Context: an optimization exercise on an open-source flow, tuned for small area and a short achievable clock period. The choices shown serve that exercise and are no tape-out recipe. Where RTL was checked, it was by simulation tests only, not by an equivalence proof against the original. Not every run is shown, and edits may drop behaviour that the tests do not exercise. Only the layout flow was run in runs 6 and 7; the RTL was not checked for function there.

==> flow/design.v <==
module fft_complex_compute #(
  parameter DATA_WIDTH = 32
) (
  input  logic clk,
  input  logic [DATA_WIDTH-1:0] x_N,
  input  logic [DATA_WIDTH-1:0] x_M,
  input  logic [DATA_WIDTH-1:0] w_N,
  output logic [DATA_WIDTH-1:0] y_N,
  output logic [DATA_WIDTH-1:0] y_M
);
  logic [15:0] ar, ai, wr, wi, wrn, win;
  logic [15:0] ar2, ai2;
  logic [15:0] ynr, yni, ymr, ymi;
  logic [15:0] ar3, ai3, dr3, di3;
  logic [7:0] br_neg, br_one, br_two;
  logic [7:0] bi_neg, bi_one, bi_two;
  logic pp1;
  logic pp2;
  logic pp3;
  logic pp4;
  logic pp5;
  logic pp6;
  logic pp7;
  logic pp8;
  logic pp9;
  logic pp10;
  logic pp11;
  logic pp12;
  logic pp13;
  logic pp14;
  logic pp15;
  logic pp16;
  logic pp17;
  logic pp18;
  logic pp19;
  logic pp20;
  logic pp21;
  logic pp22;
  logic pp23;
  logic pp24;
  logic pp25;
  logic pp26;
  logic pp27;
  logic pp28;
  logic pp29;
  logic pp30;
  logic pp31;
  logic pp32;
  logic pp33;
  logic pp34;
  logic pp35;
  logic pp36;
  logic pp37;
  logic pp38;
  logic pp39;
  logic pp40;
  logic pp41;
  logic pp42;
  logic pp43;
  logic pp44;
  logic pp45;
  logic pp46;
  logic pp47;
  logic pp48;
  logic pp49;
  logic pp50;
  logic pp51;
  logic pp52;
  logic pp53;
  logic pp54;
  logic pp55;
  logic pp56;
  logic pp57;
  logic pp58;
  logic pp59;
  logic pp60;
  logic pp61;
  logic pp62;
  logic pp63;
  logic pp64;
  logic pp65;
  logic pp66;
  logic pp67;
  logic pp68;
  logic pp69;
  logic pp70;
  logic pp71;
  logic pp72;
  logic pp73;
  logic pp74;
  logic pp75;
  logic pp76;
  logic pp77;
  logic pp78;
  logic pp79;
  logic pp80;
  logic pp81;
  logic pp82;
  logic pp83;
  logic pp84;
  logic pp85;
  logic pp86;
  logic pp87;
  logic pp88;
  logic pp89;
  logic pp90;
  logic pp91;
  logic pp92;
  logic pp93;
  logic pp94;
  logic pp95;
  logic pp96;
  logic pp97;
  logic pp98;
  logic pp99;
  logic pp100;
  logic pp101;
  logic pp102;
  logic pp103;
  logic pp104;
  logic pp105;
  logic pp106;
  logic pp107;
  logic pp108;
  logic pp109;
  logic pp110;
  logic pp111;
  logic pp112;
  logic pp113;
  logic pp114;
  logic pp115;
  logic pp116;
  logic pp117;
  logic pp118;
  logic pp119;
  logic pp120;
  logic pp121;
  logic pp122;
  logic pp123;
  logic pp124;
  logic pp125;
  logic pp126;
  logic pp127;
  logic pp128;
  logic pp129;
  logic pp130;
  logic pp131;
  logic pp132;
  logic pp133;
  logic pp134;
  logic pp135;
  logic pp136;
  logic pp137;
  logic pp138;
  logic pp139;
  logic pp140;
  logic pp141;
  logic pp142;
  logic pp143;
  logic pp144;
  logic pp145;
  logic pp146;
  logic pp147;
  logic pp148;
  logic pp149;
  logic pp150;
  logic pp151;
  logic pp152;
  logic pp153;
  logic pp154;
  logic pp155;
  logic pp156;
  logic pp157;
  logic pp158;
  logic pp159;
  logic pp160;
  logic pp161;
  logic pp162;
  logic pp163;
  logic pp164;
  logic pp165;
  logic pp166;
  logic pp167;
  logic pp168;
  logic pp169;
  logic pp170;
  logic pp171;
  logic pp172;
  logic pp173;
  logic pp174;
  logic pp175;
  logic pp176;
  logic pp177;
  logic pp178;
  logic pp179;
  logic pp180;
  logic pp181;
  logic pp182;
  logic pp183;
  logic pp184;
  logic pp185;
  logic pp186;
  logic pp187;
  logic pp188;
  logic pp189;
  logic pp190;
  logic pp191;
  logic pp192;
  logic pp193;
  logic pp194;
  logic pp195;
  logic pp196;
  logic pp197;
  logic pp198;
  logic pp199;
  logic pp200;
  logic pp201;
  logic pp202;
  logic pp203;
  logic pp204;
  logic pp205;
  logic pp206;
  logic pp207;
  logic pp208;
  logic pp209;
  logic pp210;
  logic pp211;
  logic pp212;
  logic pp213;
  logic pp214;
  logic pp215;
  logic pp216;
  logic pp217;
  logic pp218;
  logic pp219;
  logic pp220;
  logic pp221;
  logic pp222;
  logic pp223;
  logic pp224;
  logic pp225;
  logic pp226;
  logic pp227;
  logic pp228;
  logic pp229;
  logic pp230;
  logic pp231;
  logic pp232;
  logic pp233;
  logic pp234;
  logic pp235;
  logic pp236;
  logic pp237;
  logic pp238;
  logic pp239;
  logic pp240;
  logic pp241;
  logic pp242;
  logic pp243;
  logic pp244;
  logic pp245;
  logic pp246;
  logic pp247;
  logic pp248;
  logic pp249;
  logic pp250;
  logic pp251;
  logic pp252;
  logic pp253;
  logic pp254;
  logic pp255;
  logic pp256;
  logic pp257;
  logic pp258;
  logic pp259;
  logic pp260;
  logic pp261;
  logic pp262;
  logic pp263;
  logic pp264;
  logic pp265;
  logic pp266;
  logic pp267;
  logic pp268;
  logic pp269;
  logic pp270;
  logic ng271;
  logic s272;
  logic c273;
  logic s274;
  logic c275;
  logic s276;
  logic c277;
  logic s278;
  logic c279;
  logic s280;
  logic c281;
  logic s282;
  logic c283;
  logic s284;
  logic c285;
  logic s286;
  logic c287;
  logic s288;
  logic c289;
  logic s290;
  logic c291;
  logic s292;
  logic c293;
  logic s294;
  logic c295;
  logic s296;
  logic c297;
  logic s298;
  logic c299;
  logic s300;
  logic c301;
  logic s302;
  logic c303;
  logic s304;
  logic c305;
  logic s306;
  logic c307;
  logic s308;
  logic c309;
  logic s310;
  logic c311;
  logic s312;
  logic c313;
  logic s314;
  logic c315;
  logic s316;
  logic c317;
  logic s318;
  logic c319;
  logic s320;
  logic c321;
  logic s322;
  logic c323;
  logic s324;
  logic c325;
  logic s326;
  logic c327;
  logic s328;
  logic c329;
  logic s330;
  logic c331;
  logic s332;
  logic c333;
  logic s334;
  logic c335;
  logic s336;
  logic c337;
  logic s338;
  logic c339;
  logic s340;
  logic c341;
  logic s342;
  logic c343;
  logic s344;
  logic c345;
  logic s346;
  logic c347;
  logic s348;
  logic c349;
  logic s350;
  logic c351;
  logic s352;
  logic c353;
  logic s354;
  logic c355;
  logic g356;
  logic p357;
  logic g358;
  logic p359;
  logic g360;
  logic p361;
  logic g362;
  logic p363;
  logic g364;
  logic p365;
  logic g366;
  logic p367;
  logic g368;
  logic p369;
  logic g370;
  logic p371;
  logic g372;
  logic p373;
  logic g374;
  logic g375;
  logic g376;
  logic p377;
  logic g378;
  logic g379;
  logic g380;
  logic g381;
  logic p382;
  logic g383;
  logic g384;
  logic g385;
  logic p386;
  logic g387;
  logic p388;
  logic g389;
  logic s390;
  logic c391;
  logic s392;
  logic c393;
  logic s394;
  logic c395;
  logic s396;
  logic c397;
  logic s398;
  logic c399;
  logic s400;
  logic c401;
  logic s402;
  logic c403;
  logic s404;
  logic c405;
  logic s406;
  logic c407;
  logic s408;
  logic c409;
  logic s410;
  logic c411;
  logic s412;
  logic c413;
  logic s414;
  logic c415;
  logic s416;
  logic c417;
  logic s418;
  logic c419;
  logic s420;
  logic c421;
  logic s422;
  logic c423;
  logic s424;
  logic c425;
  logic s426;
  logic c427;
  logic s428;
  logic c429;
  logic s430;
  logic c431;
  logic s432;
  logic c433;
  logic s434;
  logic c435;
  logic s436;
  logic c437;
  logic s438;
  logic c439;
  logic s440;
  logic c441;
  logic s442;
  logic c443;
  logic s444;
  logic c445;
  logic s446;
  logic c447;
  logic s448;
  logic c449;
  logic s450;
  logic c451;
  logic s452;
  logic c453;
  logic s454;
  logic c455;
  logic s456;
  logic c457;
  logic s458;
  logic c459;
  logic s460;
  logic c461;
  logic s462;
  logic c463;
  logic s464;
  logic c465;
  logic s466;
  logic c467;
  logic s468;
  logic c469;
  logic s470;
  logic c471;
  logic s472;
  logic c473;
  logic ci474;
  logic ci475;
  logic ci476;
  logic ci477;
  logic ci478;
  logic ci479;
  logic g480;
  logic p481;
  logic g482;
  logic p483;
  logic g484;
  logic p485;
  logic g486;
  logic p487;
  logic g488;
  logic p489;
  logic g490;
  logic p491;
  logic g492;
  logic p493;
  logic g494;
  logic p495;
  logic g496;
  logic p497;
  logic g498;
  logic g499;
  logic g500;
  logic p501;
  logic g502;
  logic g503;
  logic g504;
  logic g505;
  logic p506;
  logic g507;
  logic g508;
  logic g509;
  logic p510;
  logic g511;
  logic p512;
  logic g513;
  logic s514;
  logic c515;
  logic s516;
  logic c517;
  logic s518;
  logic c519;
  logic s520;
  logic c521;
  logic s522;
  logic c523;
  logic s524;
  logic c525;
  logic s526;
  logic c527;
  logic s528;
  logic c529;
  logic s530;
  logic c531;
  logic s532;
  logic c533;
  logic s534;
  logic c535;
  logic s536;
  logic c537;
  logic s538;
  logic c539;
  logic s540;
  logic c541;
  logic s542;
  logic c543;
  logic s544;
  logic c545;
  logic s546;
  logic c547;
  logic s548;
  logic c549;
  logic s550;
  logic c551;
  logic s552;
  logic c553;
  logic s554;
  logic c555;
  logic s556;
  logic c557;
  logic s558;
  logic c559;
  logic s560;
  logic c561;
  logic s562;
  logic c563;
  logic s564;
  logic c565;
  logic s566;
  logic c567;
  logic s568;
  logic c569;
  logic s570;
  logic c571;
  logic s572;
  logic c573;
  logic s574;
  logic c575;
  logic s576;
  logic c577;
  logic s578;
  logic c579;
  logic s580;
  logic c581;
  logic s582;
  logic c583;
  logic s584;
  logic c585;
  logic s586;
  logic c587;
  logic s588;
  logic c589;
  logic s590;
  logic c591;
  logic s592;
  logic c593;
  logic s594;
  logic c595;
  logic s596;
  logic c597;
  logic s598;
  logic c599;
  logic s600;
  logic c601;
  logic s602;
  logic c603;
  logic s604;
  logic c605;
  logic s606;
  logic c607;
  logic s608;
  logic c609;
  logic s610;
  logic c611;
  logic s612;
  logic c613;
  logic s614;
  logic c615;
  logic s616;
  logic c617;
  logic s618;
  logic c619;
  logic s620;
  logic c621;
  logic s622;
  logic c623;
  logic s624;
  logic c625;
  logic s626;
  logic c627;
  logic s628;
  logic c629;
  logic s630;
  logic c631;
  logic s632;
  logic c633;
  logic s634;
  logic c635;
  logic s636;
  logic c637;
  logic s638;
  logic c639;
  logic s640;
  logic c641;
  logic s642;
  logic c643;
  logic s644;
  logic c645;
  logic s646;
  logic c647;
  logic s648;
  logic c649;
  logic s650;
  logic c651;
  logic s652;
  logic c653;
  logic s654;
  logic c655;
  logic s656;
  logic c657;
  logic s658;
  logic c659;
  logic s660;
  logic c661;
  logic s662;
  logic c663;
  logic s664;
  logic c665;
  logic s666;
  logic c667;
  logic s668;
  logic c669;
  logic s670;
  logic c671;
  logic s672;
  logic c673;
  logic s674;
  logic c675;
  logic s676;
  logic c677;
  logic s678;
  logic c679;
  logic s680;
  logic c681;
  logic s682;
  logic c683;
  logic s684;
  logic c685;
  logic s686;
  logic c687;
  logic s688;
  logic c689;
  logic s690;
  logic c691;
  logic s692;
  logic c693;
  logic s694;
  logic c695;
  logic s696;
  logic c697;
  logic s698;
  logic c699;
  logic s700;
  logic c701;
  logic s702;
  logic c703;
  logic s704;
  logic c705;
  logic s706;
  logic c707;
  logic s708;
  logic c709;
  logic s710;
  logic c711;
  logic s712;
  logic c713;
  logic s714;
  logic c715;
  logic s716;
  logic c717;
  logic s718;
  logic c719;
  logic s720;
  logic c721;
  logic s722;
  logic c723;
  logic s724;
  logic c725;
  logic s726;
  logic c727;
  logic s728;
  logic c729;
  logic s730;
  logic c731;
  logic s732;
  logic c733;
  logic s734;
  logic c735;
  logic s736;
  logic c737;
  logic s738;
  logic c739;
  logic s740;
  logic c741;
  logic s742;
  logic c743;
  logic s744;
  logic c745;
  logic s746;
  logic c747;
  logic s748;
  logic c749;
  logic s750;
  logic c751;
  logic s752;
  logic c753;
  logic s754;
  logic c755;
  logic s756;
  logic c757;
  logic s758;
  logic c759;
  logic pp760;
  logic pp761;
  logic pp762;
  logic pp763;
  logic pp764;
  logic pp765;
  logic pp766;
  logic pp767;
  logic pp768;
  logic pp769;
  logic pp770;
  logic pp771;
  logic pp772;
  logic pp773;
  logic pp774;
  logic pp775;
  logic pp776;
  logic pp777;
  logic pp778;
  logic pp779;
  logic pp780;
  logic pp781;
  logic pp782;
  logic pp783;
  logic pp784;
  logic pp785;
  logic pp786;
  logic pp787;
  logic pp788;
  logic pp789;
  logic pp790;
  logic pp791;
  logic pp792;
  logic pp793;
  logic pp794;
  logic pp795;
  logic pp796;
  logic pp797;
  logic pp798;
  logic pp799;
  logic pp800;
  logic pp801;
  logic pp802;
  logic pp803;
  logic pp804;
  logic pp805;
  logic pp806;
  logic pp807;
  logic pp808;
  logic pp809;
  logic pp810;
  logic pp811;
  logic pp812;
  logic pp813;
  logic pp814;
  logic pp815;
  logic pp816;
  logic pp817;
  logic pp818;
  logic pp819;
  logic pp820;
  logic pp821;
  logic pp822;
  logic pp823;
  logic pp824;
  logic pp825;
  logic pp826;
  logic pp827;
  logic pp828;
  logic pp829;
  logic pp830;
  logic pp831;
  logic pp832;
  logic pp833;
  logic pp834;
  logic pp835;
  logic pp836;
  logic pp837;
  logic pp838;
  logic pp839;
  logic pp840;
  logic pp841;
  logic pp842;
  logic pp843;
  logic pp844;
  logic pp845;
  logic pp846;
  logic pp847;
  logic pp848;
  logic pp849;
  logic pp850;
  logic pp851;
  logic pp852;
  logic pp853;
  logic pp854;
  logic pp855;
  logic pp856;
  logic pp857;
  logic pp858;
  logic pp859;
  logic pp860;
  logic pp861;
  logic pp862;
  logic pp863;
  logic pp864;
  logic pp865;
  logic pp866;
  logic pp867;
  logic pp868;
  logic pp869;
  logic pp870;
  logic pp871;
  logic pp872;
  logic pp873;
  logic pp874;
  logic pp875;
  logic pp876;
  logic pp877;
  logic pp878;
  logic pp879;
  logic pp880;
  logic pp881;
  logic pp882;
  logic pp883;
  logic pp884;
  logic pp885;
  logic pp886;
  logic pp887;
  logic pp888;
  logic pp889;
  logic pp890;
  logic pp891;
  logic pp892;
  logic pp893;
  logic pp894;
  logic pp895;
  logic pp896;
  logic pp897;
  logic pp898;
  logic pp899;
  logic pp900;
  logic pp901;
  logic pp902;
  logic pp903;
  logic pp904;
  logic pp905;
  logic pp906;
  logic pp907;
  logic pp908;
  logic pp909;
  logic pp910;
  logic pp911;
  logic pp912;
  logic pp913;
  logic pp914;
  logic pp915;
  logic pp916;
  logic pp917;
  logic pp918;
  logic pp919;
  logic pp920;
  logic pp921;
  logic pp922;
  logic pp923;
  logic pp924;
  logic pp925;
  logic pp926;
  logic pp927;
  logic pp928;
  logic pp929;
  logic pp930;
  logic pp931;
  logic pp932;
  logic pp933;
  logic pp934;
  logic pp935;
  logic pp936;
  logic pp937;
  logic pp938;
  logic pp939;
  logic pp940;
  logic pp941;
  logic pp942;
  logic pp943;
  logic pp944;
  logic pp945;
  logic pp946;
  logic pp947;
  logic pp948;
  logic pp949;
  logic pp950;
  logic pp951;
  logic pp952;
  logic pp953;
  logic pp954;
  logic pp955;
  logic pp956;
  logic pp957;
  logic pp958;
  logic pp959;
  logic pp960;
  logic pp961;
  logic pp962;
  logic pp963;
  logic pp964;
  logic pp965;
  logic pp966;
  logic pp967;
  logic pp968;
  logic pp969;
  logic pp970;
  logic pp971;
  logic pp972;
  logic pp973;
  logic pp974;
  logic pp975;
  logic pp976;
  logic pp977;
  logic pp978;
  logic pp979;
  logic pp980;
  logic pp981;
  logic pp982;
  logic pp983;
  logic pp984;
  logic pp985;
  logic pp986;
  logic pp987;
  logic pp988;
  logic pp989;
  logic pp990;
  logic pp991;
  logic pp992;
  logic pp993;
  logic pp994;
  logic pp995;
  logic pp996;
  logic pp997;
  logic pp998;
  logic pp999;
  logic pp1000;
  logic pp1001;
  logic pp1002;
  logic pp1003;
  logic pp1004;
  logic pp1005;
  logic pp1006;
  logic pp1007;
  logic pp1008;
  logic pp1009;
  logic pp1010;
  logic pp1011;
  logic pp1012;
  logic pp1013;
  logic pp1014;
  logic pp1015;
  logic pp1016;
  logic pp1017;
  logic pp1018;
  logic pp1019;
  logic pp1020;
  logic pp1021;
  logic pp1022;
  logic pp1023;
  logic pp1024;
  logic pp1025;
  logic pp1026;
  logic pp1027;
  logic pp1028;
  logic pp1029;
  logic s1030;
  logic c1031;
  logic s1032;
  logic c1033;
  logic s1034;
  logic c1035;
  logic s1036;
  logic c1037;
  logic s1038;
  logic c1039;
  logic s1040;
  logic c1041;
  logic s1042;
  logic c1043;
  logic s1044;
  logic c1045;
  logic s1046;
  logic c1047;
  logic s1048;
  logic c1049;
  logic s1050;
  logic c1051;
  logic s1052;
  logic c1053;
  logic s1054;
  logic c1055;
  logic s1056;
  logic c1057;
  logic s1058;
  logic c1059;
  logic s1060;
  logic c1061;
  logic s1062;
  logic c1063;
  logic s1064;
  logic c1065;
  logic s1066;
  logic c1067;
  logic s1068;
  logic c1069;
  logic s1070;
  logic c1071;
  logic s1072;
  logic c1073;
  logic s1074;
  logic c1075;
  logic s1076;
  logic c1077;
  logic s1078;
  logic c1079;
  logic s1080;
  logic c1081;
  logic s1082;
  logic c1083;
  logic s1084;
  logic c1085;
  logic s1086;
  logic c1087;
  logic s1088;
  logic c1089;
  logic s1090;
  logic c1091;
  logic s1092;
  logic c1093;
  logic s1094;
  logic c1095;
  logic s1096;
  logic c1097;
  logic s1098;
  logic c1099;
  logic s1100;
  logic c1101;
  logic s1102;
  logic c1103;
  logic s1104;
  logic c1105;
  logic s1106;
  logic c1107;
  logic s1108;
  logic c1109;
  logic s1110;
  logic c1111;
  logic s1112;
  logic c1113;
  logic g1114;
  logic p1115;
  logic g1116;
  logic p1117;
  logic g1118;
  logic p1119;
  logic g1120;
  logic p1121;
  logic g1122;
  logic p1123;
  logic g1124;
  logic p1125;
  logic g1126;
  logic p1127;
  logic g1128;
  logic p1129;
  logic g1130;
  logic p1131;
  logic g1132;
  logic g1133;
  logic g1134;
  logic p1135;
  logic g1136;
  logic g1137;
  logic g1138;
  logic g1139;
  logic p1140;
  logic g1141;
  logic g1142;
  logic g1143;
  logic p1144;
  logic g1145;
  logic p1146;
  logic g1147;
  logic s1148;
  logic c1149;
  logic s1150;
  logic c1151;
  logic s1152;
  logic c1153;
  logic s1154;
  logic c1155;
  logic s1156;
  logic c1157;
  logic s1158;
  logic c1159;
  logic s1160;
  logic c1161;
  logic s1162;
  logic c1163;
  logic s1164;
  logic c1165;
  logic s1166;
  logic c1167;
  logic s1168;
  logic c1169;
  logic s1170;
  logic c1171;
  logic s1172;
  logic c1173;
  logic s1174;
  logic c1175;
  logic s1176;
  logic c1177;
  logic s1178;
  logic c1179;
  logic s1180;
  logic c1181;
  logic s1182;
  logic c1183;
  logic s1184;
  logic c1185;
  logic s1186;
  logic c1187;
  logic s1188;
  logic c1189;
  logic s1190;
  logic c1191;
  logic s1192;
  logic c1193;
  logic s1194;
  logic c1195;
  logic s1196;
  logic c1197;
  logic s1198;
  logic c1199;
  logic s1200;
  logic c1201;
  logic s1202;
  logic c1203;
  logic s1204;
  logic c1205;
  logic s1206;
  logic c1207;
  logic s1208;
  logic c1209;
  logic s1210;
  logic c1211;
  logic s1212;
  logic c1213;
  logic s1214;
  logic c1215;
  logic s1216;
  logic c1217;
  logic s1218;
  logic c1219;
  logic s1220;
  logic c1221;
  logic s1222;
  logic c1223;
  logic s1224;
  logic c1225;
  logic s1226;
  logic c1227;
  logic s1228;
  logic c1229;
  logic s1230;
  logic c1231;
  logic g1232;
  logic p1233;
  logic g1234;
  logic p1235;
  logic g1236;
  logic p1237;
  logic g1238;
  logic p1239;
  logic g1240;
  logic p1241;
  logic g1242;
  logic p1243;
  logic g1244;
  logic p1245;
  logic g1246;
  logic p1247;
  logic g1248;
  logic p1249;
  logic g1250;
  logic g1251;
  logic g1252;
  logic p1253;
  logic g1254;
  logic g1255;
  logic g1256;
  logic g1257;
  logic p1258;
  logic g1259;
  logic g1260;
  logic g1261;
  logic p1262;
  logic g1263;
  logic p1264;
  logic g1265;
  logic s1266;
  logic c1267;
  logic s1268;
  logic c1269;
  logic s1270;
  logic c1271;
  logic s1272;
  logic c1273;
  logic s1274;
  logic c1275;
  logic s1276;
  logic c1277;
  logic s1278;
  logic c1279;
  logic s1280;
  logic c1281;
  logic s1282;
  logic c1283;
  logic s1284;
  logic c1285;
  logic s1286;
  logic c1287;
  logic s1288;
  logic c1289;
  logic s1290;
  logic c1291;
  logic s1292;
  logic c1293;
  logic s1294;
  logic c1295;
  logic s1296;
  logic c1297;
  logic s1298;
  logic c1299;
  logic s1300;
  logic c1301;
  logic s1302;
  logic c1303;
  logic s1304;
  logic c1305;
  logic s1306;
  logic c1307;
  logic s1308;
  logic c1309;
  logic s1310;
  logic c1311;
  logic s1312;
  logic c1313;
  logic s1314;
  logic c1315;
  logic s1316;
  logic c1317;
  logic s1318;
  logic c1319;
  logic s1320;
  logic c1321;
  logic s1322;
  logic c1323;
  logic s1324;
  logic c1325;
  logic s1326;
  logic c1327;
  logic s1328;
  logic c1329;
  logic s1330;
  logic c1331;
  logic s1332;
  logic c1333;
  logic s1334;
  logic c1335;
  logic s1336;
  logic c1337;
  logic s1338;
  logic c1339;
  logic s1340;
  logic c1341;
  logic s1342;
  logic c1343;
  logic s1344;
  logic c1345;
  logic s1346;
  logic c1347;
  logic s1348;
  logic c1349;
  logic s1350;
  logic c1351;
  logic s1352;
  logic c1353;
  logic s1354;
  logic c1355;
  logic s1356;
  logic c1357;
  logic s1358;
  logic c1359;
  logic s1360;
  logic c1361;
  logic s1362;
  logic c1363;
  logic s1364;
  logic c1365;
  logic s1366;
  logic c1367;
  logic s1368;
  logic c1369;
  logic s1370;
  logic c1371;
  logic s1372;
  logic c1373;
  logic s1374;
  logic c1375;
  logic s1376;
  logic c1377;
  logic s1378;
  logic c1379;
  logic s1380;
  logic c1381;
  logic s1382;
  logic c1383;
  logic s1384;
  logic c1385;
  logic s1386;
  logic c1387;
  logic s1388;
  logic c1389;
  logic s1390;
  logic c1391;
  logic s1392;
  logic c1393;
  logic s1394;
  logic c1395;
  logic s1396;
  logic c1397;
  logic s1398;
  logic c1399;
  logic s1400;
  logic c1401;
  logic s1402;
  logic c1403;
  logic s1404;
  logic c1405;
  logic s1406;
  logic c1407;
  logic s1408;
  logic c1409;
  logic s1410;
  logic c1411;
  logic s1412;
  logic c1413;
  logic s1414;
  logic c1415;
  logic s1416;
  logic c1417;
  logic s1418;
  logic c1419;
  logic s1420;
  logic c1421;
  logic s1422;
  logic c1423;
  logic s1424;
  logic c1425;
  logic s1426;
  logic c1427;
  logic s1428;
  logic c1429;
  logic s1430;
  logic c1431;
  logic s1432;
  logic c1433;
  logic s1434;
  logic c1435;
  logic s1436;
  logic c1437;
  logic s1438;
  logic c1439;
  logic s1440;
  logic c1441;
  logic s1442;
  logic c1443;
  logic s1444;
  logic c1445;
  logic s1446;
  logic c1447;
  logic s1448;
  logic c1449;
  logic s1450;
  logic c1451;
  logic s1452;
  logic c1453;
  logic s1454;
  logic c1455;
  logic s1456;
  logic c1457;
  logic s1458;
  logic c1459;
  logic s1460;
  logic c1461;
  logic s1462;
  logic c1463;
  logic s1464;
  logic c1465;
  logic s1466;
  logic c1467;
  logic s1468;
  logic c1469;
  logic s1470;
  logic c1471;
  logic s1472;
  logic c1473;
  logic s1474;
  logic c1475;
  logic s1476;
  logic c1477;
  logic s1478;
  logic c1479;
  logic s1480;
  logic c1481;
  logic s1482;
  logic c1483;
  logic s1484;
  logic c1485;
  logic s1486;
  logic c1487;
  logic s1488;
  logic c1489;
  logic s1490;
  logic c1491;
  logic s1492;
  logic c1493;
  logic s1494;
  logic c1495;
  logic s1496;
  logic c1497;
  logic s1498;
  logic c1499;
  logic s1500;
  logic c1501;
  logic s1502;
  logic c1503;
  logic s1504;
  logic c1505;
  logic s1506;
  logic c1507;
  logic s1508;
  logic c1509;
  logic s1510;
  logic c1511;
  logic lc1512;
  logic lc1513;
  logic lc1514;
  logic s1515;
  logic c1516;
  logic s1517;
  logic c1518;
  logic s1519;
  logic c1520;
  logic s1521;
  logic c1522;
  logic s1523;
  logic c1524;
  logic s1525;
  logic c1526;
  logic s1527;
  logic c1528;
  logic s1529;
  logic c1530;
  logic s1531;
  logic c1532;
  logic s1533;
  logic c1534;
  logic s1535;
  logic c1536;
  logic s1537;
  logic c1538;
  logic s1539;
  logic c1540;
  logic s1541;
  logic c1542;
  logic s1543;
  logic c1544;
  logic s1545;
  logic c1546;
  logic s1547;
  logic c1548;
  logic s1549;
  logic c1550;
  logic s1551;
  logic c1552;
  logic s1553;
  logic c1554;
  logic s1555;
  logic c1556;
  logic s1557;
  logic c1558;
  logic s1559;
  logic c1560;
  logic s1561;
  logic c1562;
  logic s1563;
  logic c1564;
  logic s1565;
  logic c1566;
  logic s1567;
  logic c1568;
  logic s1569;
  logic c1570;
  logic s1571;
  logic c1572;
  logic s1573;
  logic c1574;
  logic s1575;
  logic c1576;
  logic s1577;
  logic c1578;
  logic s1579;
  logic c1580;
  logic s1581;
  logic c1582;
  logic s1583;
  logic c1584;
  logic s1585;
  logic c1586;
  logic s1587;
  logic c1588;
  logic s1589;
  logic c1590;
  logic s1591;
  logic c1592;
  logic s1593;
  logic c1594;
  logic s1595;
  logic c1596;
  logic s1597;
  logic c1598;
  logic s1599;
  logic c1600;
  logic s1601;
  logic c1602;
  logic s1603;
  logic c1604;
  logic s1605;
  logic c1606;
  logic s1607;
  logic c1608;
  logic s1609;
  logic c1610;
  logic [15:0] ynr_x1611;
  logic [15:0] ynr_y1612;
  logic [15:0] ynr_g1613;
  logic [15:0] ynr_p1614;
  logic ynr_G1615;
  logic ynr_G1616;
  logic ynr_P1617;
  logic ynr_G1618;
  logic ynr_P1619;
  logic ynr_G1620;
  logic ynr_P1621;
  logic ynr_G1622;
  logic ynr_P1623;
  logic ynr_G1624;
  logic ynr_P1625;
  logic ynr_G1626;
  logic ynr_P1627;
  logic ynr_G1628;
  logic ynr_P1629;
  logic ynr_G1630;
  logic ynr_G1631;
  logic ynr_G1632;
  logic ynr_P1633;
  logic ynr_G1634;
  logic ynr_P1635;
  logic ynr_G1636;
  logic ynr_P1637;
  logic ynr_G1638;
  logic ynr_P1639;
  logic ynr_G1640;
  logic ynr_P1641;
  logic ynr_G1642;
  logic ynr_P1643;
  logic ynr_G1644;
  logic ynr_G1645;
  logic ynr_G1646;
  logic ynr_G1647;
  logic ynr_G1648;
  logic ynr_P1649;
  logic ynr_G1650;
  logic ynr_P1651;
  logic ynr_G1652;
  logic ynr_P1653;
  logic ynr_G1654;
  logic ynr_P1655;
  logic ynr_G1656;
  logic ynr_G1657;
  logic ynr_G1658;
  logic ynr_G1659;
  logic ynr_G1660;
  logic ynr_G1661;
  logic ynr_G1662;
  logic ynr_G1663;
  logic [15:0] ynr_s1664;
  logic na1665;
  logic na1666;
  logic na1667;
  logic na1668;
  logic na1669;
  logic na1670;
  logic na1671;
  logic na1672;
  logic na1673;
  logic na1674;
  logic na1675;
  logic na1676;
  logic na1677;
  logic na1678;
  logic na1679;
  logic na1680;
  logic s1681;
  logic c1682;
  logic s1683;
  logic c1684;
  logic s1685;
  logic c1686;
  logic s1687;
  logic c1688;
  logic s1689;
  logic c1690;
  logic s1691;
  logic c1692;
  logic s1693;
  logic c1694;
  logic s1695;
  logic c1696;
  logic s1697;
  logic c1698;
  logic s1699;
  logic c1700;
  logic s1701;
  logic c1702;
  logic s1703;
  logic c1704;
  logic s1705;
  logic c1706;
  logic s1707;
  logic c1708;
  logic s1709;
  logic c1710;
  logic s1711;
  logic c1712;
  logic [15:0] ymr_x1713;
  logic [15:0] ymr_y1714;
  logic [15:0] ymr_g1715;
  logic [15:0] ymr_p1716;
  logic ymr_G1717;
  logic ymr_G1718;
  logic ymr_P1719;
  logic ymr_G1720;
  logic ymr_P1721;
  logic ymr_G1722;
  logic ymr_P1723;
  logic ymr_G1724;
  logic ymr_P1725;
  logic ymr_G1726;
  logic ymr_P1727;
  logic ymr_G1728;
  logic ymr_P1729;
  logic ymr_G1730;
  logic ymr_P1731;
  logic ymr_G1732;
  logic ymr_G1733;
  logic ymr_G1734;
  logic ymr_P1735;
  logic ymr_G1736;
  logic ymr_P1737;
  logic ymr_G1738;
  logic ymr_P1739;
  logic ymr_G1740;
  logic ymr_P1741;
  logic ymr_G1742;
  logic ymr_P1743;
  logic ymr_G1744;
  logic ymr_P1745;
  logic ymr_G1746;
  logic ymr_G1747;
  logic ymr_G1748;
  logic ymr_G1749;
  logic ymr_G1750;
  logic ymr_P1751;
  logic ymr_G1752;
  logic ymr_P1753;
  logic ymr_G1754;
  logic ymr_P1755;
  logic ymr_G1756;
  logic ymr_P1757;
  logic ymr_G1758;
  logic ymr_G1759;
  logic ymr_G1760;
  logic ymr_G1761;
  logic ymr_G1762;
  logic ymr_G1763;
  logic ymr_G1764;
  logic ymr_G1765;
  logic [15:0] ymr_s1766;
  logic lc1767;
  logic lc1768;
  logic s1769;
  logic c1770;
  logic s1771;
  logic c1772;
  logic s1773;
  logic c1774;
  logic s1775;
  logic c1776;
  logic s1777;
  logic c1778;
  logic s1779;
  logic c1780;
  logic s1781;
  logic c1782;
  logic s1783;
  logic c1784;
  logic s1785;
  logic c1786;
  logic s1787;
  logic c1788;
  logic s1789;
  logic c1790;
  logic s1791;
  logic c1792;
  logic s1793;
  logic c1794;
  logic s1795;
  logic c1796;
  logic s1797;
  logic c1798;
  logic s1799;
  logic c1800;
  logic s1801;
  logic c1802;
  logic s1803;
  logic c1804;
  logic s1805;
  logic c1806;
  logic s1807;
  logic c1808;
  logic s1809;
  logic c1810;
  logic s1811;
  logic c1812;
  logic s1813;
  logic c1814;
  logic s1815;
  logic c1816;
  logic s1817;
  logic c1818;
  logic s1819;
  logic c1820;
  logic s1821;
  logic c1822;
  logic s1823;
  logic c1824;
  logic s1825;
  logic c1826;
  logic s1827;
  logic c1828;
  logic s1829;
  logic c1830;
  logic s1831;
  logic c1832;
  logic s1833;
  logic c1834;
  logic s1835;
  logic c1836;
  logic s1837;
  logic c1838;
  logic s1839;
  logic c1840;
  logic s1841;
  logic c1842;
  logic s1843;
  logic c1844;
  logic s1845;
  logic c1846;
  logic s1847;
  logic c1848;
  logic s1849;
  logic c1850;
  logic s1851;
  logic c1852;
  logic s1853;
  logic c1854;
  logic s1855;
  logic c1856;
  logic s1857;
  logic c1858;
  logic s1859;
  logic c1860;
  logic s1861;
  logic c1862;
  logic s1863;
  logic c1864;
  logic [15:0] yni_x1865;
  logic [15:0] yni_y1866;
  logic [15:0] yni_g1867;
  logic [15:0] yni_p1868;
  logic yni_G1869;
  logic yni_G1870;
  logic yni_P1871;
  logic yni_G1872;
  logic yni_P1873;
  logic yni_G1874;
  logic yni_P1875;
  logic yni_G1876;
  logic yni_P1877;
  logic yni_G1878;
  logic yni_P1879;
  logic yni_G1880;
  logic yni_P1881;
  logic yni_G1882;
  logic yni_P1883;
  logic yni_G1884;
  logic yni_G1885;
  logic yni_G1886;
  logic yni_P1887;
  logic yni_G1888;
  logic yni_P1889;
  logic yni_G1890;
  logic yni_P1891;
  logic yni_G1892;
  logic yni_P1893;
  logic yni_G1894;
  logic yni_P1895;
  logic yni_G1896;
  logic yni_P1897;
  logic yni_G1898;
  logic yni_G1899;
  logic yni_G1900;
  logic yni_G1901;
  logic yni_G1902;
  logic yni_P1903;
  logic yni_G1904;
  logic yni_P1905;
  logic yni_G1906;
  logic yni_P1907;
  logic yni_G1908;
  logic yni_P1909;
  logic yni_G1910;
  logic yni_G1911;
  logic yni_G1912;
  logic yni_G1913;
  logic yni_G1914;
  logic yni_G1915;
  logic yni_G1916;
  logic yni_G1917;
  logic [15:0] yni_s1918;
  logic na1919;
  logic na1920;
  logic na1921;
  logic na1922;
  logic na1923;
  logic na1924;
  logic na1925;
  logic na1926;
  logic na1927;
  logic na1928;
  logic na1929;
  logic na1930;
  logic na1931;
  logic na1932;
  logic na1933;
  logic na1934;
  logic s1935;
  logic c1936;
  logic s1937;
  logic c1938;
  logic s1939;
  logic c1940;
  logic s1941;
  logic c1942;
  logic s1943;
  logic c1944;
  logic s1945;
  logic c1946;
  logic s1947;
  logic c1948;
  logic s1949;
  logic c1950;
  logic s1951;
  logic c1952;
  logic s1953;
  logic c1954;
  logic s1955;
  logic c1956;
  logic s1957;
  logic c1958;
  logic s1959;
  logic c1960;
  logic s1961;
  logic c1962;
  logic s1963;
  logic c1964;
  logic s1965;
  logic c1966;
  logic [15:0] ymi_x1967;
  logic [15:0] ymi_y1968;
  logic [15:0] ymi_g1969;
  logic [15:0] ymi_p1970;
  logic ymi_G1971;
  logic ymi_G1972;
  logic ymi_P1973;
  logic ymi_G1974;
  logic ymi_P1975;
  logic ymi_G1976;
  logic ymi_P1977;
  logic ymi_G1978;
  logic ymi_P1979;
  logic ymi_G1980;
  logic ymi_P1981;
  logic ymi_G1982;
  logic ymi_P1983;
  logic ymi_G1984;
  logic ymi_P1985;
  logic ymi_G1986;
  logic ymi_G1987;
  logic ymi_G1988;
  logic ymi_P1989;
  logic ymi_G1990;
  logic ymi_P1991;
  logic ymi_G1992;
  logic ymi_P1993;
  logic ymi_G1994;
  logic ymi_P1995;
  logic ymi_G1996;
  logic ymi_P1997;
  logic ymi_G1998;
  logic ymi_P1999;
  logic ymi_G2000;
  logic ymi_G2001;
  logic ymi_G2002;
  logic ymi_G2003;
  logic ymi_G2004;
  logic ymi_P2005;
  logic ymi_G2006;
  logic ymi_P2007;
  logic ymi_G2008;
  logic ymi_P2009;
  logic ymi_G2010;
  logic ymi_P2011;
  logic ymi_G2012;
  logic ymi_G2013;
  logic ymi_G2014;
  logic ymi_G2015;
  logic ymi_G2016;
  logic ymi_G2017;
  logic ymi_G2018;
  logic ymi_G2019;
  logic [15:0] ymi_s2020;
  wire [16:0] br_x = {x_M[31:16], 1'b0};
  logic [7:0] br_neg_d, br_one_d, br_two_d;
  always_comb begin
    for (int k = 0; k < 8; k++) begin
      br_neg_d[k] = br_x[2*k+2];
      br_one_d[k] = br_x[2*k+1] ^ br_x[2*k];
      br_two_d[k] = (br_x[2*k+2] & ~br_x[2*k+1] & ~br_x[2*k]) |
                      (~br_x[2*k+2] & br_x[2*k+1] & br_x[2*k]);
    end
  end
  always_ff @(posedge clk) begin
    br_neg <= br_neg_d;
    br_one <= br_one_d;
    br_two <= br_two_d;
  end
  wire [16:0] bi_x = {x_M[15:0], 1'b0};
  logic [7:0] bi_neg_d, bi_one_d, bi_two_d;
  always_comb begin
    for (int k = 0; k < 8; k++) begin
      bi_neg_d[k] = bi_x[2*k+2];
      bi_one_d[k] = bi_x[2*k+1] ^ bi_x[2*k];
      bi_two_d[k] = (bi_x[2*k+2] & ~bi_x[2*k+1] & ~bi_x[2*k]) |
                      (~bi_x[2*k+2] & bi_x[2*k+1] & bi_x[2*k]);
    end
  end
  always_ff @(posedge clk) begin
    bi_neg <= bi_neg_d;
    bi_one <= bi_one_d;
    bi_two <= bi_two_d;
  end
  always_ff @(posedge clk) begin
    ar <= x_N[31:16]; ai <= x_N[15:0];
    wr <= w_N[31:16]; wi <= w_N[15:0];
  end
  assign pp1 = (br_one[0] & wr[0]) ^ br_neg[0];
  assign pp2 = ((br_one[0] & wr[1]) | (br_two[0] & wr[0])) ^ br_neg[0];
  assign pp3 = ((br_one[0] & wr[2]) | (br_two[0] & wr[1])) ^ br_neg[0];
  assign pp4 = ((br_one[0] & wr[3]) | (br_two[0] & wr[2])) ^ br_neg[0];
  assign pp5 = ((br_one[0] & wr[4]) | (br_two[0] & wr[3])) ^ br_neg[0];
  assign pp6 = ((br_one[0] & wr[5]) | (br_two[0] & wr[4])) ^ br_neg[0];
  assign pp7 = ((br_one[0] & wr[6]) | (br_two[0] & wr[5])) ^ br_neg[0];
  assign pp8 = ((br_one[0] & wr[7]) | (br_two[0] & wr[6])) ^ br_neg[0];
  assign pp9 = ((br_one[0] & wr[8]) | (br_two[0] & wr[7])) ^ br_neg[0];
  assign pp10 = ((br_one[0] & wr[9]) | (br_two[0] & wr[8])) ^ br_neg[0];
  assign pp11 = ((br_one[0] & wr[10]) | (br_two[0] & wr[9])) ^ br_neg[0];
  assign pp12 = ((br_one[0] & wr[11]) | (br_two[0] & wr[10])) ^ br_neg[0];
  assign pp13 = ((br_one[0] & wr[12]) | (br_two[0] & wr[11])) ^ br_neg[0];
  assign pp14 = ((br_one[0] & wr[13]) | (br_two[0] & wr[12])) ^ br_neg[0];
  assign pp15 = ((br_one[0] & wr[14]) | (br_two[0] & wr[13])) ^ br_neg[0];
  assign pp16 = ((br_one[0] & wr[15]) | (br_two[0] & wr[14])) ^ br_neg[0];
  assign pp17 = ((br_one[0] | br_two[0]) & wr[15]) ~^ br_neg[0];
  assign pp18 = (br_one[1] & wr[0]) ^ br_neg[1];
  assign pp19 = ((br_one[1] & wr[1]) | (br_two[1] & wr[0])) ^ br_neg[1];
  assign pp20 = ((br_one[1] & wr[2]) | (br_two[1] & wr[1])) ^ br_neg[1];
  assign pp21 = ((br_one[1] & wr[3]) | (br_two[1] & wr[2])) ^ br_neg[1];
  assign pp22 = ((br_one[1] & wr[4]) | (br_two[1] & wr[3])) ^ br_neg[1];
  assign pp23 = ((br_one[1] & wr[5]) | (br_two[1] & wr[4])) ^ br_neg[1];
  assign pp24 = ((br_one[1] & wr[6]) | (br_two[1] & wr[5])) ^ br_neg[1];
  assign pp25 = ((br_one[1] & wr[7]) | (br_two[1] & wr[6])) ^ br_neg[1];
  assign pp26 = ((br_one[1] & wr[8]) | (br_two[1] & wr[7])) ^ br_neg[1];
  assign pp27 = ((br_one[1] & wr[9]) | (br_two[1] & wr[8])) ^ br_neg[1];
  assign pp28 = ((br_one[1] & wr[10]) | (br_two[1] & wr[9])) ^ br_neg[1];
  assign pp29 = ((br_one[1] & wr[11]) | (br_two[1] & wr[10])) ^ br_neg[1];
  assign pp30 = ((br_one[1] & wr[12]) | (br_two[1] & wr[11])) ^ br_neg[1];
  assign pp31 = ((br_one[1] & wr[13]) | (br_two[1] & wr[12])) ^ br_neg[1];
  assign pp32 = ((br_one[1] & wr[14]) | (br_two[1] & wr[13])) ^ br_neg[1];
  assign pp33 = ((br_one[1] & wr[15]) | (br_two[1] & wr[14])) ^ br_neg[1];
  assign pp34 = ((br_one[1] | br_two[1]) & wr[15]) ~^ br_neg[1];
  assign pp35 = (br_one[2] & wr[0]) ^ br_neg[2];
  assign pp36 = ((br_one[2] & wr[1]) | (br_two[2] & wr[0])) ^ br_neg[2];
  assign pp37 = ((br_one[2] & wr[2]) | (br_two[2] & wr[1])) ^ br_neg[2];
  assign pp38 = ((br_one[2] & wr[3]) | (br_two[2] & wr[2])) ^ br_neg[2];
  assign pp39 = ((br_one[2] & wr[4]) | (br_two[2] & wr[3])) ^ br_neg[2];
  assign pp40 = ((br_one[2] & wr[5]) | (br_two[2] & wr[4])) ^ br_neg[2];
  assign pp41 = ((br_one[2] & wr[6]) | (br_two[2] & wr[5])) ^ br_neg[2];
  assign pp42 = ((br_one[2] & wr[7]) | (br_two[2] & wr[6])) ^ br_neg[2];
  assign pp43 = ((br_one[2] & wr[8]) | (br_two[2] & wr[7])) ^ br_neg[2];
  assign pp44 = ((br_one[2] & wr[9]) | (br_two[2] & wr[8])) ^ br_neg[2];
  assign pp45 = ((br_one[2] & wr[10]) | (br_two[2] & wr[9])) ^ br_neg[2];
  assign pp46 = ((br_one[2] & wr[11]) | (br_two[2] & wr[10])) ^ br_neg[2];
  assign pp47 = ((br_one[2] & wr[12]) | (br_two[2] & wr[11])) ^ br_neg[2];
  assign pp48 = ((br_one[2] & wr[13]) | (br_two[2] & wr[12])) ^ br_neg[2];
  assign pp49 = ((br_one[2] & wr[14]) | (br_two[2] & wr[13])) ^ br_neg[2];
  assign pp50 = ((br_one[2] & wr[15]) | (br_two[2] & wr[14])) ^ br_neg[2];
  assign pp51 = ((br_one[2] | br_two[2]) & wr[15]) ~^ br_neg[2];
  assign pp52 = (br_one[3] & wr[0]) ^ br_neg[3];
  assign pp53 = ((br_one[3] & wr[1]) | (br_two[3] & wr[0])) ^ br_neg[3];
  assign pp54 = ((br_one[3] & wr[2]) | (br_two[3] & wr[1])) ^ br_neg[3];
  assign pp55 = ((br_one[3] & wr[3]) | (br_two[3] & wr[2])) ^ br_neg[3];
  assign pp56 = ((br_one[3] & wr[4]) | (br_two[3] & wr[3])) ^ br_neg[3];
  assign pp57 = ((br_one[3] & wr[5]) | (br_two[3] & wr[4])) ^ br_neg[3];
  assign pp58 = ((br_one[3] & wr[6]) | (br_two[3] & wr[5])) ^ br_neg[3];
  assign pp59 = ((br_one[3] & wr[7]) | (br_two[3] & wr[6])) ^ br_neg[3];
  assign pp60 = ((br_one[3] & wr[8]) | (br_two[3] & wr[7])) ^ br_neg[3];
  assign pp61 = ((br_one[3] & wr[9]) | (br_two[3] & wr[8])) ^ br_neg[3];
  assign pp62 = ((br_one[3] & wr[10]) | (br_two[3] & wr[9])) ^ br_neg[3];
  assign pp63 = ((br_one[3] & wr[11]) | (br_two[3] & wr[10])) ^ br_neg[3];
  assign pp64 = ((br_one[3] & wr[12]) | (br_two[3] & wr[11])) ^ br_neg[3];
  assign pp65 = ((br_one[3] & wr[13]) | (br_two[3] & wr[12])) ^ br_neg[3];
  assign pp66 = ((br_one[3] & wr[14]) | (br_two[3] & wr[13])) ^ br_neg[3];
  assign pp67 = ((br_one[3] & wr[15]) | (br_two[3] & wr[14])) ^ br_neg[3];
  assign pp68 = ((br_one[3] | br_two[3]) & wr[15]) ~^ br_neg[3];
  assign pp69 = (br_one[4] & wr[0]) ^ br_neg[4];
  assign pp70 = ((br_one[4] & wr[1]) | (br_two[4] & wr[0])) ^ br_neg[4];
  assign pp71 = ((br_one[4] & wr[2]) | (br_two[4] & wr[1])) ^ br_neg[4];
  assign pp72 = ((br_one[4] & wr[3]) | (br_two[4] & wr[2])) ^ br_neg[4];
  assign pp73 = ((br_one[4] & wr[4]) | (br_two[4] & wr[3])) ^ br_neg[4];
  assign pp74 = ((br_one[4] & wr[5]) | (br_two[4] & wr[4])) ^ br_neg[4];
  assign pp75 = ((br_one[4] & wr[6]) | (br_two[4] & wr[5])) ^ br_neg[4];
  assign pp76 = ((br_one[4] & wr[7]) | (br_two[4] & wr[6])) ^ br_neg[4];
  assign pp77 = ((br_one[4] & wr[8]) | (br_two[4] & wr[7])) ^ br_neg[4];
  assign pp78 = ((br_one[4] & wr[9]) | (br_two[4] & wr[8])) ^ br_neg[4];
  assign pp79 = ((br_one[4] & wr[10]) | (br_two[4] & wr[9])) ^ br_neg[4];
  assign pp80 = ((br_one[4] & wr[11]) | (br_two[4] & wr[10])) ^ br_neg[4];
  assign pp81 = ((br_one[4] & wr[12]) | (br_two[4] & wr[11])) ^ br_neg[4];
  assign pp82 = ((br_one[4] & wr[13]) | (br_two[4] & wr[12])) ^ br_neg[4];
  assign pp83 = ((br_one[4] & wr[14]) | (br_two[4] & wr[13])) ^ br_neg[4];
  assign pp84 = ((br_one[4] & wr[15]) | (br_two[4] & wr[14])) ^ br_neg[4];
  assign pp85 = ((br_one[4] | br_two[4]) & wr[15]) ~^ br_neg[4];
  assign pp86 = (br_one[5] & wr[0]) ^ br_neg[5];
  assign pp87 = ((br_one[5] & wr[1]) | (br_two[5] & wr[0])) ^ br_neg[5];
  assign pp88 = ((br_one[5] & wr[2]) | (br_two[5] & wr[1])) ^ br_neg[5];
  assign pp89 = ((br_one[5] & wr[3]) | (br_two[5] & wr[2])) ^ br_neg[5];
  assign pp90 = ((br_one[5] & wr[4]) | (br_two[5] & wr[3])) ^ br_neg[5];
  assign pp91 = ((br_one[5] & wr[5]) | (br_two[5] & wr[4])) ^ br_neg[5];
  assign pp92 = ((br_one[5] & wr[6]) | (br_two[5] & wr[5])) ^ br_neg[5];
  assign pp93 = ((br_one[5] & wr[7]) | (br_two[5] & wr[6])) ^ br_neg[5];
  assign pp94 = ((br_one[5] & wr[8]) | (br_two[5] & wr[7])) ^ br_neg[5];
  assign pp95 = ((br_one[5] & wr[9]) | (br_two[5] & wr[8])) ^ br_neg[5];
  assign pp96 = ((br_one[5] & wr[10]) | (br_two[5] & wr[9])) ^ br_neg[5];
  assign pp97 = ((br_one[5] & wr[11]) | (br_two[5] & wr[10])) ^ br_neg[5];
  assign pp98 = ((br_one[5] & wr[12]) | (br_two[5] & wr[11])) ^ br_neg[5];
  assign pp99 = ((br_one[5] & wr[13]) | (br_two[5] & wr[12])) ^ br_neg[5];
  assign pp100 = ((br_one[5] & wr[14]) | (br_two[5] & wr[13])) ^ br_neg[5];
  assign pp101 = ((br_one[5] & wr[15]) | (br_two[5] & wr[14])) ^ br_neg[5];
  assign pp102 = ((br_one[5] | br_two[5]) & wr[15]) ~^ br_neg[5];
  assign pp103 = (br_one[6] & wr[0]) ^ br_neg[6];
  assign pp104 = ((br_one[6] & wr[1]) | (br_two[6] & wr[0])) ^ br_neg[6];
  assign pp105 = ((br_one[6] & wr[2]) | (br_two[6] & wr[1])) ^ br_neg[6];
  assign pp106 = ((br_one[6] & wr[3]) | (br_two[6] & wr[2])) ^ br_neg[6];
  assign pp107 = ((br_one[6] & wr[4]) | (br_two[6] & wr[3])) ^ br_neg[6];
  assign pp108 = ((br_one[6] & wr[5]) | (br_two[6] & wr[4])) ^ br_neg[6];
  assign pp109 = ((br_one[6] & wr[6]) | (br_two[6] & wr[5])) ^ br_neg[6];
  assign pp110 = ((br_one[6] & wr[7]) | (br_two[6] & wr[6])) ^ br_neg[6];
  assign pp111 = ((br_one[6] & wr[8]) | (br_two[6] & wr[7])) ^ br_neg[6];
  assign pp112 = ((br_one[6] & wr[9]) | (br_two[6] & wr[8])) ^ br_neg[6];
  assign pp113 = ((br_one[6] & wr[10]) | (br_two[6] & wr[9])) ^ br_neg[6];
  assign pp114 = ((br_one[6] & wr[11]) | (br_two[6] & wr[10])) ^ br_neg[6];
  assign pp115 = ((br_one[6] & wr[12]) | (br_two[6] & wr[11])) ^ br_neg[6];
  assign pp116 = ((br_one[6] & wr[13]) | (br_two[6] & wr[12])) ^ br_neg[6];
  assign pp117 = ((br_one[6] & wr[14]) | (br_two[6] & wr[13])) ^ br_neg[6];
  assign pp118 = ((br_one[6] & wr[15]) | (br_two[6] & wr[14])) ^ br_neg[6];
  assign pp119 = ((br_one[6] | br_two[6]) & wr[15]) ~^ br_neg[6];
  assign pp120 = (br_one[7] & wr[0]) ^ br_neg[7];
  assign pp121 = ((br_one[7] & wr[1]) | (br_two[7] & wr[0])) ^ br_neg[7];
  assign pp122 = ((br_one[7] & wr[2]) | (br_two[7] & wr[1])) ^ br_neg[7];
  assign pp123 = ((br_one[7] & wr[3]) | (br_two[7] & wr[2])) ^ br_neg[7];
  assign pp124 = ((br_one[7] & wr[4]) | (br_two[7] & wr[3])) ^ br_neg[7];
  assign pp125 = ((br_one[7] & wr[5]) | (br_two[7] & wr[4])) ^ br_neg[7];
  assign pp126 = ((br_one[7] & wr[6]) | (br_two[7] & wr[5])) ^ br_neg[7];
  assign pp127 = ((br_one[7] & wr[7]) | (br_two[7] & wr[6])) ^ br_neg[7];
  assign pp128 = ((br_one[7] & wr[8]) | (br_two[7] & wr[7])) ^ br_neg[7];
  assign pp129 = ((br_one[7] & wr[9]) | (br_two[7] & wr[8])) ^ br_neg[7];
  assign pp130 = ((br_one[7] & wr[10]) | (br_two[7] & wr[9])) ^ br_neg[7];
  assign pp131 = ((br_one[7] & wr[11]) | (br_two[7] & wr[10])) ^ br_neg[7];
  assign pp132 = ((br_one[7] & wr[12]) | (br_two[7] & wr[11])) ^ br_neg[7];
  assign pp133 = ((br_one[7] & wr[13]) | (br_two[7] & wr[12])) ^ br_neg[7];
  assign pp134 = ((br_one[7] & wr[14]) | (br_two[7] & wr[13])) ^ br_neg[7];
  assign pp135 = ((br_one[7] & wr[15]) | (br_two[7] & wr[14])) ^ br_neg[7];
  assign pp136 = (bi_one[0] & wi[0]) ^ bi_neg[0];
  assign pp137 = ((bi_one[0] & wi[1]) | (bi_two[0] & wi[0])) ^ bi_neg[0];
  assign pp138 = ((bi_one[0] & wi[2]) | (bi_two[0] & wi[1])) ^ bi_neg[0];
  assign pp139 = ((bi_one[0] & wi[3]) | (bi_two[0] & wi[2])) ^ bi_neg[0];
  assign pp140 = ((bi_one[0] & wi[4]) | (bi_two[0] & wi[3])) ^ bi_neg[0];
  assign pp141 = ((bi_one[0] & wi[5]) | (bi_two[0] & wi[4])) ^ bi_neg[0];
  assign pp142 = ((bi_one[0] & wi[6]) | (bi_two[0] & wi[5])) ^ bi_neg[0];
  assign pp143 = ((bi_one[0] & wi[7]) | (bi_two[0] & wi[6])) ^ bi_neg[0];
  assign pp144 = ((bi_one[0] & wi[8]) | (bi_two[0] & wi[7])) ^ bi_neg[0];
  assign pp145 = ((bi_one[0] & wi[9]) | (bi_two[0] & wi[8])) ^ bi_neg[0];
  assign pp146 = ((bi_one[0] & wi[10]) | (bi_two[0] & wi[9])) ^ bi_neg[0];
  assign pp147 = ((bi_one[0] & wi[11]) | (bi_two[0] & wi[10])) ^ bi_neg[0];
  assign pp148 = ((bi_one[0] & wi[12]) | (bi_two[0] & wi[11])) ^ bi_neg[0];
  assign pp149 = ((bi_one[0] & wi[13]) | (bi_two[0] & wi[12])) ^ bi_neg[0];
  assign pp150 = ((bi_one[0] & wi[14]) | (bi_two[0] & wi[13])) ~^ bi_neg[0];
  assign pp151 = ((bi_one[0] & wi[15]) | (bi_two[0] & wi[14])) ~^ bi_neg[0];
  assign pp152 = ((bi_one[0] | bi_two[0]) & wi[15]) ^ bi_neg[0];
  assign pp153 = (bi_one[1] & wi[0]) ^ bi_neg[1];
  assign pp154 = ((bi_one[1] & wi[1]) | (bi_two[1] & wi[0])) ^ bi_neg[1];
  assign pp155 = ((bi_one[1] & wi[2]) | (bi_two[1] & wi[1])) ^ bi_neg[1];
  assign pp156 = ((bi_one[1] & wi[3]) | (bi_two[1] & wi[2])) ^ bi_neg[1];
  assign pp157 = ((bi_one[1] & wi[4]) | (bi_two[1] & wi[3])) ^ bi_neg[1];
  assign pp158 = ((bi_one[1] & wi[5]) | (bi_two[1] & wi[4])) ^ bi_neg[1];
  assign pp159 = ((bi_one[1] & wi[6]) | (bi_two[1] & wi[5])) ^ bi_neg[1];
  assign pp160 = ((bi_one[1] & wi[7]) | (bi_two[1] & wi[6])) ^ bi_neg[1];
  assign pp161 = ((bi_one[1] & wi[8]) | (bi_two[1] & wi[7])) ^ bi_neg[1];
  assign pp162 = ((bi_one[1] & wi[9]) | (bi_two[1] & wi[8])) ^ bi_neg[1];
  assign pp163 = ((bi_one[1] & wi[10]) | (bi_two[1] & wi[9])) ^ bi_neg[1];
  assign pp164 = ((bi_one[1] & wi[11]) | (bi_two[1] & wi[10])) ^ bi_neg[1];
  assign pp165 = ((bi_one[1] & wi[12]) | (bi_two[1] & wi[11])) ~^ bi_neg[1];
  assign pp166 = ((bi_one[1] & wi[13]) | (bi_two[1] & wi[12])) ~^ bi_neg[1];
  assign pp167 = ((bi_one[1] & wi[14]) | (bi_two[1] & wi[13])) ~^ bi_neg[1];
  assign pp168 = ((bi_one[1] & wi[15]) | (bi_two[1] & wi[14])) ~^ bi_neg[1];
  assign pp169 = ((bi_one[1] | bi_two[1]) & wi[15]) ^ bi_neg[1];
  assign pp170 = (bi_one[2] & wi[0]) ^ bi_neg[2];
  assign pp171 = ((bi_one[2] & wi[1]) | (bi_two[2] & wi[0])) ^ bi_neg[2];
  assign pp172 = ((bi_one[2] & wi[2]) | (bi_two[2] & wi[1])) ^ bi_neg[2];
  assign pp173 = ((bi_one[2] & wi[3]) | (bi_two[2] & wi[2])) ^ bi_neg[2];
  assign pp174 = ((bi_one[2] & wi[4]) | (bi_two[2] & wi[3])) ^ bi_neg[2];
  assign pp175 = ((bi_one[2] & wi[5]) | (bi_two[2] & wi[4])) ^ bi_neg[2];
  assign pp176 = ((bi_one[2] & wi[6]) | (bi_two[2] & wi[5])) ^ bi_neg[2];
  assign pp177 = ((bi_one[2] & wi[7]) | (bi_two[2] & wi[6])) ^ bi_neg[2];
  assign pp178 = ((bi_one[2] & wi[8]) | (bi_two[2] & wi[7])) ^ bi_neg[2];
  assign pp179 = ((bi_one[2] & wi[9]) | (bi_two[2] & wi[8])) ^ bi_neg[2];
  assign pp180 = ((bi_one[2] & wi[10]) | (bi_two[2] & wi[9])) ~^ bi_neg[2];
  assign pp181 = ((bi_one[2] & wi[11]) | (bi_two[2] & wi[10])) ~^ bi_neg[2];
  assign pp182 = ((bi_one[2] & wi[12]) | (bi_two[2] & wi[11])) ~^ bi_neg[2];
  assign pp183 = ((bi_one[2] & wi[13]) | (bi_two[2] & wi[12])) ~^ bi_neg[2];
  assign pp184 = ((bi_one[2] & wi[14]) | (bi_two[2] & wi[13])) ~^ bi_neg[2];
  assign pp185 = ((bi_one[2] & wi[15]) | (bi_two[2] & wi[14])) ~^ bi_neg[2];
  assign pp186 = ((bi_one[2] | bi_two[2]) & wi[15]) ^ bi_neg[2];
  assign pp187 = (bi_one[3] & wi[0]) ^ bi_neg[3];
  assign pp188 = ((bi_one[3] & wi[1]) | (bi_two[3] & wi[0])) ^ bi_neg[3];
  assign pp189 = ((bi_one[3] & wi[2]) | (bi_two[3] & wi[1])) ^ bi_neg[3];
  assign pp190 = ((bi_one[3] & wi[3]) | (bi_two[3] & wi[2])) ^ bi_neg[3];
  assign pp191 = ((bi_one[3] & wi[4]) | (bi_two[3] & wi[3])) ^ bi_neg[3];
  assign pp192 = ((bi_one[3] & wi[5]) | (bi_two[3] & wi[4])) ^ bi_neg[3];
  assign pp193 = ((bi_one[3] & wi[6]) | (bi_two[3] & wi[5])) ^ bi_neg[3];
  assign pp194 = ((bi_one[3] & wi[7]) | (bi_two[3] & wi[6])) ^ bi_neg[3];
  assign pp195 = ((bi_one[3] & wi[8]) | (bi_two[3] & wi[7])) ~^ bi_neg[3];
  assign pp196 = ((bi_one[3] & wi[9]) | (bi_two[3] & wi[8])) ~^ bi_neg[3];
  assign pp197 = ((bi_one[3] & wi[10]) | (bi_two[3] & wi[9])) ~^ bi_neg[3];
  assign pp198 = ((bi_one[3] & wi[11]) | (bi_two[3] & wi[10])) ~^ bi_neg[3];
  assign pp199 = ((bi_one[3] & wi[12]) | (bi_two[3] & wi[11])) ~^ bi_neg[3];
  assign pp200 = ((bi_one[3] & wi[13]) | (bi_two[3] & wi[12])) ~^ bi_neg[3];
  assign pp201 = ((bi_one[3] & wi[14]) | (bi_two[3] & wi[13])) ~^ bi_neg[3];
  assign pp202 = ((bi_one[3] & wi[15]) | (bi_two[3] & wi[14])) ~^ bi_neg[3];
  assign pp203 = ((bi_one[3] | bi_two[3]) & wi[15]) ^ bi_neg[3];
  assign pp204 = (bi_one[4] & wi[0]) ^ bi_neg[4];
  assign pp205 = ((bi_one[4] & wi[1]) | (bi_two[4] & wi[0])) ^ bi_neg[4];
  assign pp206 = ((bi_one[4] & wi[2]) | (bi_two[4] & wi[1])) ^ bi_neg[4];
  assign pp207 = ((bi_one[4] & wi[3]) | (bi_two[4] & wi[2])) ^ bi_neg[4];
  assign pp208 = ((bi_one[4] & wi[4]) | (bi_two[4] & wi[3])) ^ bi_neg[4];
  assign pp209 = ((bi_one[4] & wi[5]) | (bi_two[4] & wi[4])) ^ bi_neg[4];
  assign pp210 = ((bi_one[4] & wi[6]) | (bi_two[4] & wi[5])) ~^ bi_neg[4];
  assign pp211 = ((bi_one[4] & wi[7]) | (bi_two[4] & wi[6])) ~^ bi_neg[4];
  assign pp212 = ((bi_one[4] & wi[8]) | (bi_two[4] & wi[7])) ~^ bi_neg[4];
  assign pp213 = ((bi_one[4] & wi[9]) | (bi_two[4] & wi[8])) ~^ bi_neg[4];
  assign pp214 = ((bi_one[4] & wi[10]) | (bi_two[4] & wi[9])) ~^ bi_neg[4];
  assign pp215 = ((bi_one[4] & wi[11]) | (bi_two[4] & wi[10])) ~^ bi_neg[4];
  assign pp216 = ((bi_one[4] & wi[12]) | (bi_two[4] & wi[11])) ~^ bi_neg[4];
  assign pp217 = ((bi_one[4] & wi[13]) | (bi_two[4] & wi[12])) ~^ bi_neg[4];
  assign pp218 = ((bi_one[4] & wi[14]) | (bi_two[4] & wi[13])) ~^ bi_neg[4];
  assign pp219 = ((bi_one[4] & wi[15]) | (bi_two[4] & wi[14])) ~^ bi_neg[4];
  assign pp220 = ((bi_one[4] | bi_two[4]) & wi[15]) ^ bi_neg[4];
  assign pp221 = (bi_one[5] & wi[0]) ^ bi_neg[5];
  assign pp222 = ((bi_one[5] & wi[1]) | (bi_two[5] & wi[0])) ^ bi_neg[5];
  assign pp223 = ((bi_one[5] & wi[2]) | (bi_two[5] & wi[1])) ^ bi_neg[5];
  assign pp224 = ((bi_one[5] & wi[3]) | (bi_two[5] & wi[2])) ^ bi_neg[5];
  assign pp225 = ((bi_one[5] & wi[4]) | (bi_two[5] & wi[3])) ~^ bi_neg[5];
  assign pp226 = ((bi_one[5] & wi[5]) | (bi_two[5] & wi[4])) ~^ bi_neg[5];
  assign pp227 = ((bi_one[5] & wi[6]) | (bi_two[5] & wi[5])) ~^ bi_neg[5];
  assign pp228 = ((bi_one[5] & wi[7]) | (bi_two[5] & wi[6])) ~^ bi_neg[5];
  assign pp229 = ((bi_one[5] & wi[8]) | (bi_two[5] & wi[7])) ~^ bi_neg[5];
  assign pp230 = ((bi_one[5] & wi[9]) | (bi_two[5] & wi[8])) ~^ bi_neg[5];
  assign pp231 = ((bi_one[5] & wi[10]) | (bi_two[5] & wi[9])) ~^ bi_neg[5];
  assign pp232 = ((bi_one[5] & wi[11]) | (bi_two[5] & wi[10])) ~^ bi_neg[5];
  assign pp233 = ((bi_one[5] & wi[12]) | (bi_two[5] & wi[11])) ~^ bi_neg[5];
  assign pp234 = ((bi_one[5] & wi[13]) | (bi_two[5] & wi[12])) ~^ bi_neg[5];
  assign pp235 = ((bi_one[5] & wi[14]) | (bi_two[5] & wi[13])) ~^ bi_neg[5];
  assign pp236 = ((bi_one[5] & wi[15]) | (bi_two[5] & wi[14])) ~^ bi_neg[5];
  assign pp237 = ((bi_one[5] | bi_two[5]) & wi[15]) ^ bi_neg[5];
  assign pp238 = (bi_one[6] & wi[0]) ^ bi_neg[6];
  assign pp239 = ((bi_one[6] & wi[1]) | (bi_two[6] & wi[0])) ^ bi_neg[6];
  assign pp240 = ((bi_one[6] & wi[2]) | (bi_two[6] & wi[1])) ~^ bi_neg[6];
  assign pp241 = ((bi_one[6] & wi[3]) | (bi_two[6] & wi[2])) ~^ bi_neg[6];
  assign pp242 = ((bi_one[6] & wi[4]) | (bi_two[6] & wi[3])) ~^ bi_neg[6];
  assign pp243 = ((bi_one[6] & wi[5]) | (bi_two[6] & wi[4])) ~^ bi_neg[6];
  assign pp244 = ((bi_one[6] & wi[6]) | (bi_two[6] & wi[5])) ~^ bi_neg[6];
  assign pp245 = ((bi_one[6] & wi[7]) | (bi_two[6] & wi[6])) ~^ bi_neg[6];
  assign pp246 = ((bi_one[6] & wi[8]) | (bi_two[6] & wi[7])) ~^ bi_neg[6];
  assign pp247 = ((bi_one[6] & wi[9]) | (bi_two[6] & wi[8])) ~^ bi_neg[6];
  assign pp248 = ((bi_one[6] & wi[10]) | (bi_two[6] & wi[9])) ~^ bi_neg[6];
  assign pp249 = ((bi_one[6] & wi[11]) | (bi_two[6] & wi[10])) ~^ bi_neg[6];
  assign pp250 = ((bi_one[6] & wi[12]) | (bi_two[6] & wi[11])) ~^ bi_neg[6];
  assign pp251 = ((bi_one[6] & wi[13]) | (bi_two[6] & wi[12])) ~^ bi_neg[6];
  assign pp252 = ((bi_one[6] & wi[14]) | (bi_two[6] & wi[13])) ~^ bi_neg[6];
  assign pp253 = ((bi_one[6] & wi[15]) | (bi_two[6] & wi[14])) ~^ bi_neg[6];
  assign pp254 = ((bi_one[6] | bi_two[6]) & wi[15]) ^ bi_neg[6];
  assign pp255 = (bi_one[7] & wi[0]) ~^ bi_neg[7];
  assign pp256 = ((bi_one[7] & wi[1]) | (bi_two[7] & wi[0])) ~^ bi_neg[7];
  assign pp257 = ((bi_one[7] & wi[2]) | (bi_two[7] & wi[1])) ~^ bi_neg[7];
  assign pp258 = ((bi_one[7] & wi[3]) | (bi_two[7] & wi[2])) ~^ bi_neg[7];
  assign pp259 = ((bi_one[7] & wi[4]) | (bi_two[7] & wi[3])) ~^ bi_neg[7];
  assign pp260 = ((bi_one[7] & wi[5]) | (bi_two[7] & wi[4])) ~^ bi_neg[7];
  assign pp261 = ((bi_one[7] & wi[6]) | (bi_two[7] & wi[5])) ~^ bi_neg[7];
  assign pp262 = ((bi_one[7] & wi[7]) | (bi_two[7] & wi[6])) ~^ bi_neg[7];
  assign pp263 = ((bi_one[7] & wi[8]) | (bi_two[7] & wi[7])) ~^ bi_neg[7];
  assign pp264 = ((bi_one[7] & wi[9]) | (bi_two[7] & wi[8])) ~^ bi_neg[7];
  assign pp265 = ((bi_one[7] & wi[10]) | (bi_two[7] & wi[9])) ~^ bi_neg[7];
  assign pp266 = ((bi_one[7] & wi[11]) | (bi_two[7] & wi[10])) ~^ bi_neg[7];
  assign pp267 = ((bi_one[7] & wi[12]) | (bi_two[7] & wi[11])) ~^ bi_neg[7];
  assign pp268 = ((bi_one[7] & wi[13]) | (bi_two[7] & wi[12])) ~^ bi_neg[7];
  assign pp269 = ((bi_one[7] & wi[14]) | (bi_two[7] & wi[13])) ~^ bi_neg[7];
  assign pp270 = ((bi_one[7] & wi[15]) | (bi_two[7] & wi[14])) ~^ bi_neg[7];
  assign ng271 = ~bi_neg[7];
  cbfly_fa u_s272 (.a(br_neg[1]), .b(pp3), .c(pp18), .s(s272), .co(c273));
  cbfly_ha u_s274 (.a(pp4), .b(pp19), .s(s274), .co(c275));
  cbfly_fa u_s276 (.a(br_neg[2]), .b(pp5), .c(pp20), .s(s276), .co(c277));
  cbfly_ha u_s278 (.a(pp35), .b(c275), .s(s278), .co(c279));
  cbfly_fa u_s280 (.a(pp6), .b(pp21), .c(pp36), .s(s280), .co(c281));
  cbfly_fa u_s282 (.a(c277), .b(c279), .c(s280), .s(s282), .co(c283));
  cbfly_fa u_s284 (.a(br_neg[3]), .b(pp7), .c(pp22), .s(s284), .co(c285));
  cbfly_fa u_s286 (.a(pp37), .b(pp52), .c(c281), .s(s286), .co(c287));
  cbfly_fa u_s288 (.a(s284), .b(c283), .c(s286), .s(s288), .co(c289));
  cbfly_fa u_s290 (.a(pp8), .b(pp23), .c(pp38), .s(s290), .co(c291));
  cbfly_fa u_s292 (.a(pp53), .b(c285), .c(s290), .s(s292), .co(c293));
  cbfly_ha u_s294 (.a(c287), .b(s292), .s(s294), .co(c295));
  cbfly_fa u_s296 (.a(br_neg[4]), .b(pp9), .c(pp24), .s(s296), .co(c297));
  cbfly_fa u_s298 (.a(pp39), .b(pp54), .c(pp69), .s(s298), .co(c299));
  cbfly_fa u_s300 (.a(c291), .b(s296), .c(s298), .s(s300), .co(c301));
  cbfly_ha u_s302 (.a(c293), .b(s300), .s(s302), .co(c303));
  cbfly_fa u_s304 (.a(pp10), .b(pp25), .c(pp40), .s(s304), .co(c305));
  cbfly_fa u_s306 (.a(pp55), .b(pp70), .c(c297), .s(s306), .co(c307));
  cbfly_fa u_s308 (.a(c299), .b(s304), .c(c301), .s(s308), .co(c309));
  cbfly_ha u_s310 (.a(s306), .b(c303), .s(s310), .co(c311));
  cbfly_fa u_s312 (.a(br_neg[5]), .b(pp11), .c(pp26), .s(s312), .co(c313));
  cbfly_fa u_s314 (.a(pp41), .b(pp56), .c(pp71), .s(s314), .co(c315));
  cbfly_fa u_s316 (.a(pp86), .b(c305), .c(s312), .s(s316), .co(c317));
  cbfly_fa u_s318 (.a(s314), .b(c307), .c(s316), .s(s318), .co(c319));
  cbfly_fa u_s320 (.a(c309), .b(c311), .c(s318), .s(s320), .co(c321));
  cbfly_fa u_s322 (.a(pp12), .b(pp27), .c(pp42), .s(s322), .co(c323));
  cbfly_fa u_s324 (.a(pp57), .b(pp72), .c(pp87), .s(s324), .co(c325));
  cbfly_fa u_s326 (.a(c313), .b(c315), .c(s322), .s(s326), .co(c327));
  cbfly_fa u_s328 (.a(s324), .b(c317), .c(s326), .s(s328), .co(c329));
  cbfly_ha u_s330 (.a(c319), .b(s328), .s(s330), .co(c331));
  cbfly_fa u_s332 (.a(br_neg[6]), .b(pp13), .c(pp28), .s(s332), .co(c333));
  cbfly_fa u_s334 (.a(pp43), .b(pp58), .c(pp73), .s(s334), .co(c335));
  cbfly_fa u_s336 (.a(pp88), .b(pp103), .c(c323), .s(s336), .co(c337));
  cbfly_fa u_s338 (.a(c325), .b(s332), .c(s334), .s(s338), .co(c339));
  cbfly_fa u_s340 (.a(c327), .b(s336), .c(s338), .s(s340), .co(c341));
  cbfly_ha u_s342 (.a(c329), .b(s340), .s(s342), .co(c343));
  cbfly_fa u_s344 (.a(pp14), .b(pp29), .c(pp44), .s(s344), .co(c345));
  cbfly_fa u_s346 (.a(pp59), .b(pp74), .c(pp89), .s(s346), .co(c347));
  cbfly_fa u_s348 (.a(pp104), .b(c333), .c(c335), .s(s348), .co(c349));
  cbfly_fa u_s350 (.a(s344), .b(s346), .c(c337), .s(s350), .co(c351));
  cbfly_fa u_s352 (.a(c339), .b(s348), .c(s350), .s(s352), .co(c353));
  cbfly_ha u_s354 (.a(c341), .b(c343), .s(s354), .co(c355));
  assign g356 = pp1 & br_neg[0];
  assign p357 = pp1 | br_neg[0];
  assign g358 = c273 & s274;
  assign p359 = c273 | s274;
  assign g360 = s276 & s278;
  assign p361 = s276 | s278;
  assign g362 = c289 & s294;
  assign p363 = c289 | s294;
  assign g364 = c295 & s302;
  assign p365 = c295 | s302;
  assign g366 = s308 & s310;
  assign p367 = s308 | s310;
  assign g368 = c321 & s330;
  assign p369 = c321 | s330;
  assign g370 = c331 & s342;
  assign p371 = c331 | s342;
  assign g372 = s352 & s354;
  assign p373 = s352 | s354;
  assign g374 = 1'b0 | (pp2 & g356);
  assign g375 = 1'b0 | (s272 & g374);
  assign g376 = g360 | (p361 & g358);
  assign p377 = p361 & p359;
  assign g378 = g376 | (p377 & g375);
  assign g379 = 1'b0 | (s282 & g378);
  assign g380 = 1'b0 | (s288 & g379);
  assign g381 = g364 | (p365 & g362);
  assign p382 = p365 & p363;
  assign g383 = g381 | (p382 & g380);
  assign g384 = g366 | (p367 & g383);
  assign g385 = g368 | (p369 & 1'b0);
  assign p386 = p369 & s320;
  assign g387 = g372 | (p373 & g370);
  assign p388 = p373 & p371;
  assign g389 = g385 | (p386 & g384);
  cbfly_fa u_s390 (.a(bi_neg[1]), .b(pp138), .c(pp153), .s(s390), .co(c391));
  cbfly_ha u_s392 (.a(pp139), .b(pp154), .s(s392), .co(c393));
  cbfly_fa u_s394 (.a(bi_neg[2]), .b(pp140), .c(pp155), .s(s394), .co(c395));
  cbfly_ha u_s396 (.a(pp170), .b(c393), .s(s396), .co(c397));
  cbfly_fa u_s398 (.a(pp141), .b(pp156), .c(pp171), .s(s398), .co(c399));
  cbfly_fa u_s400 (.a(c395), .b(c397), .c(s398), .s(s400), .co(c401));
  cbfly_fa u_s402 (.a(bi_neg[3]), .b(pp142), .c(pp157), .s(s402), .co(c403));
  cbfly_fa u_s404 (.a(pp172), .b(pp187), .c(c399), .s(s404), .co(c405));
  cbfly_fa u_s406 (.a(s402), .b(c401), .c(s404), .s(s406), .co(c407));
  cbfly_fa u_s408 (.a(pp143), .b(pp158), .c(pp173), .s(s408), .co(c409));
  cbfly_fa u_s410 (.a(pp188), .b(c403), .c(s408), .s(s410), .co(c411));
  cbfly_ha u_s412 (.a(c405), .b(s410), .s(s412), .co(c413));
  cbfly_fa u_s414 (.a(bi_neg[4]), .b(pp144), .c(pp159), .s(s414), .co(c415));
  cbfly_fa u_s416 (.a(pp174), .b(pp189), .c(pp204), .s(s416), .co(c417));
  cbfly_fa u_s418 (.a(c409), .b(s414), .c(s416), .s(s418), .co(c419));
  cbfly_ha u_s420 (.a(c411), .b(s418), .s(s420), .co(c421));
  cbfly_fa u_s422 (.a(pp145), .b(pp160), .c(pp175), .s(s422), .co(c423));
  cbfly_fa u_s424 (.a(pp190), .b(pp205), .c(c415), .s(s424), .co(c425));
  cbfly_fa u_s426 (.a(c417), .b(s422), .c(c419), .s(s426), .co(c427));
  cbfly_ha u_s428 (.a(s424), .b(c421), .s(s428), .co(c429));
  cbfly_fa u_s430 (.a(bi_neg[5]), .b(pp146), .c(pp161), .s(s430), .co(c431));
  cbfly_fa u_s432 (.a(pp176), .b(pp191), .c(pp206), .s(s432), .co(c433));
  cbfly_fa u_s434 (.a(pp221), .b(c423), .c(s430), .s(s434), .co(c435));
  cbfly_fa u_s436 (.a(s432), .b(c425), .c(s434), .s(s436), .co(c437));
  cbfly_fa u_s438 (.a(c427), .b(c429), .c(s436), .s(s438), .co(c439));
  cbfly_fa u_s440 (.a(pp147), .b(pp162), .c(pp177), .s(s440), .co(c441));
  cbfly_fa u_s442 (.a(pp192), .b(pp207), .c(pp222), .s(s442), .co(c443));
  cbfly_fa u_s444 (.a(c431), .b(c433), .c(s440), .s(s444), .co(c445));
  cbfly_fa u_s446 (.a(s442), .b(c435), .c(s444), .s(s446), .co(c447));
  cbfly_ha u_s448 (.a(c437), .b(s446), .s(s448), .co(c449));
  cbfly_fa u_s450 (.a(bi_neg[6]), .b(pp148), .c(pp163), .s(s450), .co(c451));
  cbfly_fa u_s452 (.a(pp178), .b(pp193), .c(pp208), .s(s452), .co(c453));
  cbfly_fa u_s454 (.a(pp223), .b(pp238), .c(c441), .s(s454), .co(c455));
  cbfly_fa u_s456 (.a(c443), .b(s450), .c(s452), .s(s456), .co(c457));
  cbfly_fa u_s458 (.a(c445), .b(s454), .c(s456), .s(s458), .co(c459));
  cbfly_ha u_s460 (.a(c447), .b(s458), .s(s460), .co(c461));
  cbfly_fa u_s462 (.a(pp149), .b(pp164), .c(pp179), .s(s462), .co(c463));
  cbfly_fa u_s464 (.a(pp194), .b(pp209), .c(pp224), .s(s464), .co(c465));
  cbfly_fa u_s466 (.a(pp239), .b(c451), .c(c453), .s(s466), .co(c467));
  cbfly_fa u_s468 (.a(s462), .b(s464), .c(c455), .s(s468), .co(c469));
  cbfly_fa u_s470 (.a(c457), .b(s466), .c(s468), .s(s470), .co(c471));
  cbfly_ha u_s472 (.a(c459), .b(c461), .s(s472), .co(c473));
  assign ci474 = ~c463;
  assign ci475 = ~c465;
  assign ci476 = ~c467;
  assign ci477 = ~c469;
  assign ci478 = ~c471;
  assign ci479 = ~c473;
  assign g480 = pp136 & bi_neg[0];
  assign p481 = pp136 | bi_neg[0];
  assign g482 = c391 & s392;
  assign p483 = c391 | s392;
  assign g484 = s394 & s396;
  assign p485 = s394 | s396;
  assign g486 = c407 & s412;
  assign p487 = c407 | s412;
  assign g488 = c413 & s420;
  assign p489 = c413 | s420;
  assign g490 = s426 & s428;
  assign p491 = s426 | s428;
  assign g492 = c439 & s448;
  assign p493 = c439 | s448;
  assign g494 = c449 & s460;
  assign p495 = c449 | s460;
  assign g496 = s470 & s472;
  assign p497 = s470 | s472;
  assign g498 = 1'b0 | (pp137 & g480);
  assign g499 = 1'b0 | (s390 & g498);
  assign g500 = g484 | (p485 & g482);
  assign p501 = p485 & p483;
  assign g502 = g500 | (p501 & g499);
  assign g503 = 1'b0 | (s400 & g502);
  assign g504 = 1'b0 | (s406 & g503);
  assign g505 = g488 | (p489 & g486);
  assign p506 = p489 & p487;
  assign g507 = g505 | (p506 & g504);
  assign g508 = g490 | (p491 & g507);
  assign g509 = g492 | (p493 & 1'b0);
  assign p510 = p493 & s438;
  assign g511 = g496 | (p497 & g494);
  assign p512 = p497 & p495;
  assign g513 = g509 | (p510 & g508);
  cbfly_fa u_s514 (.a(br_neg[7]), .b(ng271), .c(pp15), .s(s514), .co(c515));
  cbfly_fa u_s516 (.a(pp30), .b(pp45), .c(pp60), .s(s516), .co(c517));
  cbfly_fa u_s518 (.a(pp75), .b(pp90), .c(pp105), .s(s518), .co(c519));
  cbfly_fa u_s520 (.a(pp120), .b(pp150), .c(pp165), .s(s520), .co(c521));
  cbfly_fa u_s522 (.a(pp180), .b(pp195), .c(pp210), .s(s522), .co(c523));
  cbfly_fa u_s524 (.a(pp225), .b(pp240), .c(pp255), .s(s524), .co(c525));
  cbfly_fa u_s526 (.a(c345), .b(c347), .c(ci474), .s(s526), .co(c527));
  cbfly_fa u_s528 (.a(ci475), .b(s514), .c(s516), .s(s528), .co(c529));
  cbfly_fa u_s530 (.a(s518), .b(s520), .c(s522), .s(s530), .co(c531));
  cbfly_fa u_s532 (.a(s524), .b(c349), .c(ci476), .s(s532), .co(c533));
  cbfly_fa u_s534 (.a(s526), .b(s528), .c(s530), .s(s534), .co(c535));
  cbfly_fa u_s536 (.a(c351), .b(ci477), .c(s532), .s(s536), .co(c537));
  cbfly_fa u_s538 (.a(s534), .b(c353), .c(ci478), .s(s538), .co(c539));
  cbfly_fa u_s540 (.a(pp16), .b(pp31), .c(pp46), .s(s540), .co(c541));
  cbfly_fa u_s542 (.a(pp61), .b(pp76), .c(pp91), .s(s542), .co(c543));
  cbfly_fa u_s544 (.a(pp106), .b(pp121), .c(pp151), .s(s544), .co(c545));
  cbfly_fa u_s546 (.a(pp166), .b(pp181), .c(pp196), .s(s546), .co(c547));
  cbfly_fa u_s548 (.a(pp211), .b(pp226), .c(pp241), .s(s548), .co(c549));
  cbfly_fa u_s550 (.a(pp256), .b(c515), .c(c517), .s(s550), .co(c551));
  cbfly_fa u_s552 (.a(c519), .b(c521), .c(c523), .s(s552), .co(c553));
  cbfly_fa u_s554 (.a(c525), .b(s540), .c(s542), .s(s554), .co(c555));
  cbfly_fa u_s556 (.a(s544), .b(s546), .c(s548), .s(s556), .co(c557));
  cbfly_fa u_s558 (.a(c527), .b(c529), .c(c531), .s(s558), .co(c559));
  cbfly_fa u_s560 (.a(s550), .b(s552), .c(s554), .s(s560), .co(c561));
  cbfly_fa u_s562 (.a(s556), .b(c533), .c(c535), .s(s562), .co(c563));
  cbfly_ha u_s564 (.a(s558), .b(s560), .s(s564), .co(c565));
  cbfly_fa u_s566 (.a(pp17), .b(pp32), .c(pp47), .s(s566), .co(c567));
  cbfly_fa u_s568 (.a(pp62), .b(pp77), .c(pp92), .s(s568), .co(c569));
  cbfly_fa u_s570 (.a(pp107), .b(pp122), .c(pp152), .s(s570), .co(c571));
  cbfly_fa u_s572 (.a(pp167), .b(pp182), .c(pp197), .s(s572), .co(c573));
  cbfly_fa u_s574 (.a(pp212), .b(pp227), .c(pp242), .s(s574), .co(c575));
  cbfly_fa u_s576 (.a(pp257), .b(c541), .c(c543), .s(s576), .co(c577));
  cbfly_fa u_s578 (.a(c545), .b(c547), .c(c549), .s(s578), .co(c579));
  cbfly_fa u_s580 (.a(s566), .b(s568), .c(s570), .s(s580), .co(c581));
  cbfly_fa u_s582 (.a(s572), .b(s574), .c(c551), .s(s582), .co(c583));
  cbfly_fa u_s584 (.a(c553), .b(c555), .c(c557), .s(s584), .co(c585));
  cbfly_fa u_s586 (.a(s576), .b(s578), .c(s580), .s(s586), .co(c587));
  cbfly_fa u_s588 (.a(c559), .b(s582), .c(c561), .s(s588), .co(c589));
  cbfly_ha u_s590 (.a(s584), .b(s586), .s(s590), .co(c591));
  assign s592 = ~(pp33 ^ pp48);
  assign c593 = pp33 | pp48;
  cbfly_fa u_s594 (.a(pp63), .b(pp78), .c(pp93), .s(s594), .co(c595));
  cbfly_fa u_s596 (.a(pp108), .b(pp123), .c(pp168), .s(s596), .co(c597));
  cbfly_fa u_s598 (.a(pp183), .b(pp198), .c(pp213), .s(s598), .co(c599));
  cbfly_fa u_s600 (.a(pp228), .b(pp243), .c(pp258), .s(s600), .co(c601));
  cbfly_fa u_s602 (.a(s592), .b(c567), .c(c569), .s(s602), .co(c603));
  cbfly_fa u_s604 (.a(c571), .b(c573), .c(c575), .s(s604), .co(c605));
  cbfly_fa u_s606 (.a(s594), .b(s596), .c(s598), .s(s606), .co(c607));
  cbfly_fa u_s608 (.a(s600), .b(c577), .c(c579), .s(s608), .co(c609));
  cbfly_fa u_s610 (.a(c581), .b(s602), .c(s604), .s(s610), .co(c611));
  cbfly_fa u_s612 (.a(s606), .b(c583), .c(c585), .s(s612), .co(c613));
  cbfly_fa u_s614 (.a(s608), .b(c587), .c(s610), .s(s614), .co(c615));
  assign s616 = ~(pp34 ^ pp49);
  assign c617 = pp34 | pp49;
  cbfly_fa u_s618 (.a(pp64), .b(pp79), .c(pp94), .s(s618), .co(c619));
  cbfly_fa u_s620 (.a(pp109), .b(pp124), .c(pp169), .s(s620), .co(c621));
  cbfly_fa u_s622 (.a(pp184), .b(pp199), .c(pp214), .s(s622), .co(c623));
  cbfly_fa u_s624 (.a(pp229), .b(pp244), .c(pp259), .s(s624), .co(c625));
  cbfly_fa u_s626 (.a(c593), .b(s616), .c(c595), .s(s626), .co(c627));
  cbfly_fa u_s628 (.a(c597), .b(c599), .c(c601), .s(s628), .co(c629));
  cbfly_fa u_s630 (.a(s618), .b(s620), .c(s622), .s(s630), .co(c631));
  cbfly_fa u_s632 (.a(s624), .b(c603), .c(c605), .s(s632), .co(c633));
  cbfly_fa u_s634 (.a(c607), .b(s626), .c(s628), .s(s634), .co(c635));
  cbfly_fa u_s636 (.a(s630), .b(c609), .c(c611), .s(s636), .co(c637));
  cbfly_ha u_s638 (.a(s632), .b(s634), .s(s638), .co(c639));
  cbfly_fa u_s640 (.a(pp50), .b(pp65), .c(pp80), .s(s640), .co(c641));
  cbfly_fa u_s642 (.a(pp95), .b(pp110), .c(pp125), .s(s642), .co(c643));
  cbfly_fa u_s644 (.a(pp185), .b(pp200), .c(pp215), .s(s644), .co(c645));
  cbfly_fa u_s646 (.a(pp230), .b(pp245), .c(pp260), .s(s646), .co(c647));
  cbfly_fa u_s648 (.a(c617), .b(c619), .c(c621), .s(s648), .co(c649));
  cbfly_fa u_s650 (.a(c623), .b(c625), .c(s640), .s(s650), .co(c651));
  cbfly_fa u_s652 (.a(s642), .b(s644), .c(s646), .s(s652), .co(c653));
  cbfly_fa u_s654 (.a(c627), .b(c629), .c(c631), .s(s654), .co(c655));
  cbfly_fa u_s656 (.a(s648), .b(s650), .c(s652), .s(s656), .co(c657));
  cbfly_fa u_s658 (.a(c633), .b(c635), .c(s654), .s(s658), .co(c659));
  assign s660 = ~(pp51 ^ pp66);
  assign c661 = pp51 | pp66;
  cbfly_fa u_s662 (.a(pp81), .b(pp96), .c(pp111), .s(s662), .co(c663));
  cbfly_fa u_s664 (.a(pp126), .b(pp186), .c(pp201), .s(s664), .co(c665));
  cbfly_fa u_s666 (.a(pp216), .b(pp231), .c(pp246), .s(s666), .co(c667));
  cbfly_fa u_s668 (.a(pp261), .b(s660), .c(c641), .s(s668), .co(c669));
  cbfly_fa u_s670 (.a(c643), .b(c645), .c(c647), .s(s670), .co(c671));
  cbfly_fa u_s672 (.a(s662), .b(s664), .c(s666), .s(s672), .co(c673));
  cbfly_fa u_s674 (.a(c649), .b(c651), .c(c653), .s(s674), .co(c675));
  cbfly_fa u_s676 (.a(s668), .b(s670), .c(s672), .s(s676), .co(c677));
  cbfly_fa u_s678 (.a(c655), .b(c657), .c(s674), .s(s678), .co(c679));
  cbfly_fa u_s680 (.a(pp67), .b(pp82), .c(pp97), .s(s680), .co(c681));
  cbfly_fa u_s682 (.a(pp112), .b(pp127), .c(pp202), .s(s682), .co(c683));
  cbfly_fa u_s684 (.a(pp217), .b(pp232), .c(pp247), .s(s684), .co(c685));
  cbfly_fa u_s686 (.a(pp262), .b(c661), .c(c663), .s(s686), .co(c687));
  cbfly_fa u_s688 (.a(c665), .b(c667), .c(s680), .s(s688), .co(c689));
  cbfly_fa u_s690 (.a(s682), .b(s684), .c(c669), .s(s690), .co(c691));
  cbfly_fa u_s692 (.a(c671), .b(c673), .c(s686), .s(s692), .co(c693));
  cbfly_fa u_s694 (.a(s688), .b(c675), .c(s690), .s(s694), .co(c695));
  assign s696 = ~(pp68 ^ pp83);
  assign c697 = pp68 | pp83;
  cbfly_fa u_s698 (.a(pp98), .b(pp113), .c(pp128), .s(s698), .co(c699));
  cbfly_fa u_s700 (.a(pp203), .b(pp218), .c(pp233), .s(s700), .co(c701));
  cbfly_fa u_s702 (.a(pp248), .b(pp263), .c(s696), .s(s702), .co(c703));
  cbfly_fa u_s704 (.a(c681), .b(c683), .c(c685), .s(s704), .co(c705));
  cbfly_fa u_s706 (.a(s698), .b(s700), .c(s702), .s(s706), .co(c707));
  cbfly_fa u_s708 (.a(c687), .b(c689), .c(s704), .s(s708), .co(c709));
  cbfly_fa u_s710 (.a(c691), .b(s706), .c(c693), .s(s710), .co(c711));
  cbfly_fa u_s712 (.a(pp84), .b(pp99), .c(pp114), .s(s712), .co(c713));
  cbfly_fa u_s714 (.a(pp129), .b(pp219), .c(pp234), .s(s714), .co(c715));
  cbfly_fa u_s716 (.a(pp249), .b(pp264), .c(c697), .s(s716), .co(c717));
  cbfly_fa u_s718 (.a(c699), .b(c701), .c(s712), .s(s718), .co(c719));
  cbfly_fa u_s720 (.a(s714), .b(s716), .c(c703), .s(s720), .co(c721));
  cbfly_fa u_s722 (.a(c705), .b(s718), .c(s720), .s(s722), .co(c723));
  assign s724 = ~(pp85 ^ pp100);
  assign c725 = pp85 | pp100;
  cbfly_fa u_s726 (.a(pp115), .b(pp130), .c(pp220), .s(s726), .co(c727));
  cbfly_fa u_s728 (.a(pp235), .b(pp250), .c(pp265), .s(s728), .co(c729));
  cbfly_fa u_s730 (.a(s724), .b(c713), .c(c715), .s(s730), .co(c731));
  cbfly_fa u_s732 (.a(s726), .b(s728), .c(c717), .s(s732), .co(c733));
  cbfly_ha u_s734 (.a(c719), .b(s730), .s(s734), .co(c735));
  cbfly_fa u_s736 (.a(pp101), .b(pp116), .c(pp131), .s(s736), .co(c737));
  cbfly_fa u_s738 (.a(pp236), .b(pp251), .c(pp266), .s(s738), .co(c739));
  cbfly_fa u_s740 (.a(c725), .b(c727), .c(c729), .s(s740), .co(c741));
  cbfly_fa u_s742 (.a(s736), .b(s738), .c(c731), .s(s742), .co(c743));
  assign s744 = ~(pp102 ^ pp117);
  assign c745 = pp102 | pp117;
  cbfly_fa u_s746 (.a(pp132), .b(pp237), .c(pp252), .s(s746), .co(c747));
  cbfly_fa u_s748 (.a(pp267), .b(s744), .c(c737), .s(s748), .co(c749));
  cbfly_ha u_s750 (.a(c739), .b(s746), .s(s750), .co(c751));
  cbfly_fa u_s752 (.a(pp118), .b(pp133), .c(pp253), .s(s752), .co(c753));
  cbfly_fa u_s754 (.a(pp268), .b(c745), .c(c747), .s(s754), .co(c755));
  assign s756 = ~(pp119 ^ pp134);
  assign c757 = pp119 | pp134;
  cbfly_ha u_s758 (.a(pp254), .b(pp269), .s(s758), .co(c759));
  assign pp760 = (bi_one[0] & wr[0]) ^ bi_neg[0];
  assign pp761 = ((bi_one[0] & wr[1]) | (bi_two[0] & wr[0])) ^ bi_neg[0];
  assign pp762 = ((bi_one[0] & wr[2]) | (bi_two[0] & wr[1])) ^ bi_neg[0];
  assign pp763 = ((bi_one[0] & wr[3]) | (bi_two[0] & wr[2])) ^ bi_neg[0];
  assign pp764 = ((bi_one[0] & wr[4]) | (bi_two[0] & wr[3])) ^ bi_neg[0];
  assign pp765 = ((bi_one[0] & wr[5]) | (bi_two[0] & wr[4])) ^ bi_neg[0];
  assign pp766 = ((bi_one[0] & wr[6]) | (bi_two[0] & wr[5])) ^ bi_neg[0];
  assign pp767 = ((bi_one[0] & wr[7]) | (bi_two[0] & wr[6])) ^ bi_neg[0];
  assign pp768 = ((bi_one[0] & wr[8]) | (bi_two[0] & wr[7])) ^ bi_neg[0];
  assign pp769 = ((bi_one[0] & wr[9]) | (bi_two[0] & wr[8])) ^ bi_neg[0];
  assign pp770 = ((bi_one[0] & wr[10]) | (bi_two[0] & wr[9])) ^ bi_neg[0];
  assign pp771 = ((bi_one[0] & wr[11]) | (bi_two[0] & wr[10])) ^ bi_neg[0];
  assign pp772 = ((bi_one[0] & wr[12]) | (bi_two[0] & wr[11])) ^ bi_neg[0];
  assign pp773 = ((bi_one[0] & wr[13]) | (bi_two[0] & wr[12])) ^ bi_neg[0];
  assign pp774 = ((bi_one[0] & wr[14]) | (bi_two[0] & wr[13])) ^ bi_neg[0];
  assign pp775 = ((bi_one[0] & wr[15]) | (bi_two[0] & wr[14])) ^ bi_neg[0];
  assign pp776 = ((bi_one[0] | bi_two[0]) & wr[15]) ~^ bi_neg[0];
  assign pp777 = (bi_one[1] & wr[0]) ^ bi_neg[1];
  assign pp778 = ((bi_one[1] & wr[1]) | (bi_two[1] & wr[0])) ^ bi_neg[1];
  assign pp779 = ((bi_one[1] & wr[2]) | (bi_two[1] & wr[1])) ^ bi_neg[1];
  assign pp780 = ((bi_one[1] & wr[3]) | (bi_two[1] & wr[2])) ^ bi_neg[1];
  assign pp781 = ((bi_one[1] & wr[4]) | (bi_two[1] & wr[3])) ^ bi_neg[1];
  assign pp782 = ((bi_one[1] & wr[5]) | (bi_two[1] & wr[4])) ^ bi_neg[1];
  assign pp783 = ((bi_one[1] & wr[6]) | (bi_two[1] & wr[5])) ^ bi_neg[1];
  assign pp784 = ((bi_one[1] & wr[7]) | (bi_two[1] & wr[6])) ^ bi_neg[1];
  assign pp785 = ((bi_one[1] & wr[8]) | (bi_two[1] & wr[7])) ^ bi_neg[1];
  assign pp786 = ((bi_one[1] & wr[9]) | (bi_two[1] & wr[8])) ^ bi_neg[1];
  assign pp787 = ((bi_one[1] & wr[10]) | (bi_two[1] & wr[9])) ^ bi_neg[1];
  assign pp788 = ((bi_one[1] & wr[11]) | (bi_two[1] & wr[10])) ^ bi_neg[1];
  assign pp789 = ((bi_one[1] & wr[12]) | (bi_two[1] & wr[11])) ^ bi_neg[1];
  assign pp790 = ((bi_one[1] & wr[13]) | (bi_two[1] & wr[12])) ^ bi_neg[1];
  assign pp791 = ((bi_one[1] & wr[14]) | (bi_two[1] & wr[13])) ^ bi_neg[1];
  assign pp792 = ((bi_one[1] & wr[15]) | (bi_two[1] & wr[14])) ^ bi_neg[1];
  assign pp793 = ((bi_one[1] | bi_two[1]) & wr[15]) ~^ bi_neg[1];
  assign pp794 = (bi_one[2] & wr[0]) ^ bi_neg[2];
  assign pp795 = ((bi_one[2] & wr[1]) | (bi_two[2] & wr[0])) ^ bi_neg[2];
  assign pp796 = ((bi_one[2] & wr[2]) | (bi_two[2] & wr[1])) ^ bi_neg[2];
  assign pp797 = ((bi_one[2] & wr[3]) | (bi_two[2] & wr[2])) ^ bi_neg[2];
  assign pp798 = ((bi_one[2] & wr[4]) | (bi_two[2] & wr[3])) ^ bi_neg[2];
  assign pp799 = ((bi_one[2] & wr[5]) | (bi_two[2] & wr[4])) ^ bi_neg[2];
  assign pp800 = ((bi_one[2] & wr[6]) | (bi_two[2] & wr[5])) ^ bi_neg[2];
  assign pp801 = ((bi_one[2] & wr[7]) | (bi_two[2] & wr[6])) ^ bi_neg[2];
  assign pp802 = ((bi_one[2] & wr[8]) | (bi_two[2] & wr[7])) ^ bi_neg[2];
  assign pp803 = ((bi_one[2] & wr[9]) | (bi_two[2] & wr[8])) ^ bi_neg[2];
  assign pp804 = ((bi_one[2] & wr[10]) | (bi_two[2] & wr[9])) ^ bi_neg[2];
  assign pp805 = ((bi_one[2] & wr[11]) | (bi_two[2] & wr[10])) ^ bi_neg[2];
  assign pp806 = ((bi_one[2] & wr[12]) | (bi_two[2] & wr[11])) ^ bi_neg[2];
  assign pp807 = ((bi_one[2] & wr[13]) | (bi_two[2] & wr[12])) ^ bi_neg[2];
  assign pp808 = ((bi_one[2] & wr[14]) | (bi_two[2] & wr[13])) ^ bi_neg[2];
  assign pp809 = ((bi_one[2] & wr[15]) | (bi_two[2] & wr[14])) ^ bi_neg[2];
  assign pp810 = ((bi_one[2] | bi_two[2]) & wr[15]) ~^ bi_neg[2];
  assign pp811 = (bi_one[3] & wr[0]) ^ bi_neg[3];
  assign pp812 = ((bi_one[3] & wr[1]) | (bi_two[3] & wr[0])) ^ bi_neg[3];
  assign pp813 = ((bi_one[3] & wr[2]) | (bi_two[3] & wr[1])) ^ bi_neg[3];
  assign pp814 = ((bi_one[3] & wr[3]) | (bi_two[3] & wr[2])) ^ bi_neg[3];
  assign pp815 = ((bi_one[3] & wr[4]) | (bi_two[3] & wr[3])) ^ bi_neg[3];
  assign pp816 = ((bi_one[3] & wr[5]) | (bi_two[3] & wr[4])) ^ bi_neg[3];
  assign pp817 = ((bi_one[3] & wr[6]) | (bi_two[3] & wr[5])) ^ bi_neg[3];
  assign pp818 = ((bi_one[3] & wr[7]) | (bi_two[3] & wr[6])) ^ bi_neg[3];
  assign pp819 = ((bi_one[3] & wr[8]) | (bi_two[3] & wr[7])) ^ bi_neg[3];
  assign pp820 = ((bi_one[3] & wr[9]) | (bi_two[3] & wr[8])) ^ bi_neg[3];
  assign pp821 = ((bi_one[3] & wr[10]) | (bi_two[3] & wr[9])) ^ bi_neg[3];
  assign pp822 = ((bi_one[3] & wr[11]) | (bi_two[3] & wr[10])) ^ bi_neg[3];
  assign pp823 = ((bi_one[3] & wr[12]) | (bi_two[3] & wr[11])) ^ bi_neg[3];
  assign pp824 = ((bi_one[3] & wr[13]) | (bi_two[3] & wr[12])) ^ bi_neg[3];
  assign pp825 = ((bi_one[3] & wr[14]) | (bi_two[3] & wr[13])) ^ bi_neg[3];
  assign pp826 = ((bi_one[3] & wr[15]) | (bi_two[3] & wr[14])) ^ bi_neg[3];
  assign pp827 = ((bi_one[3] | bi_two[3]) & wr[15]) ~^ bi_neg[3];
  assign pp828 = (bi_one[4] & wr[0]) ^ bi_neg[4];
  assign pp829 = ((bi_one[4] & wr[1]) | (bi_two[4] & wr[0])) ^ bi_neg[4];
  assign pp830 = ((bi_one[4] & wr[2]) | (bi_two[4] & wr[1])) ^ bi_neg[4];
  assign pp831 = ((bi_one[4] & wr[3]) | (bi_two[4] & wr[2])) ^ bi_neg[4];
  assign pp832 = ((bi_one[4] & wr[4]) | (bi_two[4] & wr[3])) ^ bi_neg[4];
  assign pp833 = ((bi_one[4] & wr[5]) | (bi_two[4] & wr[4])) ^ bi_neg[4];
  assign pp834 = ((bi_one[4] & wr[6]) | (bi_two[4] & wr[5])) ^ bi_neg[4];
  assign pp835 = ((bi_one[4] & wr[7]) | (bi_two[4] & wr[6])) ^ bi_neg[4];
  assign pp836 = ((bi_one[4] & wr[8]) | (bi_two[4] & wr[7])) ^ bi_neg[4];
  assign pp837 = ((bi_one[4] & wr[9]) | (bi_two[4] & wr[8])) ^ bi_neg[4];
  assign pp838 = ((bi_one[4] & wr[10]) | (bi_two[4] & wr[9])) ^ bi_neg[4];
  assign pp839 = ((bi_one[4] & wr[11]) | (bi_two[4] & wr[10])) ^ bi_neg[4];
  assign pp840 = ((bi_one[4] & wr[12]) | (bi_two[4] & wr[11])) ^ bi_neg[4];
  assign pp841 = ((bi_one[4] & wr[13]) | (bi_two[4] & wr[12])) ^ bi_neg[4];
  assign pp842 = ((bi_one[4] & wr[14]) | (bi_two[4] & wr[13])) ^ bi_neg[4];
  assign pp843 = ((bi_one[4] & wr[15]) | (bi_two[4] & wr[14])) ^ bi_neg[4];
  assign pp844 = ((bi_one[4] | bi_two[4]) & wr[15]) ~^ bi_neg[4];
  assign pp845 = (bi_one[5] & wr[0]) ^ bi_neg[5];
  assign pp846 = ((bi_one[5] & wr[1]) | (bi_two[5] & wr[0])) ^ bi_neg[5];
  assign pp847 = ((bi_one[5] & wr[2]) | (bi_two[5] & wr[1])) ^ bi_neg[5];
  assign pp848 = ((bi_one[5] & wr[3]) | (bi_two[5] & wr[2])) ^ bi_neg[5];
  assign pp849 = ((bi_one[5] & wr[4]) | (bi_two[5] & wr[3])) ^ bi_neg[5];
  assign pp850 = ((bi_one[5] & wr[5]) | (bi_two[5] & wr[4])) ^ bi_neg[5];
  assign pp851 = ((bi_one[5] & wr[6]) | (bi_two[5] & wr[5])) ^ bi_neg[5];
  assign pp852 = ((bi_one[5] & wr[7]) | (bi_two[5] & wr[6])) ^ bi_neg[5];
  assign pp853 = ((bi_one[5] & wr[8]) | (bi_two[5] & wr[7])) ^ bi_neg[5];
  assign pp854 = ((bi_one[5] & wr[9]) | (bi_two[5] & wr[8])) ^ bi_neg[5];
  assign pp855 = ((bi_one[5] & wr[10]) | (bi_two[5] & wr[9])) ^ bi_neg[5];
  assign pp856 = ((bi_one[5] & wr[11]) | (bi_two[5] & wr[10])) ^ bi_neg[5];
  assign pp857 = ((bi_one[5] & wr[12]) | (bi_two[5] & wr[11])) ^ bi_neg[5];
  assign pp858 = ((bi_one[5] & wr[13]) | (bi_two[5] & wr[12])) ^ bi_neg[5];
  assign pp859 = ((bi_one[5] & wr[14]) | (bi_two[5] & wr[13])) ^ bi_neg[5];
  assign pp860 = ((bi_one[5] & wr[15]) | (bi_two[5] & wr[14])) ^ bi_neg[5];
  assign pp861 = ((bi_one[5] | bi_two[5]) & wr[15]) ~^ bi_neg[5];
  assign pp862 = (bi_one[6] & wr[0]) ^ bi_neg[6];
  assign pp863 = ((bi_one[6] & wr[1]) | (bi_two[6] & wr[0])) ^ bi_neg[6];
  assign pp864 = ((bi_one[6] & wr[2]) | (bi_two[6] & wr[1])) ^ bi_neg[6];
  assign pp865 = ((bi_one[6] & wr[3]) | (bi_two[6] & wr[2])) ^ bi_neg[6];
  assign pp866 = ((bi_one[6] & wr[4]) | (bi_two[6] & wr[3])) ^ bi_neg[6];
  assign pp867 = ((bi_one[6] & wr[5]) | (bi_two[6] & wr[4])) ^ bi_neg[6];
  assign pp868 = ((bi_one[6] & wr[6]) | (bi_two[6] & wr[5])) ^ bi_neg[6];
  assign pp869 = ((bi_one[6] & wr[7]) | (bi_two[6] & wr[6])) ^ bi_neg[6];
  assign pp870 = ((bi_one[6] & wr[8]) | (bi_two[6] & wr[7])) ^ bi_neg[6];
  assign pp871 = ((bi_one[6] & wr[9]) | (bi_two[6] & wr[8])) ^ bi_neg[6];
  assign pp872 = ((bi_one[6] & wr[10]) | (bi_two[6] & wr[9])) ^ bi_neg[6];
  assign pp873 = ((bi_one[6] & wr[11]) | (bi_two[6] & wr[10])) ^ bi_neg[6];
  assign pp874 = ((bi_one[6] & wr[12]) | (bi_two[6] & wr[11])) ^ bi_neg[6];
  assign pp875 = ((bi_one[6] & wr[13]) | (bi_two[6] & wr[12])) ^ bi_neg[6];
  assign pp876 = ((bi_one[6] & wr[14]) | (bi_two[6] & wr[13])) ^ bi_neg[6];
  assign pp877 = ((bi_one[6] & wr[15]) | (bi_two[6] & wr[14])) ^ bi_neg[6];
  assign pp878 = ((bi_one[6] | bi_two[6]) & wr[15]) ~^ bi_neg[6];
  assign pp879 = (bi_one[7] & wr[0]) ^ bi_neg[7];
  assign pp880 = ((bi_one[7] & wr[1]) | (bi_two[7] & wr[0])) ^ bi_neg[7];
  assign pp881 = ((bi_one[7] & wr[2]) | (bi_two[7] & wr[1])) ^ bi_neg[7];
  assign pp882 = ((bi_one[7] & wr[3]) | (bi_two[7] & wr[2])) ^ bi_neg[7];
  assign pp883 = ((bi_one[7] & wr[4]) | (bi_two[7] & wr[3])) ^ bi_neg[7];
  assign pp884 = ((bi_one[7] & wr[5]) | (bi_two[7] & wr[4])) ^ bi_neg[7];
  assign pp885 = ((bi_one[7] & wr[6]) | (bi_two[7] & wr[5])) ^ bi_neg[7];
  assign pp886 = ((bi_one[7] & wr[7]) | (bi_two[7] & wr[6])) ^ bi_neg[7];
  assign pp887 = ((bi_one[7] & wr[8]) | (bi_two[7] & wr[7])) ^ bi_neg[7];
  assign pp888 = ((bi_one[7] & wr[9]) | (bi_two[7] & wr[8])) ^ bi_neg[7];
  assign pp889 = ((bi_one[7] & wr[10]) | (bi_two[7] & wr[9])) ^ bi_neg[7];
  assign pp890 = ((bi_one[7] & wr[11]) | (bi_two[7] & wr[10])) ^ bi_neg[7];
  assign pp891 = ((bi_one[7] & wr[12]) | (bi_two[7] & wr[11])) ^ bi_neg[7];
  assign pp892 = ((bi_one[7] & wr[13]) | (bi_two[7] & wr[12])) ^ bi_neg[7];
  assign pp893 = ((bi_one[7] & wr[14]) | (bi_two[7] & wr[13])) ^ bi_neg[7];
  assign pp894 = ((bi_one[7] & wr[15]) | (bi_two[7] & wr[14])) ^ bi_neg[7];
  assign pp895 = (br_one[0] & wi[0]) ^ br_neg[0];
  assign pp896 = ((br_one[0] & wi[1]) | (br_two[0] & wi[0])) ^ br_neg[0];
  assign pp897 = ((br_one[0] & wi[2]) | (br_two[0] & wi[1])) ^ br_neg[0];
  assign pp898 = ((br_one[0] & wi[3]) | (br_two[0] & wi[2])) ^ br_neg[0];
  assign pp899 = ((br_one[0] & wi[4]) | (br_two[0] & wi[3])) ^ br_neg[0];
  assign pp900 = ((br_one[0] & wi[5]) | (br_two[0] & wi[4])) ^ br_neg[0];
  assign pp901 = ((br_one[0] & wi[6]) | (br_two[0] & wi[5])) ^ br_neg[0];
  assign pp902 = ((br_one[0] & wi[7]) | (br_two[0] & wi[6])) ^ br_neg[0];
  assign pp903 = ((br_one[0] & wi[8]) | (br_two[0] & wi[7])) ^ br_neg[0];
  assign pp904 = ((br_one[0] & wi[9]) | (br_two[0] & wi[8])) ^ br_neg[0];
  assign pp905 = ((br_one[0] & wi[10]) | (br_two[0] & wi[9])) ^ br_neg[0];
  assign pp906 = ((br_one[0] & wi[11]) | (br_two[0] & wi[10])) ^ br_neg[0];
  assign pp907 = ((br_one[0] & wi[12]) | (br_two[0] & wi[11])) ^ br_neg[0];
  assign pp908 = ((br_one[0] & wi[13]) | (br_two[0] & wi[12])) ^ br_neg[0];
  assign pp909 = ((br_one[0] & wi[14]) | (br_two[0] & wi[13])) ^ br_neg[0];
  assign pp910 = ((br_one[0] & wi[15]) | (br_two[0] & wi[14])) ^ br_neg[0];
  assign pp911 = ((br_one[0] | br_two[0]) & wi[15]) ~^ br_neg[0];
  assign pp912 = (br_one[1] & wi[0]) ^ br_neg[1];
  assign pp913 = ((br_one[1] & wi[1]) | (br_two[1] & wi[0])) ^ br_neg[1];
  assign pp914 = ((br_one[1] & wi[2]) | (br_two[1] & wi[1])) ^ br_neg[1];
  assign pp915 = ((br_one[1] & wi[3]) | (br_two[1] & wi[2])) ^ br_neg[1];
  assign pp916 = ((br_one[1] & wi[4]) | (br_two[1] & wi[3])) ^ br_neg[1];
  assign pp917 = ((br_one[1] & wi[5]) | (br_two[1] & wi[4])) ^ br_neg[1];
  assign pp918 = ((br_one[1] & wi[6]) | (br_two[1] & wi[5])) ^ br_neg[1];
  assign pp919 = ((br_one[1] & wi[7]) | (br_two[1] & wi[6])) ^ br_neg[1];
  assign pp920 = ((br_one[1] & wi[8]) | (br_two[1] & wi[7])) ^ br_neg[1];
  assign pp921 = ((br_one[1] & wi[9]) | (br_two[1] & wi[8])) ^ br_neg[1];
  assign pp922 = ((br_one[1] & wi[10]) | (br_two[1] & wi[9])) ^ br_neg[1];
  assign pp923 = ((br_one[1] & wi[11]) | (br_two[1] & wi[10])) ^ br_neg[1];
  assign pp924 = ((br_one[1] & wi[12]) | (br_two[1] & wi[11])) ^ br_neg[1];
  assign pp925 = ((br_one[1] & wi[13]) | (br_two[1] & wi[12])) ^ br_neg[1];
  assign pp926 = ((br_one[1] & wi[14]) | (br_two[1] & wi[13])) ^ br_neg[1];
  assign pp927 = ((br_one[1] & wi[15]) | (br_two[1] & wi[14])) ^ br_neg[1];
  assign pp928 = ((br_one[1] | br_two[1]) & wi[15]) ~^ br_neg[1];
  assign pp929 = (br_one[2] & wi[0]) ^ br_neg[2];
  assign pp930 = ((br_one[2] & wi[1]) | (br_two[2] & wi[0])) ^ br_neg[2];
  assign pp931 = ((br_one[2] & wi[2]) | (br_two[2] & wi[1])) ^ br_neg[2];
  assign pp932 = ((br_one[2] & wi[3]) | (br_two[2] & wi[2])) ^ br_neg[2];
  assign pp933 = ((br_one[2] & wi[4]) | (br_two[2] & wi[3])) ^ br_neg[2];
  assign pp934 = ((br_one[2] & wi[5]) | (br_two[2] & wi[4])) ^ br_neg[2];
  assign pp935 = ((br_one[2] & wi[6]) | (br_two[2] & wi[5])) ^ br_neg[2];
  assign pp936 = ((br_one[2] & wi[7]) | (br_two[2] & wi[6])) ^ br_neg[2];
  assign pp937 = ((br_one[2] & wi[8]) | (br_two[2] & wi[7])) ^ br_neg[2];
  assign pp938 = ((br_one[2] & wi[9]) | (br_two[2] & wi[8])) ^ br_neg[2];
  assign pp939 = ((br_one[2] & wi[10]) | (br_two[2] & wi[9])) ^ br_neg[2];
  assign pp940 = ((br_one[2] & wi[11]) | (br_two[2] & wi[10])) ^ br_neg[2];
  assign pp941 = ((br_one[2] & wi[12]) | (br_two[2] & wi[11])) ^ br_neg[2];
  assign pp942 = ((br_one[2] & wi[13]) | (br_two[2] & wi[12])) ^ br_neg[2];
  assign pp943 = ((br_one[2] & wi[14]) | (br_two[2] & wi[13])) ^ br_neg[2];
  assign pp944 = ((br_one[2] & wi[15]) | (br_two[2] & wi[14])) ^ br_neg[2];
  assign pp945 = ((br_one[2] | br_two[2]) & wi[15]) ~^ br_neg[2];
  assign pp946 = (br_one[3] & wi[0]) ^ br_neg[3];
  assign pp947 = ((br_one[3] & wi[1]) | (br_two[3] & wi[0])) ^ br_neg[3];
  assign pp948 = ((br_one[3] & wi[2]) | (br_two[3] & wi[1])) ^ br_neg[3];
  assign pp949 = ((br_one[3] & wi[3]) | (br_two[3] & wi[2])) ^ br_neg[3];
  assign pp950 = ((br_one[3] & wi[4]) | (br_two[3] & wi[3])) ^ br_neg[3];
  assign pp951 = ((br_one[3] & wi[5]) | (br_two[3] & wi[4])) ^ br_neg[3];
  assign pp952 = ((br_one[3] & wi[6]) | (br_two[3] & wi[5])) ^ br_neg[3];
  assign pp953 = ((br_one[3] & wi[7]) | (br_two[3] & wi[6])) ^ br_neg[3];
  assign pp954 = ((br_one[3] & wi[8]) | (br_two[3] & wi[7])) ^ br_neg[3];
  assign pp955 = ((br_one[3] & wi[9]) | (br_two[3] & wi[8])) ^ br_neg[3];
  assign pp956 = ((br_one[3] & wi[10]) | (br_two[3] & wi[9])) ^ br_neg[3];
  assign pp957 = ((br_one[3] & wi[11]) | (br_two[3] & wi[10])) ^ br_neg[3];
  assign pp958 = ((br_one[3] & wi[12]) | (br_two[3] & wi[11])) ^ br_neg[3];
  assign pp959 = ((br_one[3] & wi[13]) | (br_two[3] & wi[12])) ^ br_neg[3];
  assign pp960 = ((br_one[3] & wi[14]) | (br_two[3] & wi[13])) ^ br_neg[3];
  assign pp961 = ((br_one[3] & wi[15]) | (br_two[3] & wi[14])) ^ br_neg[3];
  assign pp962 = ((br_one[3] | br_two[3]) & wi[15]) ~^ br_neg[3];
  assign pp963 = (br_one[4] & wi[0]) ^ br_neg[4];
  assign pp964 = ((br_one[4] & wi[1]) | (br_two[4] & wi[0])) ^ br_neg[4];
  assign pp965 = ((br_one[4] & wi[2]) | (br_two[4] & wi[1])) ^ br_neg[4];
  assign pp966 = ((br_one[4] & wi[3]) | (br_two[4] & wi[2])) ^ br_neg[4];
  assign pp967 = ((br_one[4] & wi[4]) | (br_two[4] & wi[3])) ^ br_neg[4];
  assign pp968 = ((br_one[4] & wi[5]) | (br_two[4] & wi[4])) ^ br_neg[4];
  assign pp969 = ((br_one[4] & wi[6]) | (br_two[4] & wi[5])) ^ br_neg[4];
  assign pp970 = ((br_one[4] & wi[7]) | (br_two[4] & wi[6])) ^ br_neg[4];
  assign pp971 = ((br_one[4] & wi[8]) | (br_two[4] & wi[7])) ^ br_neg[4];
  assign pp972 = ((br_one[4] & wi[9]) | (br_two[4] & wi[8])) ^ br_neg[4];
  assign pp973 = ((br_one[4] & wi[10]) | (br_two[4] & wi[9])) ^ br_neg[4];
  assign pp974 = ((br_one[4] & wi[11]) | (br_two[4] & wi[10])) ^ br_neg[4];
  assign pp975 = ((br_one[4] & wi[12]) | (br_two[4] & wi[11])) ^ br_neg[4];
  assign pp976 = ((br_one[4] & wi[13]) | (br_two[4] & wi[12])) ^ br_neg[4];
  assign pp977 = ((br_one[4] & wi[14]) | (br_two[4] & wi[13])) ^ br_neg[4];
  assign pp978 = ((br_one[4] & wi[15]) | (br_two[4] & wi[14])) ^ br_neg[4];
  assign pp979 = ((br_one[4] | br_two[4]) & wi[15]) ~^ br_neg[4];
  assign pp980 = (br_one[5] & wi[0]) ^ br_neg[5];
  assign pp981 = ((br_one[5] & wi[1]) | (br_two[5] & wi[0])) ^ br_neg[5];
  assign pp982 = ((br_one[5] & wi[2]) | (br_two[5] & wi[1])) ^ br_neg[5];
  assign pp983 = ((br_one[5] & wi[3]) | (br_two[5] & wi[2])) ^ br_neg[5];
  assign pp984 = ((br_one[5] & wi[4]) | (br_two[5] & wi[3])) ^ br_neg[5];
  assign pp985 = ((br_one[5] & wi[5]) | (br_two[5] & wi[4])) ^ br_neg[5];
  assign pp986 = ((br_one[5] & wi[6]) | (br_two[5] & wi[5])) ^ br_neg[5];
  assign pp987 = ((br_one[5] & wi[7]) | (br_two[5] & wi[6])) ^ br_neg[5];
  assign pp988 = ((br_one[5] & wi[8]) | (br_two[5] & wi[7])) ^ br_neg[5];
  assign pp989 = ((br_one[5] & wi[9]) | (br_two[5] & wi[8])) ^ br_neg[5];
  assign pp990 = ((br_one[5] & wi[10]) | (br_two[5] & wi[9])) ^ br_neg[5];
  assign pp991 = ((br_one[5] & wi[11]) | (br_two[5] & wi[10])) ^ br_neg[5];
  assign pp992 = ((br_one[5] & wi[12]) | (br_two[5] & wi[11])) ^ br_neg[5];
  assign pp993 = ((br_one[5] & wi[13]) | (br_two[5] & wi[12])) ^ br_neg[5];
  assign pp994 = ((br_one[5] & wi[14]) | (br_two[5] & wi[13])) ^ br_neg[5];
  assign pp995 = ((br_one[5] & wi[15]) | (br_two[5] & wi[14])) ^ br_neg[5];
  assign pp996 = ((br_one[5] | br_two[5]) & wi[15]) ~^ br_neg[5];
  assign pp997 = (br_one[6] & wi[0]) ^ br_neg[6];
  assign pp998 = ((br_one[6] & wi[1]) | (br_two[6] & wi[0])) ^ br_neg[6];
  assign pp999 = ((br_one[6] & wi[2]) | (br_two[6] & wi[1])) ^ br_neg[6];
  assign pp1000 = ((br_one[6] & wi[3]) | (br_two[6] & wi[2])) ^ br_neg[6];
  assign pp1001 = ((br_one[6] & wi[4]) | (br_two[6] & wi[3])) ^ br_neg[6];
  assign pp1002 = ((br_one[6] & wi[5]) | (br_two[6] & wi[4])) ^ br_neg[6];
  assign pp1003 = ((br_one[6] & wi[6]) | (br_two[6] & wi[5])) ^ br_neg[6];
  assign pp1004 = ((br_one[6] & wi[7]) | (br_two[6] & wi[6])) ^ br_neg[6];
  assign pp1005 = ((br_one[6] & wi[8]) | (br_two[6] & wi[7])) ^ br_neg[6];
  assign pp1006 = ((br_one[6] & wi[9]) | (br_two[6] & wi[8])) ^ br_neg[6];
  assign pp1007 = ((br_one[6] & wi[10]) | (br_two[6] & wi[9])) ^ br_neg[6];
  assign pp1008 = ((br_one[6] & wi[11]) | (br_two[6] & wi[10])) ^ br_neg[6];
  assign pp1009 = ((br_one[6] & wi[12]) | (br_two[6] & wi[11])) ^ br_neg[6];
  assign pp1010 = ((br_one[6] & wi[13]) | (br_two[6] & wi[12])) ^ br_neg[6];
  assign pp1011 = ((br_one[6] & wi[14]) | (br_two[6] & wi[13])) ^ br_neg[6];
  assign pp1012 = ((br_one[6] & wi[15]) | (br_two[6] & wi[14])) ^ br_neg[6];
  assign pp1013 = ((br_one[6] | br_two[6]) & wi[15]) ~^ br_neg[6];
  assign pp1014 = (br_one[7] & wi[0]) ^ br_neg[7];
  assign pp1015 = ((br_one[7] & wi[1]) | (br_two[7] & wi[0])) ^ br_neg[7];
  assign pp1016 = ((br_one[7] & wi[2]) | (br_two[7] & wi[1])) ^ br_neg[7];
  assign pp1017 = ((br_one[7] & wi[3]) | (br_two[7] & wi[2])) ^ br_neg[7];
  assign pp1018 = ((br_one[7] & wi[4]) | (br_two[7] & wi[3])) ^ br_neg[7];
  assign pp1019 = ((br_one[7] & wi[5]) | (br_two[7] & wi[4])) ^ br_neg[7];
  assign pp1020 = ((br_one[7] & wi[6]) | (br_two[7] & wi[5])) ^ br_neg[7];
  assign pp1021 = ((br_one[7] & wi[7]) | (br_two[7] & wi[6])) ^ br_neg[7];
  assign pp1022 = ((br_one[7] & wi[8]) | (br_two[7] & wi[7])) ^ br_neg[7];
  assign pp1023 = ((br_one[7] & wi[9]) | (br_two[7] & wi[8])) ^ br_neg[7];
  assign pp1024 = ((br_one[7] & wi[10]) | (br_two[7] & wi[9])) ^ br_neg[7];
  assign pp1025 = ((br_one[7] & wi[11]) | (br_two[7] & wi[10])) ^ br_neg[7];
  assign pp1026 = ((br_one[7] & wi[12]) | (br_two[7] & wi[11])) ^ br_neg[7];
  assign pp1027 = ((br_one[7] & wi[13]) | (br_two[7] & wi[12])) ^ br_neg[7];
  assign pp1028 = ((br_one[7] & wi[14]) | (br_two[7] & wi[13])) ^ br_neg[7];
  assign pp1029 = ((br_one[7] & wi[15]) | (br_two[7] & wi[14])) ^ br_neg[7];
  cbfly_fa u_s1030 (.a(bi_neg[1]), .b(pp762), .c(pp777), .s(s1030), .co(c1031));
  cbfly_ha u_s1032 (.a(pp763), .b(pp778), .s(s1032), .co(c1033));
  cbfly_fa u_s1034 (.a(bi_neg[2]), .b(pp764), .c(pp779), .s(s1034), .co(c1035));
  cbfly_ha u_s1036 (.a(pp794), .b(c1033), .s(s1036), .co(c1037));
  cbfly_fa u_s1038 (.a(pp765), .b(pp780), .c(pp795), .s(s1038), .co(c1039));
  cbfly_fa u_s1040 (.a(c1035), .b(c1037), .c(s1038), .s(s1040), .co(c1041));
  cbfly_fa u_s1042 (.a(bi_neg[3]), .b(pp766), .c(pp781), .s(s1042), .co(c1043));
  cbfly_fa u_s1044 (.a(pp796), .b(pp811), .c(c1039), .s(s1044), .co(c1045));
  cbfly_fa u_s1046 (.a(s1042), .b(c1041), .c(s1044), .s(s1046), .co(c1047));
  cbfly_fa u_s1048 (.a(pp767), .b(pp782), .c(pp797), .s(s1048), .co(c1049));
  cbfly_fa u_s1050 (.a(pp812), .b(c1043), .c(s1048), .s(s1050), .co(c1051));
  cbfly_ha u_s1052 (.a(c1045), .b(s1050), .s(s1052), .co(c1053));
  cbfly_fa u_s1054 (.a(bi_neg[4]), .b(pp768), .c(pp783), .s(s1054), .co(c1055));
  cbfly_fa u_s1056 (.a(pp798), .b(pp813), .c(pp828), .s(s1056), .co(c1057));
  cbfly_fa u_s1058 (.a(c1049), .b(s1054), .c(s1056), .s(s1058), .co(c1059));
  cbfly_ha u_s1060 (.a(c1051), .b(s1058), .s(s1060), .co(c1061));
  cbfly_fa u_s1062 (.a(pp769), .b(pp784), .c(pp799), .s(s1062), .co(c1063));
  cbfly_fa u_s1064 (.a(pp814), .b(pp829), .c(c1055), .s(s1064), .co(c1065));
  cbfly_fa u_s1066 (.a(c1057), .b(s1062), .c(c1059), .s(s1066), .co(c1067));
  cbfly_ha u_s1068 (.a(s1064), .b(c1061), .s(s1068), .co(c1069));
  cbfly_fa u_s1070 (.a(bi_neg[5]), .b(pp770), .c(pp785), .s(s1070), .co(c1071));
  cbfly_fa u_s1072 (.a(pp800), .b(pp815), .c(pp830), .s(s1072), .co(c1073));
  cbfly_fa u_s1074 (.a(pp845), .b(c1063), .c(s1070), .s(s1074), .co(c1075));
  cbfly_fa u_s1076 (.a(s1072), .b(c1065), .c(s1074), .s(s1076), .co(c1077));
  cbfly_fa u_s1078 (.a(c1067), .b(c1069), .c(s1076), .s(s1078), .co(c1079));
  cbfly_fa u_s1080 (.a(pp771), .b(pp786), .c(pp801), .s(s1080), .co(c1081));
  cbfly_fa u_s1082 (.a(pp816), .b(pp831), .c(pp846), .s(s1082), .co(c1083));
  cbfly_fa u_s1084 (.a(c1071), .b(c1073), .c(s1080), .s(s1084), .co(c1085));
  cbfly_fa u_s1086 (.a(s1082), .b(c1075), .c(s1084), .s(s1086), .co(c1087));
  cbfly_ha u_s1088 (.a(c1077), .b(s1086), .s(s1088), .co(c1089));
  cbfly_fa u_s1090 (.a(bi_neg[6]), .b(pp772), .c(pp787), .s(s1090), .co(c1091));
  cbfly_fa u_s1092 (.a(pp802), .b(pp817), .c(pp832), .s(s1092), .co(c1093));
  cbfly_fa u_s1094 (.a(pp847), .b(pp862), .c(c1081), .s(s1094), .co(c1095));
  cbfly_fa u_s1096 (.a(c1083), .b(s1090), .c(s1092), .s(s1096), .co(c1097));
  cbfly_fa u_s1098 (.a(c1085), .b(s1094), .c(s1096), .s(s1098), .co(c1099));
  cbfly_ha u_s1100 (.a(c1087), .b(s1098), .s(s1100), .co(c1101));
  cbfly_fa u_s1102 (.a(pp773), .b(pp788), .c(pp803), .s(s1102), .co(c1103));
  cbfly_fa u_s1104 (.a(pp818), .b(pp833), .c(pp848), .s(s1104), .co(c1105));
  cbfly_fa u_s1106 (.a(pp863), .b(c1091), .c(c1093), .s(s1106), .co(c1107));
  cbfly_fa u_s1108 (.a(s1102), .b(s1104), .c(c1095), .s(s1108), .co(c1109));
  cbfly_fa u_s1110 (.a(c1097), .b(s1106), .c(s1108), .s(s1110), .co(c1111));
  cbfly_ha u_s1112 (.a(c1099), .b(c1101), .s(s1112), .co(c1113));
  assign g1114 = pp760 & bi_neg[0];
  assign p1115 = pp760 | bi_neg[0];
  assign g1116 = c1031 & s1032;
  assign p1117 = c1031 | s1032;
  assign g1118 = s1034 & s1036;
  assign p1119 = s1034 | s1036;
  assign g1120 = c1047 & s1052;
  assign p1121 = c1047 | s1052;
  assign g1122 = c1053 & s1060;
  assign p1123 = c1053 | s1060;
  assign g1124 = s1066 & s1068;
  assign p1125 = s1066 | s1068;
  assign g1126 = c1079 & s1088;
  assign p1127 = c1079 | s1088;
  assign g1128 = c1089 & s1100;
  assign p1129 = c1089 | s1100;
  assign g1130 = s1110 & s1112;
  assign p1131 = s1110 | s1112;
  assign g1132 = 1'b0 | (pp761 & g1114);
  assign g1133 = 1'b0 | (s1030 & g1132);
  assign g1134 = g1118 | (p1119 & g1116);
  assign p1135 = p1119 & p1117;
  assign g1136 = g1134 | (p1135 & g1133);
  assign g1137 = 1'b0 | (s1040 & g1136);
  assign g1138 = 1'b0 | (s1046 & g1137);
  assign g1139 = g1122 | (p1123 & g1120);
  assign p1140 = p1123 & p1121;
  assign g1141 = g1139 | (p1140 & g1138);
  assign g1142 = g1124 | (p1125 & g1141);
  assign g1143 = g1126 | (p1127 & 1'b0);
  assign p1144 = p1127 & s1078;
  assign g1145 = g1130 | (p1131 & g1128);
  assign p1146 = p1131 & p1129;
  assign g1147 = g1143 | (p1144 & g1142);
  cbfly_fa u_s1148 (.a(br_neg[1]), .b(pp897), .c(pp912), .s(s1148), .co(c1149));
  cbfly_ha u_s1150 (.a(pp898), .b(pp913), .s(s1150), .co(c1151));
  cbfly_fa u_s1152 (.a(br_neg[2]), .b(pp899), .c(pp914), .s(s1152), .co(c1153));
  cbfly_ha u_s1154 (.a(pp929), .b(c1151), .s(s1154), .co(c1155));
  cbfly_fa u_s1156 (.a(pp900), .b(pp915), .c(pp930), .s(s1156), .co(c1157));
  cbfly_fa u_s1158 (.a(c1153), .b(c1155), .c(s1156), .s(s1158), .co(c1159));
  cbfly_fa u_s1160 (.a(br_neg[3]), .b(pp901), .c(pp916), .s(s1160), .co(c1161));
  cbfly_fa u_s1162 (.a(pp931), .b(pp946), .c(c1157), .s(s1162), .co(c1163));
  cbfly_fa u_s1164 (.a(s1160), .b(c1159), .c(s1162), .s(s1164), .co(c1165));
  cbfly_fa u_s1166 (.a(pp902), .b(pp917), .c(pp932), .s(s1166), .co(c1167));
  cbfly_fa u_s1168 (.a(pp947), .b(c1161), .c(s1166), .s(s1168), .co(c1169));
  cbfly_ha u_s1170 (.a(c1163), .b(s1168), .s(s1170), .co(c1171));
  cbfly_fa u_s1172 (.a(br_neg[4]), .b(pp903), .c(pp918), .s(s1172), .co(c1173));
  cbfly_fa u_s1174 (.a(pp933), .b(pp948), .c(pp963), .s(s1174), .co(c1175));
  cbfly_fa u_s1176 (.a(c1167), .b(s1172), .c(s1174), .s(s1176), .co(c1177));
  cbfly_ha u_s1178 (.a(c1169), .b(s1176), .s(s1178), .co(c1179));
  cbfly_fa u_s1180 (.a(pp904), .b(pp919), .c(pp934), .s(s1180), .co(c1181));
  cbfly_fa u_s1182 (.a(pp949), .b(pp964), .c(c1173), .s(s1182), .co(c1183));
  cbfly_fa u_s1184 (.a(c1175), .b(s1180), .c(c1177), .s(s1184), .co(c1185));
  cbfly_ha u_s1186 (.a(s1182), .b(c1179), .s(s1186), .co(c1187));
  cbfly_fa u_s1188 (.a(br_neg[5]), .b(pp905), .c(pp920), .s(s1188), .co(c1189));
  cbfly_fa u_s1190 (.a(pp935), .b(pp950), .c(pp965), .s(s1190), .co(c1191));
  cbfly_fa u_s1192 (.a(pp980), .b(c1181), .c(s1188), .s(s1192), .co(c1193));
  cbfly_fa u_s1194 (.a(s1190), .b(c1183), .c(s1192), .s(s1194), .co(c1195));
  cbfly_fa u_s1196 (.a(c1185), .b(c1187), .c(s1194), .s(s1196), .co(c1197));
  cbfly_fa u_s1198 (.a(pp906), .b(pp921), .c(pp936), .s(s1198), .co(c1199));
  cbfly_fa u_s1200 (.a(pp951), .b(pp966), .c(pp981), .s(s1200), .co(c1201));
  cbfly_fa u_s1202 (.a(c1189), .b(c1191), .c(s1198), .s(s1202), .co(c1203));
  cbfly_fa u_s1204 (.a(s1200), .b(c1193), .c(s1202), .s(s1204), .co(c1205));
  cbfly_ha u_s1206 (.a(c1195), .b(s1204), .s(s1206), .co(c1207));
  cbfly_fa u_s1208 (.a(br_neg[6]), .b(pp907), .c(pp922), .s(s1208), .co(c1209));
  cbfly_fa u_s1210 (.a(pp937), .b(pp952), .c(pp967), .s(s1210), .co(c1211));
  cbfly_fa u_s1212 (.a(pp982), .b(pp997), .c(c1199), .s(s1212), .co(c1213));
  cbfly_fa u_s1214 (.a(c1201), .b(s1208), .c(s1210), .s(s1214), .co(c1215));
  cbfly_fa u_s1216 (.a(c1203), .b(s1212), .c(s1214), .s(s1216), .co(c1217));
  cbfly_ha u_s1218 (.a(c1205), .b(s1216), .s(s1218), .co(c1219));
  cbfly_fa u_s1220 (.a(pp908), .b(pp923), .c(pp938), .s(s1220), .co(c1221));
  cbfly_fa u_s1222 (.a(pp953), .b(pp968), .c(pp983), .s(s1222), .co(c1223));
  cbfly_fa u_s1224 (.a(pp998), .b(c1209), .c(c1211), .s(s1224), .co(c1225));
  cbfly_fa u_s1226 (.a(s1220), .b(s1222), .c(c1213), .s(s1226), .co(c1227));
  cbfly_fa u_s1228 (.a(c1215), .b(s1224), .c(s1226), .s(s1228), .co(c1229));
  cbfly_ha u_s1230 (.a(c1217), .b(c1219), .s(s1230), .co(c1231));
  assign g1232 = pp895 & br_neg[0];
  assign p1233 = pp895 | br_neg[0];
  assign g1234 = c1149 & s1150;
  assign p1235 = c1149 | s1150;
  assign g1236 = s1152 & s1154;
  assign p1237 = s1152 | s1154;
  assign g1238 = c1165 & s1170;
  assign p1239 = c1165 | s1170;
  assign g1240 = c1171 & s1178;
  assign p1241 = c1171 | s1178;
  assign g1242 = s1184 & s1186;
  assign p1243 = s1184 | s1186;
  assign g1244 = c1197 & s1206;
  assign p1245 = c1197 | s1206;
  assign g1246 = c1207 & s1218;
  assign p1247 = c1207 | s1218;
  assign g1248 = s1228 & s1230;
  assign p1249 = s1228 | s1230;
  assign g1250 = 1'b0 | (pp896 & g1232);
  assign g1251 = 1'b0 | (s1148 & g1250);
  assign g1252 = g1236 | (p1237 & g1234);
  assign p1253 = p1237 & p1235;
  assign g1254 = g1252 | (p1253 & g1251);
  assign g1255 = 1'b0 | (s1158 & g1254);
  assign g1256 = 1'b0 | (s1164 & g1255);
  assign g1257 = g1240 | (p1241 & g1238);
  assign p1258 = p1241 & p1239;
  assign g1259 = g1257 | (p1258 & g1256);
  assign g1260 = g1242 | (p1243 & g1259);
  assign g1261 = g1244 | (p1245 & 1'b0);
  assign p1262 = p1245 & s1196;
  assign g1263 = g1248 | (p1249 & g1246);
  assign p1264 = p1249 & p1247;
  assign g1265 = g1261 | (p1262 & g1260);
  cbfly_fa u_s1266 (.a(bi_neg[7]), .b(br_neg[7]), .c(pp774), .s(s1266), .co(c1267));
  cbfly_fa u_s1268 (.a(pp789), .b(pp804), .c(pp819), .s(s1268), .co(c1269));
  cbfly_fa u_s1270 (.a(pp834), .b(pp849), .c(pp864), .s(s1270), .co(c1271));
  cbfly_fa u_s1272 (.a(pp879), .b(pp909), .c(pp924), .s(s1272), .co(c1273));
  cbfly_fa u_s1274 (.a(pp939), .b(pp954), .c(pp969), .s(s1274), .co(c1275));
  cbfly_fa u_s1276 (.a(pp984), .b(pp999), .c(pp1014), .s(s1276), .co(c1277));
  cbfly_fa u_s1278 (.a(c1103), .b(c1105), .c(c1221), .s(s1278), .co(c1279));
  cbfly_fa u_s1280 (.a(c1223), .b(s1266), .c(s1268), .s(s1280), .co(c1281));
  cbfly_fa u_s1282 (.a(s1270), .b(s1272), .c(s1274), .s(s1282), .co(c1283));
  cbfly_fa u_s1284 (.a(s1276), .b(c1107), .c(c1225), .s(s1284), .co(c1285));
  cbfly_fa u_s1286 (.a(s1278), .b(s1280), .c(s1282), .s(s1286), .co(c1287));
  cbfly_fa u_s1288 (.a(c1109), .b(c1227), .c(s1284), .s(s1288), .co(c1289));
  cbfly_fa u_s1290 (.a(s1286), .b(c1111), .c(c1229), .s(s1290), .co(c1291));
  cbfly_fa u_s1292 (.a(pp775), .b(pp790), .c(pp805), .s(s1292), .co(c1293));
  cbfly_fa u_s1294 (.a(pp820), .b(pp835), .c(pp850), .s(s1294), .co(c1295));
  cbfly_fa u_s1296 (.a(pp865), .b(pp880), .c(pp910), .s(s1296), .co(c1297));
  cbfly_fa u_s1298 (.a(pp925), .b(pp940), .c(pp955), .s(s1298), .co(c1299));
  cbfly_fa u_s1300 (.a(pp970), .b(pp985), .c(pp1000), .s(s1300), .co(c1301));
  cbfly_fa u_s1302 (.a(pp1015), .b(c1267), .c(c1269), .s(s1302), .co(c1303));
  cbfly_fa u_s1304 (.a(c1271), .b(c1273), .c(c1275), .s(s1304), .co(c1305));
  cbfly_fa u_s1306 (.a(c1277), .b(s1292), .c(s1294), .s(s1306), .co(c1307));
  cbfly_fa u_s1308 (.a(s1296), .b(s1298), .c(s1300), .s(s1308), .co(c1309));
  cbfly_fa u_s1310 (.a(c1279), .b(c1281), .c(c1283), .s(s1310), .co(c1311));
  cbfly_fa u_s1312 (.a(s1302), .b(s1304), .c(s1306), .s(s1312), .co(c1313));
  cbfly_fa u_s1314 (.a(s1308), .b(c1285), .c(c1287), .s(s1314), .co(c1315));
  cbfly_ha u_s1316 (.a(s1310), .b(s1312), .s(s1316), .co(c1317));
  cbfly_fa u_s1318 (.a(pp776), .b(pp791), .c(pp806), .s(s1318), .co(c1319));
  cbfly_fa u_s1320 (.a(pp821), .b(pp836), .c(pp851), .s(s1320), .co(c1321));
  cbfly_fa u_s1322 (.a(pp866), .b(pp881), .c(pp911), .s(s1322), .co(c1323));
  cbfly_fa u_s1324 (.a(pp926), .b(pp941), .c(pp956), .s(s1324), .co(c1325));
  cbfly_fa u_s1326 (.a(pp971), .b(pp986), .c(pp1001), .s(s1326), .co(c1327));
  cbfly_fa u_s1328 (.a(pp1016), .b(c1293), .c(c1295), .s(s1328), .co(c1329));
  cbfly_fa u_s1330 (.a(c1297), .b(c1299), .c(c1301), .s(s1330), .co(c1331));
  cbfly_fa u_s1332 (.a(s1318), .b(s1320), .c(s1322), .s(s1332), .co(c1333));
  cbfly_fa u_s1334 (.a(s1324), .b(s1326), .c(c1303), .s(s1334), .co(c1335));
  cbfly_fa u_s1336 (.a(c1305), .b(c1307), .c(c1309), .s(s1336), .co(c1337));
  cbfly_fa u_s1338 (.a(s1328), .b(s1330), .c(s1332), .s(s1338), .co(c1339));
  cbfly_fa u_s1340 (.a(c1311), .b(s1334), .c(c1313), .s(s1340), .co(c1341));
  cbfly_ha u_s1342 (.a(s1336), .b(s1338), .s(s1342), .co(c1343));
  assign s1344 = ~(pp792 ^ pp807);
  assign c1345 = pp792 | pp807;
  cbfly_fa u_s1346 (.a(pp822), .b(pp837), .c(pp852), .s(s1346), .co(c1347));
  cbfly_fa u_s1348 (.a(pp867), .b(pp882), .c(pp927), .s(s1348), .co(c1349));
  cbfly_fa u_s1350 (.a(pp942), .b(pp957), .c(pp972), .s(s1350), .co(c1351));
  cbfly_fa u_s1352 (.a(pp987), .b(pp1002), .c(pp1017), .s(s1352), .co(c1353));
  cbfly_fa u_s1354 (.a(s1344), .b(c1319), .c(c1321), .s(s1354), .co(c1355));
  cbfly_fa u_s1356 (.a(c1323), .b(c1325), .c(c1327), .s(s1356), .co(c1357));
  cbfly_fa u_s1358 (.a(s1346), .b(s1348), .c(s1350), .s(s1358), .co(c1359));
  cbfly_fa u_s1360 (.a(s1352), .b(c1329), .c(c1331), .s(s1360), .co(c1361));
  cbfly_fa u_s1362 (.a(c1333), .b(s1354), .c(s1356), .s(s1362), .co(c1363));
  cbfly_fa u_s1364 (.a(s1358), .b(c1335), .c(c1337), .s(s1364), .co(c1365));
  cbfly_fa u_s1366 (.a(s1360), .b(c1339), .c(s1362), .s(s1366), .co(c1367));
  assign s1368 = ~(pp793 ^ pp808);
  assign c1369 = pp793 | pp808;
  cbfly_fa u_s1370 (.a(pp823), .b(pp838), .c(pp853), .s(s1370), .co(c1371));
  cbfly_fa u_s1372 (.a(pp868), .b(pp883), .c(pp928), .s(s1372), .co(c1373));
  cbfly_fa u_s1374 (.a(pp943), .b(pp958), .c(pp973), .s(s1374), .co(c1375));
  cbfly_fa u_s1376 (.a(pp988), .b(pp1003), .c(pp1018), .s(s1376), .co(c1377));
  cbfly_fa u_s1378 (.a(c1345), .b(s1368), .c(c1347), .s(s1378), .co(c1379));
  cbfly_fa u_s1380 (.a(c1349), .b(c1351), .c(c1353), .s(s1380), .co(c1381));
  cbfly_fa u_s1382 (.a(s1370), .b(s1372), .c(s1374), .s(s1382), .co(c1383));
  cbfly_fa u_s1384 (.a(s1376), .b(c1355), .c(c1357), .s(s1384), .co(c1385));
  cbfly_fa u_s1386 (.a(c1359), .b(s1378), .c(s1380), .s(s1386), .co(c1387));
  cbfly_fa u_s1388 (.a(s1382), .b(c1361), .c(c1363), .s(s1388), .co(c1389));
  cbfly_ha u_s1390 (.a(s1384), .b(s1386), .s(s1390), .co(c1391));
  cbfly_fa u_s1392 (.a(pp809), .b(pp824), .c(pp839), .s(s1392), .co(c1393));
  cbfly_fa u_s1394 (.a(pp854), .b(pp869), .c(pp884), .s(s1394), .co(c1395));
  cbfly_fa u_s1396 (.a(pp944), .b(pp959), .c(pp974), .s(s1396), .co(c1397));
  cbfly_fa u_s1398 (.a(pp989), .b(pp1004), .c(pp1019), .s(s1398), .co(c1399));
  cbfly_fa u_s1400 (.a(c1369), .b(c1371), .c(c1373), .s(s1400), .co(c1401));
  cbfly_fa u_s1402 (.a(c1375), .b(c1377), .c(s1392), .s(s1402), .co(c1403));
  cbfly_fa u_s1404 (.a(s1394), .b(s1396), .c(s1398), .s(s1404), .co(c1405));
  cbfly_fa u_s1406 (.a(c1379), .b(c1381), .c(c1383), .s(s1406), .co(c1407));
  cbfly_fa u_s1408 (.a(s1400), .b(s1402), .c(s1404), .s(s1408), .co(c1409));
  cbfly_fa u_s1410 (.a(c1385), .b(c1387), .c(s1406), .s(s1410), .co(c1411));
  assign s1412 = ~(pp810 ^ pp825);
  assign c1413 = pp810 | pp825;
  cbfly_fa u_s1414 (.a(pp840), .b(pp855), .c(pp870), .s(s1414), .co(c1415));
  cbfly_fa u_s1416 (.a(pp885), .b(pp945), .c(pp960), .s(s1416), .co(c1417));
  cbfly_fa u_s1418 (.a(pp975), .b(pp990), .c(pp1005), .s(s1418), .co(c1419));
  cbfly_fa u_s1420 (.a(pp1020), .b(s1412), .c(c1393), .s(s1420), .co(c1421));
  cbfly_fa u_s1422 (.a(c1395), .b(c1397), .c(c1399), .s(s1422), .co(c1423));
  cbfly_fa u_s1424 (.a(s1414), .b(s1416), .c(s1418), .s(s1424), .co(c1425));
  cbfly_fa u_s1426 (.a(c1401), .b(c1403), .c(c1405), .s(s1426), .co(c1427));
  cbfly_fa u_s1428 (.a(s1420), .b(s1422), .c(s1424), .s(s1428), .co(c1429));
  cbfly_fa u_s1430 (.a(c1407), .b(c1409), .c(s1426), .s(s1430), .co(c1431));
  cbfly_fa u_s1432 (.a(pp826), .b(pp841), .c(pp856), .s(s1432), .co(c1433));
  cbfly_fa u_s1434 (.a(pp871), .b(pp886), .c(pp961), .s(s1434), .co(c1435));
  cbfly_fa u_s1436 (.a(pp976), .b(pp991), .c(pp1006), .s(s1436), .co(c1437));
  cbfly_fa u_s1438 (.a(pp1021), .b(c1413), .c(c1415), .s(s1438), .co(c1439));
  cbfly_fa u_s1440 (.a(c1417), .b(c1419), .c(s1432), .s(s1440), .co(c1441));
  cbfly_fa u_s1442 (.a(s1434), .b(s1436), .c(c1421), .s(s1442), .co(c1443));
  cbfly_fa u_s1444 (.a(c1423), .b(c1425), .c(s1438), .s(s1444), .co(c1445));
  cbfly_fa u_s1446 (.a(s1440), .b(c1427), .c(s1442), .s(s1446), .co(c1447));
  assign s1448 = ~(pp827 ^ pp842);
  assign c1449 = pp827 | pp842;
  cbfly_fa u_s1450 (.a(pp857), .b(pp872), .c(pp887), .s(s1450), .co(c1451));
  cbfly_fa u_s1452 (.a(pp962), .b(pp977), .c(pp992), .s(s1452), .co(c1453));
  cbfly_fa u_s1454 (.a(pp1007), .b(pp1022), .c(s1448), .s(s1454), .co(c1455));
  cbfly_fa u_s1456 (.a(c1433), .b(c1435), .c(c1437), .s(s1456), .co(c1457));
  cbfly_fa u_s1458 (.a(s1450), .b(s1452), .c(s1454), .s(s1458), .co(c1459));
  cbfly_fa u_s1460 (.a(c1439), .b(c1441), .c(s1456), .s(s1460), .co(c1461));
  cbfly_fa u_s1462 (.a(c1443), .b(s1458), .c(c1445), .s(s1462), .co(c1463));
  cbfly_fa u_s1464 (.a(pp843), .b(pp858), .c(pp873), .s(s1464), .co(c1465));
  cbfly_fa u_s1466 (.a(pp888), .b(pp978), .c(pp993), .s(s1466), .co(c1467));
  cbfly_fa u_s1468 (.a(pp1008), .b(pp1023), .c(c1449), .s(s1468), .co(c1469));
  cbfly_fa u_s1470 (.a(c1451), .b(c1453), .c(s1464), .s(s1470), .co(c1471));
  cbfly_fa u_s1472 (.a(s1466), .b(s1468), .c(c1455), .s(s1472), .co(c1473));
  cbfly_fa u_s1474 (.a(c1457), .b(s1470), .c(s1472), .s(s1474), .co(c1475));
  assign s1476 = ~(pp844 ^ pp859);
  assign c1477 = pp844 | pp859;
  cbfly_fa u_s1478 (.a(pp874), .b(pp889), .c(pp979), .s(s1478), .co(c1479));
  cbfly_fa u_s1480 (.a(pp994), .b(pp1009), .c(pp1024), .s(s1480), .co(c1481));
  cbfly_fa u_s1482 (.a(s1476), .b(c1465), .c(c1467), .s(s1482), .co(c1483));
  cbfly_fa u_s1484 (.a(s1478), .b(s1480), .c(c1469), .s(s1484), .co(c1485));
  cbfly_ha u_s1486 (.a(c1471), .b(s1482), .s(s1486), .co(c1487));
  cbfly_fa u_s1488 (.a(pp860), .b(pp875), .c(pp890), .s(s1488), .co(c1489));
  cbfly_fa u_s1490 (.a(pp995), .b(pp1010), .c(pp1025), .s(s1490), .co(c1491));
  cbfly_fa u_s1492 (.a(c1477), .b(c1479), .c(c1481), .s(s1492), .co(c1493));
  cbfly_fa u_s1494 (.a(s1488), .b(s1490), .c(c1483), .s(s1494), .co(c1495));
  assign s1496 = ~(pp861 ^ pp876);
  assign c1497 = pp861 | pp876;
  cbfly_fa u_s1498 (.a(pp891), .b(pp996), .c(pp1011), .s(s1498), .co(c1499));
  cbfly_fa u_s1500 (.a(pp1026), .b(s1496), .c(c1489), .s(s1500), .co(c1501));
  cbfly_ha u_s1502 (.a(c1491), .b(s1498), .s(s1502), .co(c1503));
  cbfly_fa u_s1504 (.a(pp877), .b(pp892), .c(pp1012), .s(s1504), .co(c1505));
  cbfly_fa u_s1506 (.a(pp1027), .b(c1497), .c(c1499), .s(s1506), .co(c1507));
  assign s1508 = ~(pp878 ^ pp893);
  assign c1509 = pp878 | pp893;
  cbfly_ha u_s1510 (.a(pp1013), .b(pp1028), .s(s1510), .co(c1511));
  logic qr_h0_0;
  logic qr_h0_1;
  logic qr_h0_2;
  logic qr_h0_3;
  logic qr_h1_0;
  logic qr_h1_1;
  logic qr_h1_2;
  logic qr_h1_3;
  logic qr_h2_0;
  logic qr_h2_1;
  logic qr_h2_2;
  logic qr_h2_3;
  logic qr_h3_0;
  logic qr_h3_1;
  logic qr_h3_2;
  logic qr_h3_3;
  logic qr_h4_0;
  logic qr_h4_1;
  logic qr_h4_2;
  logic qr_h4_3;
  logic qr_h5_0;
  logic qr_h5_1;
  logic qr_h5_2;
  logic qr_h5_3;
  logic qr_h6_0;
  logic qr_h6_1;
  logic qr_h6_2;
  logic qr_h7_0;
  logic qr_h7_1;
  logic qr_h7_2;
  logic qr_h7_3;
  logic qr_h8_0;
  logic qr_h8_1;
  logic qr_h8_2;
  logic qr_h9_0;
  logic qr_h9_1;
  logic qr_h9_2;
  logic qr_h9_3;
  logic qr_h10_0;
  logic qr_h10_1;
  logic qr_h10_2;
  logic qr_h10_3;
  logic qr_h11_0;
  logic qr_h11_1;
  logic qr_h11_2;
  logic qr_h11_3;
  logic qr_h12_0;
  logic qr_h12_1;
  logic qr_h12_2;
  logic qr_h12_3;
  logic qr_h13_0;
  logic qr_h13_1;
  logic qr_h13_2;
  logic qr_h13_3;
  logic qr_h14_0;
  logic qr_h14_1;
  logic qr_h14_2;
  logic qr_h14_3;
  logic qr_h15_0;
  logic qr_h15_1;
  logic qr_h15_2;
  logic qr_h15_3;
  logic qr_l0g0;
  logic qr_l0g1;
  logic qr_l0p1;
  logic qr_l1g0;
  logic qr_l1g1;
  logic qr_l1p1;
  logic qi_h0_0;
  logic qi_h0_1;
  logic qi_h0_2;
  logic qi_h0_3;
  logic qi_h1_0;
  logic qi_h1_1;
  logic qi_h1_2;
  logic qi_h1_3;
  logic qi_h2_0;
  logic qi_h2_1;
  logic qi_h2_2;
  logic qi_h2_3;
  logic qi_h3_0;
  logic qi_h3_1;
  logic qi_h3_2;
  logic qi_h3_3;
  logic qi_h4_0;
  logic qi_h4_1;
  logic qi_h4_2;
  logic qi_h4_3;
  logic qi_h5_0;
  logic qi_h5_1;
  logic qi_h5_2;
  logic qi_h5_3;
  logic qi_h6_0;
  logic qi_h6_1;
  logic qi_h6_2;
  logic qi_h7_0;
  logic qi_h7_1;
  logic qi_h7_2;
  logic qi_h7_3;
  logic qi_h8_0;
  logic qi_h8_1;
  logic qi_h8_2;
  logic qi_h9_0;
  logic qi_h9_1;
  logic qi_h9_2;
  logic qi_h9_3;
  logic qi_h10_0;
  logic qi_h10_1;
  logic qi_h10_2;
  logic qi_h10_3;
  logic qi_h11_0;
  logic qi_h11_1;
  logic qi_h11_2;
  logic qi_h11_3;
  logic qi_h12_0;
  logic qi_h12_1;
  logic qi_h12_2;
  logic qi_h12_3;
  logic qi_h13_0;
  logic qi_h13_1;
  logic qi_h13_2;
  logic qi_h13_3;
  logic qi_h14_0;
  logic qi_h14_1;
  logic qi_h14_2;
  logic qi_h14_3;
  logic qi_h15_0;
  logic qi_h15_1;
  logic qi_h15_2;
  logic qi_h15_3;
  logic qi_l0g0;
  logic qi_l0g1;
  logic qi_l0p1;
  logic qi_l1g0;
  logic qi_l1g1;
  logic qi_l1p1;
  always_ff @(posedge clk) begin
    ar2 <= ar; ai2 <= ai;
    qr_h0_0 <= s536;
    qr_h0_1 <= c355;
    qr_h0_2 <= ci479;
    qr_h0_3 <= s538;
    qr_h1_0 <= c537;
    qr_h1_1 <= s562;
    qr_h1_2 <= c539;
    qr_h1_3 <= s564;
    qr_h2_0 <= c565;
    qr_h2_1 <= c563;
    qr_h2_2 <= s588;
    qr_h2_3 <= s590;
    qr_h3_0 <= c591;
    qr_h3_1 <= c589;
    qr_h3_2 <= s612;
    qr_h3_3 <= s614;
    qr_h4_0 <= c613;
    qr_h4_1 <= c615;
    qr_h4_2 <= s636;
    qr_h4_3 <= s638;
    qr_h5_0 <= s656;
    qr_h5_1 <= c639;
    qr_h5_2 <= c637;
    qr_h5_3 <= s658;
    qr_h6_0 <= s676;
    qr_h6_1 <= c659;
    qr_h6_2 <= s678;
    qr_h7_0 <= c677;
    qr_h7_1 <= s692;
    qr_h7_2 <= c679;
    qr_h7_3 <= s694;
    qr_h8_0 <= s708;
    qr_h8_1 <= c695;
    qr_h8_2 <= s710;
    qr_h9_0 <= c707;
    qr_h9_1 <= c709;
    qr_h9_2 <= c711;
    qr_h9_3 <= s722;
    qr_h10_0 <= s732;
    qr_h10_1 <= c721;
    qr_h10_2 <= c723;
    qr_h10_3 <= s734;
    qr_h11_0 <= s740;
    qr_h11_1 <= c733;
    qr_h11_2 <= c735;
    qr_h11_3 <= s742;
    qr_h12_0 <= c741;
    qr_h12_1 <= s748;
    qr_h12_2 <= c743;
    qr_h12_3 <= s750;
    qr_h13_0 <= s752;
    qr_h13_1 <= c751;
    qr_h13_2 <= c749;
    qr_h13_3 <= s754;
    qr_h14_0 <= s756;
    qr_h14_1 <= c753;
    qr_h14_2 <= c755;
    qr_h14_3 <= s758;
    qr_h15_0 <= pp135;
    qr_h15_1 <= pp270;
    qr_h15_2 <= c757;
    qr_h15_3 <= c759;
    qr_l0g0 <= g389;
    qr_l0g1 <= g387;
    qr_l0p1 <= p388;
    qr_l1g0 <= g513;
    qr_l1g1 <= g511;
    qr_l1p1 <= p512;
    qi_h0_0 <= s1288;
    qi_h0_1 <= c1113;
    qi_h0_2 <= c1231;
    qi_h0_3 <= s1290;
    qi_h1_0 <= c1289;
    qi_h1_1 <= s1314;
    qi_h1_2 <= c1291;
    qi_h1_3 <= s1316;
    qi_h2_0 <= c1317;
    qi_h2_1 <= c1315;
    qi_h2_2 <= s1340;
    qi_h2_3 <= s1342;
    qi_h3_0 <= c1343;
    qi_h3_1 <= c1341;
    qi_h3_2 <= s1364;
    qi_h3_3 <= s1366;
    qi_h4_0 <= c1365;
    qi_h4_1 <= c1367;
    qi_h4_2 <= s1388;
    qi_h4_3 <= s1390;
    qi_h5_0 <= s1408;
    qi_h5_1 <= c1391;
    qi_h5_2 <= c1389;
    qi_h5_3 <= s1410;
    qi_h6_0 <= s1428;
    qi_h6_1 <= c1411;
    qi_h6_2 <= s1430;
    qi_h7_0 <= c1429;
    qi_h7_1 <= s1444;
    qi_h7_2 <= c1431;
    qi_h7_3 <= s1446;
    qi_h8_0 <= s1460;
    qi_h8_1 <= c1447;
    qi_h8_2 <= s1462;
    qi_h9_0 <= c1459;
    qi_h9_1 <= c1461;
    qi_h9_2 <= c1463;
    qi_h9_3 <= s1474;
    qi_h10_0 <= s1484;
    qi_h10_1 <= c1473;
    qi_h10_2 <= c1475;
    qi_h10_3 <= s1486;
    qi_h11_0 <= s1492;
    qi_h11_1 <= c1485;
    qi_h11_2 <= c1487;
    qi_h11_3 <= s1494;
    qi_h12_0 <= c1493;
    qi_h12_1 <= s1500;
    qi_h12_2 <= c1495;
    qi_h12_3 <= s1502;
    qi_h13_0 <= s1504;
    qi_h13_1 <= c1503;
    qi_h13_2 <= c1501;
    qi_h13_3 <= s1506;
    qi_h14_0 <= s1508;
    qi_h14_1 <= c1505;
    qi_h14_2 <= c1507;
    qi_h14_3 <= s1510;
    qi_h15_0 <= pp894;
    qi_h15_1 <= pp1029;
    qi_h15_2 <= c1509;
    qi_h15_3 <= c1511;
    qi_l0g0 <= g1147;
    qi_l0g1 <= g1145;
    qi_l0p1 <= p1146;
    qi_l1g0 <= g1265;
    qi_l1g1 <= g1263;
    qi_l1p1 <= p1264;
  end
  assign lc1512 = qr_l0g1 | (qr_l0p1 & qr_l0g0);
  assign lc1513 = qr_l1g1 | (qr_l1p1 & qr_l1g0);
  assign lc1514 = ~lc1513;
  cbfly_fa u_s1515 (.a(qr_h0_0), .b(qr_h0_1), .c(qr_h0_2), .s(s1515), .co(c1516));
  cbfly_fa u_s1517 (.a(qr_h0_3), .b(lc1512), .c(lc1514), .s(s1517), .co(c1518));
  cbfly_fa u_s1519 (.a(qr_h1_0), .b(qr_h1_1), .c(qr_h1_2), .s(s1519), .co(c1520));
  cbfly_fa u_s1521 (.a(qr_h1_3), .b(c1516), .c(s1519), .s(s1521), .co(c1522));
  cbfly_fa u_s1523 (.a(qr_h2_0), .b(qr_h2_1), .c(qr_h2_2), .s(s1523), .co(c1524));
  cbfly_fa u_s1525 (.a(qr_h2_3), .b(c1520), .c(s1523), .s(s1525), .co(c1526));
  cbfly_fa u_s1527 (.a(qr_h3_0), .b(qr_h3_1), .c(qr_h3_2), .s(s1527), .co(c1528));
  cbfly_fa u_s1529 (.a(qr_h3_3), .b(c1524), .c(s1527), .s(s1529), .co(c1530));
  cbfly_fa u_s1531 (.a(qr_h4_0), .b(qr_h4_1), .c(qr_h4_2), .s(s1531), .co(c1532));
  cbfly_fa u_s1533 (.a(qr_h4_3), .b(c1528), .c(s1531), .s(s1533), .co(c1534));
  cbfly_fa u_s1535 (.a(qr_h5_0), .b(qr_h5_1), .c(qr_h5_2), .s(s1535), .co(c1536));
  cbfly_fa u_s1537 (.a(qr_h5_3), .b(c1532), .c(s1535), .s(s1537), .co(c1538));
  cbfly_fa u_s1539 (.a(qr_h6_0), .b(qr_h6_1), .c(qr_h6_2), .s(s1539), .co(c1540));
  cbfly_ha u_s1541 (.a(c1536), .b(s1539), .s(s1541), .co(c1542));
  cbfly_fa u_s1543 (.a(qr_h7_0), .b(qr_h7_1), .c(qr_h7_2), .s(s1543), .co(c1544));
  cbfly_fa u_s1545 (.a(qr_h7_3), .b(c1540), .c(s1543), .s(s1545), .co(c1546));
  cbfly_fa u_s1547 (.a(qr_h8_0), .b(qr_h8_1), .c(qr_h8_2), .s(s1547), .co(c1548));
  cbfly_ha u_s1549 (.a(c1544), .b(s1547), .s(s1549), .co(c1550));
  cbfly_fa u_s1551 (.a(qr_h9_0), .b(qr_h9_1), .c(qr_h9_2), .s(s1551), .co(c1552));
  cbfly_fa u_s1553 (.a(qr_h9_3), .b(c1548), .c(s1551), .s(s1553), .co(c1554));
  cbfly_fa u_s1555 (.a(qr_h10_0), .b(qr_h10_1), .c(qr_h10_2), .s(s1555), .co(c1556));
  cbfly_fa u_s1557 (.a(qr_h10_3), .b(c1552), .c(s1555), .s(s1557), .co(c1558));
  cbfly_fa u_s1559 (.a(qr_h11_0), .b(qr_h11_1), .c(qr_h11_2), .s(s1559), .co(c1560));
  cbfly_fa u_s1561 (.a(qr_h11_3), .b(c1556), .c(s1559), .s(s1561), .co(c1562));
  cbfly_fa u_s1563 (.a(qr_h12_0), .b(qr_h12_1), .c(qr_h12_2), .s(s1563), .co(c1564));
  cbfly_fa u_s1565 (.a(qr_h12_3), .b(c1560), .c(s1563), .s(s1565), .co(c1566));
  cbfly_fa u_s1567 (.a(qr_h13_0), .b(qr_h13_1), .c(qr_h13_2), .s(s1567), .co(c1568));
  cbfly_fa u_s1569 (.a(qr_h13_3), .b(c1564), .c(s1567), .s(s1569), .co(c1570));
  cbfly_fa u_s1571 (.a(qr_h14_0), .b(qr_h14_1), .c(qr_h14_2), .s(s1571), .co(c1572));
  cbfly_fa u_s1573 (.a(qr_h14_3), .b(c1568), .c(s1571), .s(s1573), .co(c1574));
  cbfly_fa u_s1575 (.a(qr_h15_0), .b(qr_h15_1), .c(qr_h15_2), .s(s1575), .co(c1576));
  cbfly_fa u_s1577 (.a(qr_h15_3), .b(c1572), .c(s1575), .s(s1577), .co(c1578));
  cbfly_ha u_s1579 (.a(ar2[0]), .b(s1515), .s(s1579), .co(c1580));
  cbfly_fa u_s1581 (.a(ar2[1]), .b(c1518), .c(c1580), .s(s1581), .co(c1582));
  cbfly_fa u_s1583 (.a(ar2[2]), .b(c1522), .c(s1525), .s(s1583), .co(c1584));
  cbfly_fa u_s1585 (.a(ar2[3]), .b(c1526), .c(s1529), .s(s1585), .co(c1586));
  cbfly_fa u_s1587 (.a(ar2[4]), .b(c1530), .c(s1533), .s(s1587), .co(c1588));
  cbfly_fa u_s1589 (.a(ar2[5]), .b(c1534), .c(s1537), .s(s1589), .co(c1590));
  cbfly_fa u_s1591 (.a(ar2[6]), .b(s1541), .c(c1538), .s(s1591), .co(c1592));
  cbfly_fa u_s1593 (.a(ar2[7]), .b(c1542), .c(s1545), .s(s1593), .co(c1594));
  cbfly_fa u_s1595 (.a(ar2[8]), .b(s1549), .c(c1546), .s(s1595), .co(c1596));
  cbfly_fa u_s1597 (.a(ar2[9]), .b(c1550), .c(s1553), .s(s1597), .co(c1598));
  cbfly_fa u_s1599 (.a(ar2[10]), .b(c1554), .c(s1557), .s(s1599), .co(c1600));
  cbfly_fa u_s1601 (.a(ar2[11]), .b(c1558), .c(s1561), .s(s1601), .co(c1602));
  cbfly_fa u_s1603 (.a(ar2[12]), .b(c1562), .c(s1565), .s(s1603), .co(c1604));
  cbfly_fa u_s1605 (.a(ar2[13]), .b(c1566), .c(s1569), .s(s1605), .co(c1606));
  cbfly_fa u_s1607 (.a(ar2[14]), .b(c1570), .c(s1573), .s(s1607), .co(c1608));
  cbfly_fa u_s1609 (.a(ar2[15]), .b(c1574), .c(s1577), .s(s1609), .co(c1610));
  assign ynr_x1611 = {c1608, c1606, c1604, c1602, c1600, c1598, c1596, c1594, c1592, c1590, c1588, c1586, c1584, c1582, s1521, s1517};
  assign ynr_y1612 = {s1609, s1607, s1605, s1603, s1601, s1599, s1597, s1595, s1593, s1591, s1589, s1587, s1585, s1583, s1581, s1579};
  assign ynr_g1613 = ynr_x1611 & ynr_y1612;
  assign ynr_p1614 = ynr_x1611 ^ ynr_y1612;
  assign ynr_G1615 = ynr_g1613[1] | (ynr_p1614[1] & ynr_g1613[0]);
  assign ynr_G1616 = ynr_g1613[3] | (ynr_p1614[3] & ynr_g1613[2]);
  assign ynr_P1617 = ynr_p1614[3] & ynr_p1614[2];
  assign ynr_G1618 = ynr_g1613[5] | (ynr_p1614[5] & ynr_g1613[4]);
  assign ynr_P1619 = ynr_p1614[5] & ynr_p1614[4];
  assign ynr_G1620 = ynr_g1613[7] | (ynr_p1614[7] & ynr_g1613[6]);
  assign ynr_P1621 = ynr_p1614[7] & ynr_p1614[6];
  assign ynr_G1622 = ynr_g1613[9] | (ynr_p1614[9] & ynr_g1613[8]);
  assign ynr_P1623 = ynr_p1614[9] & ynr_p1614[8];
  assign ynr_G1624 = ynr_g1613[11] | (ynr_p1614[11] & ynr_g1613[10]);
  assign ynr_P1625 = ynr_p1614[11] & ynr_p1614[10];
  assign ynr_G1626 = ynr_g1613[13] | (ynr_p1614[13] & ynr_g1613[12]);
  assign ynr_P1627 = ynr_p1614[13] & ynr_p1614[12];
  assign ynr_G1628 = ynr_g1613[15] | (ynr_p1614[15] & ynr_g1613[14]);
  assign ynr_P1629 = ynr_p1614[15] & ynr_p1614[14];
  assign ynr_G1630 = ynr_g1613[2] | (ynr_p1614[2] & ynr_G1615);
  assign ynr_G1631 = ynr_G1616 | (ynr_P1617 & ynr_G1615);
  assign ynr_G1632 = ynr_g1613[6] | (ynr_p1614[6] & ynr_G1618);
  assign ynr_P1633 = ynr_p1614[6] & ynr_P1619;
  assign ynr_G1634 = ynr_G1620 | (ynr_P1621 & ynr_G1618);
  assign ynr_P1635 = ynr_P1621 & ynr_P1619;
  assign ynr_G1636 = ynr_g1613[10] | (ynr_p1614[10] & ynr_G1622);
  assign ynr_P1637 = ynr_p1614[10] & ynr_P1623;
  assign ynr_G1638 = ynr_G1624 | (ynr_P1625 & ynr_G1622);
  assign ynr_P1639 = ynr_P1625 & ynr_P1623;
  assign ynr_G1640 = ynr_g1613[14] | (ynr_p1614[14] & ynr_G1626);
  assign ynr_P1641 = ynr_p1614[14] & ynr_P1627;
  assign ynr_G1642 = ynr_G1628 | (ynr_P1629 & ynr_G1626);
  assign ynr_P1643 = ynr_P1629 & ynr_P1627;
  assign ynr_G1644 = ynr_g1613[4] | (ynr_p1614[4] & ynr_G1631);
  assign ynr_G1645 = ynr_G1618 | (ynr_P1619 & ynr_G1631);
  assign ynr_G1646 = ynr_G1632 | (ynr_P1633 & ynr_G1631);
  assign ynr_G1647 = ynr_G1634 | (ynr_P1635 & ynr_G1631);
  assign ynr_G1648 = ynr_g1613[12] | (ynr_p1614[12] & ynr_G1638);
  assign ynr_P1649 = ynr_p1614[12] & ynr_P1639;
  assign ynr_G1650 = ynr_G1626 | (ynr_P1627 & ynr_G1638);
  assign ynr_P1651 = ynr_P1627 & ynr_P1639;
  assign ynr_G1652 = ynr_G1640 | (ynr_P1641 & ynr_G1638);
  assign ynr_P1653 = ynr_P1641 & ynr_P1639;
  assign ynr_G1654 = ynr_G1642 | (ynr_P1643 & ynr_G1638);
  assign ynr_P1655 = ynr_P1643 & ynr_P1639;
  assign ynr_G1656 = ynr_g1613[8] | (ynr_p1614[8] & ynr_G1647);
  assign ynr_G1657 = ynr_G1622 | (ynr_P1623 & ynr_G1647);
  assign ynr_G1658 = ynr_G1636 | (ynr_P1637 & ynr_G1647);
  assign ynr_G1659 = ynr_G1638 | (ynr_P1639 & ynr_G1647);
  assign ynr_G1660 = ynr_G1648 | (ynr_P1649 & ynr_G1647);
  assign ynr_G1661 = ynr_G1650 | (ynr_P1651 & ynr_G1647);
  assign ynr_G1662 = ynr_G1652 | (ynr_P1653 & ynr_G1647);
  assign ynr_G1663 = ynr_G1654 | (ynr_P1655 & ynr_G1647);
  assign ynr_s1664 = {ynr_p1614[15] ^ ynr_G1662, ynr_p1614[14] ^ ynr_G1661, ynr_p1614[13] ^ ynr_G1660, ynr_p1614[12] ^ ynr_G1659, ynr_p1614[11] ^ ynr_G1658, ynr_p1614[10] ^ ynr_G1657, ynr_p1614[9] ^ ynr_G1656, ynr_p1614[8] ^ ynr_G1647, ynr_p1614[7] ^ ynr_G1646, ynr_p1614[6] ^ ynr_G1645, ynr_p1614[5] ^ ynr_G1644, ynr_p1614[4] ^ ynr_G1631, ynr_p1614[3] ^ ynr_G1630, ynr_p1614[2] ^ ynr_G1615, ynr_p1614[1] ^ ynr_g1613[0], ynr_p1614[0]};
  always_ff @(posedge clk) ynr <= ynr_s1664;
  assign na1665 = ~ar2[0];
  assign na1666 = ~ar2[1];
  assign na1667 = ~ar2[2];
  assign na1668 = ~ar2[3];
  assign na1669 = ~ar2[4];
  assign na1670 = ~ar2[5];
  assign na1671 = ~ar2[6];
  assign na1672 = ~ar2[7];
  assign na1673 = ~ar2[8];
  assign na1674 = ~ar2[9];
  assign na1675 = ~ar2[10];
  assign na1676 = ~ar2[11];
  assign na1677 = ~ar2[12];
  assign na1678 = ~ar2[13];
  assign na1679 = ~ar2[14];
  assign na1680 = ~ar2[15];
  cbfly_ha u_s1681 (.a(na1665), .b(s1515), .s(s1681), .co(c1682));
  cbfly_fa u_s1683 (.a(na1666), .b(c1518), .c(c1682), .s(s1683), .co(c1684));
  cbfly_fa u_s1685 (.a(na1667), .b(c1522), .c(s1525), .s(s1685), .co(c1686));
  cbfly_fa u_s1687 (.a(na1668), .b(c1526), .c(s1529), .s(s1687), .co(c1688));
  cbfly_fa u_s1689 (.a(na1669), .b(c1530), .c(s1533), .s(s1689), .co(c1690));
  cbfly_fa u_s1691 (.a(na1670), .b(c1534), .c(s1537), .s(s1691), .co(c1692));
  cbfly_fa u_s1693 (.a(na1671), .b(s1541), .c(c1538), .s(s1693), .co(c1694));
  cbfly_fa u_s1695 (.a(na1672), .b(c1542), .c(s1545), .s(s1695), .co(c1696));
  cbfly_fa u_s1697 (.a(na1673), .b(s1549), .c(c1546), .s(s1697), .co(c1698));
  cbfly_fa u_s1699 (.a(na1674), .b(c1550), .c(s1553), .s(s1699), .co(c1700));
  cbfly_fa u_s1701 (.a(na1675), .b(c1554), .c(s1557), .s(s1701), .co(c1702));
  cbfly_fa u_s1703 (.a(na1676), .b(c1558), .c(s1561), .s(s1703), .co(c1704));
  cbfly_fa u_s1705 (.a(na1677), .b(c1562), .c(s1565), .s(s1705), .co(c1706));
  cbfly_fa u_s1707 (.a(na1678), .b(c1566), .c(s1569), .s(s1707), .co(c1708));
  cbfly_fa u_s1709 (.a(na1679), .b(c1570), .c(s1573), .s(s1709), .co(c1710));
  cbfly_fa u_s1711 (.a(na1680), .b(c1574), .c(s1577), .s(s1711), .co(c1712));
  assign ymr_x1713 = {c1710, c1708, c1706, c1704, c1702, c1700, c1698, c1696, c1694, c1692, c1690, c1688, c1686, c1684, s1521, s1517};
  assign ymr_y1714 = {s1711, s1709, s1707, s1705, s1703, s1701, s1699, s1697, s1695, s1693, s1691, s1689, s1687, s1685, s1683, s1681};
  assign ymr_g1715 = ymr_x1713 & ymr_y1714;
  assign ymr_p1716 = ymr_x1713 ^ ymr_y1714;
  assign ymr_G1717 = ymr_g1715[1] | (ymr_p1716[1] & ymr_g1715[0]);
  assign ymr_G1718 = ymr_g1715[3] | (ymr_p1716[3] & ymr_g1715[2]);
  assign ymr_P1719 = ymr_p1716[3] & ymr_p1716[2];
  assign ymr_G1720 = ymr_g1715[5] | (ymr_p1716[5] & ymr_g1715[4]);
  assign ymr_P1721 = ymr_p1716[5] & ymr_p1716[4];
  assign ymr_G1722 = ymr_g1715[7] | (ymr_p1716[7] & ymr_g1715[6]);
  assign ymr_P1723 = ymr_p1716[7] & ymr_p1716[6];
  assign ymr_G1724 = ymr_g1715[9] | (ymr_p1716[9] & ymr_g1715[8]);
  assign ymr_P1725 = ymr_p1716[9] & ymr_p1716[8];
  assign ymr_G1726 = ymr_g1715[11] | (ymr_p1716[11] & ymr_g1715[10]);
  assign ymr_P1727 = ymr_p1716[11] & ymr_p1716[10];
  assign ymr_G1728 = ymr_g1715[13] | (ymr_p1716[13] & ymr_g1715[12]);
  assign ymr_P1729 = ymr_p1716[13] & ymr_p1716[12];
  assign ymr_G1730 = ymr_g1715[15] | (ymr_p1716[15] & ymr_g1715[14]);
  assign ymr_P1731 = ymr_p1716[15] & ymr_p1716[14];
  assign ymr_G1732 = ymr_g1715[2] | (ymr_p1716[2] & ymr_G1717);
  assign ymr_G1733 = ymr_G1718 | (ymr_P1719 & ymr_G1717);
  assign ymr_G1734 = ymr_g1715[6] | (ymr_p1716[6] & ymr_G1720);
  assign ymr_P1735 = ymr_p1716[6] & ymr_P1721;
  assign ymr_G1736 = ymr_G1722 | (ymr_P1723 & ymr_G1720);
  assign ymr_P1737 = ymr_P1723 & ymr_P1721;
  assign ymr_G1738 = ymr_g1715[10] | (ymr_p1716[10] & ymr_G1724);
  assign ymr_P1739 = ymr_p1716[10] & ymr_P1725;
  assign ymr_G1740 = ymr_G1726 | (ymr_P1727 & ymr_G1724);
  assign ymr_P1741 = ymr_P1727 & ymr_P1725;
  assign ymr_G1742 = ymr_g1715[14] | (ymr_p1716[14] & ymr_G1728);
  assign ymr_P1743 = ymr_p1716[14] & ymr_P1729;
  assign ymr_G1744 = ymr_G1730 | (ymr_P1731 & ymr_G1728);
  assign ymr_P1745 = ymr_P1731 & ymr_P1729;
  assign ymr_G1746 = ymr_g1715[4] | (ymr_p1716[4] & ymr_G1733);
  assign ymr_G1747 = ymr_G1720 | (ymr_P1721 & ymr_G1733);
  assign ymr_G1748 = ymr_G1734 | (ymr_P1735 & ymr_G1733);
  assign ymr_G1749 = ymr_G1736 | (ymr_P1737 & ymr_G1733);
  assign ymr_G1750 = ymr_g1715[12] | (ymr_p1716[12] & ymr_G1740);
  assign ymr_P1751 = ymr_p1716[12] & ymr_P1741;
  assign ymr_G1752 = ymr_G1728 | (ymr_P1729 & ymr_G1740);
  assign ymr_P1753 = ymr_P1729 & ymr_P1741;
  assign ymr_G1754 = ymr_G1742 | (ymr_P1743 & ymr_G1740);
  assign ymr_P1755 = ymr_P1743 & ymr_P1741;
  assign ymr_G1756 = ymr_G1744 | (ymr_P1745 & ymr_G1740);
  assign ymr_P1757 = ymr_P1745 & ymr_P1741;
  assign ymr_G1758 = ymr_g1715[8] | (ymr_p1716[8] & ymr_G1749);
  assign ymr_G1759 = ymr_G1724 | (ymr_P1725 & ymr_G1749);
  assign ymr_G1760 = ymr_G1738 | (ymr_P1739 & ymr_G1749);
  assign ymr_G1761 = ymr_G1740 | (ymr_P1741 & ymr_G1749);
  assign ymr_G1762 = ymr_G1750 | (ymr_P1751 & ymr_G1749);
  assign ymr_G1763 = ymr_G1752 | (ymr_P1753 & ymr_G1749);
  assign ymr_G1764 = ymr_G1754 | (ymr_P1755 & ymr_G1749);
  assign ymr_G1765 = ymr_G1756 | (ymr_P1757 & ymr_G1749);
  assign ymr_s1766 = {ymr_p1716[15] ^ ymr_G1764, ymr_p1716[14] ^ ymr_G1763, ymr_p1716[13] ^ ymr_G1762, ymr_p1716[12] ^ ymr_G1761, ymr_p1716[11] ^ ymr_G1760, ymr_p1716[10] ^ ymr_G1759, ymr_p1716[9] ^ ymr_G1758, ymr_p1716[8] ^ ymr_G1749, ymr_p1716[7] ^ ymr_G1748, ymr_p1716[6] ^ ymr_G1747, ymr_p1716[5] ^ ymr_G1746, ymr_p1716[4] ^ ymr_G1733, ymr_p1716[3] ^ ymr_G1732, ymr_p1716[2] ^ ymr_G1717, ymr_p1716[1] ^ ymr_g1715[0], ymr_p1716[0]};
  always_ff @(posedge clk) ymr <= ~ymr_s1766;
  assign lc1767 = qi_l0g1 | (qi_l0p1 & qi_l0g0);
  assign lc1768 = qi_l1g1 | (qi_l1p1 & qi_l1g0);
  cbfly_fa u_s1769 (.a(qi_h0_0), .b(qi_h0_1), .c(qi_h0_2), .s(s1769), .co(c1770));
  cbfly_fa u_s1771 (.a(qi_h0_3), .b(lc1767), .c(lc1768), .s(s1771), .co(c1772));
  cbfly_fa u_s1773 (.a(qi_h1_0), .b(qi_h1_1), .c(qi_h1_2), .s(s1773), .co(c1774));
  cbfly_fa u_s1775 (.a(qi_h1_3), .b(c1770), .c(s1773), .s(s1775), .co(c1776));
  cbfly_fa u_s1777 (.a(qi_h2_0), .b(qi_h2_1), .c(qi_h2_2), .s(s1777), .co(c1778));
  cbfly_fa u_s1779 (.a(qi_h2_3), .b(c1774), .c(s1777), .s(s1779), .co(c1780));
  cbfly_fa u_s1781 (.a(qi_h3_0), .b(qi_h3_1), .c(qi_h3_2), .s(s1781), .co(c1782));
  cbfly_fa u_s1783 (.a(qi_h3_3), .b(c1778), .c(s1781), .s(s1783), .co(c1784));
  cbfly_fa u_s1785 (.a(qi_h4_0), .b(qi_h4_1), .c(qi_h4_2), .s(s1785), .co(c1786));
  cbfly_fa u_s1787 (.a(qi_h4_3), .b(c1782), .c(s1785), .s(s1787), .co(c1788));
  cbfly_fa u_s1789 (.a(qi_h5_0), .b(qi_h5_1), .c(qi_h5_2), .s(s1789), .co(c1790));
  cbfly_fa u_s1791 (.a(qi_h5_3), .b(c1786), .c(s1789), .s(s1791), .co(c1792));
  cbfly_fa u_s1793 (.a(qi_h6_0), .b(qi_h6_1), .c(qi_h6_2), .s(s1793), .co(c1794));
  cbfly_ha u_s1795 (.a(c1790), .b(s1793), .s(s1795), .co(c1796));
  cbfly_fa u_s1797 (.a(qi_h7_0), .b(qi_h7_1), .c(qi_h7_2), .s(s1797), .co(c1798));
  cbfly_fa u_s1799 (.a(qi_h7_3), .b(c1794), .c(s1797), .s(s1799), .co(c1800));
  cbfly_fa u_s1801 (.a(qi_h8_0), .b(qi_h8_1), .c(qi_h8_2), .s(s1801), .co(c1802));
  cbfly_ha u_s1803 (.a(c1798), .b(s1801), .s(s1803), .co(c1804));
  cbfly_fa u_s1805 (.a(qi_h9_0), .b(qi_h9_1), .c(qi_h9_2), .s(s1805), .co(c1806));
  cbfly_fa u_s1807 (.a(qi_h9_3), .b(c1802), .c(s1805), .s(s1807), .co(c1808));
  cbfly_fa u_s1809 (.a(qi_h10_0), .b(qi_h10_1), .c(qi_h10_2), .s(s1809), .co(c1810));
  cbfly_fa u_s1811 (.a(qi_h10_3), .b(c1806), .c(s1809), .s(s1811), .co(c1812));
  cbfly_fa u_s1813 (.a(qi_h11_0), .b(qi_h11_1), .c(qi_h11_2), .s(s1813), .co(c1814));
  cbfly_fa u_s1815 (.a(qi_h11_3), .b(c1810), .c(s1813), .s(s1815), .co(c1816));
  cbfly_fa u_s1817 (.a(qi_h12_0), .b(qi_h12_1), .c(qi_h12_2), .s(s1817), .co(c1818));
  cbfly_fa u_s1819 (.a(qi_h12_3), .b(c1814), .c(s1817), .s(s1819), .co(c1820));
  cbfly_fa u_s1821 (.a(qi_h13_0), .b(qi_h13_1), .c(qi_h13_2), .s(s1821), .co(c1822));
  cbfly_fa u_s1823 (.a(qi_h13_3), .b(c1818), .c(s1821), .s(s1823), .co(c1824));
  cbfly_fa u_s1825 (.a(qi_h14_0), .b(qi_h14_1), .c(qi_h14_2), .s(s1825), .co(c1826));
  cbfly_fa u_s1827 (.a(qi_h14_3), .b(c1822), .c(s1825), .s(s1827), .co(c1828));
  cbfly_fa u_s1829 (.a(qi_h15_0), .b(qi_h15_1), .c(qi_h15_2), .s(s1829), .co(c1830));
  cbfly_fa u_s1831 (.a(qi_h15_3), .b(c1826), .c(s1829), .s(s1831), .co(c1832));
  cbfly_ha u_s1833 (.a(ai2[0]), .b(s1769), .s(s1833), .co(c1834));
  cbfly_fa u_s1835 (.a(ai2[1]), .b(c1772), .c(c1834), .s(s1835), .co(c1836));
  cbfly_fa u_s1837 (.a(ai2[2]), .b(c1776), .c(s1779), .s(s1837), .co(c1838));
  cbfly_fa u_s1839 (.a(ai2[3]), .b(c1780), .c(s1783), .s(s1839), .co(c1840));
  cbfly_fa u_s1841 (.a(ai2[4]), .b(c1784), .c(s1787), .s(s1841), .co(c1842));
  cbfly_fa u_s1843 (.a(ai2[5]), .b(c1788), .c(s1791), .s(s1843), .co(c1844));
  cbfly_fa u_s1845 (.a(ai2[6]), .b(s1795), .c(c1792), .s(s1845), .co(c1846));
  cbfly_fa u_s1847 (.a(ai2[7]), .b(c1796), .c(s1799), .s(s1847), .co(c1848));
  cbfly_fa u_s1849 (.a(ai2[8]), .b(s1803), .c(c1800), .s(s1849), .co(c1850));
  cbfly_fa u_s1851 (.a(ai2[9]), .b(c1804), .c(s1807), .s(s1851), .co(c1852));
  cbfly_fa u_s1853 (.a(ai2[10]), .b(c1808), .c(s1811), .s(s1853), .co(c1854));
  cbfly_fa u_s1855 (.a(ai2[11]), .b(c1812), .c(s1815), .s(s1855), .co(c1856));
  cbfly_fa u_s1857 (.a(ai2[12]), .b(c1816), .c(s1819), .s(s1857), .co(c1858));
  cbfly_fa u_s1859 (.a(ai2[13]), .b(c1820), .c(s1823), .s(s1859), .co(c1860));
  cbfly_fa u_s1861 (.a(ai2[14]), .b(c1824), .c(s1827), .s(s1861), .co(c1862));
  cbfly_fa u_s1863 (.a(ai2[15]), .b(c1828), .c(s1831), .s(s1863), .co(c1864));
  assign yni_x1865 = {c1862, c1860, c1858, c1856, c1854, c1852, c1850, c1848, c1846, c1844, c1842, c1840, c1838, c1836, s1775, s1771};
  assign yni_y1866 = {s1863, s1861, s1859, s1857, s1855, s1853, s1851, s1849, s1847, s1845, s1843, s1841, s1839, s1837, s1835, s1833};
  assign yni_g1867 = yni_x1865 & yni_y1866;
  assign yni_p1868 = yni_x1865 ^ yni_y1866;
  assign yni_G1869 = yni_g1867[1] | (yni_p1868[1] & yni_g1867[0]);
  assign yni_G1870 = yni_g1867[3] | (yni_p1868[3] & yni_g1867[2]);
  assign yni_P1871 = yni_p1868[3] & yni_p1868[2];
  assign yni_G1872 = yni_g1867[5] | (yni_p1868[5] & yni_g1867[4]);
  assign yni_P1873 = yni_p1868[5] & yni_p1868[4];
  assign yni_G1874 = yni_g1867[7] | (yni_p1868[7] & yni_g1867[6]);
  assign yni_P1875 = yni_p1868[7] & yni_p1868[6];
  assign yni_G1876 = yni_g1867[9] | (yni_p1868[9] & yni_g1867[8]);
  assign yni_P1877 = yni_p1868[9] & yni_p1868[8];
  assign yni_G1878 = yni_g1867[11] | (yni_p1868[11] & yni_g1867[10]);
  assign yni_P1879 = yni_p1868[11] & yni_p1868[10];
  assign yni_G1880 = yni_g1867[13] | (yni_p1868[13] & yni_g1867[12]);
  assign yni_P1881 = yni_p1868[13] & yni_p1868[12];
  assign yni_G1882 = yni_g1867[15] | (yni_p1868[15] & yni_g1867[14]);
  assign yni_P1883 = yni_p1868[15] & yni_p1868[14];
  assign yni_G1884 = yni_g1867[2] | (yni_p1868[2] & yni_G1869);
  assign yni_G1885 = yni_G1870 | (yni_P1871 & yni_G1869);
  assign yni_G1886 = yni_g1867[6] | (yni_p1868[6] & yni_G1872);
  assign yni_P1887 = yni_p1868[6] & yni_P1873;
  assign yni_G1888 = yni_G1874 | (yni_P1875 & yni_G1872);
  assign yni_P1889 = yni_P1875 & yni_P1873;
  assign yni_G1890 = yni_g1867[10] | (yni_p1868[10] & yni_G1876);
  assign yni_P1891 = yni_p1868[10] & yni_P1877;
  assign yni_G1892 = yni_G1878 | (yni_P1879 & yni_G1876);
  assign yni_P1893 = yni_P1879 & yni_P1877;
  assign yni_G1894 = yni_g1867[14] | (yni_p1868[14] & yni_G1880);
  assign yni_P1895 = yni_p1868[14] & yni_P1881;
  assign yni_G1896 = yni_G1882 | (yni_P1883 & yni_G1880);
  assign yni_P1897 = yni_P1883 & yni_P1881;
  assign yni_G1898 = yni_g1867[4] | (yni_p1868[4] & yni_G1885);
  assign yni_G1899 = yni_G1872 | (yni_P1873 & yni_G1885);
  assign yni_G1900 = yni_G1886 | (yni_P1887 & yni_G1885);
  assign yni_G1901 = yni_G1888 | (yni_P1889 & yni_G1885);
  assign yni_G1902 = yni_g1867[12] | (yni_p1868[12] & yni_G1892);
  assign yni_P1903 = yni_p1868[12] & yni_P1893;
  assign yni_G1904 = yni_G1880 | (yni_P1881 & yni_G1892);
  assign yni_P1905 = yni_P1881 & yni_P1893;
  assign yni_G1906 = yni_G1894 | (yni_P1895 & yni_G1892);
  assign yni_P1907 = yni_P1895 & yni_P1893;
  assign yni_G1908 = yni_G1896 | (yni_P1897 & yni_G1892);
  assign yni_P1909 = yni_P1897 & yni_P1893;
  assign yni_G1910 = yni_g1867[8] | (yni_p1868[8] & yni_G1901);
  assign yni_G1911 = yni_G1876 | (yni_P1877 & yni_G1901);
  assign yni_G1912 = yni_G1890 | (yni_P1891 & yni_G1901);
  assign yni_G1913 = yni_G1892 | (yni_P1893 & yni_G1901);
  assign yni_G1914 = yni_G1902 | (yni_P1903 & yni_G1901);
  assign yni_G1915 = yni_G1904 | (yni_P1905 & yni_G1901);
  assign yni_G1916 = yni_G1906 | (yni_P1907 & yni_G1901);
  assign yni_G1917 = yni_G1908 | (yni_P1909 & yni_G1901);
  assign yni_s1918 = {yni_p1868[15] ^ yni_G1916, yni_p1868[14] ^ yni_G1915, yni_p1868[13] ^ yni_G1914, yni_p1868[12] ^ yni_G1913, yni_p1868[11] ^ yni_G1912, yni_p1868[10] ^ yni_G1911, yni_p1868[9] ^ yni_G1910, yni_p1868[8] ^ yni_G1901, yni_p1868[7] ^ yni_G1900, yni_p1868[6] ^ yni_G1899, yni_p1868[5] ^ yni_G1898, yni_p1868[4] ^ yni_G1885, yni_p1868[3] ^ yni_G1884, yni_p1868[2] ^ yni_G1869, yni_p1868[1] ^ yni_g1867[0], yni_p1868[0]};
  always_ff @(posedge clk) yni <= yni_s1918;
  assign na1919 = ~ai2[0];
  assign na1920 = ~ai2[1];
  assign na1921 = ~ai2[2];
  assign na1922 = ~ai2[3];
  assign na1923 = ~ai2[4];
  assign na1924 = ~ai2[5];
  assign na1925 = ~ai2[6];
  assign na1926 = ~ai2[7];
  assign na1927 = ~ai2[8];
  assign na1928 = ~ai2[9];
  assign na1929 = ~ai2[10];
  assign na1930 = ~ai2[11];
  assign na1931 = ~ai2[12];
  assign na1932 = ~ai2[13];
  assign na1933 = ~ai2[14];
  assign na1934 = ~ai2[15];
  cbfly_ha u_s1935 (.a(na1919), .b(s1769), .s(s1935), .co(c1936));
  cbfly_fa u_s1937 (.a(na1920), .b(c1772), .c(c1936), .s(s1937), .co(c1938));
  cbfly_fa u_s1939 (.a(na1921), .b(c1776), .c(s1779), .s(s1939), .co(c1940));
  cbfly_fa u_s1941 (.a(na1922), .b(c1780), .c(s1783), .s(s1941), .co(c1942));
  cbfly_fa u_s1943 (.a(na1923), .b(c1784), .c(s1787), .s(s1943), .co(c1944));
  cbfly_fa u_s1945 (.a(na1924), .b(c1788), .c(s1791), .s(s1945), .co(c1946));
  cbfly_fa u_s1947 (.a(na1925), .b(s1795), .c(c1792), .s(s1947), .co(c1948));
  cbfly_fa u_s1949 (.a(na1926), .b(c1796), .c(s1799), .s(s1949), .co(c1950));
  cbfly_fa u_s1951 (.a(na1927), .b(s1803), .c(c1800), .s(s1951), .co(c1952));
  cbfly_fa u_s1953 (.a(na1928), .b(c1804), .c(s1807), .s(s1953), .co(c1954));
  cbfly_fa u_s1955 (.a(na1929), .b(c1808), .c(s1811), .s(s1955), .co(c1956));
  cbfly_fa u_s1957 (.a(na1930), .b(c1812), .c(s1815), .s(s1957), .co(c1958));
  cbfly_fa u_s1959 (.a(na1931), .b(c1816), .c(s1819), .s(s1959), .co(c1960));
  cbfly_fa u_s1961 (.a(na1932), .b(c1820), .c(s1823), .s(s1961), .co(c1962));
  cbfly_fa u_s1963 (.a(na1933), .b(c1824), .c(s1827), .s(s1963), .co(c1964));
  cbfly_fa u_s1965 (.a(na1934), .b(c1828), .c(s1831), .s(s1965), .co(c1966));
  assign ymi_x1967 = {c1964, c1962, c1960, c1958, c1956, c1954, c1952, c1950, c1948, c1946, c1944, c1942, c1940, c1938, s1775, s1771};
  assign ymi_y1968 = {s1965, s1963, s1961, s1959, s1957, s1955, s1953, s1951, s1949, s1947, s1945, s1943, s1941, s1939, s1937, s1935};
  assign ymi_g1969 = ymi_x1967 & ymi_y1968;
  assign ymi_p1970 = ymi_x1967 ^ ymi_y1968;
  assign ymi_G1971 = ymi_g1969[1] | (ymi_p1970[1] & ymi_g1969[0]);
  assign ymi_G1972 = ymi_g1969[3] | (ymi_p1970[3] & ymi_g1969[2]);
  assign ymi_P1973 = ymi_p1970[3] & ymi_p1970[2];
  assign ymi_G1974 = ymi_g1969[5] | (ymi_p1970[5] & ymi_g1969[4]);
  assign ymi_P1975 = ymi_p1970[5] & ymi_p1970[4];
  assign ymi_G1976 = ymi_g1969[7] | (ymi_p1970[7] & ymi_g1969[6]);
  assign ymi_P1977 = ymi_p1970[7] & ymi_p1970[6];
  assign ymi_G1978 = ymi_g1969[9] | (ymi_p1970[9] & ymi_g1969[8]);
  assign ymi_P1979 = ymi_p1970[9] & ymi_p1970[8];
  assign ymi_G1980 = ymi_g1969[11] | (ymi_p1970[11] & ymi_g1969[10]);
  assign ymi_P1981 = ymi_p1970[11] & ymi_p1970[10];
  assign ymi_G1982 = ymi_g1969[13] | (ymi_p1970[13] & ymi_g1969[12]);
  assign ymi_P1983 = ymi_p1970[13] & ymi_p1970[12];
  assign ymi_G1984 = ymi_g1969[15] | (ymi_p1970[15] & ymi_g1969[14]);
  assign ymi_P1985 = ymi_p1970[15] & ymi_p1970[14];
  assign ymi_G1986 = ymi_g1969[2] | (ymi_p1970[2] & ymi_G1971);
  assign ymi_G1987 = ymi_G1972 | (ymi_P1973 & ymi_G1971);
  assign ymi_G1988 = ymi_g1969[6] | (ymi_p1970[6] & ymi_G1974);
  assign ymi_P1989 = ymi_p1970[6] & ymi_P1975;
  assign ymi_G1990 = ymi_G1976 | (ymi_P1977 & ymi_G1974);
  assign ymi_P1991 = ymi_P1977 & ymi_P1975;
  assign ymi_G1992 = ymi_g1969[10] | (ymi_p1970[10] & ymi_G1978);
  assign ymi_P1993 = ymi_p1970[10] & ymi_P1979;
  assign ymi_G1994 = ymi_G1980 | (ymi_P1981 & ymi_G1978);
  assign ymi_P1995 = ymi_P1981 & ymi_P1979;
  assign ymi_G1996 = ymi_g1969[14] | (ymi_p1970[14] & ymi_G1982);
  assign ymi_P1997 = ymi_p1970[14] & ymi_P1983;
  assign ymi_G1998 = ymi_G1984 | (ymi_P1985 & ymi_G1982);
  assign ymi_P1999 = ymi_P1985 & ymi_P1983;
  assign ymi_G2000 = ymi_g1969[4] | (ymi_p1970[4] & ymi_G1987);
  assign ymi_G2001 = ymi_G1974 | (ymi_P1975 & ymi_G1987);
  assign ymi_G2002 = ymi_G1988 | (ymi_P1989 & ymi_G1987);
  assign ymi_G2003 = ymi_G1990 | (ymi_P1991 & ymi_G1987);
  assign ymi_G2004 = ymi_g1969[12] | (ymi_p1970[12] & ymi_G1994);
  assign ymi_P2005 = ymi_p1970[12] & ymi_P1995;
  assign ymi_G2006 = ymi_G1982 | (ymi_P1983 & ymi_G1994);
  assign ymi_P2007 = ymi_P1983 & ymi_P1995;
  assign ymi_G2008 = ymi_G1996 | (ymi_P1997 & ymi_G1994);
  assign ymi_P2009 = ymi_P1997 & ymi_P1995;
  assign ymi_G2010 = ymi_G1998 | (ymi_P1999 & ymi_G1994);
  assign ymi_P2011 = ymi_P1999 & ymi_P1995;
  assign ymi_G2012 = ymi_g1969[8] | (ymi_p1970[8] & ymi_G2003);
  assign ymi_G2013 = ymi_G1978 | (ymi_P1979 & ymi_G2003);
  assign ymi_G2014 = ymi_G1992 | (ymi_P1993 & ymi_G2003);
  assign ymi_G2015 = ymi_G1994 | (ymi_P1995 & ymi_G2003);
  assign ymi_G2016 = ymi_G2004 | (ymi_P2005 & ymi_G2003);
  assign ymi_G2017 = ymi_G2006 | (ymi_P2007 & ymi_G2003);
  assign ymi_G2018 = ymi_G2008 | (ymi_P2009 & ymi_G2003);
  assign ymi_G2019 = ymi_G2010 | (ymi_P2011 & ymi_G2003);
  assign ymi_s2020 = {ymi_p1970[15] ^ ymi_G2018, ymi_p1970[14] ^ ymi_G2017, ymi_p1970[13] ^ ymi_G2016, ymi_p1970[12] ^ ymi_G2015, ymi_p1970[11] ^ ymi_G2014, ymi_p1970[10] ^ ymi_G2013, ymi_p1970[9] ^ ymi_G2012, ymi_p1970[8] ^ ymi_G2003, ymi_p1970[7] ^ ymi_G2002, ymi_p1970[6] ^ ymi_G2001, ymi_p1970[5] ^ ymi_G2000, ymi_p1970[4] ^ ymi_G1987, ymi_p1970[3] ^ ymi_G1986, ymi_p1970[2] ^ ymi_G1971, ymi_p1970[1] ^ ymi_g1969[0], ymi_p1970[0]};
  always_ff @(posedge clk) ymi <= ~ymi_s2020;
  assign y_N = {ynr, yni};
  assign y_M = {ymr, ymi};
endmodule
module cbfly_fa (input logic a, b, c, output logic s, co);
  assign s = a ^ b ^ c;
  assign co = (a & b) | (a & c) | (b & c);
endmodule
module cbfly_ha (input logic a, b, output logic s, co);
  assign s = a ^ b;
  assign co = a & b;
endmodule
==> flow/config.mk <==
export PLATFORM = sky130hd
export DESIGN_NAME = fft_complex_compute
export DESIGN_NICKNAME = fft_complex_compute
export VERILOG_FILES = /design/flow/design.v
export SDC_FILE = /design/flow/constraint.sdc
export NUM_CORES = 4
export LEC_CHECK = 0
export ABC_AREA = 1
export CAP_MARGIN = 20
export CORE_MARGIN = 2
export CORE_UTILIZATION = 40
export CTS_CLUSTER_DIAMETER = 120
export CTS_CLUSTER_SIZE = 20
export PLACE_DENSITY = 0.75
export SETUP_SLACK_MARGIN = 4.5
export SLEW_MARGIN = 20
export SYNTH_HIERARCHICAL = 1
export SYNTH_MINIMUM_KEEP_SIZE = 0
==> flow/constraint.sdc <==
create_clock -name core_clock -period 8.0 [get_ports {clk}]
set_input_delay 1.6000 -clock core_clock [delete_from_list [all_inputs] [get_ports {clk}]]
set_output_delay 1.6000 -clock core_clock [all_outputs]
set_load 0.01 [all_outputs]
==> flow/flow/run.sh <==
#!/bin/bash
# The standard layout (standard.sh: ORFS synthesis through finish,
# unchanged), except that the port buffers that global placement inserts on
# every input and output are the platform's smallest buffer (buf_1) rather
# than the one buffer_ports picks by default.  Timing repair still resizes
# them where a path needs it.  The tools' output goes to standard.log.
set -euo pipefail
export BUFFER_PORTS_ARGS="-buffer_cell sky130_fd_sc_hd__buf_1"
bash standard.sh > standard.log 2>&1
==> flow/standard.sh <==
#!/bin/bash
# synth_recipe.tcl (not shown) runs the flow's synth.tcl, then flattens the netlist and writes it again
# the make line also repeats each setting of config.mk as NAME=value (left out here)
make -C /OpenROAD-flow-scripts/flow DESIGN_CONFIG=/design/flow/config.mk WORK_HOME=/design/flow/orfs CLKGATE_MAP_FILE= SYNTH_SCRIPT=/design/flow/synth_recipe.tcl "${@:-finish}"
==> qor.yml, run 1 <==
run_status:
  outcome: "timing/DRC/antenna clean"
logic_synthesis:
  dominantRegCellSynth: "dfxtp_1"
  ys_top_cells_by_count: "xor2_1, fa_1, o22ai_1, dfxtp_1, nand2_1"
  synth_compound_area_share_pct: 11.9
  synth.mux.area_fraction_pct: 0.504
  synth_edf_count: 0
  ys_seq_area_share_pct: 22.0
  syn_area_mm2: 0.0313
  yosysMostFrequentCell: "xor2_1"
  syn-mean-instance-area_um2: 10.3
  synth-seq-cells: 344
layout:
  n_fill_cell: 7240
  final_common_cell: "xor2_1"
  multiInputGateArea_mm2: 0.0220
  layout_common_cells: "xor2_1, fa_1, o22ai_1"
  nets: 3829
drt:
  wl_per_cell_um: 23.2
  drt_iter0_drc: 3375
  route.detailed.drc: 0
  drtAntennaViolNets: 0
timing:
  finalSetupViolCount: 0
  min_period_ns: 3.57
  clock.fmax_ghz: 0.280
  tightest_slew_ns: 1.21
  finalMaxSlewViolations: 0
  tns_ns: 0
clocking:
  numCtsBuffers: 23
  cts_sinks: 344
  cts_tree: "done"
  cts_max_level: 1
grt:
  grt_pass1_vias: 25400
  grt_start_max_net_pins: 34
  grt_overflow: 0
die:
  die_x_um: 284
  io_pins: 161
critical_path:
  reg2reg_from: "br_neg[7]"
  critPathRequiredTime_ns: 8.48
  worst-path-max-fanout: 32
place:
  routabilityCongestion: 0.983
  dpl.hpwl_um: 64200
==> run 1: final cells by class <==
class / instances / area share (%)
antenna: 2 / 0.0147
clock buffer: 24 / 1.73
clock inverter: 8 / 0.279
inverter: 284 / 3.45
multi-input combinational: 2176 / 64.5
sequential: 344 / 20.4
tap: 1040 / 3.82
timing repair buffer: 282 / 5.67
timing repair inverter: 7 / 0.154
==> run 1: how the worst max path moves through the flow <==
stage | end | startpoint
floorplan | qi_l0g0 | bi_neg[1]
global placement | qr_h0_3 | bi_neg[3]
detailed placement | qr_h0_3 | bi_neg[3]
CTS | qr_l0g1 | br_one[4]
global route | qr_l0g1 | br_one[4]
finish | qr_h0_3 | br_neg[7]
==> run 1: repair_timing <==
| action | CTS | global route |
|---|---|---|
| resized for setup | 65 | 154 |
| cloned | 7 | 2 |
| pin swaps | 0 | 6 |
| buffers inserted | 38 | 13 |
| hold endpoints to repair | 0 | 0 |
| setup endpoints to repair | 76 | 53 |
==> run 1: per-module statistics from Yosys, one instance, submodules excluded <==
module | copies in the design | cell area [µm²]
cbfly_fa | 476 | 20.0
cbfly_ha | 52 | 12.5
fft_complex_compute | 1 | 21100
==> run 1: logic make-up (layout without fill, tap and decap cells) <==
group / after synthesis / after routing
buffers and inverters: 527 / 605
xor gates and xnor gates: 554 / 554
DFF: 344 / 344
other: 0 / 2
adders and majority gates: 614 / 614
muxes: 14 / 14
AOI/OAI and AO/OA: 560 / 560
and+or+nand+nor: 434 / 434
==> run 1: sequential cells by signal, summed over array words and instances (netlist names), 16 cells and up <==
register / flops
wr: 16
yni: 16
ai: 16
ar2: 16
wi: 16
ar: 16
ai2: 16
ymr: 16
ynr: 16
ymi: 16
==> run 1: worst max-delay path, cell delays in order (launching register included) <==
cell and delay [ns]:
dfxtp_2 0.33, buf_6 0.38, inv_1 0.25, xor2_2 0.47, fa_1 0.52, fa_1 0.54, fa_1 0.45, fa_1 0.48
==> run 1: through the flow <==
step           instances  utilization [%]
6_report            4167             44.0
5_1_grt             4165             44.0
4_1_cts             4150             43.2
3_5_place_dp        4073             41.6
3_3_place_gp        4073             41.6
2_1_floorplan       3047                -
Figure 1. The metal 1 layer (run 1).
Bar = 100 µm. Supply wires on this layer in grey.
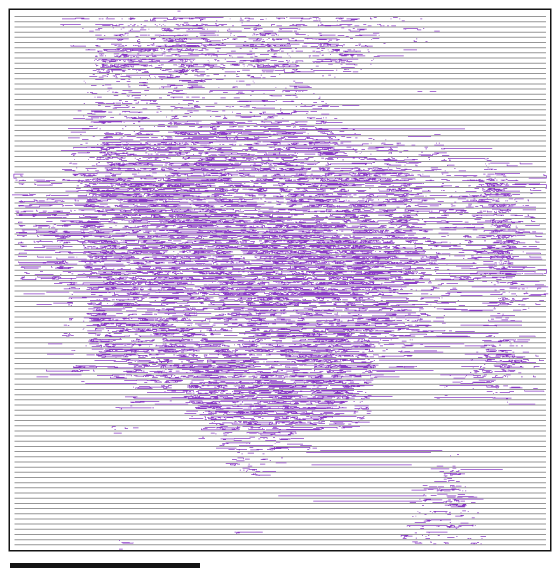
wire length on this layer: 33.6 mm
longest straight run: 76.4 µm
via count: 24200
GR Layer Usage met1: 28.0%

Figure 2. M2 wires (run 1).
Bar = 100 µm.
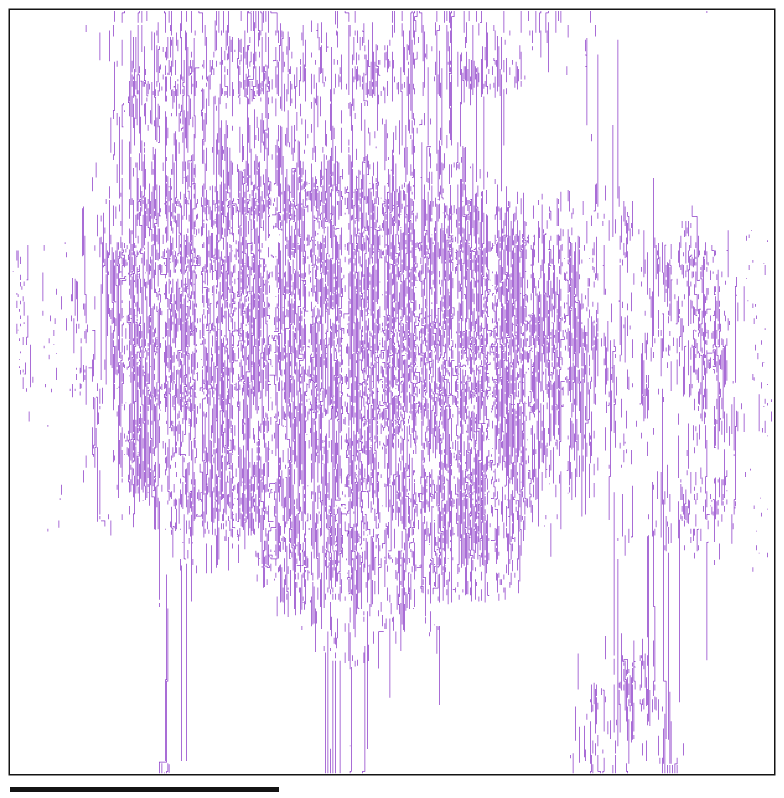
main direction: vertical
longest straight run: 73.1 µm
wire length on this layer: 41.0 mm
nets with wire on the layer: 3211
met2 Usage GRT: 35.4%
Post-Route WL: 96500 µm

Figure 3. Signal wires on met3 (run 1).
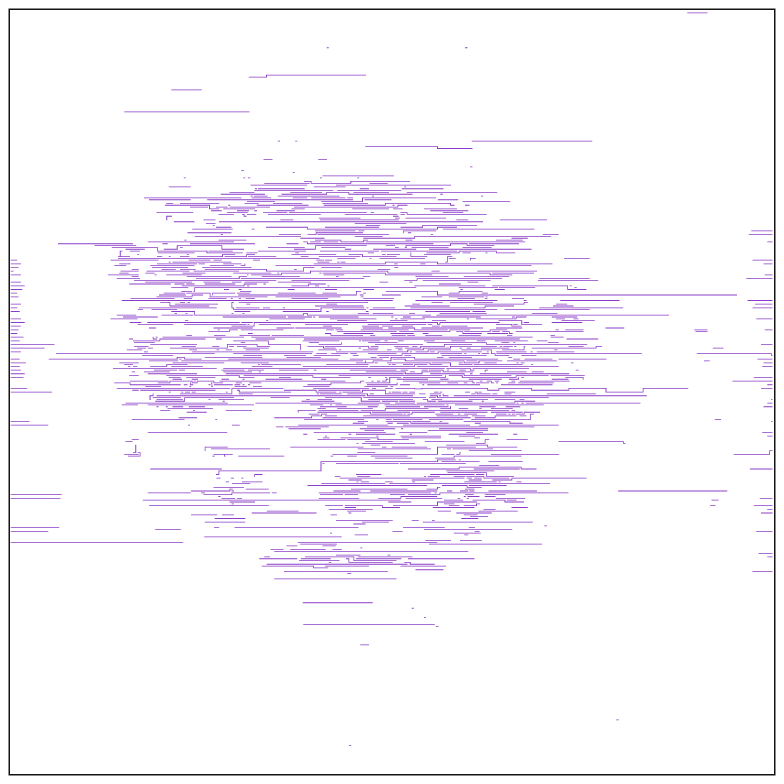
nets with wire on the layer: 490
main direction: horizontal
wire length on this layer: 14800 µm
longest straight run: 111 µm
share of all routed wire: 15%
GR Util met3: 9.74%

Figure 4. The metal 4 layer (run 1).
Bar = 100 µm. Supply wires on this layer in grey.
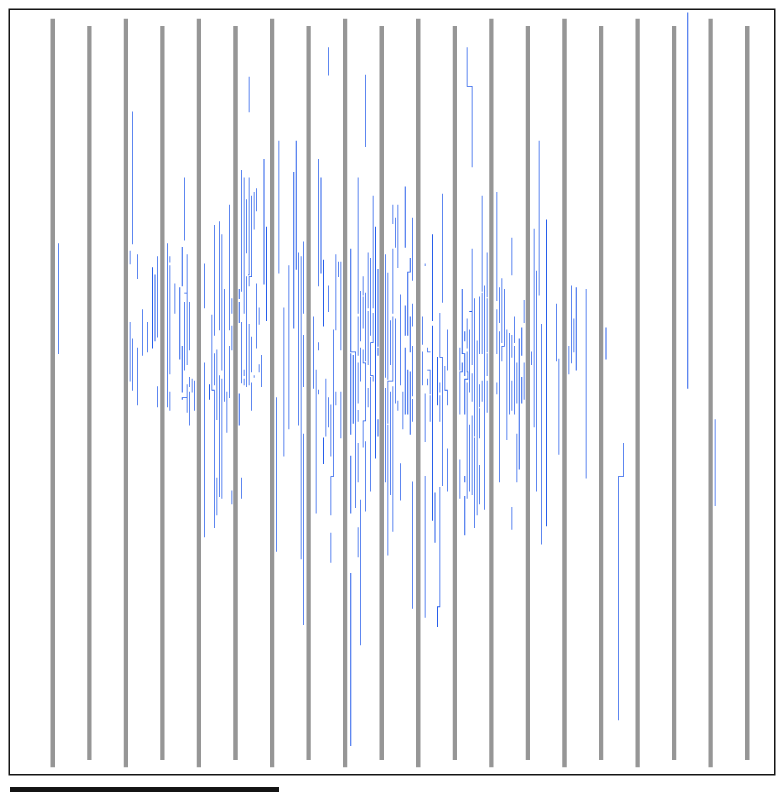
share of all routed wire: 7.2%
wire length on this layer: 6920 µm
main direction: vertical

Figure 5. Clock nets (run 1).
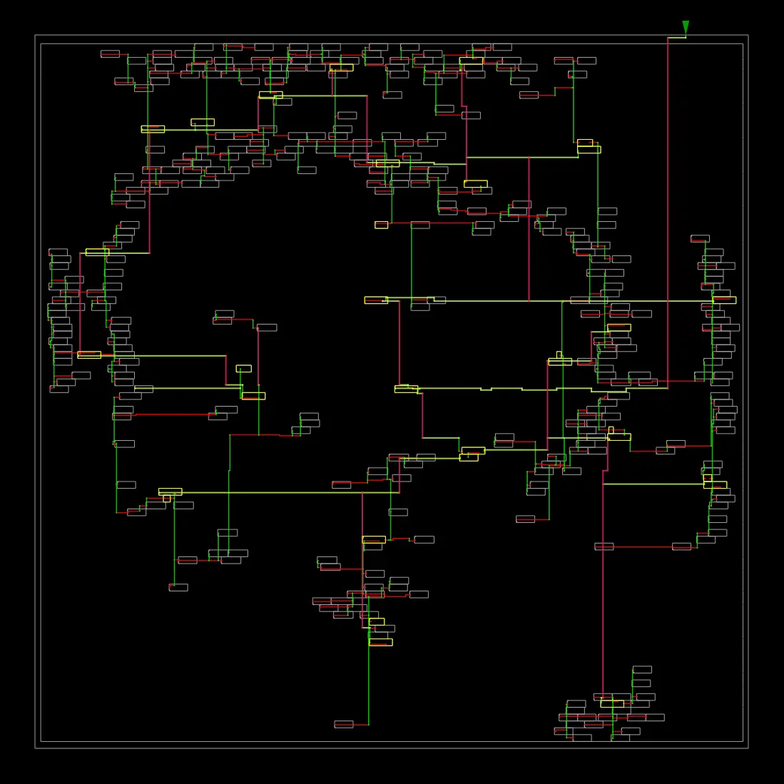

## Run 2: what changed since run 1
--- a/flow/config.mk
+++ b/flow/config.mk
@@ -12,5 +12,5 @@
 export CTS_CLUSTER_DIAMETER = 120
 export CTS_CLUSTER_SIZE = 20
-export PLACE_DENSITY = 0.75
+export GPL_ROUTABILITY_DRIVEN = 0
 export SETUP_SLACK_MARGIN = 4.5
 export SLEW_MARGIN = 20
Figure 6. Clock nets (run 2).
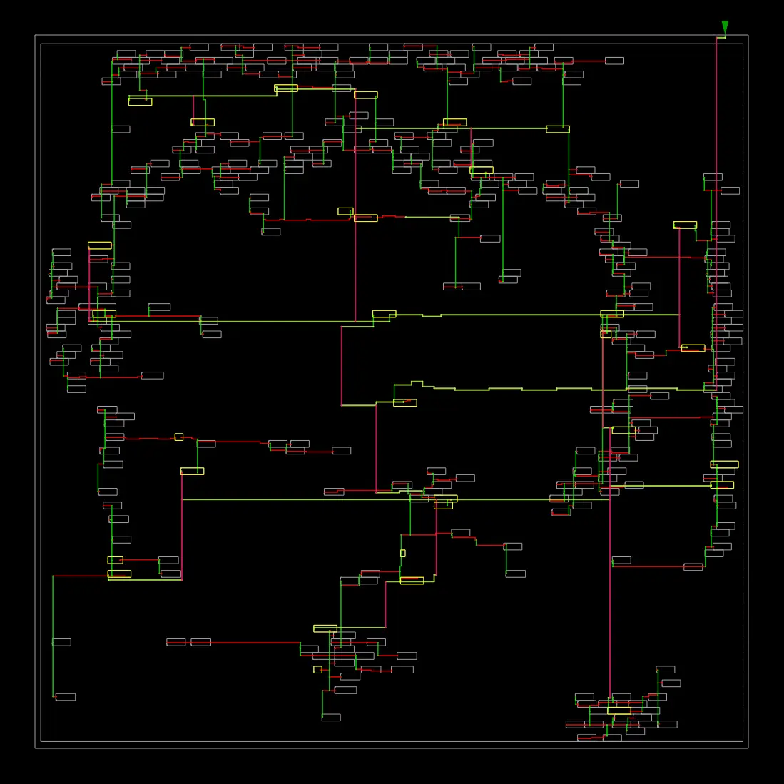
Final Skew: 0.0231 ns
CTS Sinks: 344
clock latency (worst-skew pair): 0.61 ns

Figure 7. The metal 1 layer (run 2).
Bar = 100 µm. Supply wires on this layer in grey.
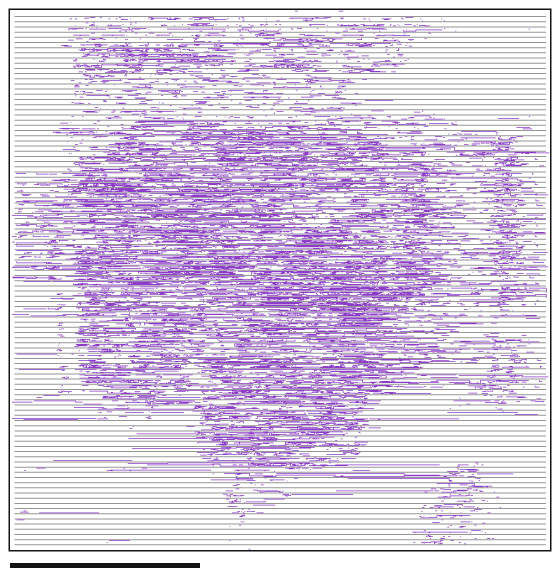
via count: 23000
GR Layer Usage met1: 30.0%
Post-Route WL: 95200 µm

==> run 2 against run 1 <==
Effect of this change:
- still clean on timing, DRC and antenna
- hold slack lost 0.00089 ns
- via count shrank 4.9%
- flip-flop and latch count is the same
- fmax grew 3.1%
- worst setup slack gained 0.11 ns
- routed wire length shrank 1.3%
- non-clock buffer count shrank 23
- utilization shrank 0.41 points
- cell area shrank 0.93%
- critical path type unchanged
- highest routed layer is now met4
==> qor.yml, run 2 <==
layout:
  layout_common_cells: "xor2_1, fa_1, o22ai_1"
  final_core_util_pct: 43.6
  antenna_cells: 0
drt:
  route.detailed.drc: 0
  wl_per_cell_um: 23.0
  drt_iter0_drc: 2291
  drtAntennaViolNets: 0
place:
  placed_cells: 4074
run_status:
  outcome: "timing/DRC/antenna clean"
critical_path:
  crit_end: "qr_h0_3"
  crit_start: "bi_two[2]"
  worst-path-max-fanout: 27
  path_cells: "inv_1 > buf_12 > o22ai_1 > xor2_1 > fa_1 > fa_1 > fa_1 > fa_1 > inv_1 > fa_1"
  path_buf_inv: 3
  path_delay_family: "adder cells"
  crit_path_frequent_cell: "fa_1"
  cpPeakStageDelay_ns: 0.50
clocking:
  cts_max_level: 1
  cts_tree: "done"
grt:
  grt_overflow: 0
  grt_pass1_vias: 24000
die:
  die_x_um: 284
timing:
  min_period_ns: 3.46
  clock.fmax_ghz: 0.289
  finalMaxSlewViolations: 0
  tightest_slew_ns: 1.02
logic_synthesis:
  ys_seq_area_share_pct: 22.0
  yosysMostFrequentCell: "xor2_1"
  ys_top_cells_by_count: "xor2_1, fa_1, o22ai_1, dfxtp_1, nand2_1"
  synth-seq-cells: 344
  synth_compound_area_share_pct: 11.9
  dominantRegCellSynth: "dfxtp_1"
  synth.mux.area_fraction_pct: 0.504
Figure 8. M2 wires (run 2).
Bar = 100 µm.
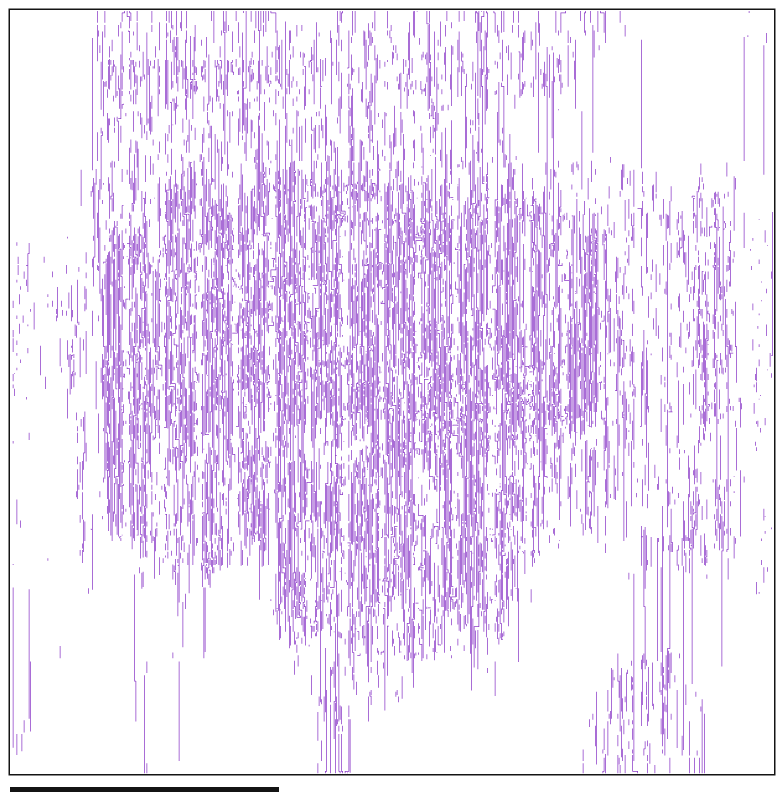
share of all routed wire: 44%
wire length on this layer: 42.2 mm
nets with wire on the layer: 3070
met2 Usage GRT: 37.1%

Figure 9. The metal 4 layer (run 2).
Bar = 100 µm. Supply wires on this layer in grey.
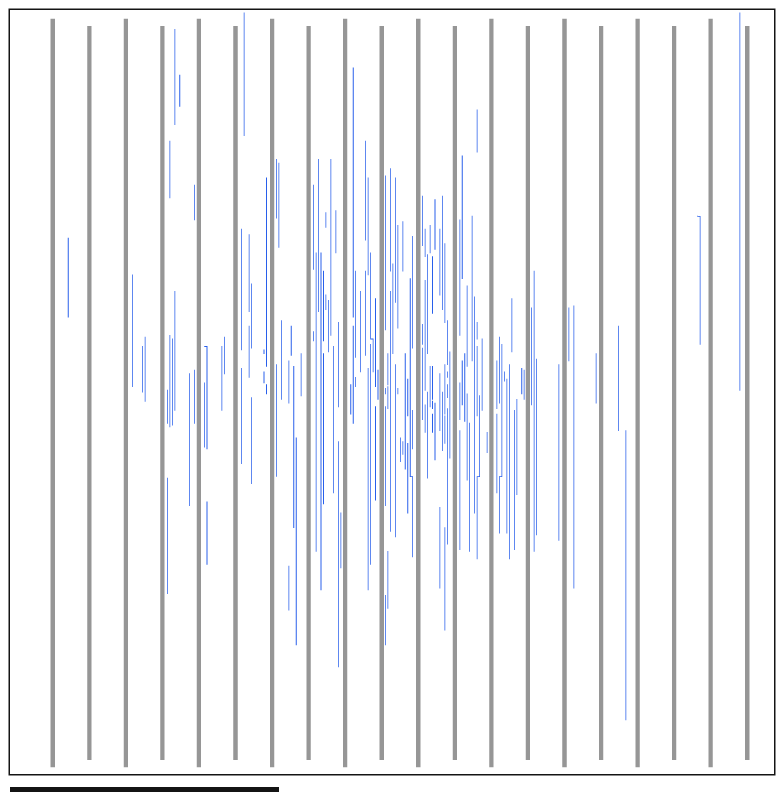
share of all routed wire: 5.9%
nets with wire on the layer: 125
main direction: vertical
wire length on this layer: 5580 µm

## run 2: cell counts after synthesis
Identical to the previous run, type by type.
## run 2: routing by layer
metal | wire length [µm] | GRT usage [%]
met5 | 0 | 0.119
met2 | 42200 | 37.1
met4 | 5580 | 11.8
met1 | 36700 | 30.0
met3 | 10700 | 6.41
## run 2: per-module statistics from Yosys, one instance, submodules excluded
module | cell area, µm² | flip-flops and latches | cells inside | copies in the design
cbfly_ha | 12.5 | 0 | 1 | 52
cbfly_fa | 20.0 | 0 | 1 | 476
fft_complex_compute | 21100 | 344 | 2519 | 1
## run 2: worst min-delay path by stage
stage,end,slack (ns)
after floorplan,ai2[0],0.31
after global placement,ai2[5],0.31
final,ar2[5],0.33
after detailed placement,ar2[2],0.31
after global routing,ar2[2],0.33
after CTS,ar2[2],0.33
## run 2: what timing repair did
item | in CTS | in global routing
buffers inserted | 26 | 3
gates resized for setup | 86 | 104
endpoints found under the setup margin | 84 | 36
pin swaps | 0 | 3
cloned | 2 | 0
## run 2: kinds of logic after synthesis
family	Yosys count
muxes	14
AOI/OAI and AO/OA	560
DFF	344
xor gates and xnor gates	554
adders and majority gates	614
and+or+nand+nor	434
buffers and inverters	527
## run 2: layout make-up
type / count / area [µm²]
Multi-Input combinational cell: 2176 / 22000
Timing Repair Buffer: 259 / 1690
Sequential cell: 344 / 6950
Clock inverter: 8 / 116
Clock buffer: 23 / 576
Timing Repair inverter: 2 / 15.0
Fill cell: 7493 / 43700
Tap cell: 1040 / 1300
Inverter: 284 / 1160
## run 2: per-stage QoR
| step | hold WS, ns |
|---|---|
| floorplan | 0.310 |
| global placement | 0.310 |
| detailed placement | 0.313 |
| CTS | 0.332 |
| global route | 0.334 |
| finish | 0.329 |
Figure 10. Signal wires on met3 (run 2).
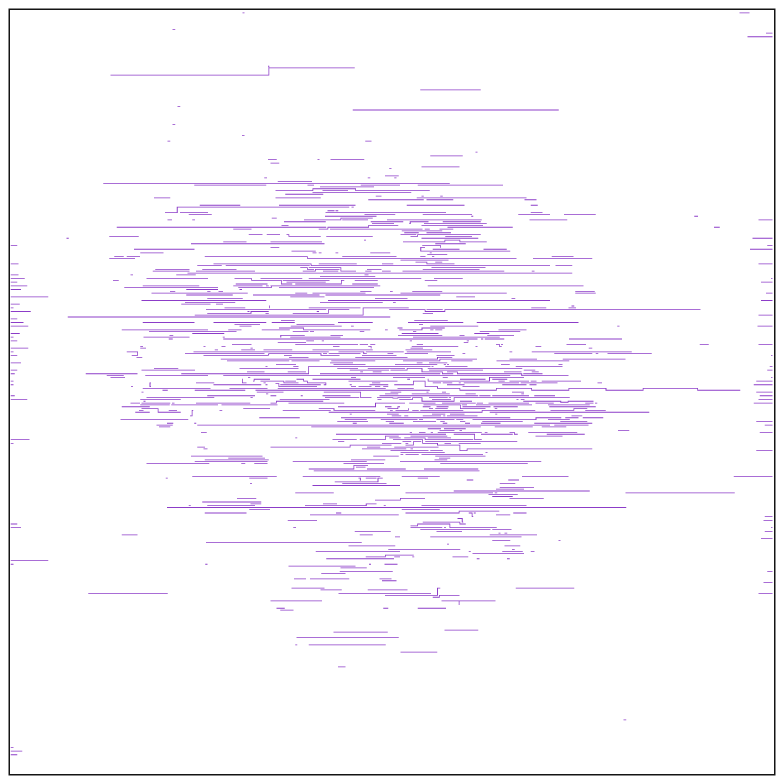

## Run 3: what changed since run 2
--- a/flow/config.mk
+++ b/flow/config.mk
@@ -9,8 +9,7 @@
 export CAP_MARGIN = 20
 export CORE_MARGIN = 2
-export CORE_UTILIZATION = 40
+export CORE_UTILIZATION = 55
 export CTS_CLUSTER_DIAMETER = 120
 export CTS_CLUSTER_SIZE = 20
-export GPL_ROUTABILITY_DRIVEN = 0
 export SETUP_SLACK_MARGIN = 4.5
 export SLEW_MARGIN = 20
Figure 11. Signal wires on met3 (run 3).
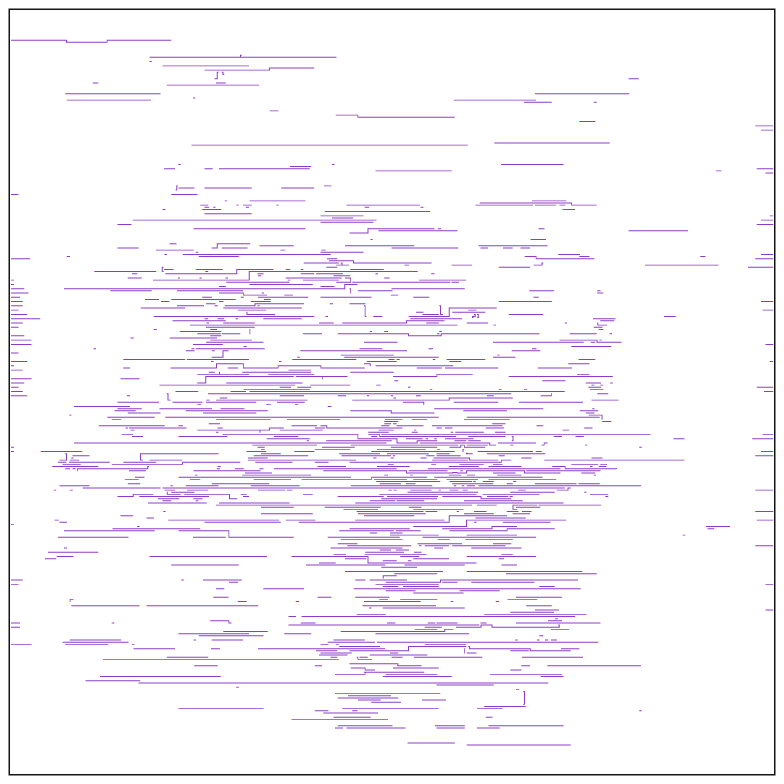
GR Util met3: 8.11%
Post-Route WL: 99400 µm

Figure 12. The metal 1 layer (run 3).
Bar = 50 µm. Supply wires on this layer in grey.
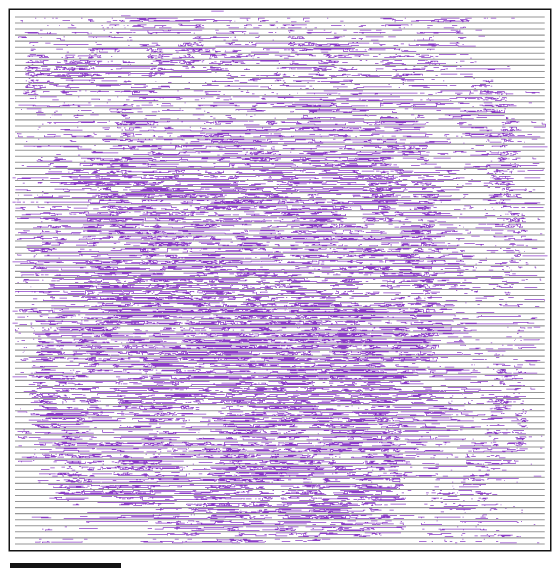
share of all routed wire: 38%
longest straight run: 74.5 µm
nets with wire on the layer: 3482
main direction: horizontal
GR Layer Usage met1: 41.9%
via count: 23700

==> run 3 against run 2 <==
Effect of this change:
- still clean
- first-iteration DRC count increased by 2.3%
- via count up 3.1%
- count of clock-buffer cells in the layout down 1
- clock skew grew 0.016 ns
- highest routed layer is now met5
==> qor.yml, run 3 <==
drt:
  route.detailed.drc: 0
  drtAntennaViolNets: 0
logic_synthesis:
  ys_seq_area_share_pct: 22.0
  ys_top_cells_by_count: "xor2_1, fa_1, o22ai_1, dfxtp_1, nand2_1"
  dominantRegCellSynth: "dfxtp_1"
  yosysMostFrequentCell: "xor2_1"
  syn_area_mm2: 0.0313
critical_path:
  crit_start: "br_neg[5]"
  reg2reg_from: "br_neg[5]"
  crit_cells: 9
  path_delay_family: "adder cells"
  critPathRequiredTime_ns: 8.53
  path_buf_inv: 2
  cp_slowest_cell: "buf_4"
  cpPeakStageDelay_ns: 0.56
  crit_end: "qr_l0g0"
clocking:
  numCtsBuffers: 21
  cts_tree: "done"
  cts_sinks: 344
layout:
  layout_common_cells: "xor2_1, fa_1, o22ai_1"
  nets: 3794
  regArea_mm2: 0.00694
timing:
  finalMaxSlewViolations: 0
  tightest_slew_ns: 0.969
  clock.fmax_ghz: 0.286
  clock_skew_ns: 0.0392
  min_period_ns: 3.50
hold_path:
  min_to: "ai2[7]"
die:
  die_x_um: 242
run_status:
  outcome: "timing/DRC/antenna clean"
Figure 13. The metal 4 layer (run 3).
Bar = 50 µm. Supply wires on this layer in grey.
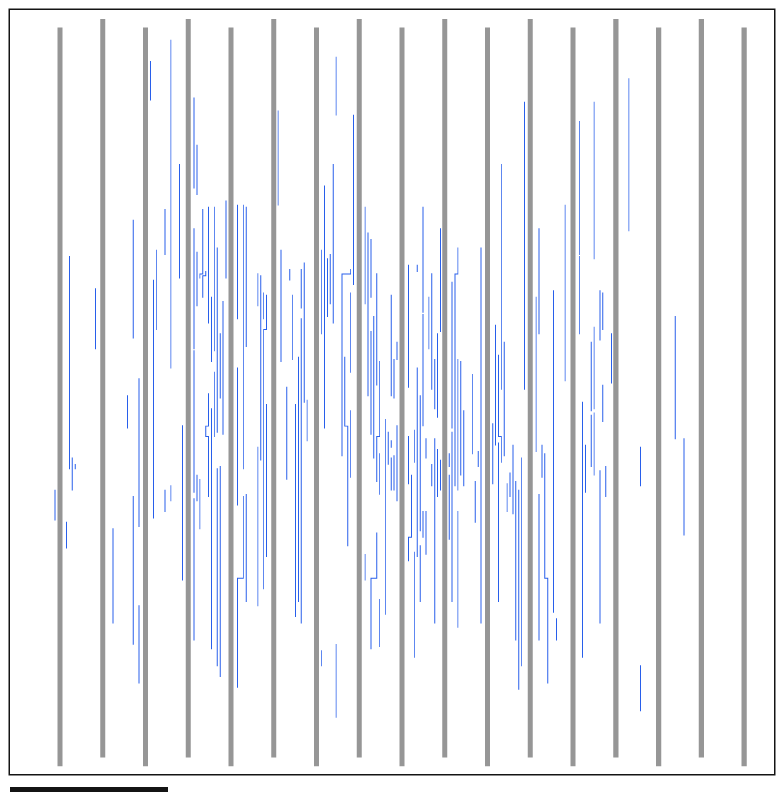
wire length on this layer: 5900 µm
main direction: vertical

Figure 14. Routing congestion (run 3).
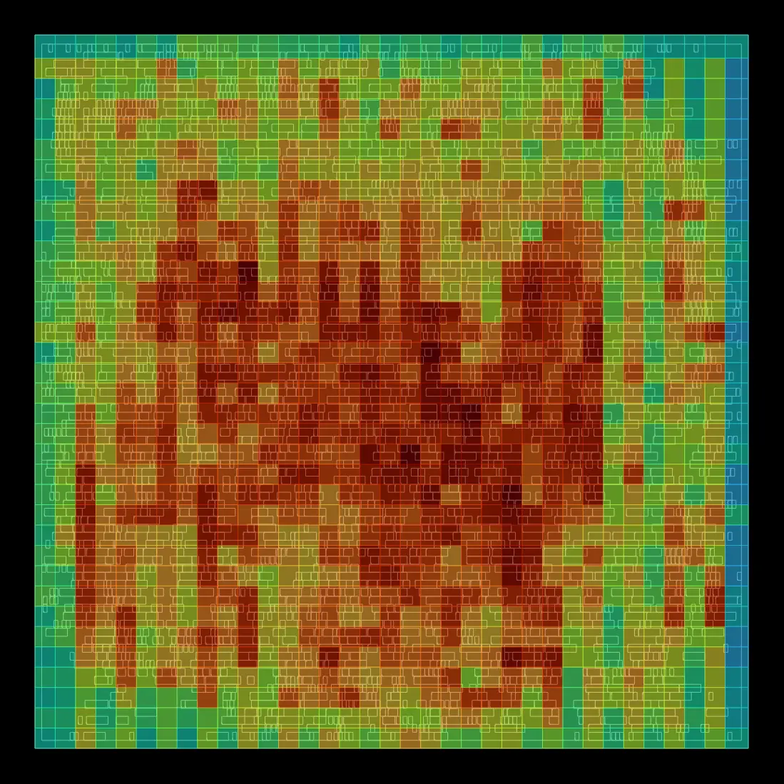
Util after Layout: 59.5%
gr usage total: 33.5%
wire per inst: 25.9 µm
Top Usage Layer GRT: met2
met2 Usage GRT: 52.8%

## run 3: cell families after synthesis
| family | Yosys count | synth area share (%) |
|---|---|---|
| fa+ha+maj | 614 | 36.4 |
| compound gates | 560 | 11.9 |
| xor+xnor | 554 | 15.5 |
| buf+inv | 527 | 8.26 |
| simple gates | 434 | 5.42 |
| flops | 344 | 22.0 |
| mux | 14 | 0.504 |
## run 3: Yosys stat by module (local to each module, per instance)
module               area (µm²)  times used
cbfly_ha                   12.5          52
fft_complex_compute       21100           1
cbfly_fa                   20.0         476
## run 3: what timing repair did
| item | CTS | global route |
|---|---|---|
| endpoints found under the setup margin | 74 | 51 |
| cloned | 0 | 2 |
| setup buffers | 14 | 10 |
| pin swaps | 0 | 20 |
| gates resized for setup | 70 | 155 |
## run 3: routing by layer
metal	vias to the layer above	routed length, µm	global-route usage [%]
met4	2	5900	20.0
met5	-	11	0
met3	381	10700	8.11
met1	11800	37400	41.9
met2	1525	45400	52.8
li1	9973	-	-
## run 3: cell type report
class | count | area share (%)
Clock buffer | 22 | 1.58
Multi-Input combinational cell | 2176 | 66.1
Clock inverter | 4 | 0.157
Sequential cell | 344 | 20.7
Antenna cell | 1 | 0.00748
Timing Repair Buffer | 256 | 5.15
Tap cell | 756 | 2.83
Inverter | 284 | 3.48
## run 3: metrics by stage
stage | utilization [%] | hold slack, ns | cells | worst slack [ns]
3_3_place_gp | 56.6 | 0.312 | 3790 | 4.06
4_1_cts | 58.2 | 0.332 | 3830 | 4.47
3_5_place_dp | 56.6 | 0.312 | 3790 | 4.06
6_report | 59.5 | 0.329 | 3843 | 4.50
5_1_grt | 59.5 | 0.335 | 3842 | 4.47
2_1_floorplan | - | 0.310 | 3047 | 4.73
## run 3: worst register-to-register path: stages, from the launching register on
cell,delay (ns)
dfxtp_2,0.32
buf_4,0.56
inv_1,0.36
xor2_1,0.43
fa_1,0.48
fa_1,0.50
fa_2,0.55
o221a_2,0.16
nand2_1,0.05
nand2_1,0.06
Figure 15. Clock nets (run 3).
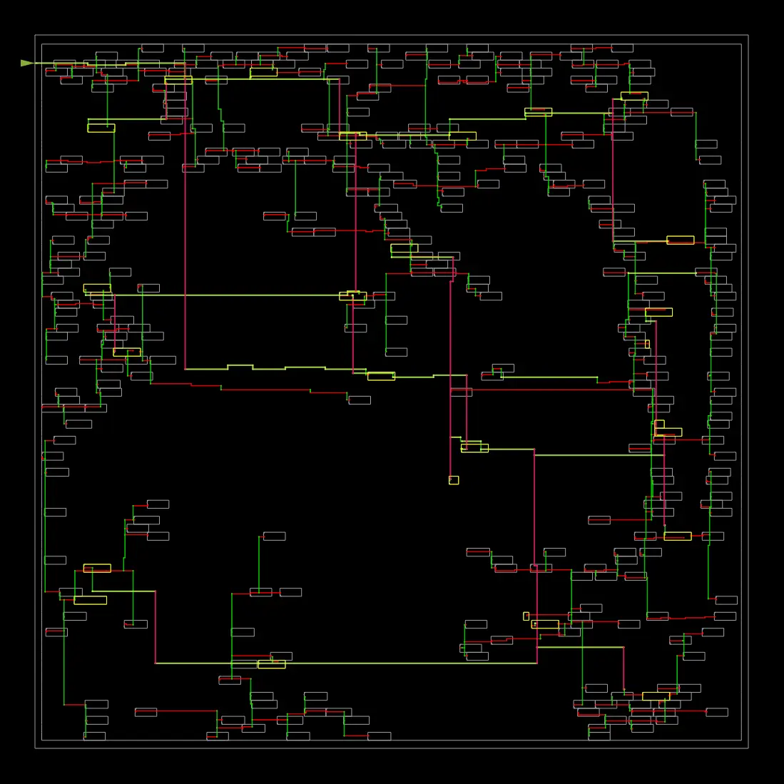

## Run 4: what changed since run 3
--- a/flow/config.mk
+++ b/flow/config.mk
@@ -9,8 +9,8 @@
 export CAP_MARGIN = 20
 export CORE_MARGIN = 2
-export CORE_UTILIZATION = 55
+export CORE_UTILIZATION = 40
 export CTS_CLUSTER_DIAMETER = 120
 export CTS_CLUSTER_SIZE = 20
-export SETUP_SLACK_MARGIN = 4.5
+export SETUP_SLACK_MARGIN = 4.6
 export SLEW_MARGIN = 20
 export SYNTH_HIERARCHICAL = 1
Figure 16. Clock nets (run 4).
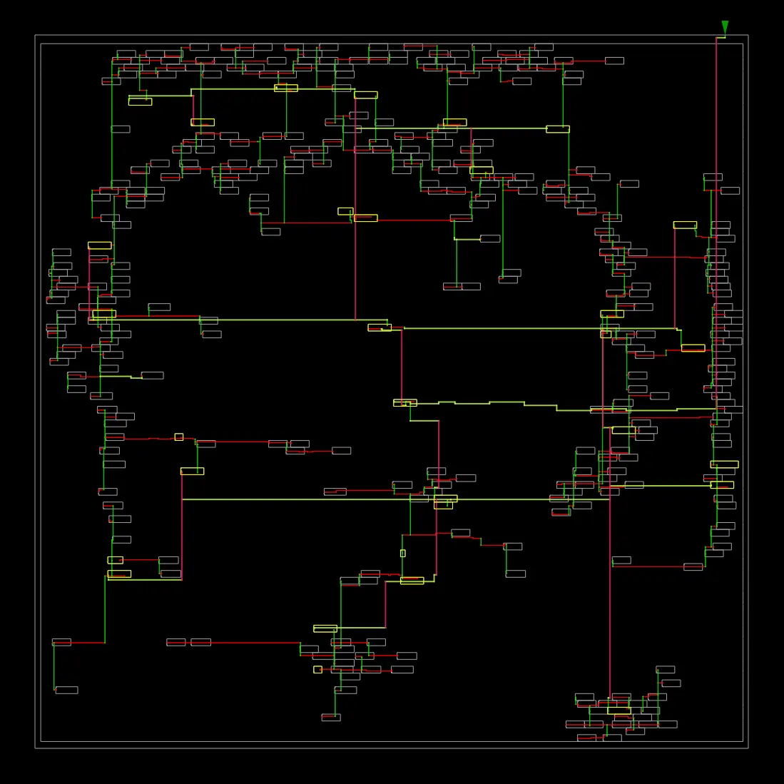
seq_cells: 344
Num CTS Buffers: 23
Final Skew: 0.0286 ns
CLK BUF: 23

Figure 17. Routing congestion (run 4).
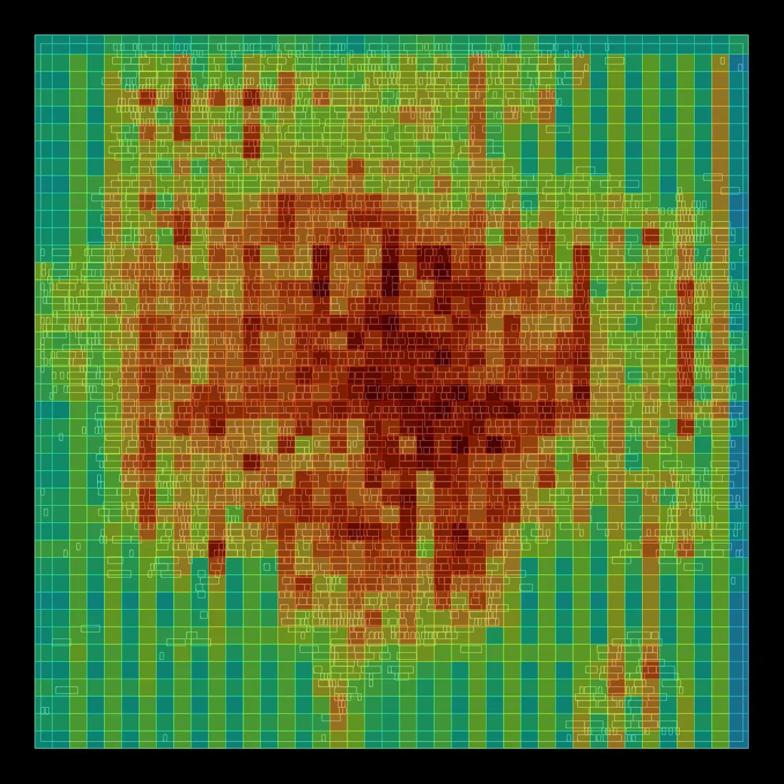
wire per inst: 23.3 µm
Util after Layout: 44.4%
gr usage total: 23.6%
GR Util met3: 5.79%

==> run 4 against run 3 <==
Effect of this change:
- global-route usage down 9.9 points
- worst setup slack worse by 0.078 ns
- via count shrank 1.7%
- sequential share of layout area fell by 0.47 points
- critical endpoint unchanged
- utilization down 15 points
- fmax down 2.2%
- critical path depth is the same
- clock skew down 0.011 ns
- hold slack improved by 0.0014 ns
- routed wire length fell by 2.5%
==> qor.yml, run 4 <==
run_status:
  outcome: "timing/DRC/antenna clean"
timing:
  finalSetupViolCount: 0
  tightest_slew_ns: 1.10
  clock.fmax_ghz: 0.280
  worst_slack_ns: 4.43
  tns_ns: 0
  min_period_ns: 3.57
grt:
  grt_pass1_vias: 24100
  grt_overflow: 0
  grt_pass1_wl_um: 145000
  grt_start_max_net_pins: 34
critical_path:
  crit_cells: 9
  critPathRequiredTime_ns: 8.52
  cpPeakStageDelay_ns: 0.64
  path_delay_family: "adder cells"
  crit_path_frequent_cell: "fa_1"
  reg2reg_from: "br_neg[5]"
  path_cells: "buf_6 > inv_1 > xor2_1 > fa_1 > fa_1 > fa_1 > o221a_2 > nand2_1 > nand2_1"
  path_buf_inv: 2
  worst-path-max-fanout: 33
place:
  pre_cts_slack_ns: 3.97
  dpl.hpwl_um: 65500
  placed_cells: 4074
clocking:
  cts_max_level: 1
  cts_max_path_buffers: 3
  cts_sinks: 344
  cts_tree: "done"
layout:
  final_common_cell: "xor2_1"
  n_fill_cell: 7422
  fin_cells: 4154
  layout_common_cells: "xor2_1, fa_1, o22ai_1"
  antenna_cells: 0
  nets: 3819
drt:
  drt_iter0_drc: 2505
  drtAntennaViolNets: 0
  route.detailed.drc: 0
logic_synthesis:
  synth-seq-cells: 344
  dominantRegCellSynth: "dfxtp_1"
  syn-mean-instance-area_um2: 10.3
  syn_area_mm2: 0.0313
  synth_edf_count: 0
  syn-num-nets: 3758
  yosysMostFrequentCell: "xor2_1"
  ys_top_cells_by_count: "xor2_1, fa_1, o22ai_1, dfxtp_1, nand2_1"
die:
  die_x_um: 284
  io_pins: 161
Figure 18. The metal 1 layer (run 4).
Bar = 100 µm. Supply wires on this layer in grey.
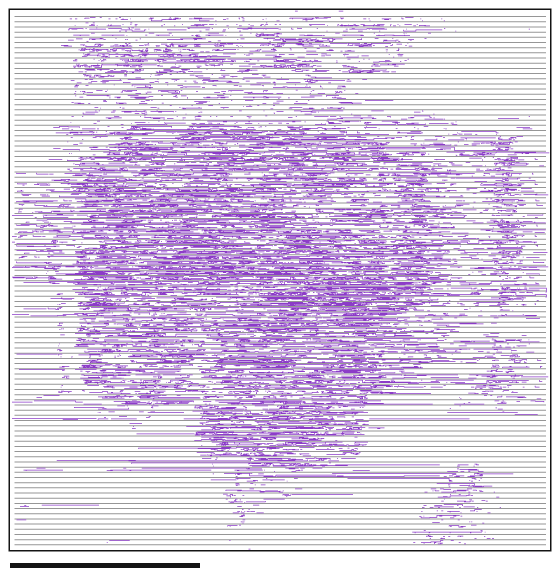
main direction: horizontal
share of all routed wire: 39%
longest straight run: 108 µm
via count: 23300
Post-Route WL: 97000 µm
GR Layer Usage met1: 30.1%

Figure 19. M2 wires (run 4).
Bar = 100 µm.
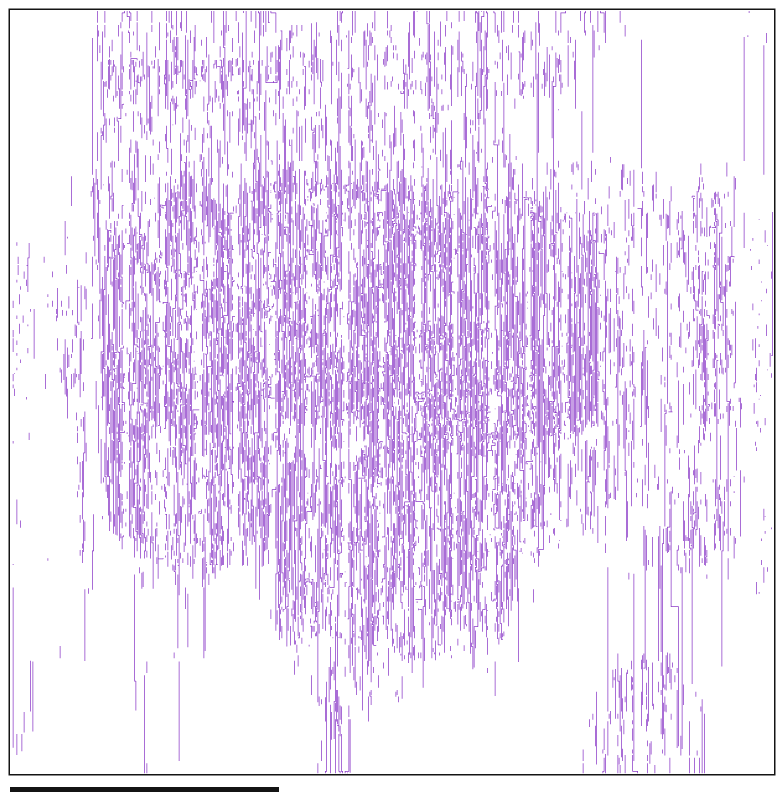
nets with wire on the layer: 3090
share of all routed wire: 44%
longest straight run: 72.4 µm
main direction: vertical
wire length on this layer: 43.0 mm
met2 Usage GRT: 37.2%

[run 4: cells by family after synthesis]
| kind of cell | synth area share (%) |
|---|---|
| compound gates | 11.9 |
| xor+xnor | 15.5 |
| fa+ha+maj | 36.4 |
| buf+inv | 8.26 |
| flops | 22.0 |
| mux | 0.504 |
| simple gates | 5.42 |
[run 4: layout make-up]
class	count	area, µm²	area share (%)
timing repair buffer	277	2150	6.24
clock buffer	23	576	1.67
tap	1040	1300	3.78
clock inverter	8	116	0.338
timing repair inverter	2	15.0	0.0436
inverter	284	1190	3.47
sequential	344	6970	20.3
multi-input combinational	2176	22100	64.2
[run 4: how the worst min path moves through the flow]
| stage | start | end | slack [ns] | cells past startpoint |
|---|---|---|---|---|
| final | ar[6] | ar2[6] | 0.33 | 0 |
| after global routing | ar[2] | ar2[2] | 0.33 | 0 |
| after CTS | ar[2] | ar2[2] | 0.33 | 0 |
| after detailed placement | ar[2] | ar2[2] | 0.31 | 0 |
| after global placement | ai[5] | ai2[5] | 0.31 | 0 |
| after floorplan | ai[0] | ai2[0] | 0.31 | 0 |
[run 4: per-layer routing]
layer | vias up | global-route usage [%] | part of all wire (%)
li1 | 10000 | - | -
met1 | 11400 | 30.1 | 39
met2 | 1501 | 37.2 | 44
met3 | 339 | 5.79 | 11
met4 | 2 | 12.0 | 5.8
met5 | - | 0.476 | 0.058
[run 4: modules after synthesis (local to each module, per instance)]
module,flops+latches,times used,area (µm²)
fft_complex_compute,344,1,21100
cbfly_fa,0,476,20.0
cbfly_ha,0,52,12.5
[run 4: repair_timing]
item	in CTS	in global routing
setup buffers	27	14
pin swaps	4	16
setup endpoints to repair	95	41
gates cloned	2	6
resized for setup	148	159
hold buffers	0	0
Figure 20. Signal wires on met3 (run 4).
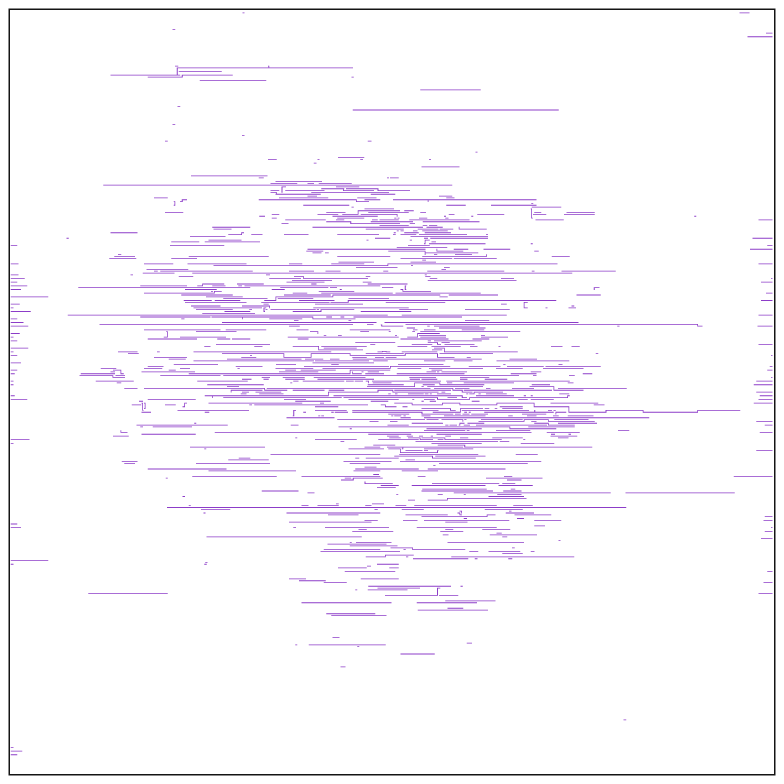

## Run 5: what changed since run 4
--- a/flow/config.mk
+++ b/flow/config.mk
@@ -12,5 +12,5 @@
 export CTS_CLUSTER_DIAMETER = 120
 export CTS_CLUSTER_SIZE = 20
-export SETUP_SLACK_MARGIN = 4.6
+export SETUP_SLACK_MARGIN = 4.4
 export SLEW_MARGIN = 20
 export SYNTH_HIERARCHICAL = 1
Figure 21. Signal wires on met3 (run 5).
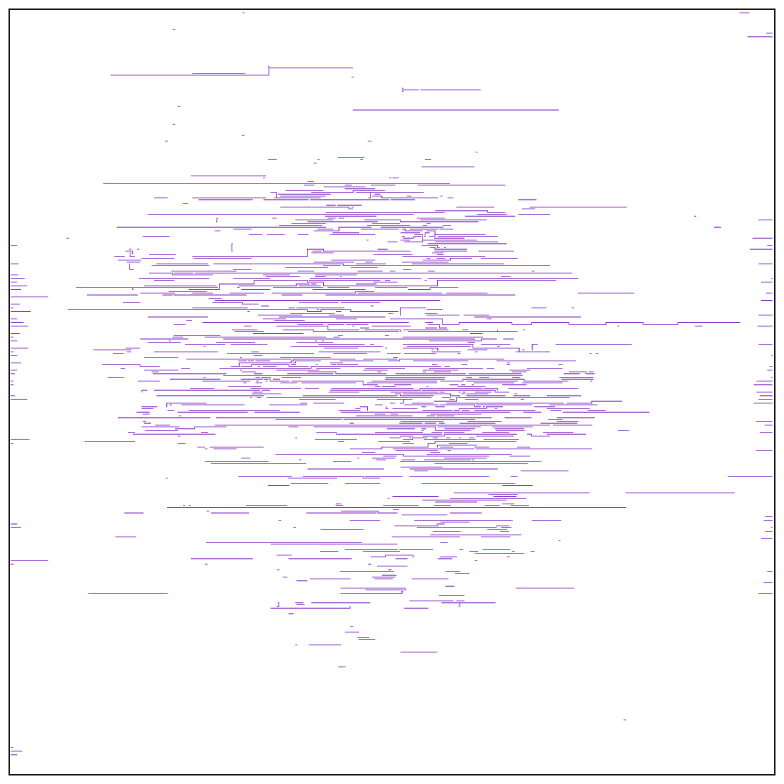
via count: 23100
GR Util met3: 6.45%
Post-Route WL: 95400 µm

Figure 22. Routing congestion (run 5).
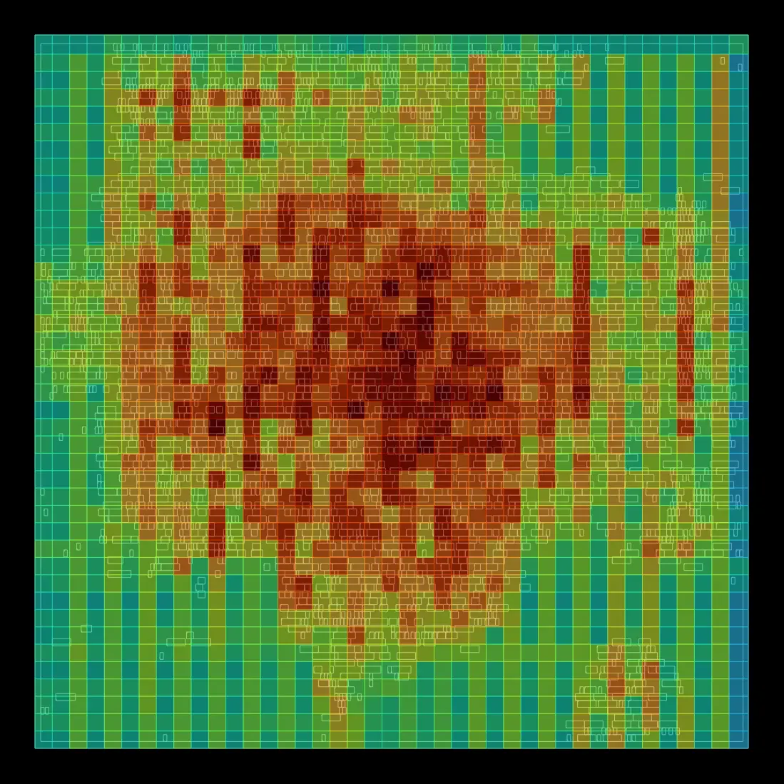
wire per inst: 23.1 µm
Util after Layout: 43.2%
GR Layer Usage met1: 29.9%
met2 Usage GRT: 37.2%

==> run 5 against run 4 <==
Effect of this change:
- sequential share of layout area rose by 0.46 points
- first-iteration DRC count fell by 8.9%
- worst setup slack improved by 0.017 ns
- die area is the same
- non-clock buffer count fell by 19
- area after synthesis did not move
- routed wire length is 1.6% lower
- critical path type unchanged
==> qor.yml, run 5 <==
clocking:
  numCtsBuffers: 23
  cts_sinks: 344
  cts_max_level: 1
  cts_max_path_buffers: 3
layout:
  layout_common_cells: "xor2_1, fa_1, o22ai_1"
  antenna_cells: 0
  n_fill_cell: 7530
grt:
  grt_pass1_vias: 24000
  grt_pass1_wl_um: 145000
  grt_usage_pct: 23.6
  grt_start_max_net_pins: 34
critical_path:
  crit_cells: 10
  cpPeakStageDelay_ns: 0.49
  crit_path_frequent_cell: "fa_1"
  worst-path-max-fanout: 32
  path_cells: "inv_1 > buf_4 > o22ai_2 > xor2_1 > fa_1 > fa_1 > fa_1 > fa_1 > inv_1 > fa_1"
  cp_slowest_cell: "fa_1"
  critPathRequiredTime_ns: 8.50
  reg2reg_from: "wi[11]"
  path_buf_inv: 3
timing:
  tightest_slew_ns: 1.05
  whs_ns: 0.329
  tns_ns: 0
  finalMaxSlewViolations: 0
  clock.fmax_ghz: 0.281
  worst_slack_ns: 4.44
drt:
  drtAntennaViolNets: 0
  route.detailed.drc: 0
logic_synthesis:
  synth_edf_count: 0
  synth-seq-cells: 344
  syn-mean-instance-area_um2: 10.3
  ys_seq_area_share_pct: 22.0
  syn_area_mm2: 0.0313
  ys_top_cells_by_count: "xor2_1, fa_1, o22ai_1, dfxtp_1, nand2_1"
place:
  routabilityCongestion: 0.921
  placed_cells: 4074
  dpl.hpwl_um: 65500
  pre_cts_slack_ns: 3.97
run_status:
  outcome: "timing/DRC/antenna clean"
hold_path:
  min_to: "ar2[5]"
  min_from: "ar[5]"
die:
  io_pins: 161
  die_x_um: 284
Figure 23. M2 wires (run 5).
Bar = 100 µm.
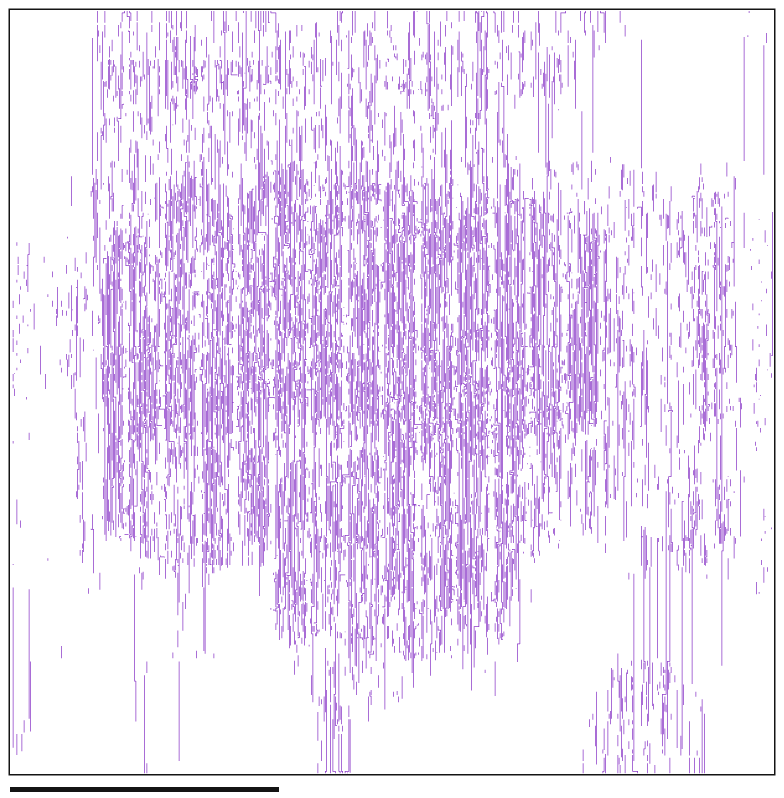
main direction: vertical
wire length on this layer: 42.6 mm
longest straight run: 113 µm
nets with wire on the layer: 3061

Figure 24. Clock nets (run 5).
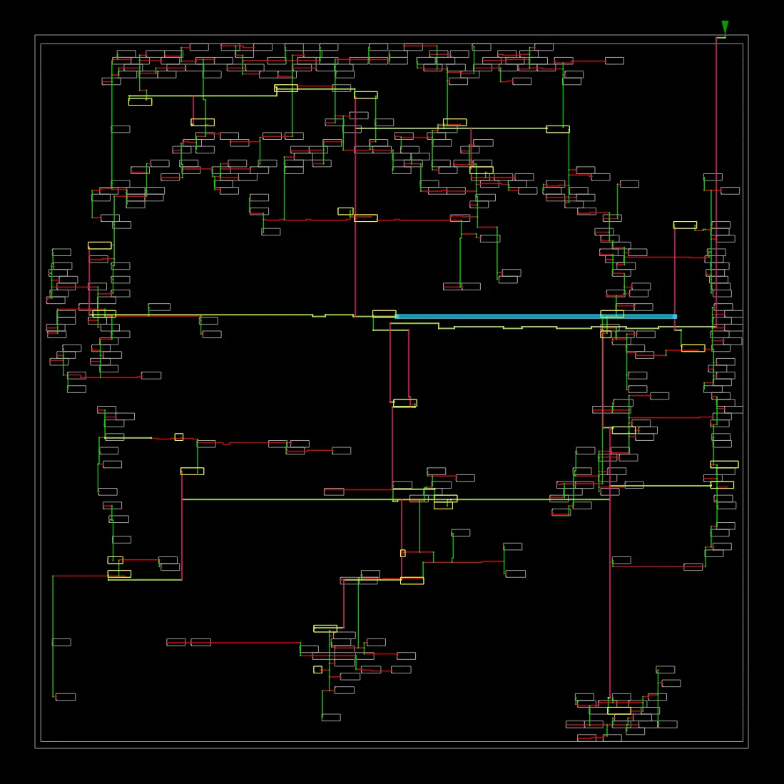
Final Skew: 0.0267 ns

-- run 5: cell types whose count changed in the layout (fill, tap and decap cells not counted), sizes merged --
| cell | change |
|---|---|
| clkbuf | -8 |
| clkinvlp | -2 |
| clkinv | +1 |
| inv | +1 |
| buf | -11 |
-- run 5: worst max-delay path by stage --
stage               startpoint      end  slack, ns
global placement     bi_neg[3]  qr_h0_3       4.06
floorplan            bi_neg[1]  qi_l0g0       4.73
finish                  wi[11]  qr_h0_3       4.44
global route             wi[1]  qr_l1g0       4.30
detailed placement      wi[15]  qr_h6_2       3.97
CTS                  br_one[1]  qi_l1g0       4.40
-- run 5: area by class of cell --
cell class	instances	area [µm²]	area share, %
multi-input combinational	2176	21800	65.3
sequential	344	6930	20.7
timing repair buffer	258	1520	4.55
tap	1040	1300	3.89
inverter	284	1140	3.41
clock buffer	23	576	1.72
clock inverter	8	116	0.348
timing repair inverter	2	15.0	0.0449
-- run 5: what timing repair did --
action                                  CTS  global route
resized for setup                        37            66
setup buffers                            17            11
cloned                                    2             0
hold buffers                              0             0
endpoints found under the setup margin   75            47
-- run 5: logic make-up (layout without fill, tap and decap cells) --
family | Yosys count | after routing | synth area share, %
DFF | 344 | 344 | 22.0
AOI/OAI and AO/OA | 560 | 560 | 11.9
buffers and inverters | 527 | 575 | 8.26
adders and majority gates | 614 | 614 | 36.4
muxes | 14 | 14 | 0.504
and+or+nand+nor | 434 | 434 | 5.42
xor gates and xnor gates | 554 | 554 | 15.5
-- run 5: per-layer routing --
metal	up-vias	routed length, µm
met1	11400	36700
li1	9994	-
met3	331	10900
met4	2	5180
met5	-	110
met2	1391	42600
-- run 5: per-module statistics from Yosys (local to each module, per instance) --
module,times used,flip-flops and latches,cell area [µm²],cells
cbfly_fa,476,0,20.0,1
cbfly_ha,52,0,12.5,1
fft_complex_compute,1,344,21100,2519
Figure 25. The metal 1 layer (run 5).
Bar = 100 µm. Supply wires on this layer in grey.
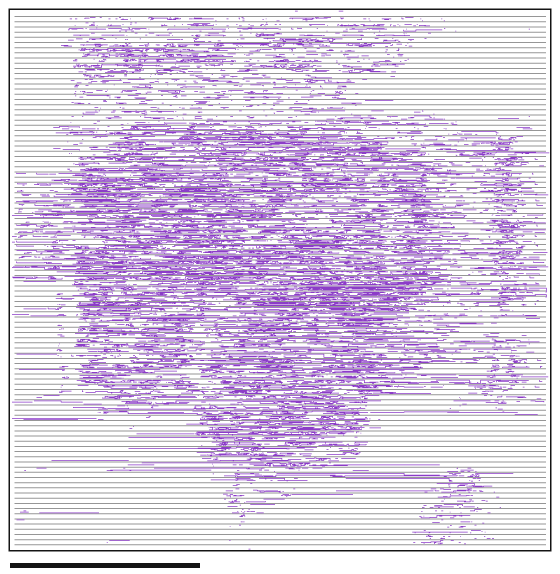

## Run 6: large edit since run 5, in outline
flow/design.v: 3852 -> 3820 lines; modules unchanged: 2
  fft_complex_compute: edited, 3844 -> 3812 lines
--- a/flow/config.mk
+++ b/flow/config.mk
@@ -12,5 +12,5 @@
 export CTS_CLUSTER_DIAMETER = 120
 export CTS_CLUSTER_SIZE = 20
-export SETUP_SLACK_MARGIN = 4.4
+export SETUP_SLACK_MARGIN = 4.5
 export SLEW_MARGIN = 20
 export SYNTH_HIERARCHICAL = 1
Figure 26. The metal 1 layer (run 6).
Bar = 100 µm. Supply wires on this layer in grey.
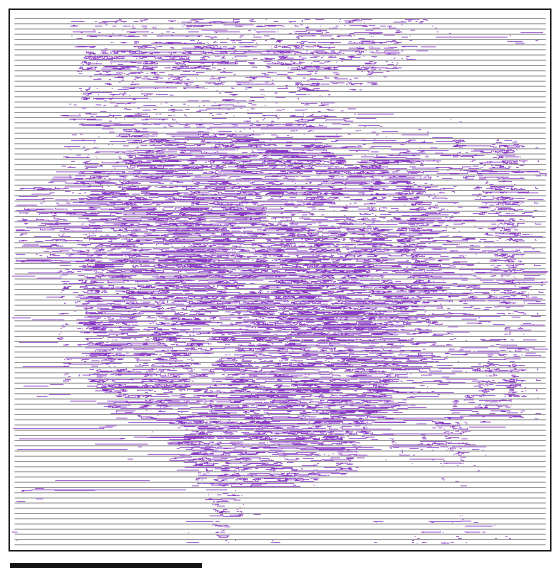
nets with wire on the layer: 3429
wire length on this layer: 37.5 mm
main direction: horizontal
share of all routed wire: 38%
via count: 23600
Post-Route WL: 97800 µm

Figure 27. The metal 4 layer (run 6).
Bar = 100 µm. Supply wires on this layer in grey.
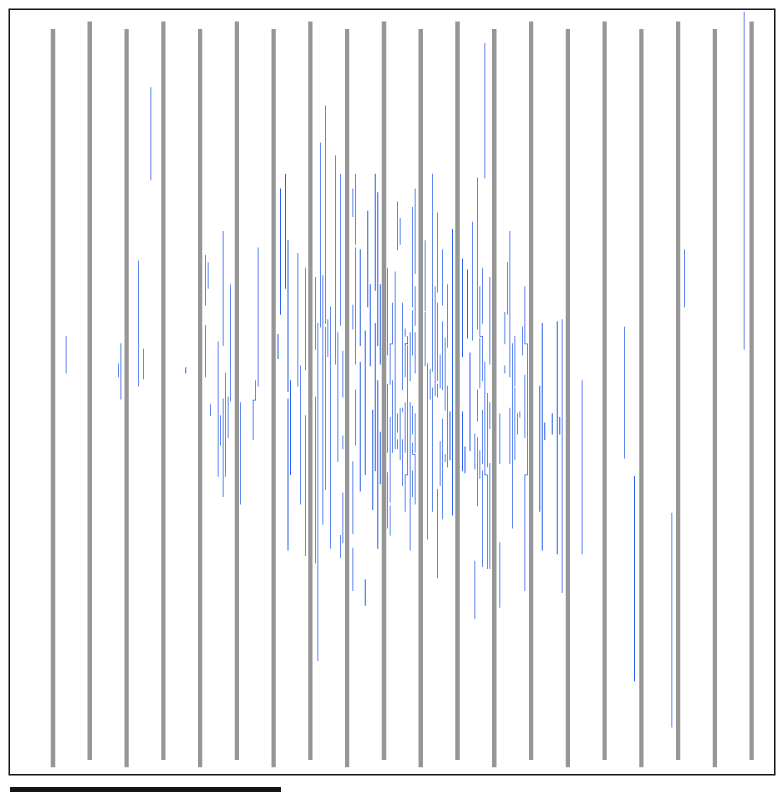
main direction: vertical
nets with wire on the layer: 132

==> run 6 against run 5 <==
Effect of this change:
- critical path depth unchanged
- hold slack worse by 0.00051 ns
- via count increased by 2.2%
- worst setup slack gained 0.050 ns
- utilization is 1.2 points higher
- cell count up 1.6%
- clock skew rose by 0.0085 ns
- flip-flop and latch count is 2 lower
- routed wire length rose by 2.4%
==> qor.yml, run 6 <==
timing:
  tightest_slew_ns: 1.13
  finalMaxSlewViolations: 0
  min_period_ns: 3.51
  tns_ns: 0
  clock.fmax_ghz: 0.285
  finalSetupViolCount: 0
logic_synthesis:
  synth-seq-cells: 342
  syn_area_mm2: 0.0309
  syn-num-nets: 3780
  yosysMostFrequentCell: "xor2_1"
  dominantRegCellSynth: "dfxtp_1"
  ys_seq_area_share_pct: 22.2
  ys_top_cells_by_count: "xor2_1, fa_1, o22ai_1, nand2_1, dfxtp_1"
layout:
  largestClassByArea: "multi-input combinational cells"
  antenna_cells: 1
  final_common_cell: "xor2_1"
  multi_input_cells: 2237
  final-nonclk-buf-share_pct: 5.87
  n_clock_buffer: 23
  multiInputGateArea_mm2: 0.0218
  seq_area_share_pct: 20.5
  multi_input_area_share_pct: 64.4
  fin_cells: 4201
  inverters: 283
  n_fill_cell: 7288
  design.seq.count: 342
  regArea_mm2: 0.00692
  nNonClkBuffers: 277
critical_path:
  worst-path-max-fanout: 28
  reg2reg_from: "br_two[0]"
  cp_slowest_cell: "fa_2"
  cpPeakStageDelay_ns: 0.62
  path_cells: "inv_6 > o22ai_1 > xor2_1 > fa_1 > fa_2 > fa_2 > fa_2 > o221a_2 > nand2_1 > nand2_1"
grt:
  grt_usage_pct: 23.9
  grt_start_max_net_pins: 34
  grt_overflow: 0
  grt_pass1_wl_um: 144000
place:
  routabilityCongestion: 0.943
  dpl.hpwl_um: 65900
  placed_cells: 4123
drt:
  drt_iter0_drc: 2218
  wl_per_cell_um: 23.3
  top_layer: "met5"
  wl_met2_um: 43400
  wl_met3_um: 11100
  route.detailed.drc: 0
die:
  die_x_um: 282
  tap_cells: 1030
clocking:
  worstSkewPairLatency_ns: 0.59
  cts_max_level: 1
run_status:
  outcome: "timing/DRC/antenna clean"
hold_path:
  min_from: "ai[9]"
  min_to: "ai2[9]"
Figure 28. M2 wires (run 6).
Bar = 100 µm.
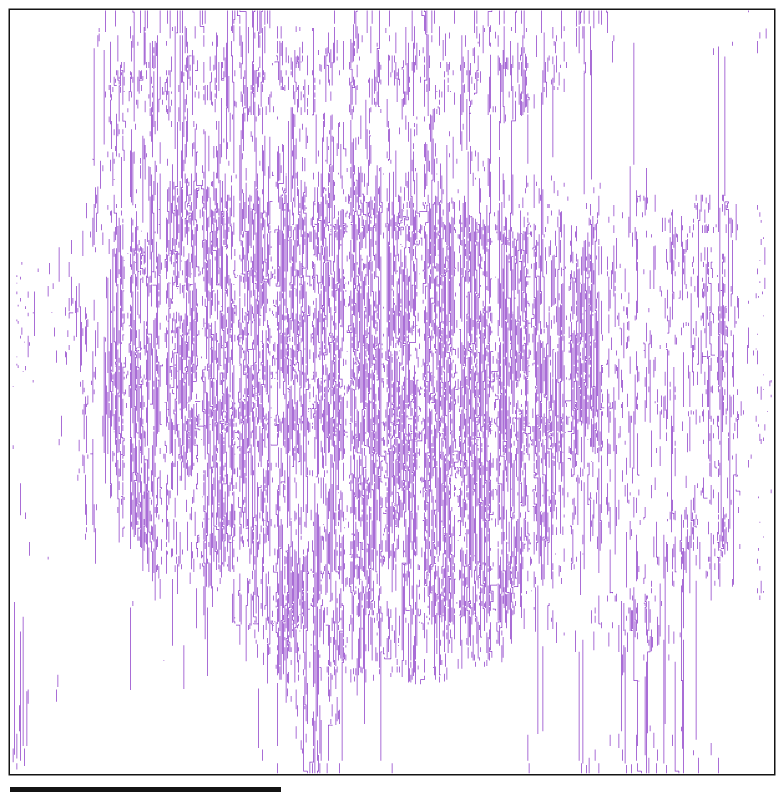
met2 Usage GRT: 37.8%

Figure 29. Clock nets (run 6).
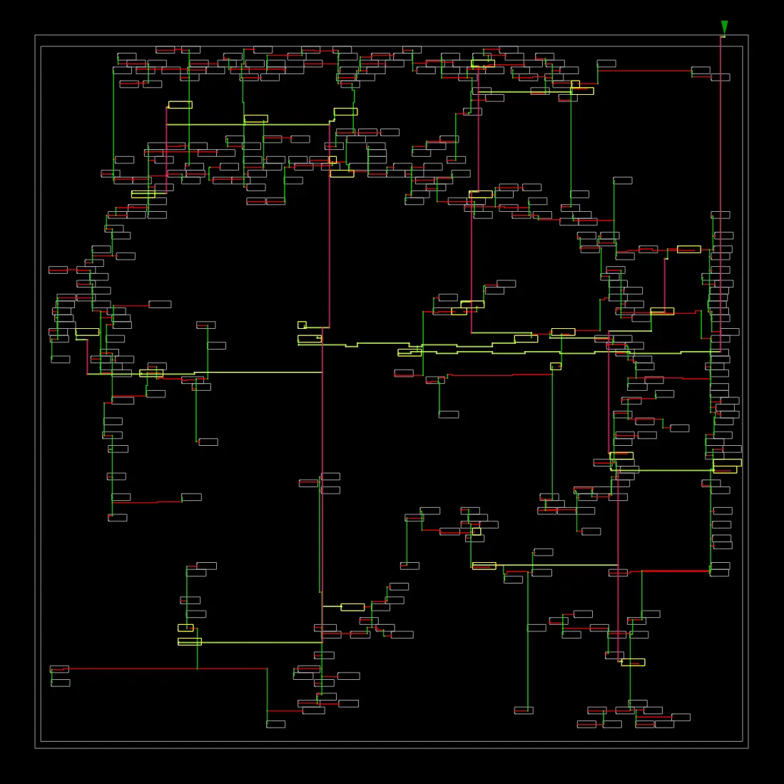
Final Skew: 0.0353 ns
CTS Sinks: 342

run 6: modules after synthesis (local to each module, per instance):
module	times used	flops+latches	area, µm²	cells inside
cbfly_fa	448	0	20.0	1
cbfly_ha	48	0	12.5	1
fft_complex_compute	1	342	21300	2609
run 6: routing by layer:
metal | track usage, % | up-vias
met5 | 0 | -
met2 | 37.8 | 1547
met3 | 6.31 | 364
li1 | - | 10200
met4 | 10.9 | 4
met1 | 30.7 | 11500
run 6: kinds of logic after synthesis:
group | synth area share, %
and+or+nand+nor | 6.39
muxes | 0.510
DFF | 22.2
buffers and inverters | 8.45
xor gates and xnor gates | 15.6
AOI/OAI and AO/OA | 12.3
adders and majority gates | 34.6
run 6: metrics by stage:
| stage | hold slack, ns | worst slack [ns] | utilization (%) |
|---|---|---|---|
| 2_1_floorplan | 0.310 | 4.71 | - |
| 3_3_place_gp | 0.310 | 4.05 | 41.7 |
| 3_5_place_dp | 0.312 | 4.07 | 41.7 |
| 4_1_cts | 0.328 | 4.45 | 43.2 |
| 5_1_grt | 0.331 | 4.45 | 44.3 |
| 6_report | 0.329 | 4.49 | 44.3 |
run 6: what timing repair did:
item	CTS	global route
buffers inserted	22	16
cloned	2	6
endpoints found under the setup margin	77	55
gates resized for setup	85	165
pin swaps	1	15
run 6: critical path, delay by kind of cell (launching register included):
kind            cells  cell delay [ns]
fa+ha+maj           4             2.11
flops               1             0.37
compound gates      2             0.35
buf+inv             1             0.26
xor+xnor            1             0.22
simple gates        2             0.09
run 6: worst max path at each step:
stage,start,endpoint,slack (ns),depth (start not counted)
after floorplan,qr_h4_0,ymr[9],4.71,12
after global placement,bi_neg[3],qr_h0_3,4.05,7
after detailed placement,bi_neg[3],qr_h0_3,4.07,7
after CTS,bi_one[2],qr_h0_3,4.45,10
after global routing,br_two[0],qi_l1g0,4.45,10
final,br_two[0],qi_l1g0,4.49,10
Figure 30. Routing congestion (run 6).
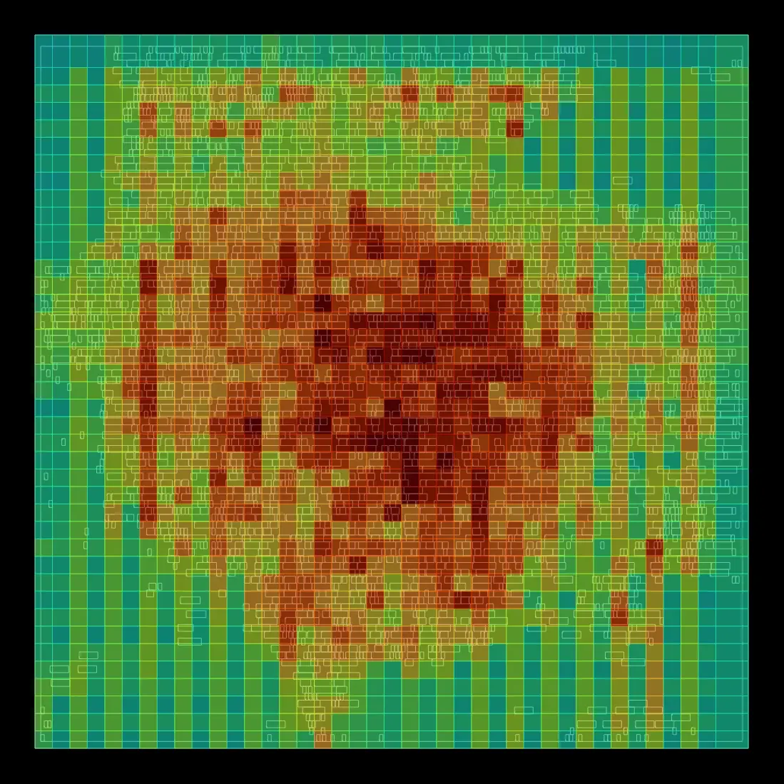

## Run 7: what changed since run 6
--- a/flow/config.mk
+++ b/flow/config.mk
@@ -10,6 +10,4 @@
 export CORE_MARGIN = 2
 export CORE_UTILIZATION = 40
-export CTS_CLUSTER_DIAMETER = 120
-export CTS_CLUSTER_SIZE = 20
 export SETUP_SLACK_MARGIN = 4.5
 export SLEW_MARGIN = 20
Figure 31. Routing congestion (run 7).
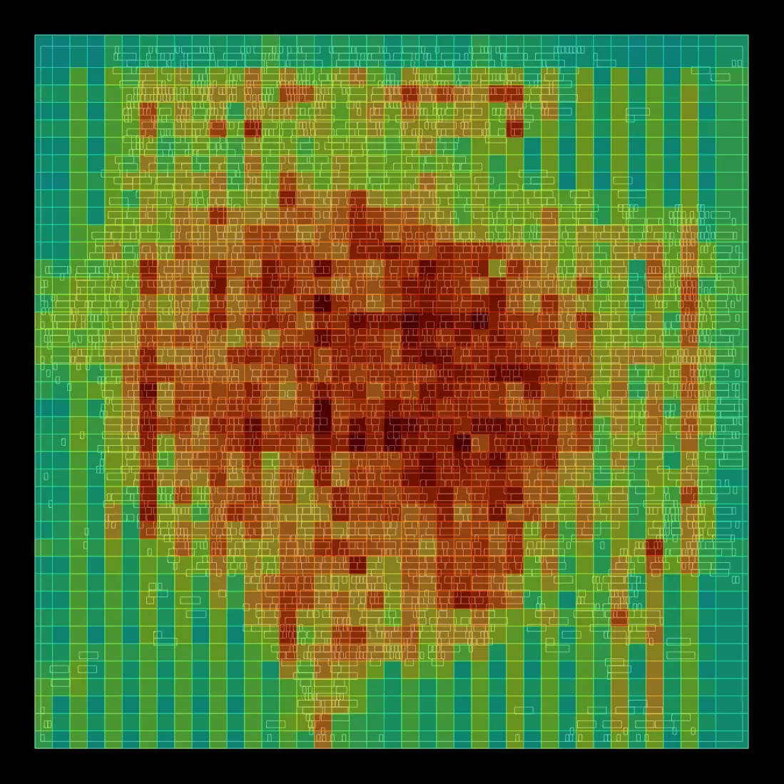
gr usage total: 24.3%
wire per inst: 23.0 µm

Figure 32. Clock nets (run 7).
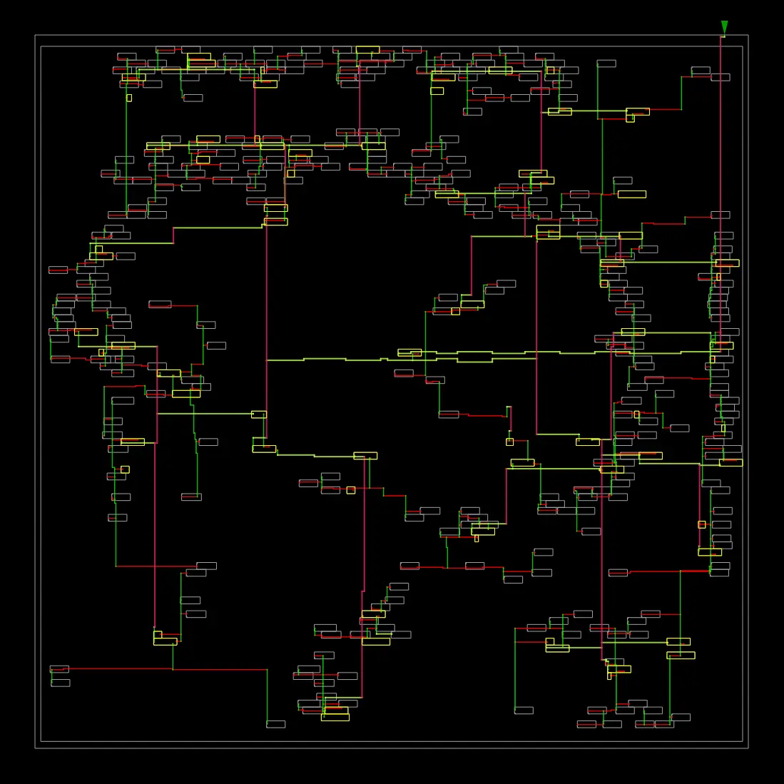
Final Skew: 0.0375 ns

==> run 7 against run 6 <==
Effect of this change:
- still clean on timing, DRC and antenna
- hold slack lost 0.0048 ns
- utilization grew 0.91 points
- flip-flop and latch count unchanged
- synthesized cell count did not move
- via count increased by 0.58%
- worst setup slack improved by 0.045 ns
- cell area up 2.1%
- critical endpoint is now qr_h2_2
==> qor.yml, run 7 <==
hold_path:
  min_from: "ai[8]"
logic_synthesis:
  synth_compound_area_share_pct: 12.3
  syn-mean-instance-area_um2: 9.95
clocking:
  cts_resized: 85
  cts_setup_buffers: 21
critical_path:
  cpPeakStageDelay_ns: 0.55
  path_delay_family: "adder cells"
run_status:
  outcome: "timing/DRC/antenna clean"
Figure 33. M2 wires (run 7).
Bar = 100 µm.
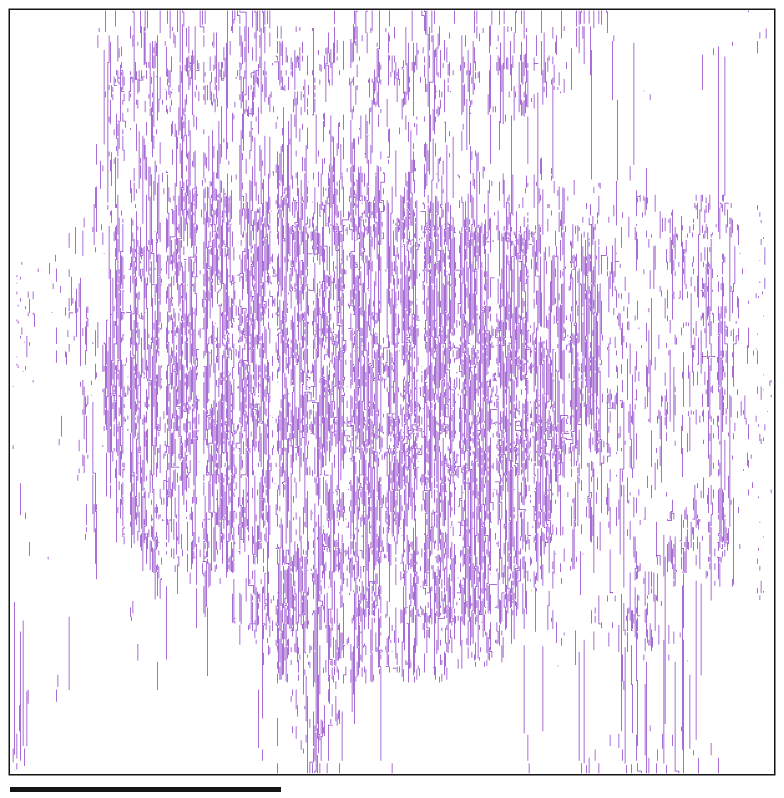
via count: 23800
Post-Route WL: 97500 µm

Figure 34. Signal wires on met3 (run 7).
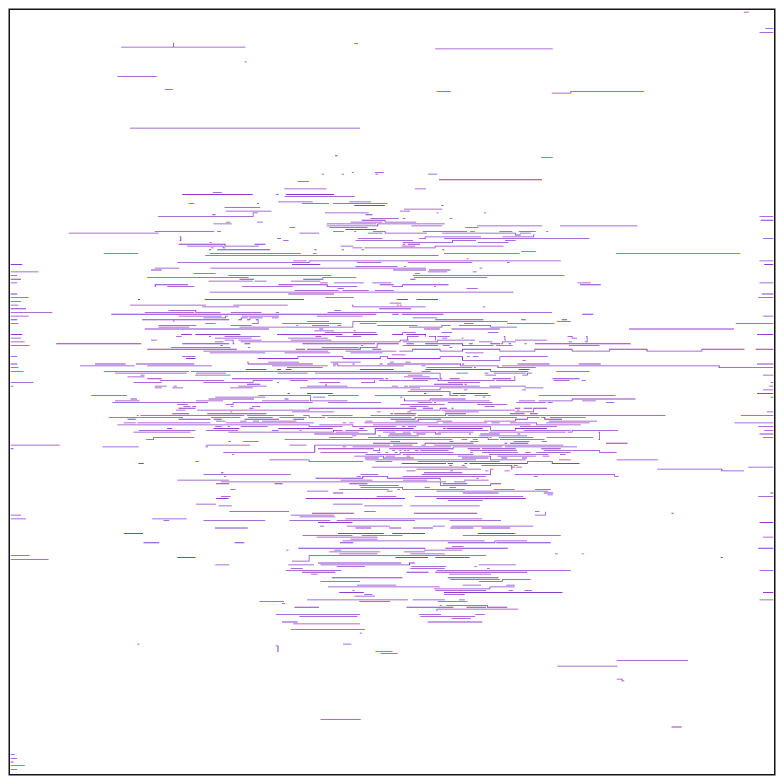
nets with wire on the layer: 407
wire length on this layer: 11400 µm
share of all routed wire: 12%
longest straight run: 112 µm
main direction: horizontal
GR Util met3: 6.89%

## run 7: Yosys stat by module (local to each module, per instance)
module	cells	area [µm²]
cbfly_fa	1	20.0
cbfly_ha	1	12.5
fft_complex_compute	2609	21300
## run 7: final timing paths
check / endpoint / cells after the start
worst max-delay path: qr_h2_2 / 7
worst min-delay path: ai2[8] / 0
worst max register to register: qr_h2_2 / 7
worst min register to register: ai2[8] / 0

[separate check: timing with driven ports]
No port has a modelled driver above. Below, the same layouts with a new extraction and two added sets of constraints.
Step 1, drivers: a clkbuf_16 drives clk and a buf_2 each remaining input, both assumed.
Step 2 moves the port delays by t, midway between the first and last clock arrival at a register: inputs arrive t later, outputs are due t later. That takes back most of the time a late clock gives input paths.
Three values: no drivers, after step 1, after step 2; two values: the first two.
run	shift t [ns]	setup WS [ns]	clock arrival spread, ns
run 1	0.663	4.433 / 4.433 / 4.433	0.050 / 0.050
run 2	0.673	4.540 / 4.540 / 4.540	0.024 / 0.023
run 3	0.633	4.503 / 4.503 / 4.503	0.040 / 0.039
run 4	0.667	4.425 / 4.425 / 4.425	0.029 / 0.029
run 5	0.665	4.442 / 4.442 / 4.442	0.027 / 0.027
run 6	0.637	4.492 / 4.492 / 4.492	0.037 / 0.037
run 7	0.658	4.537 / 4.537 / 4.537	0.037 / 0.038
After both steps every run listed still meets setup and hold.
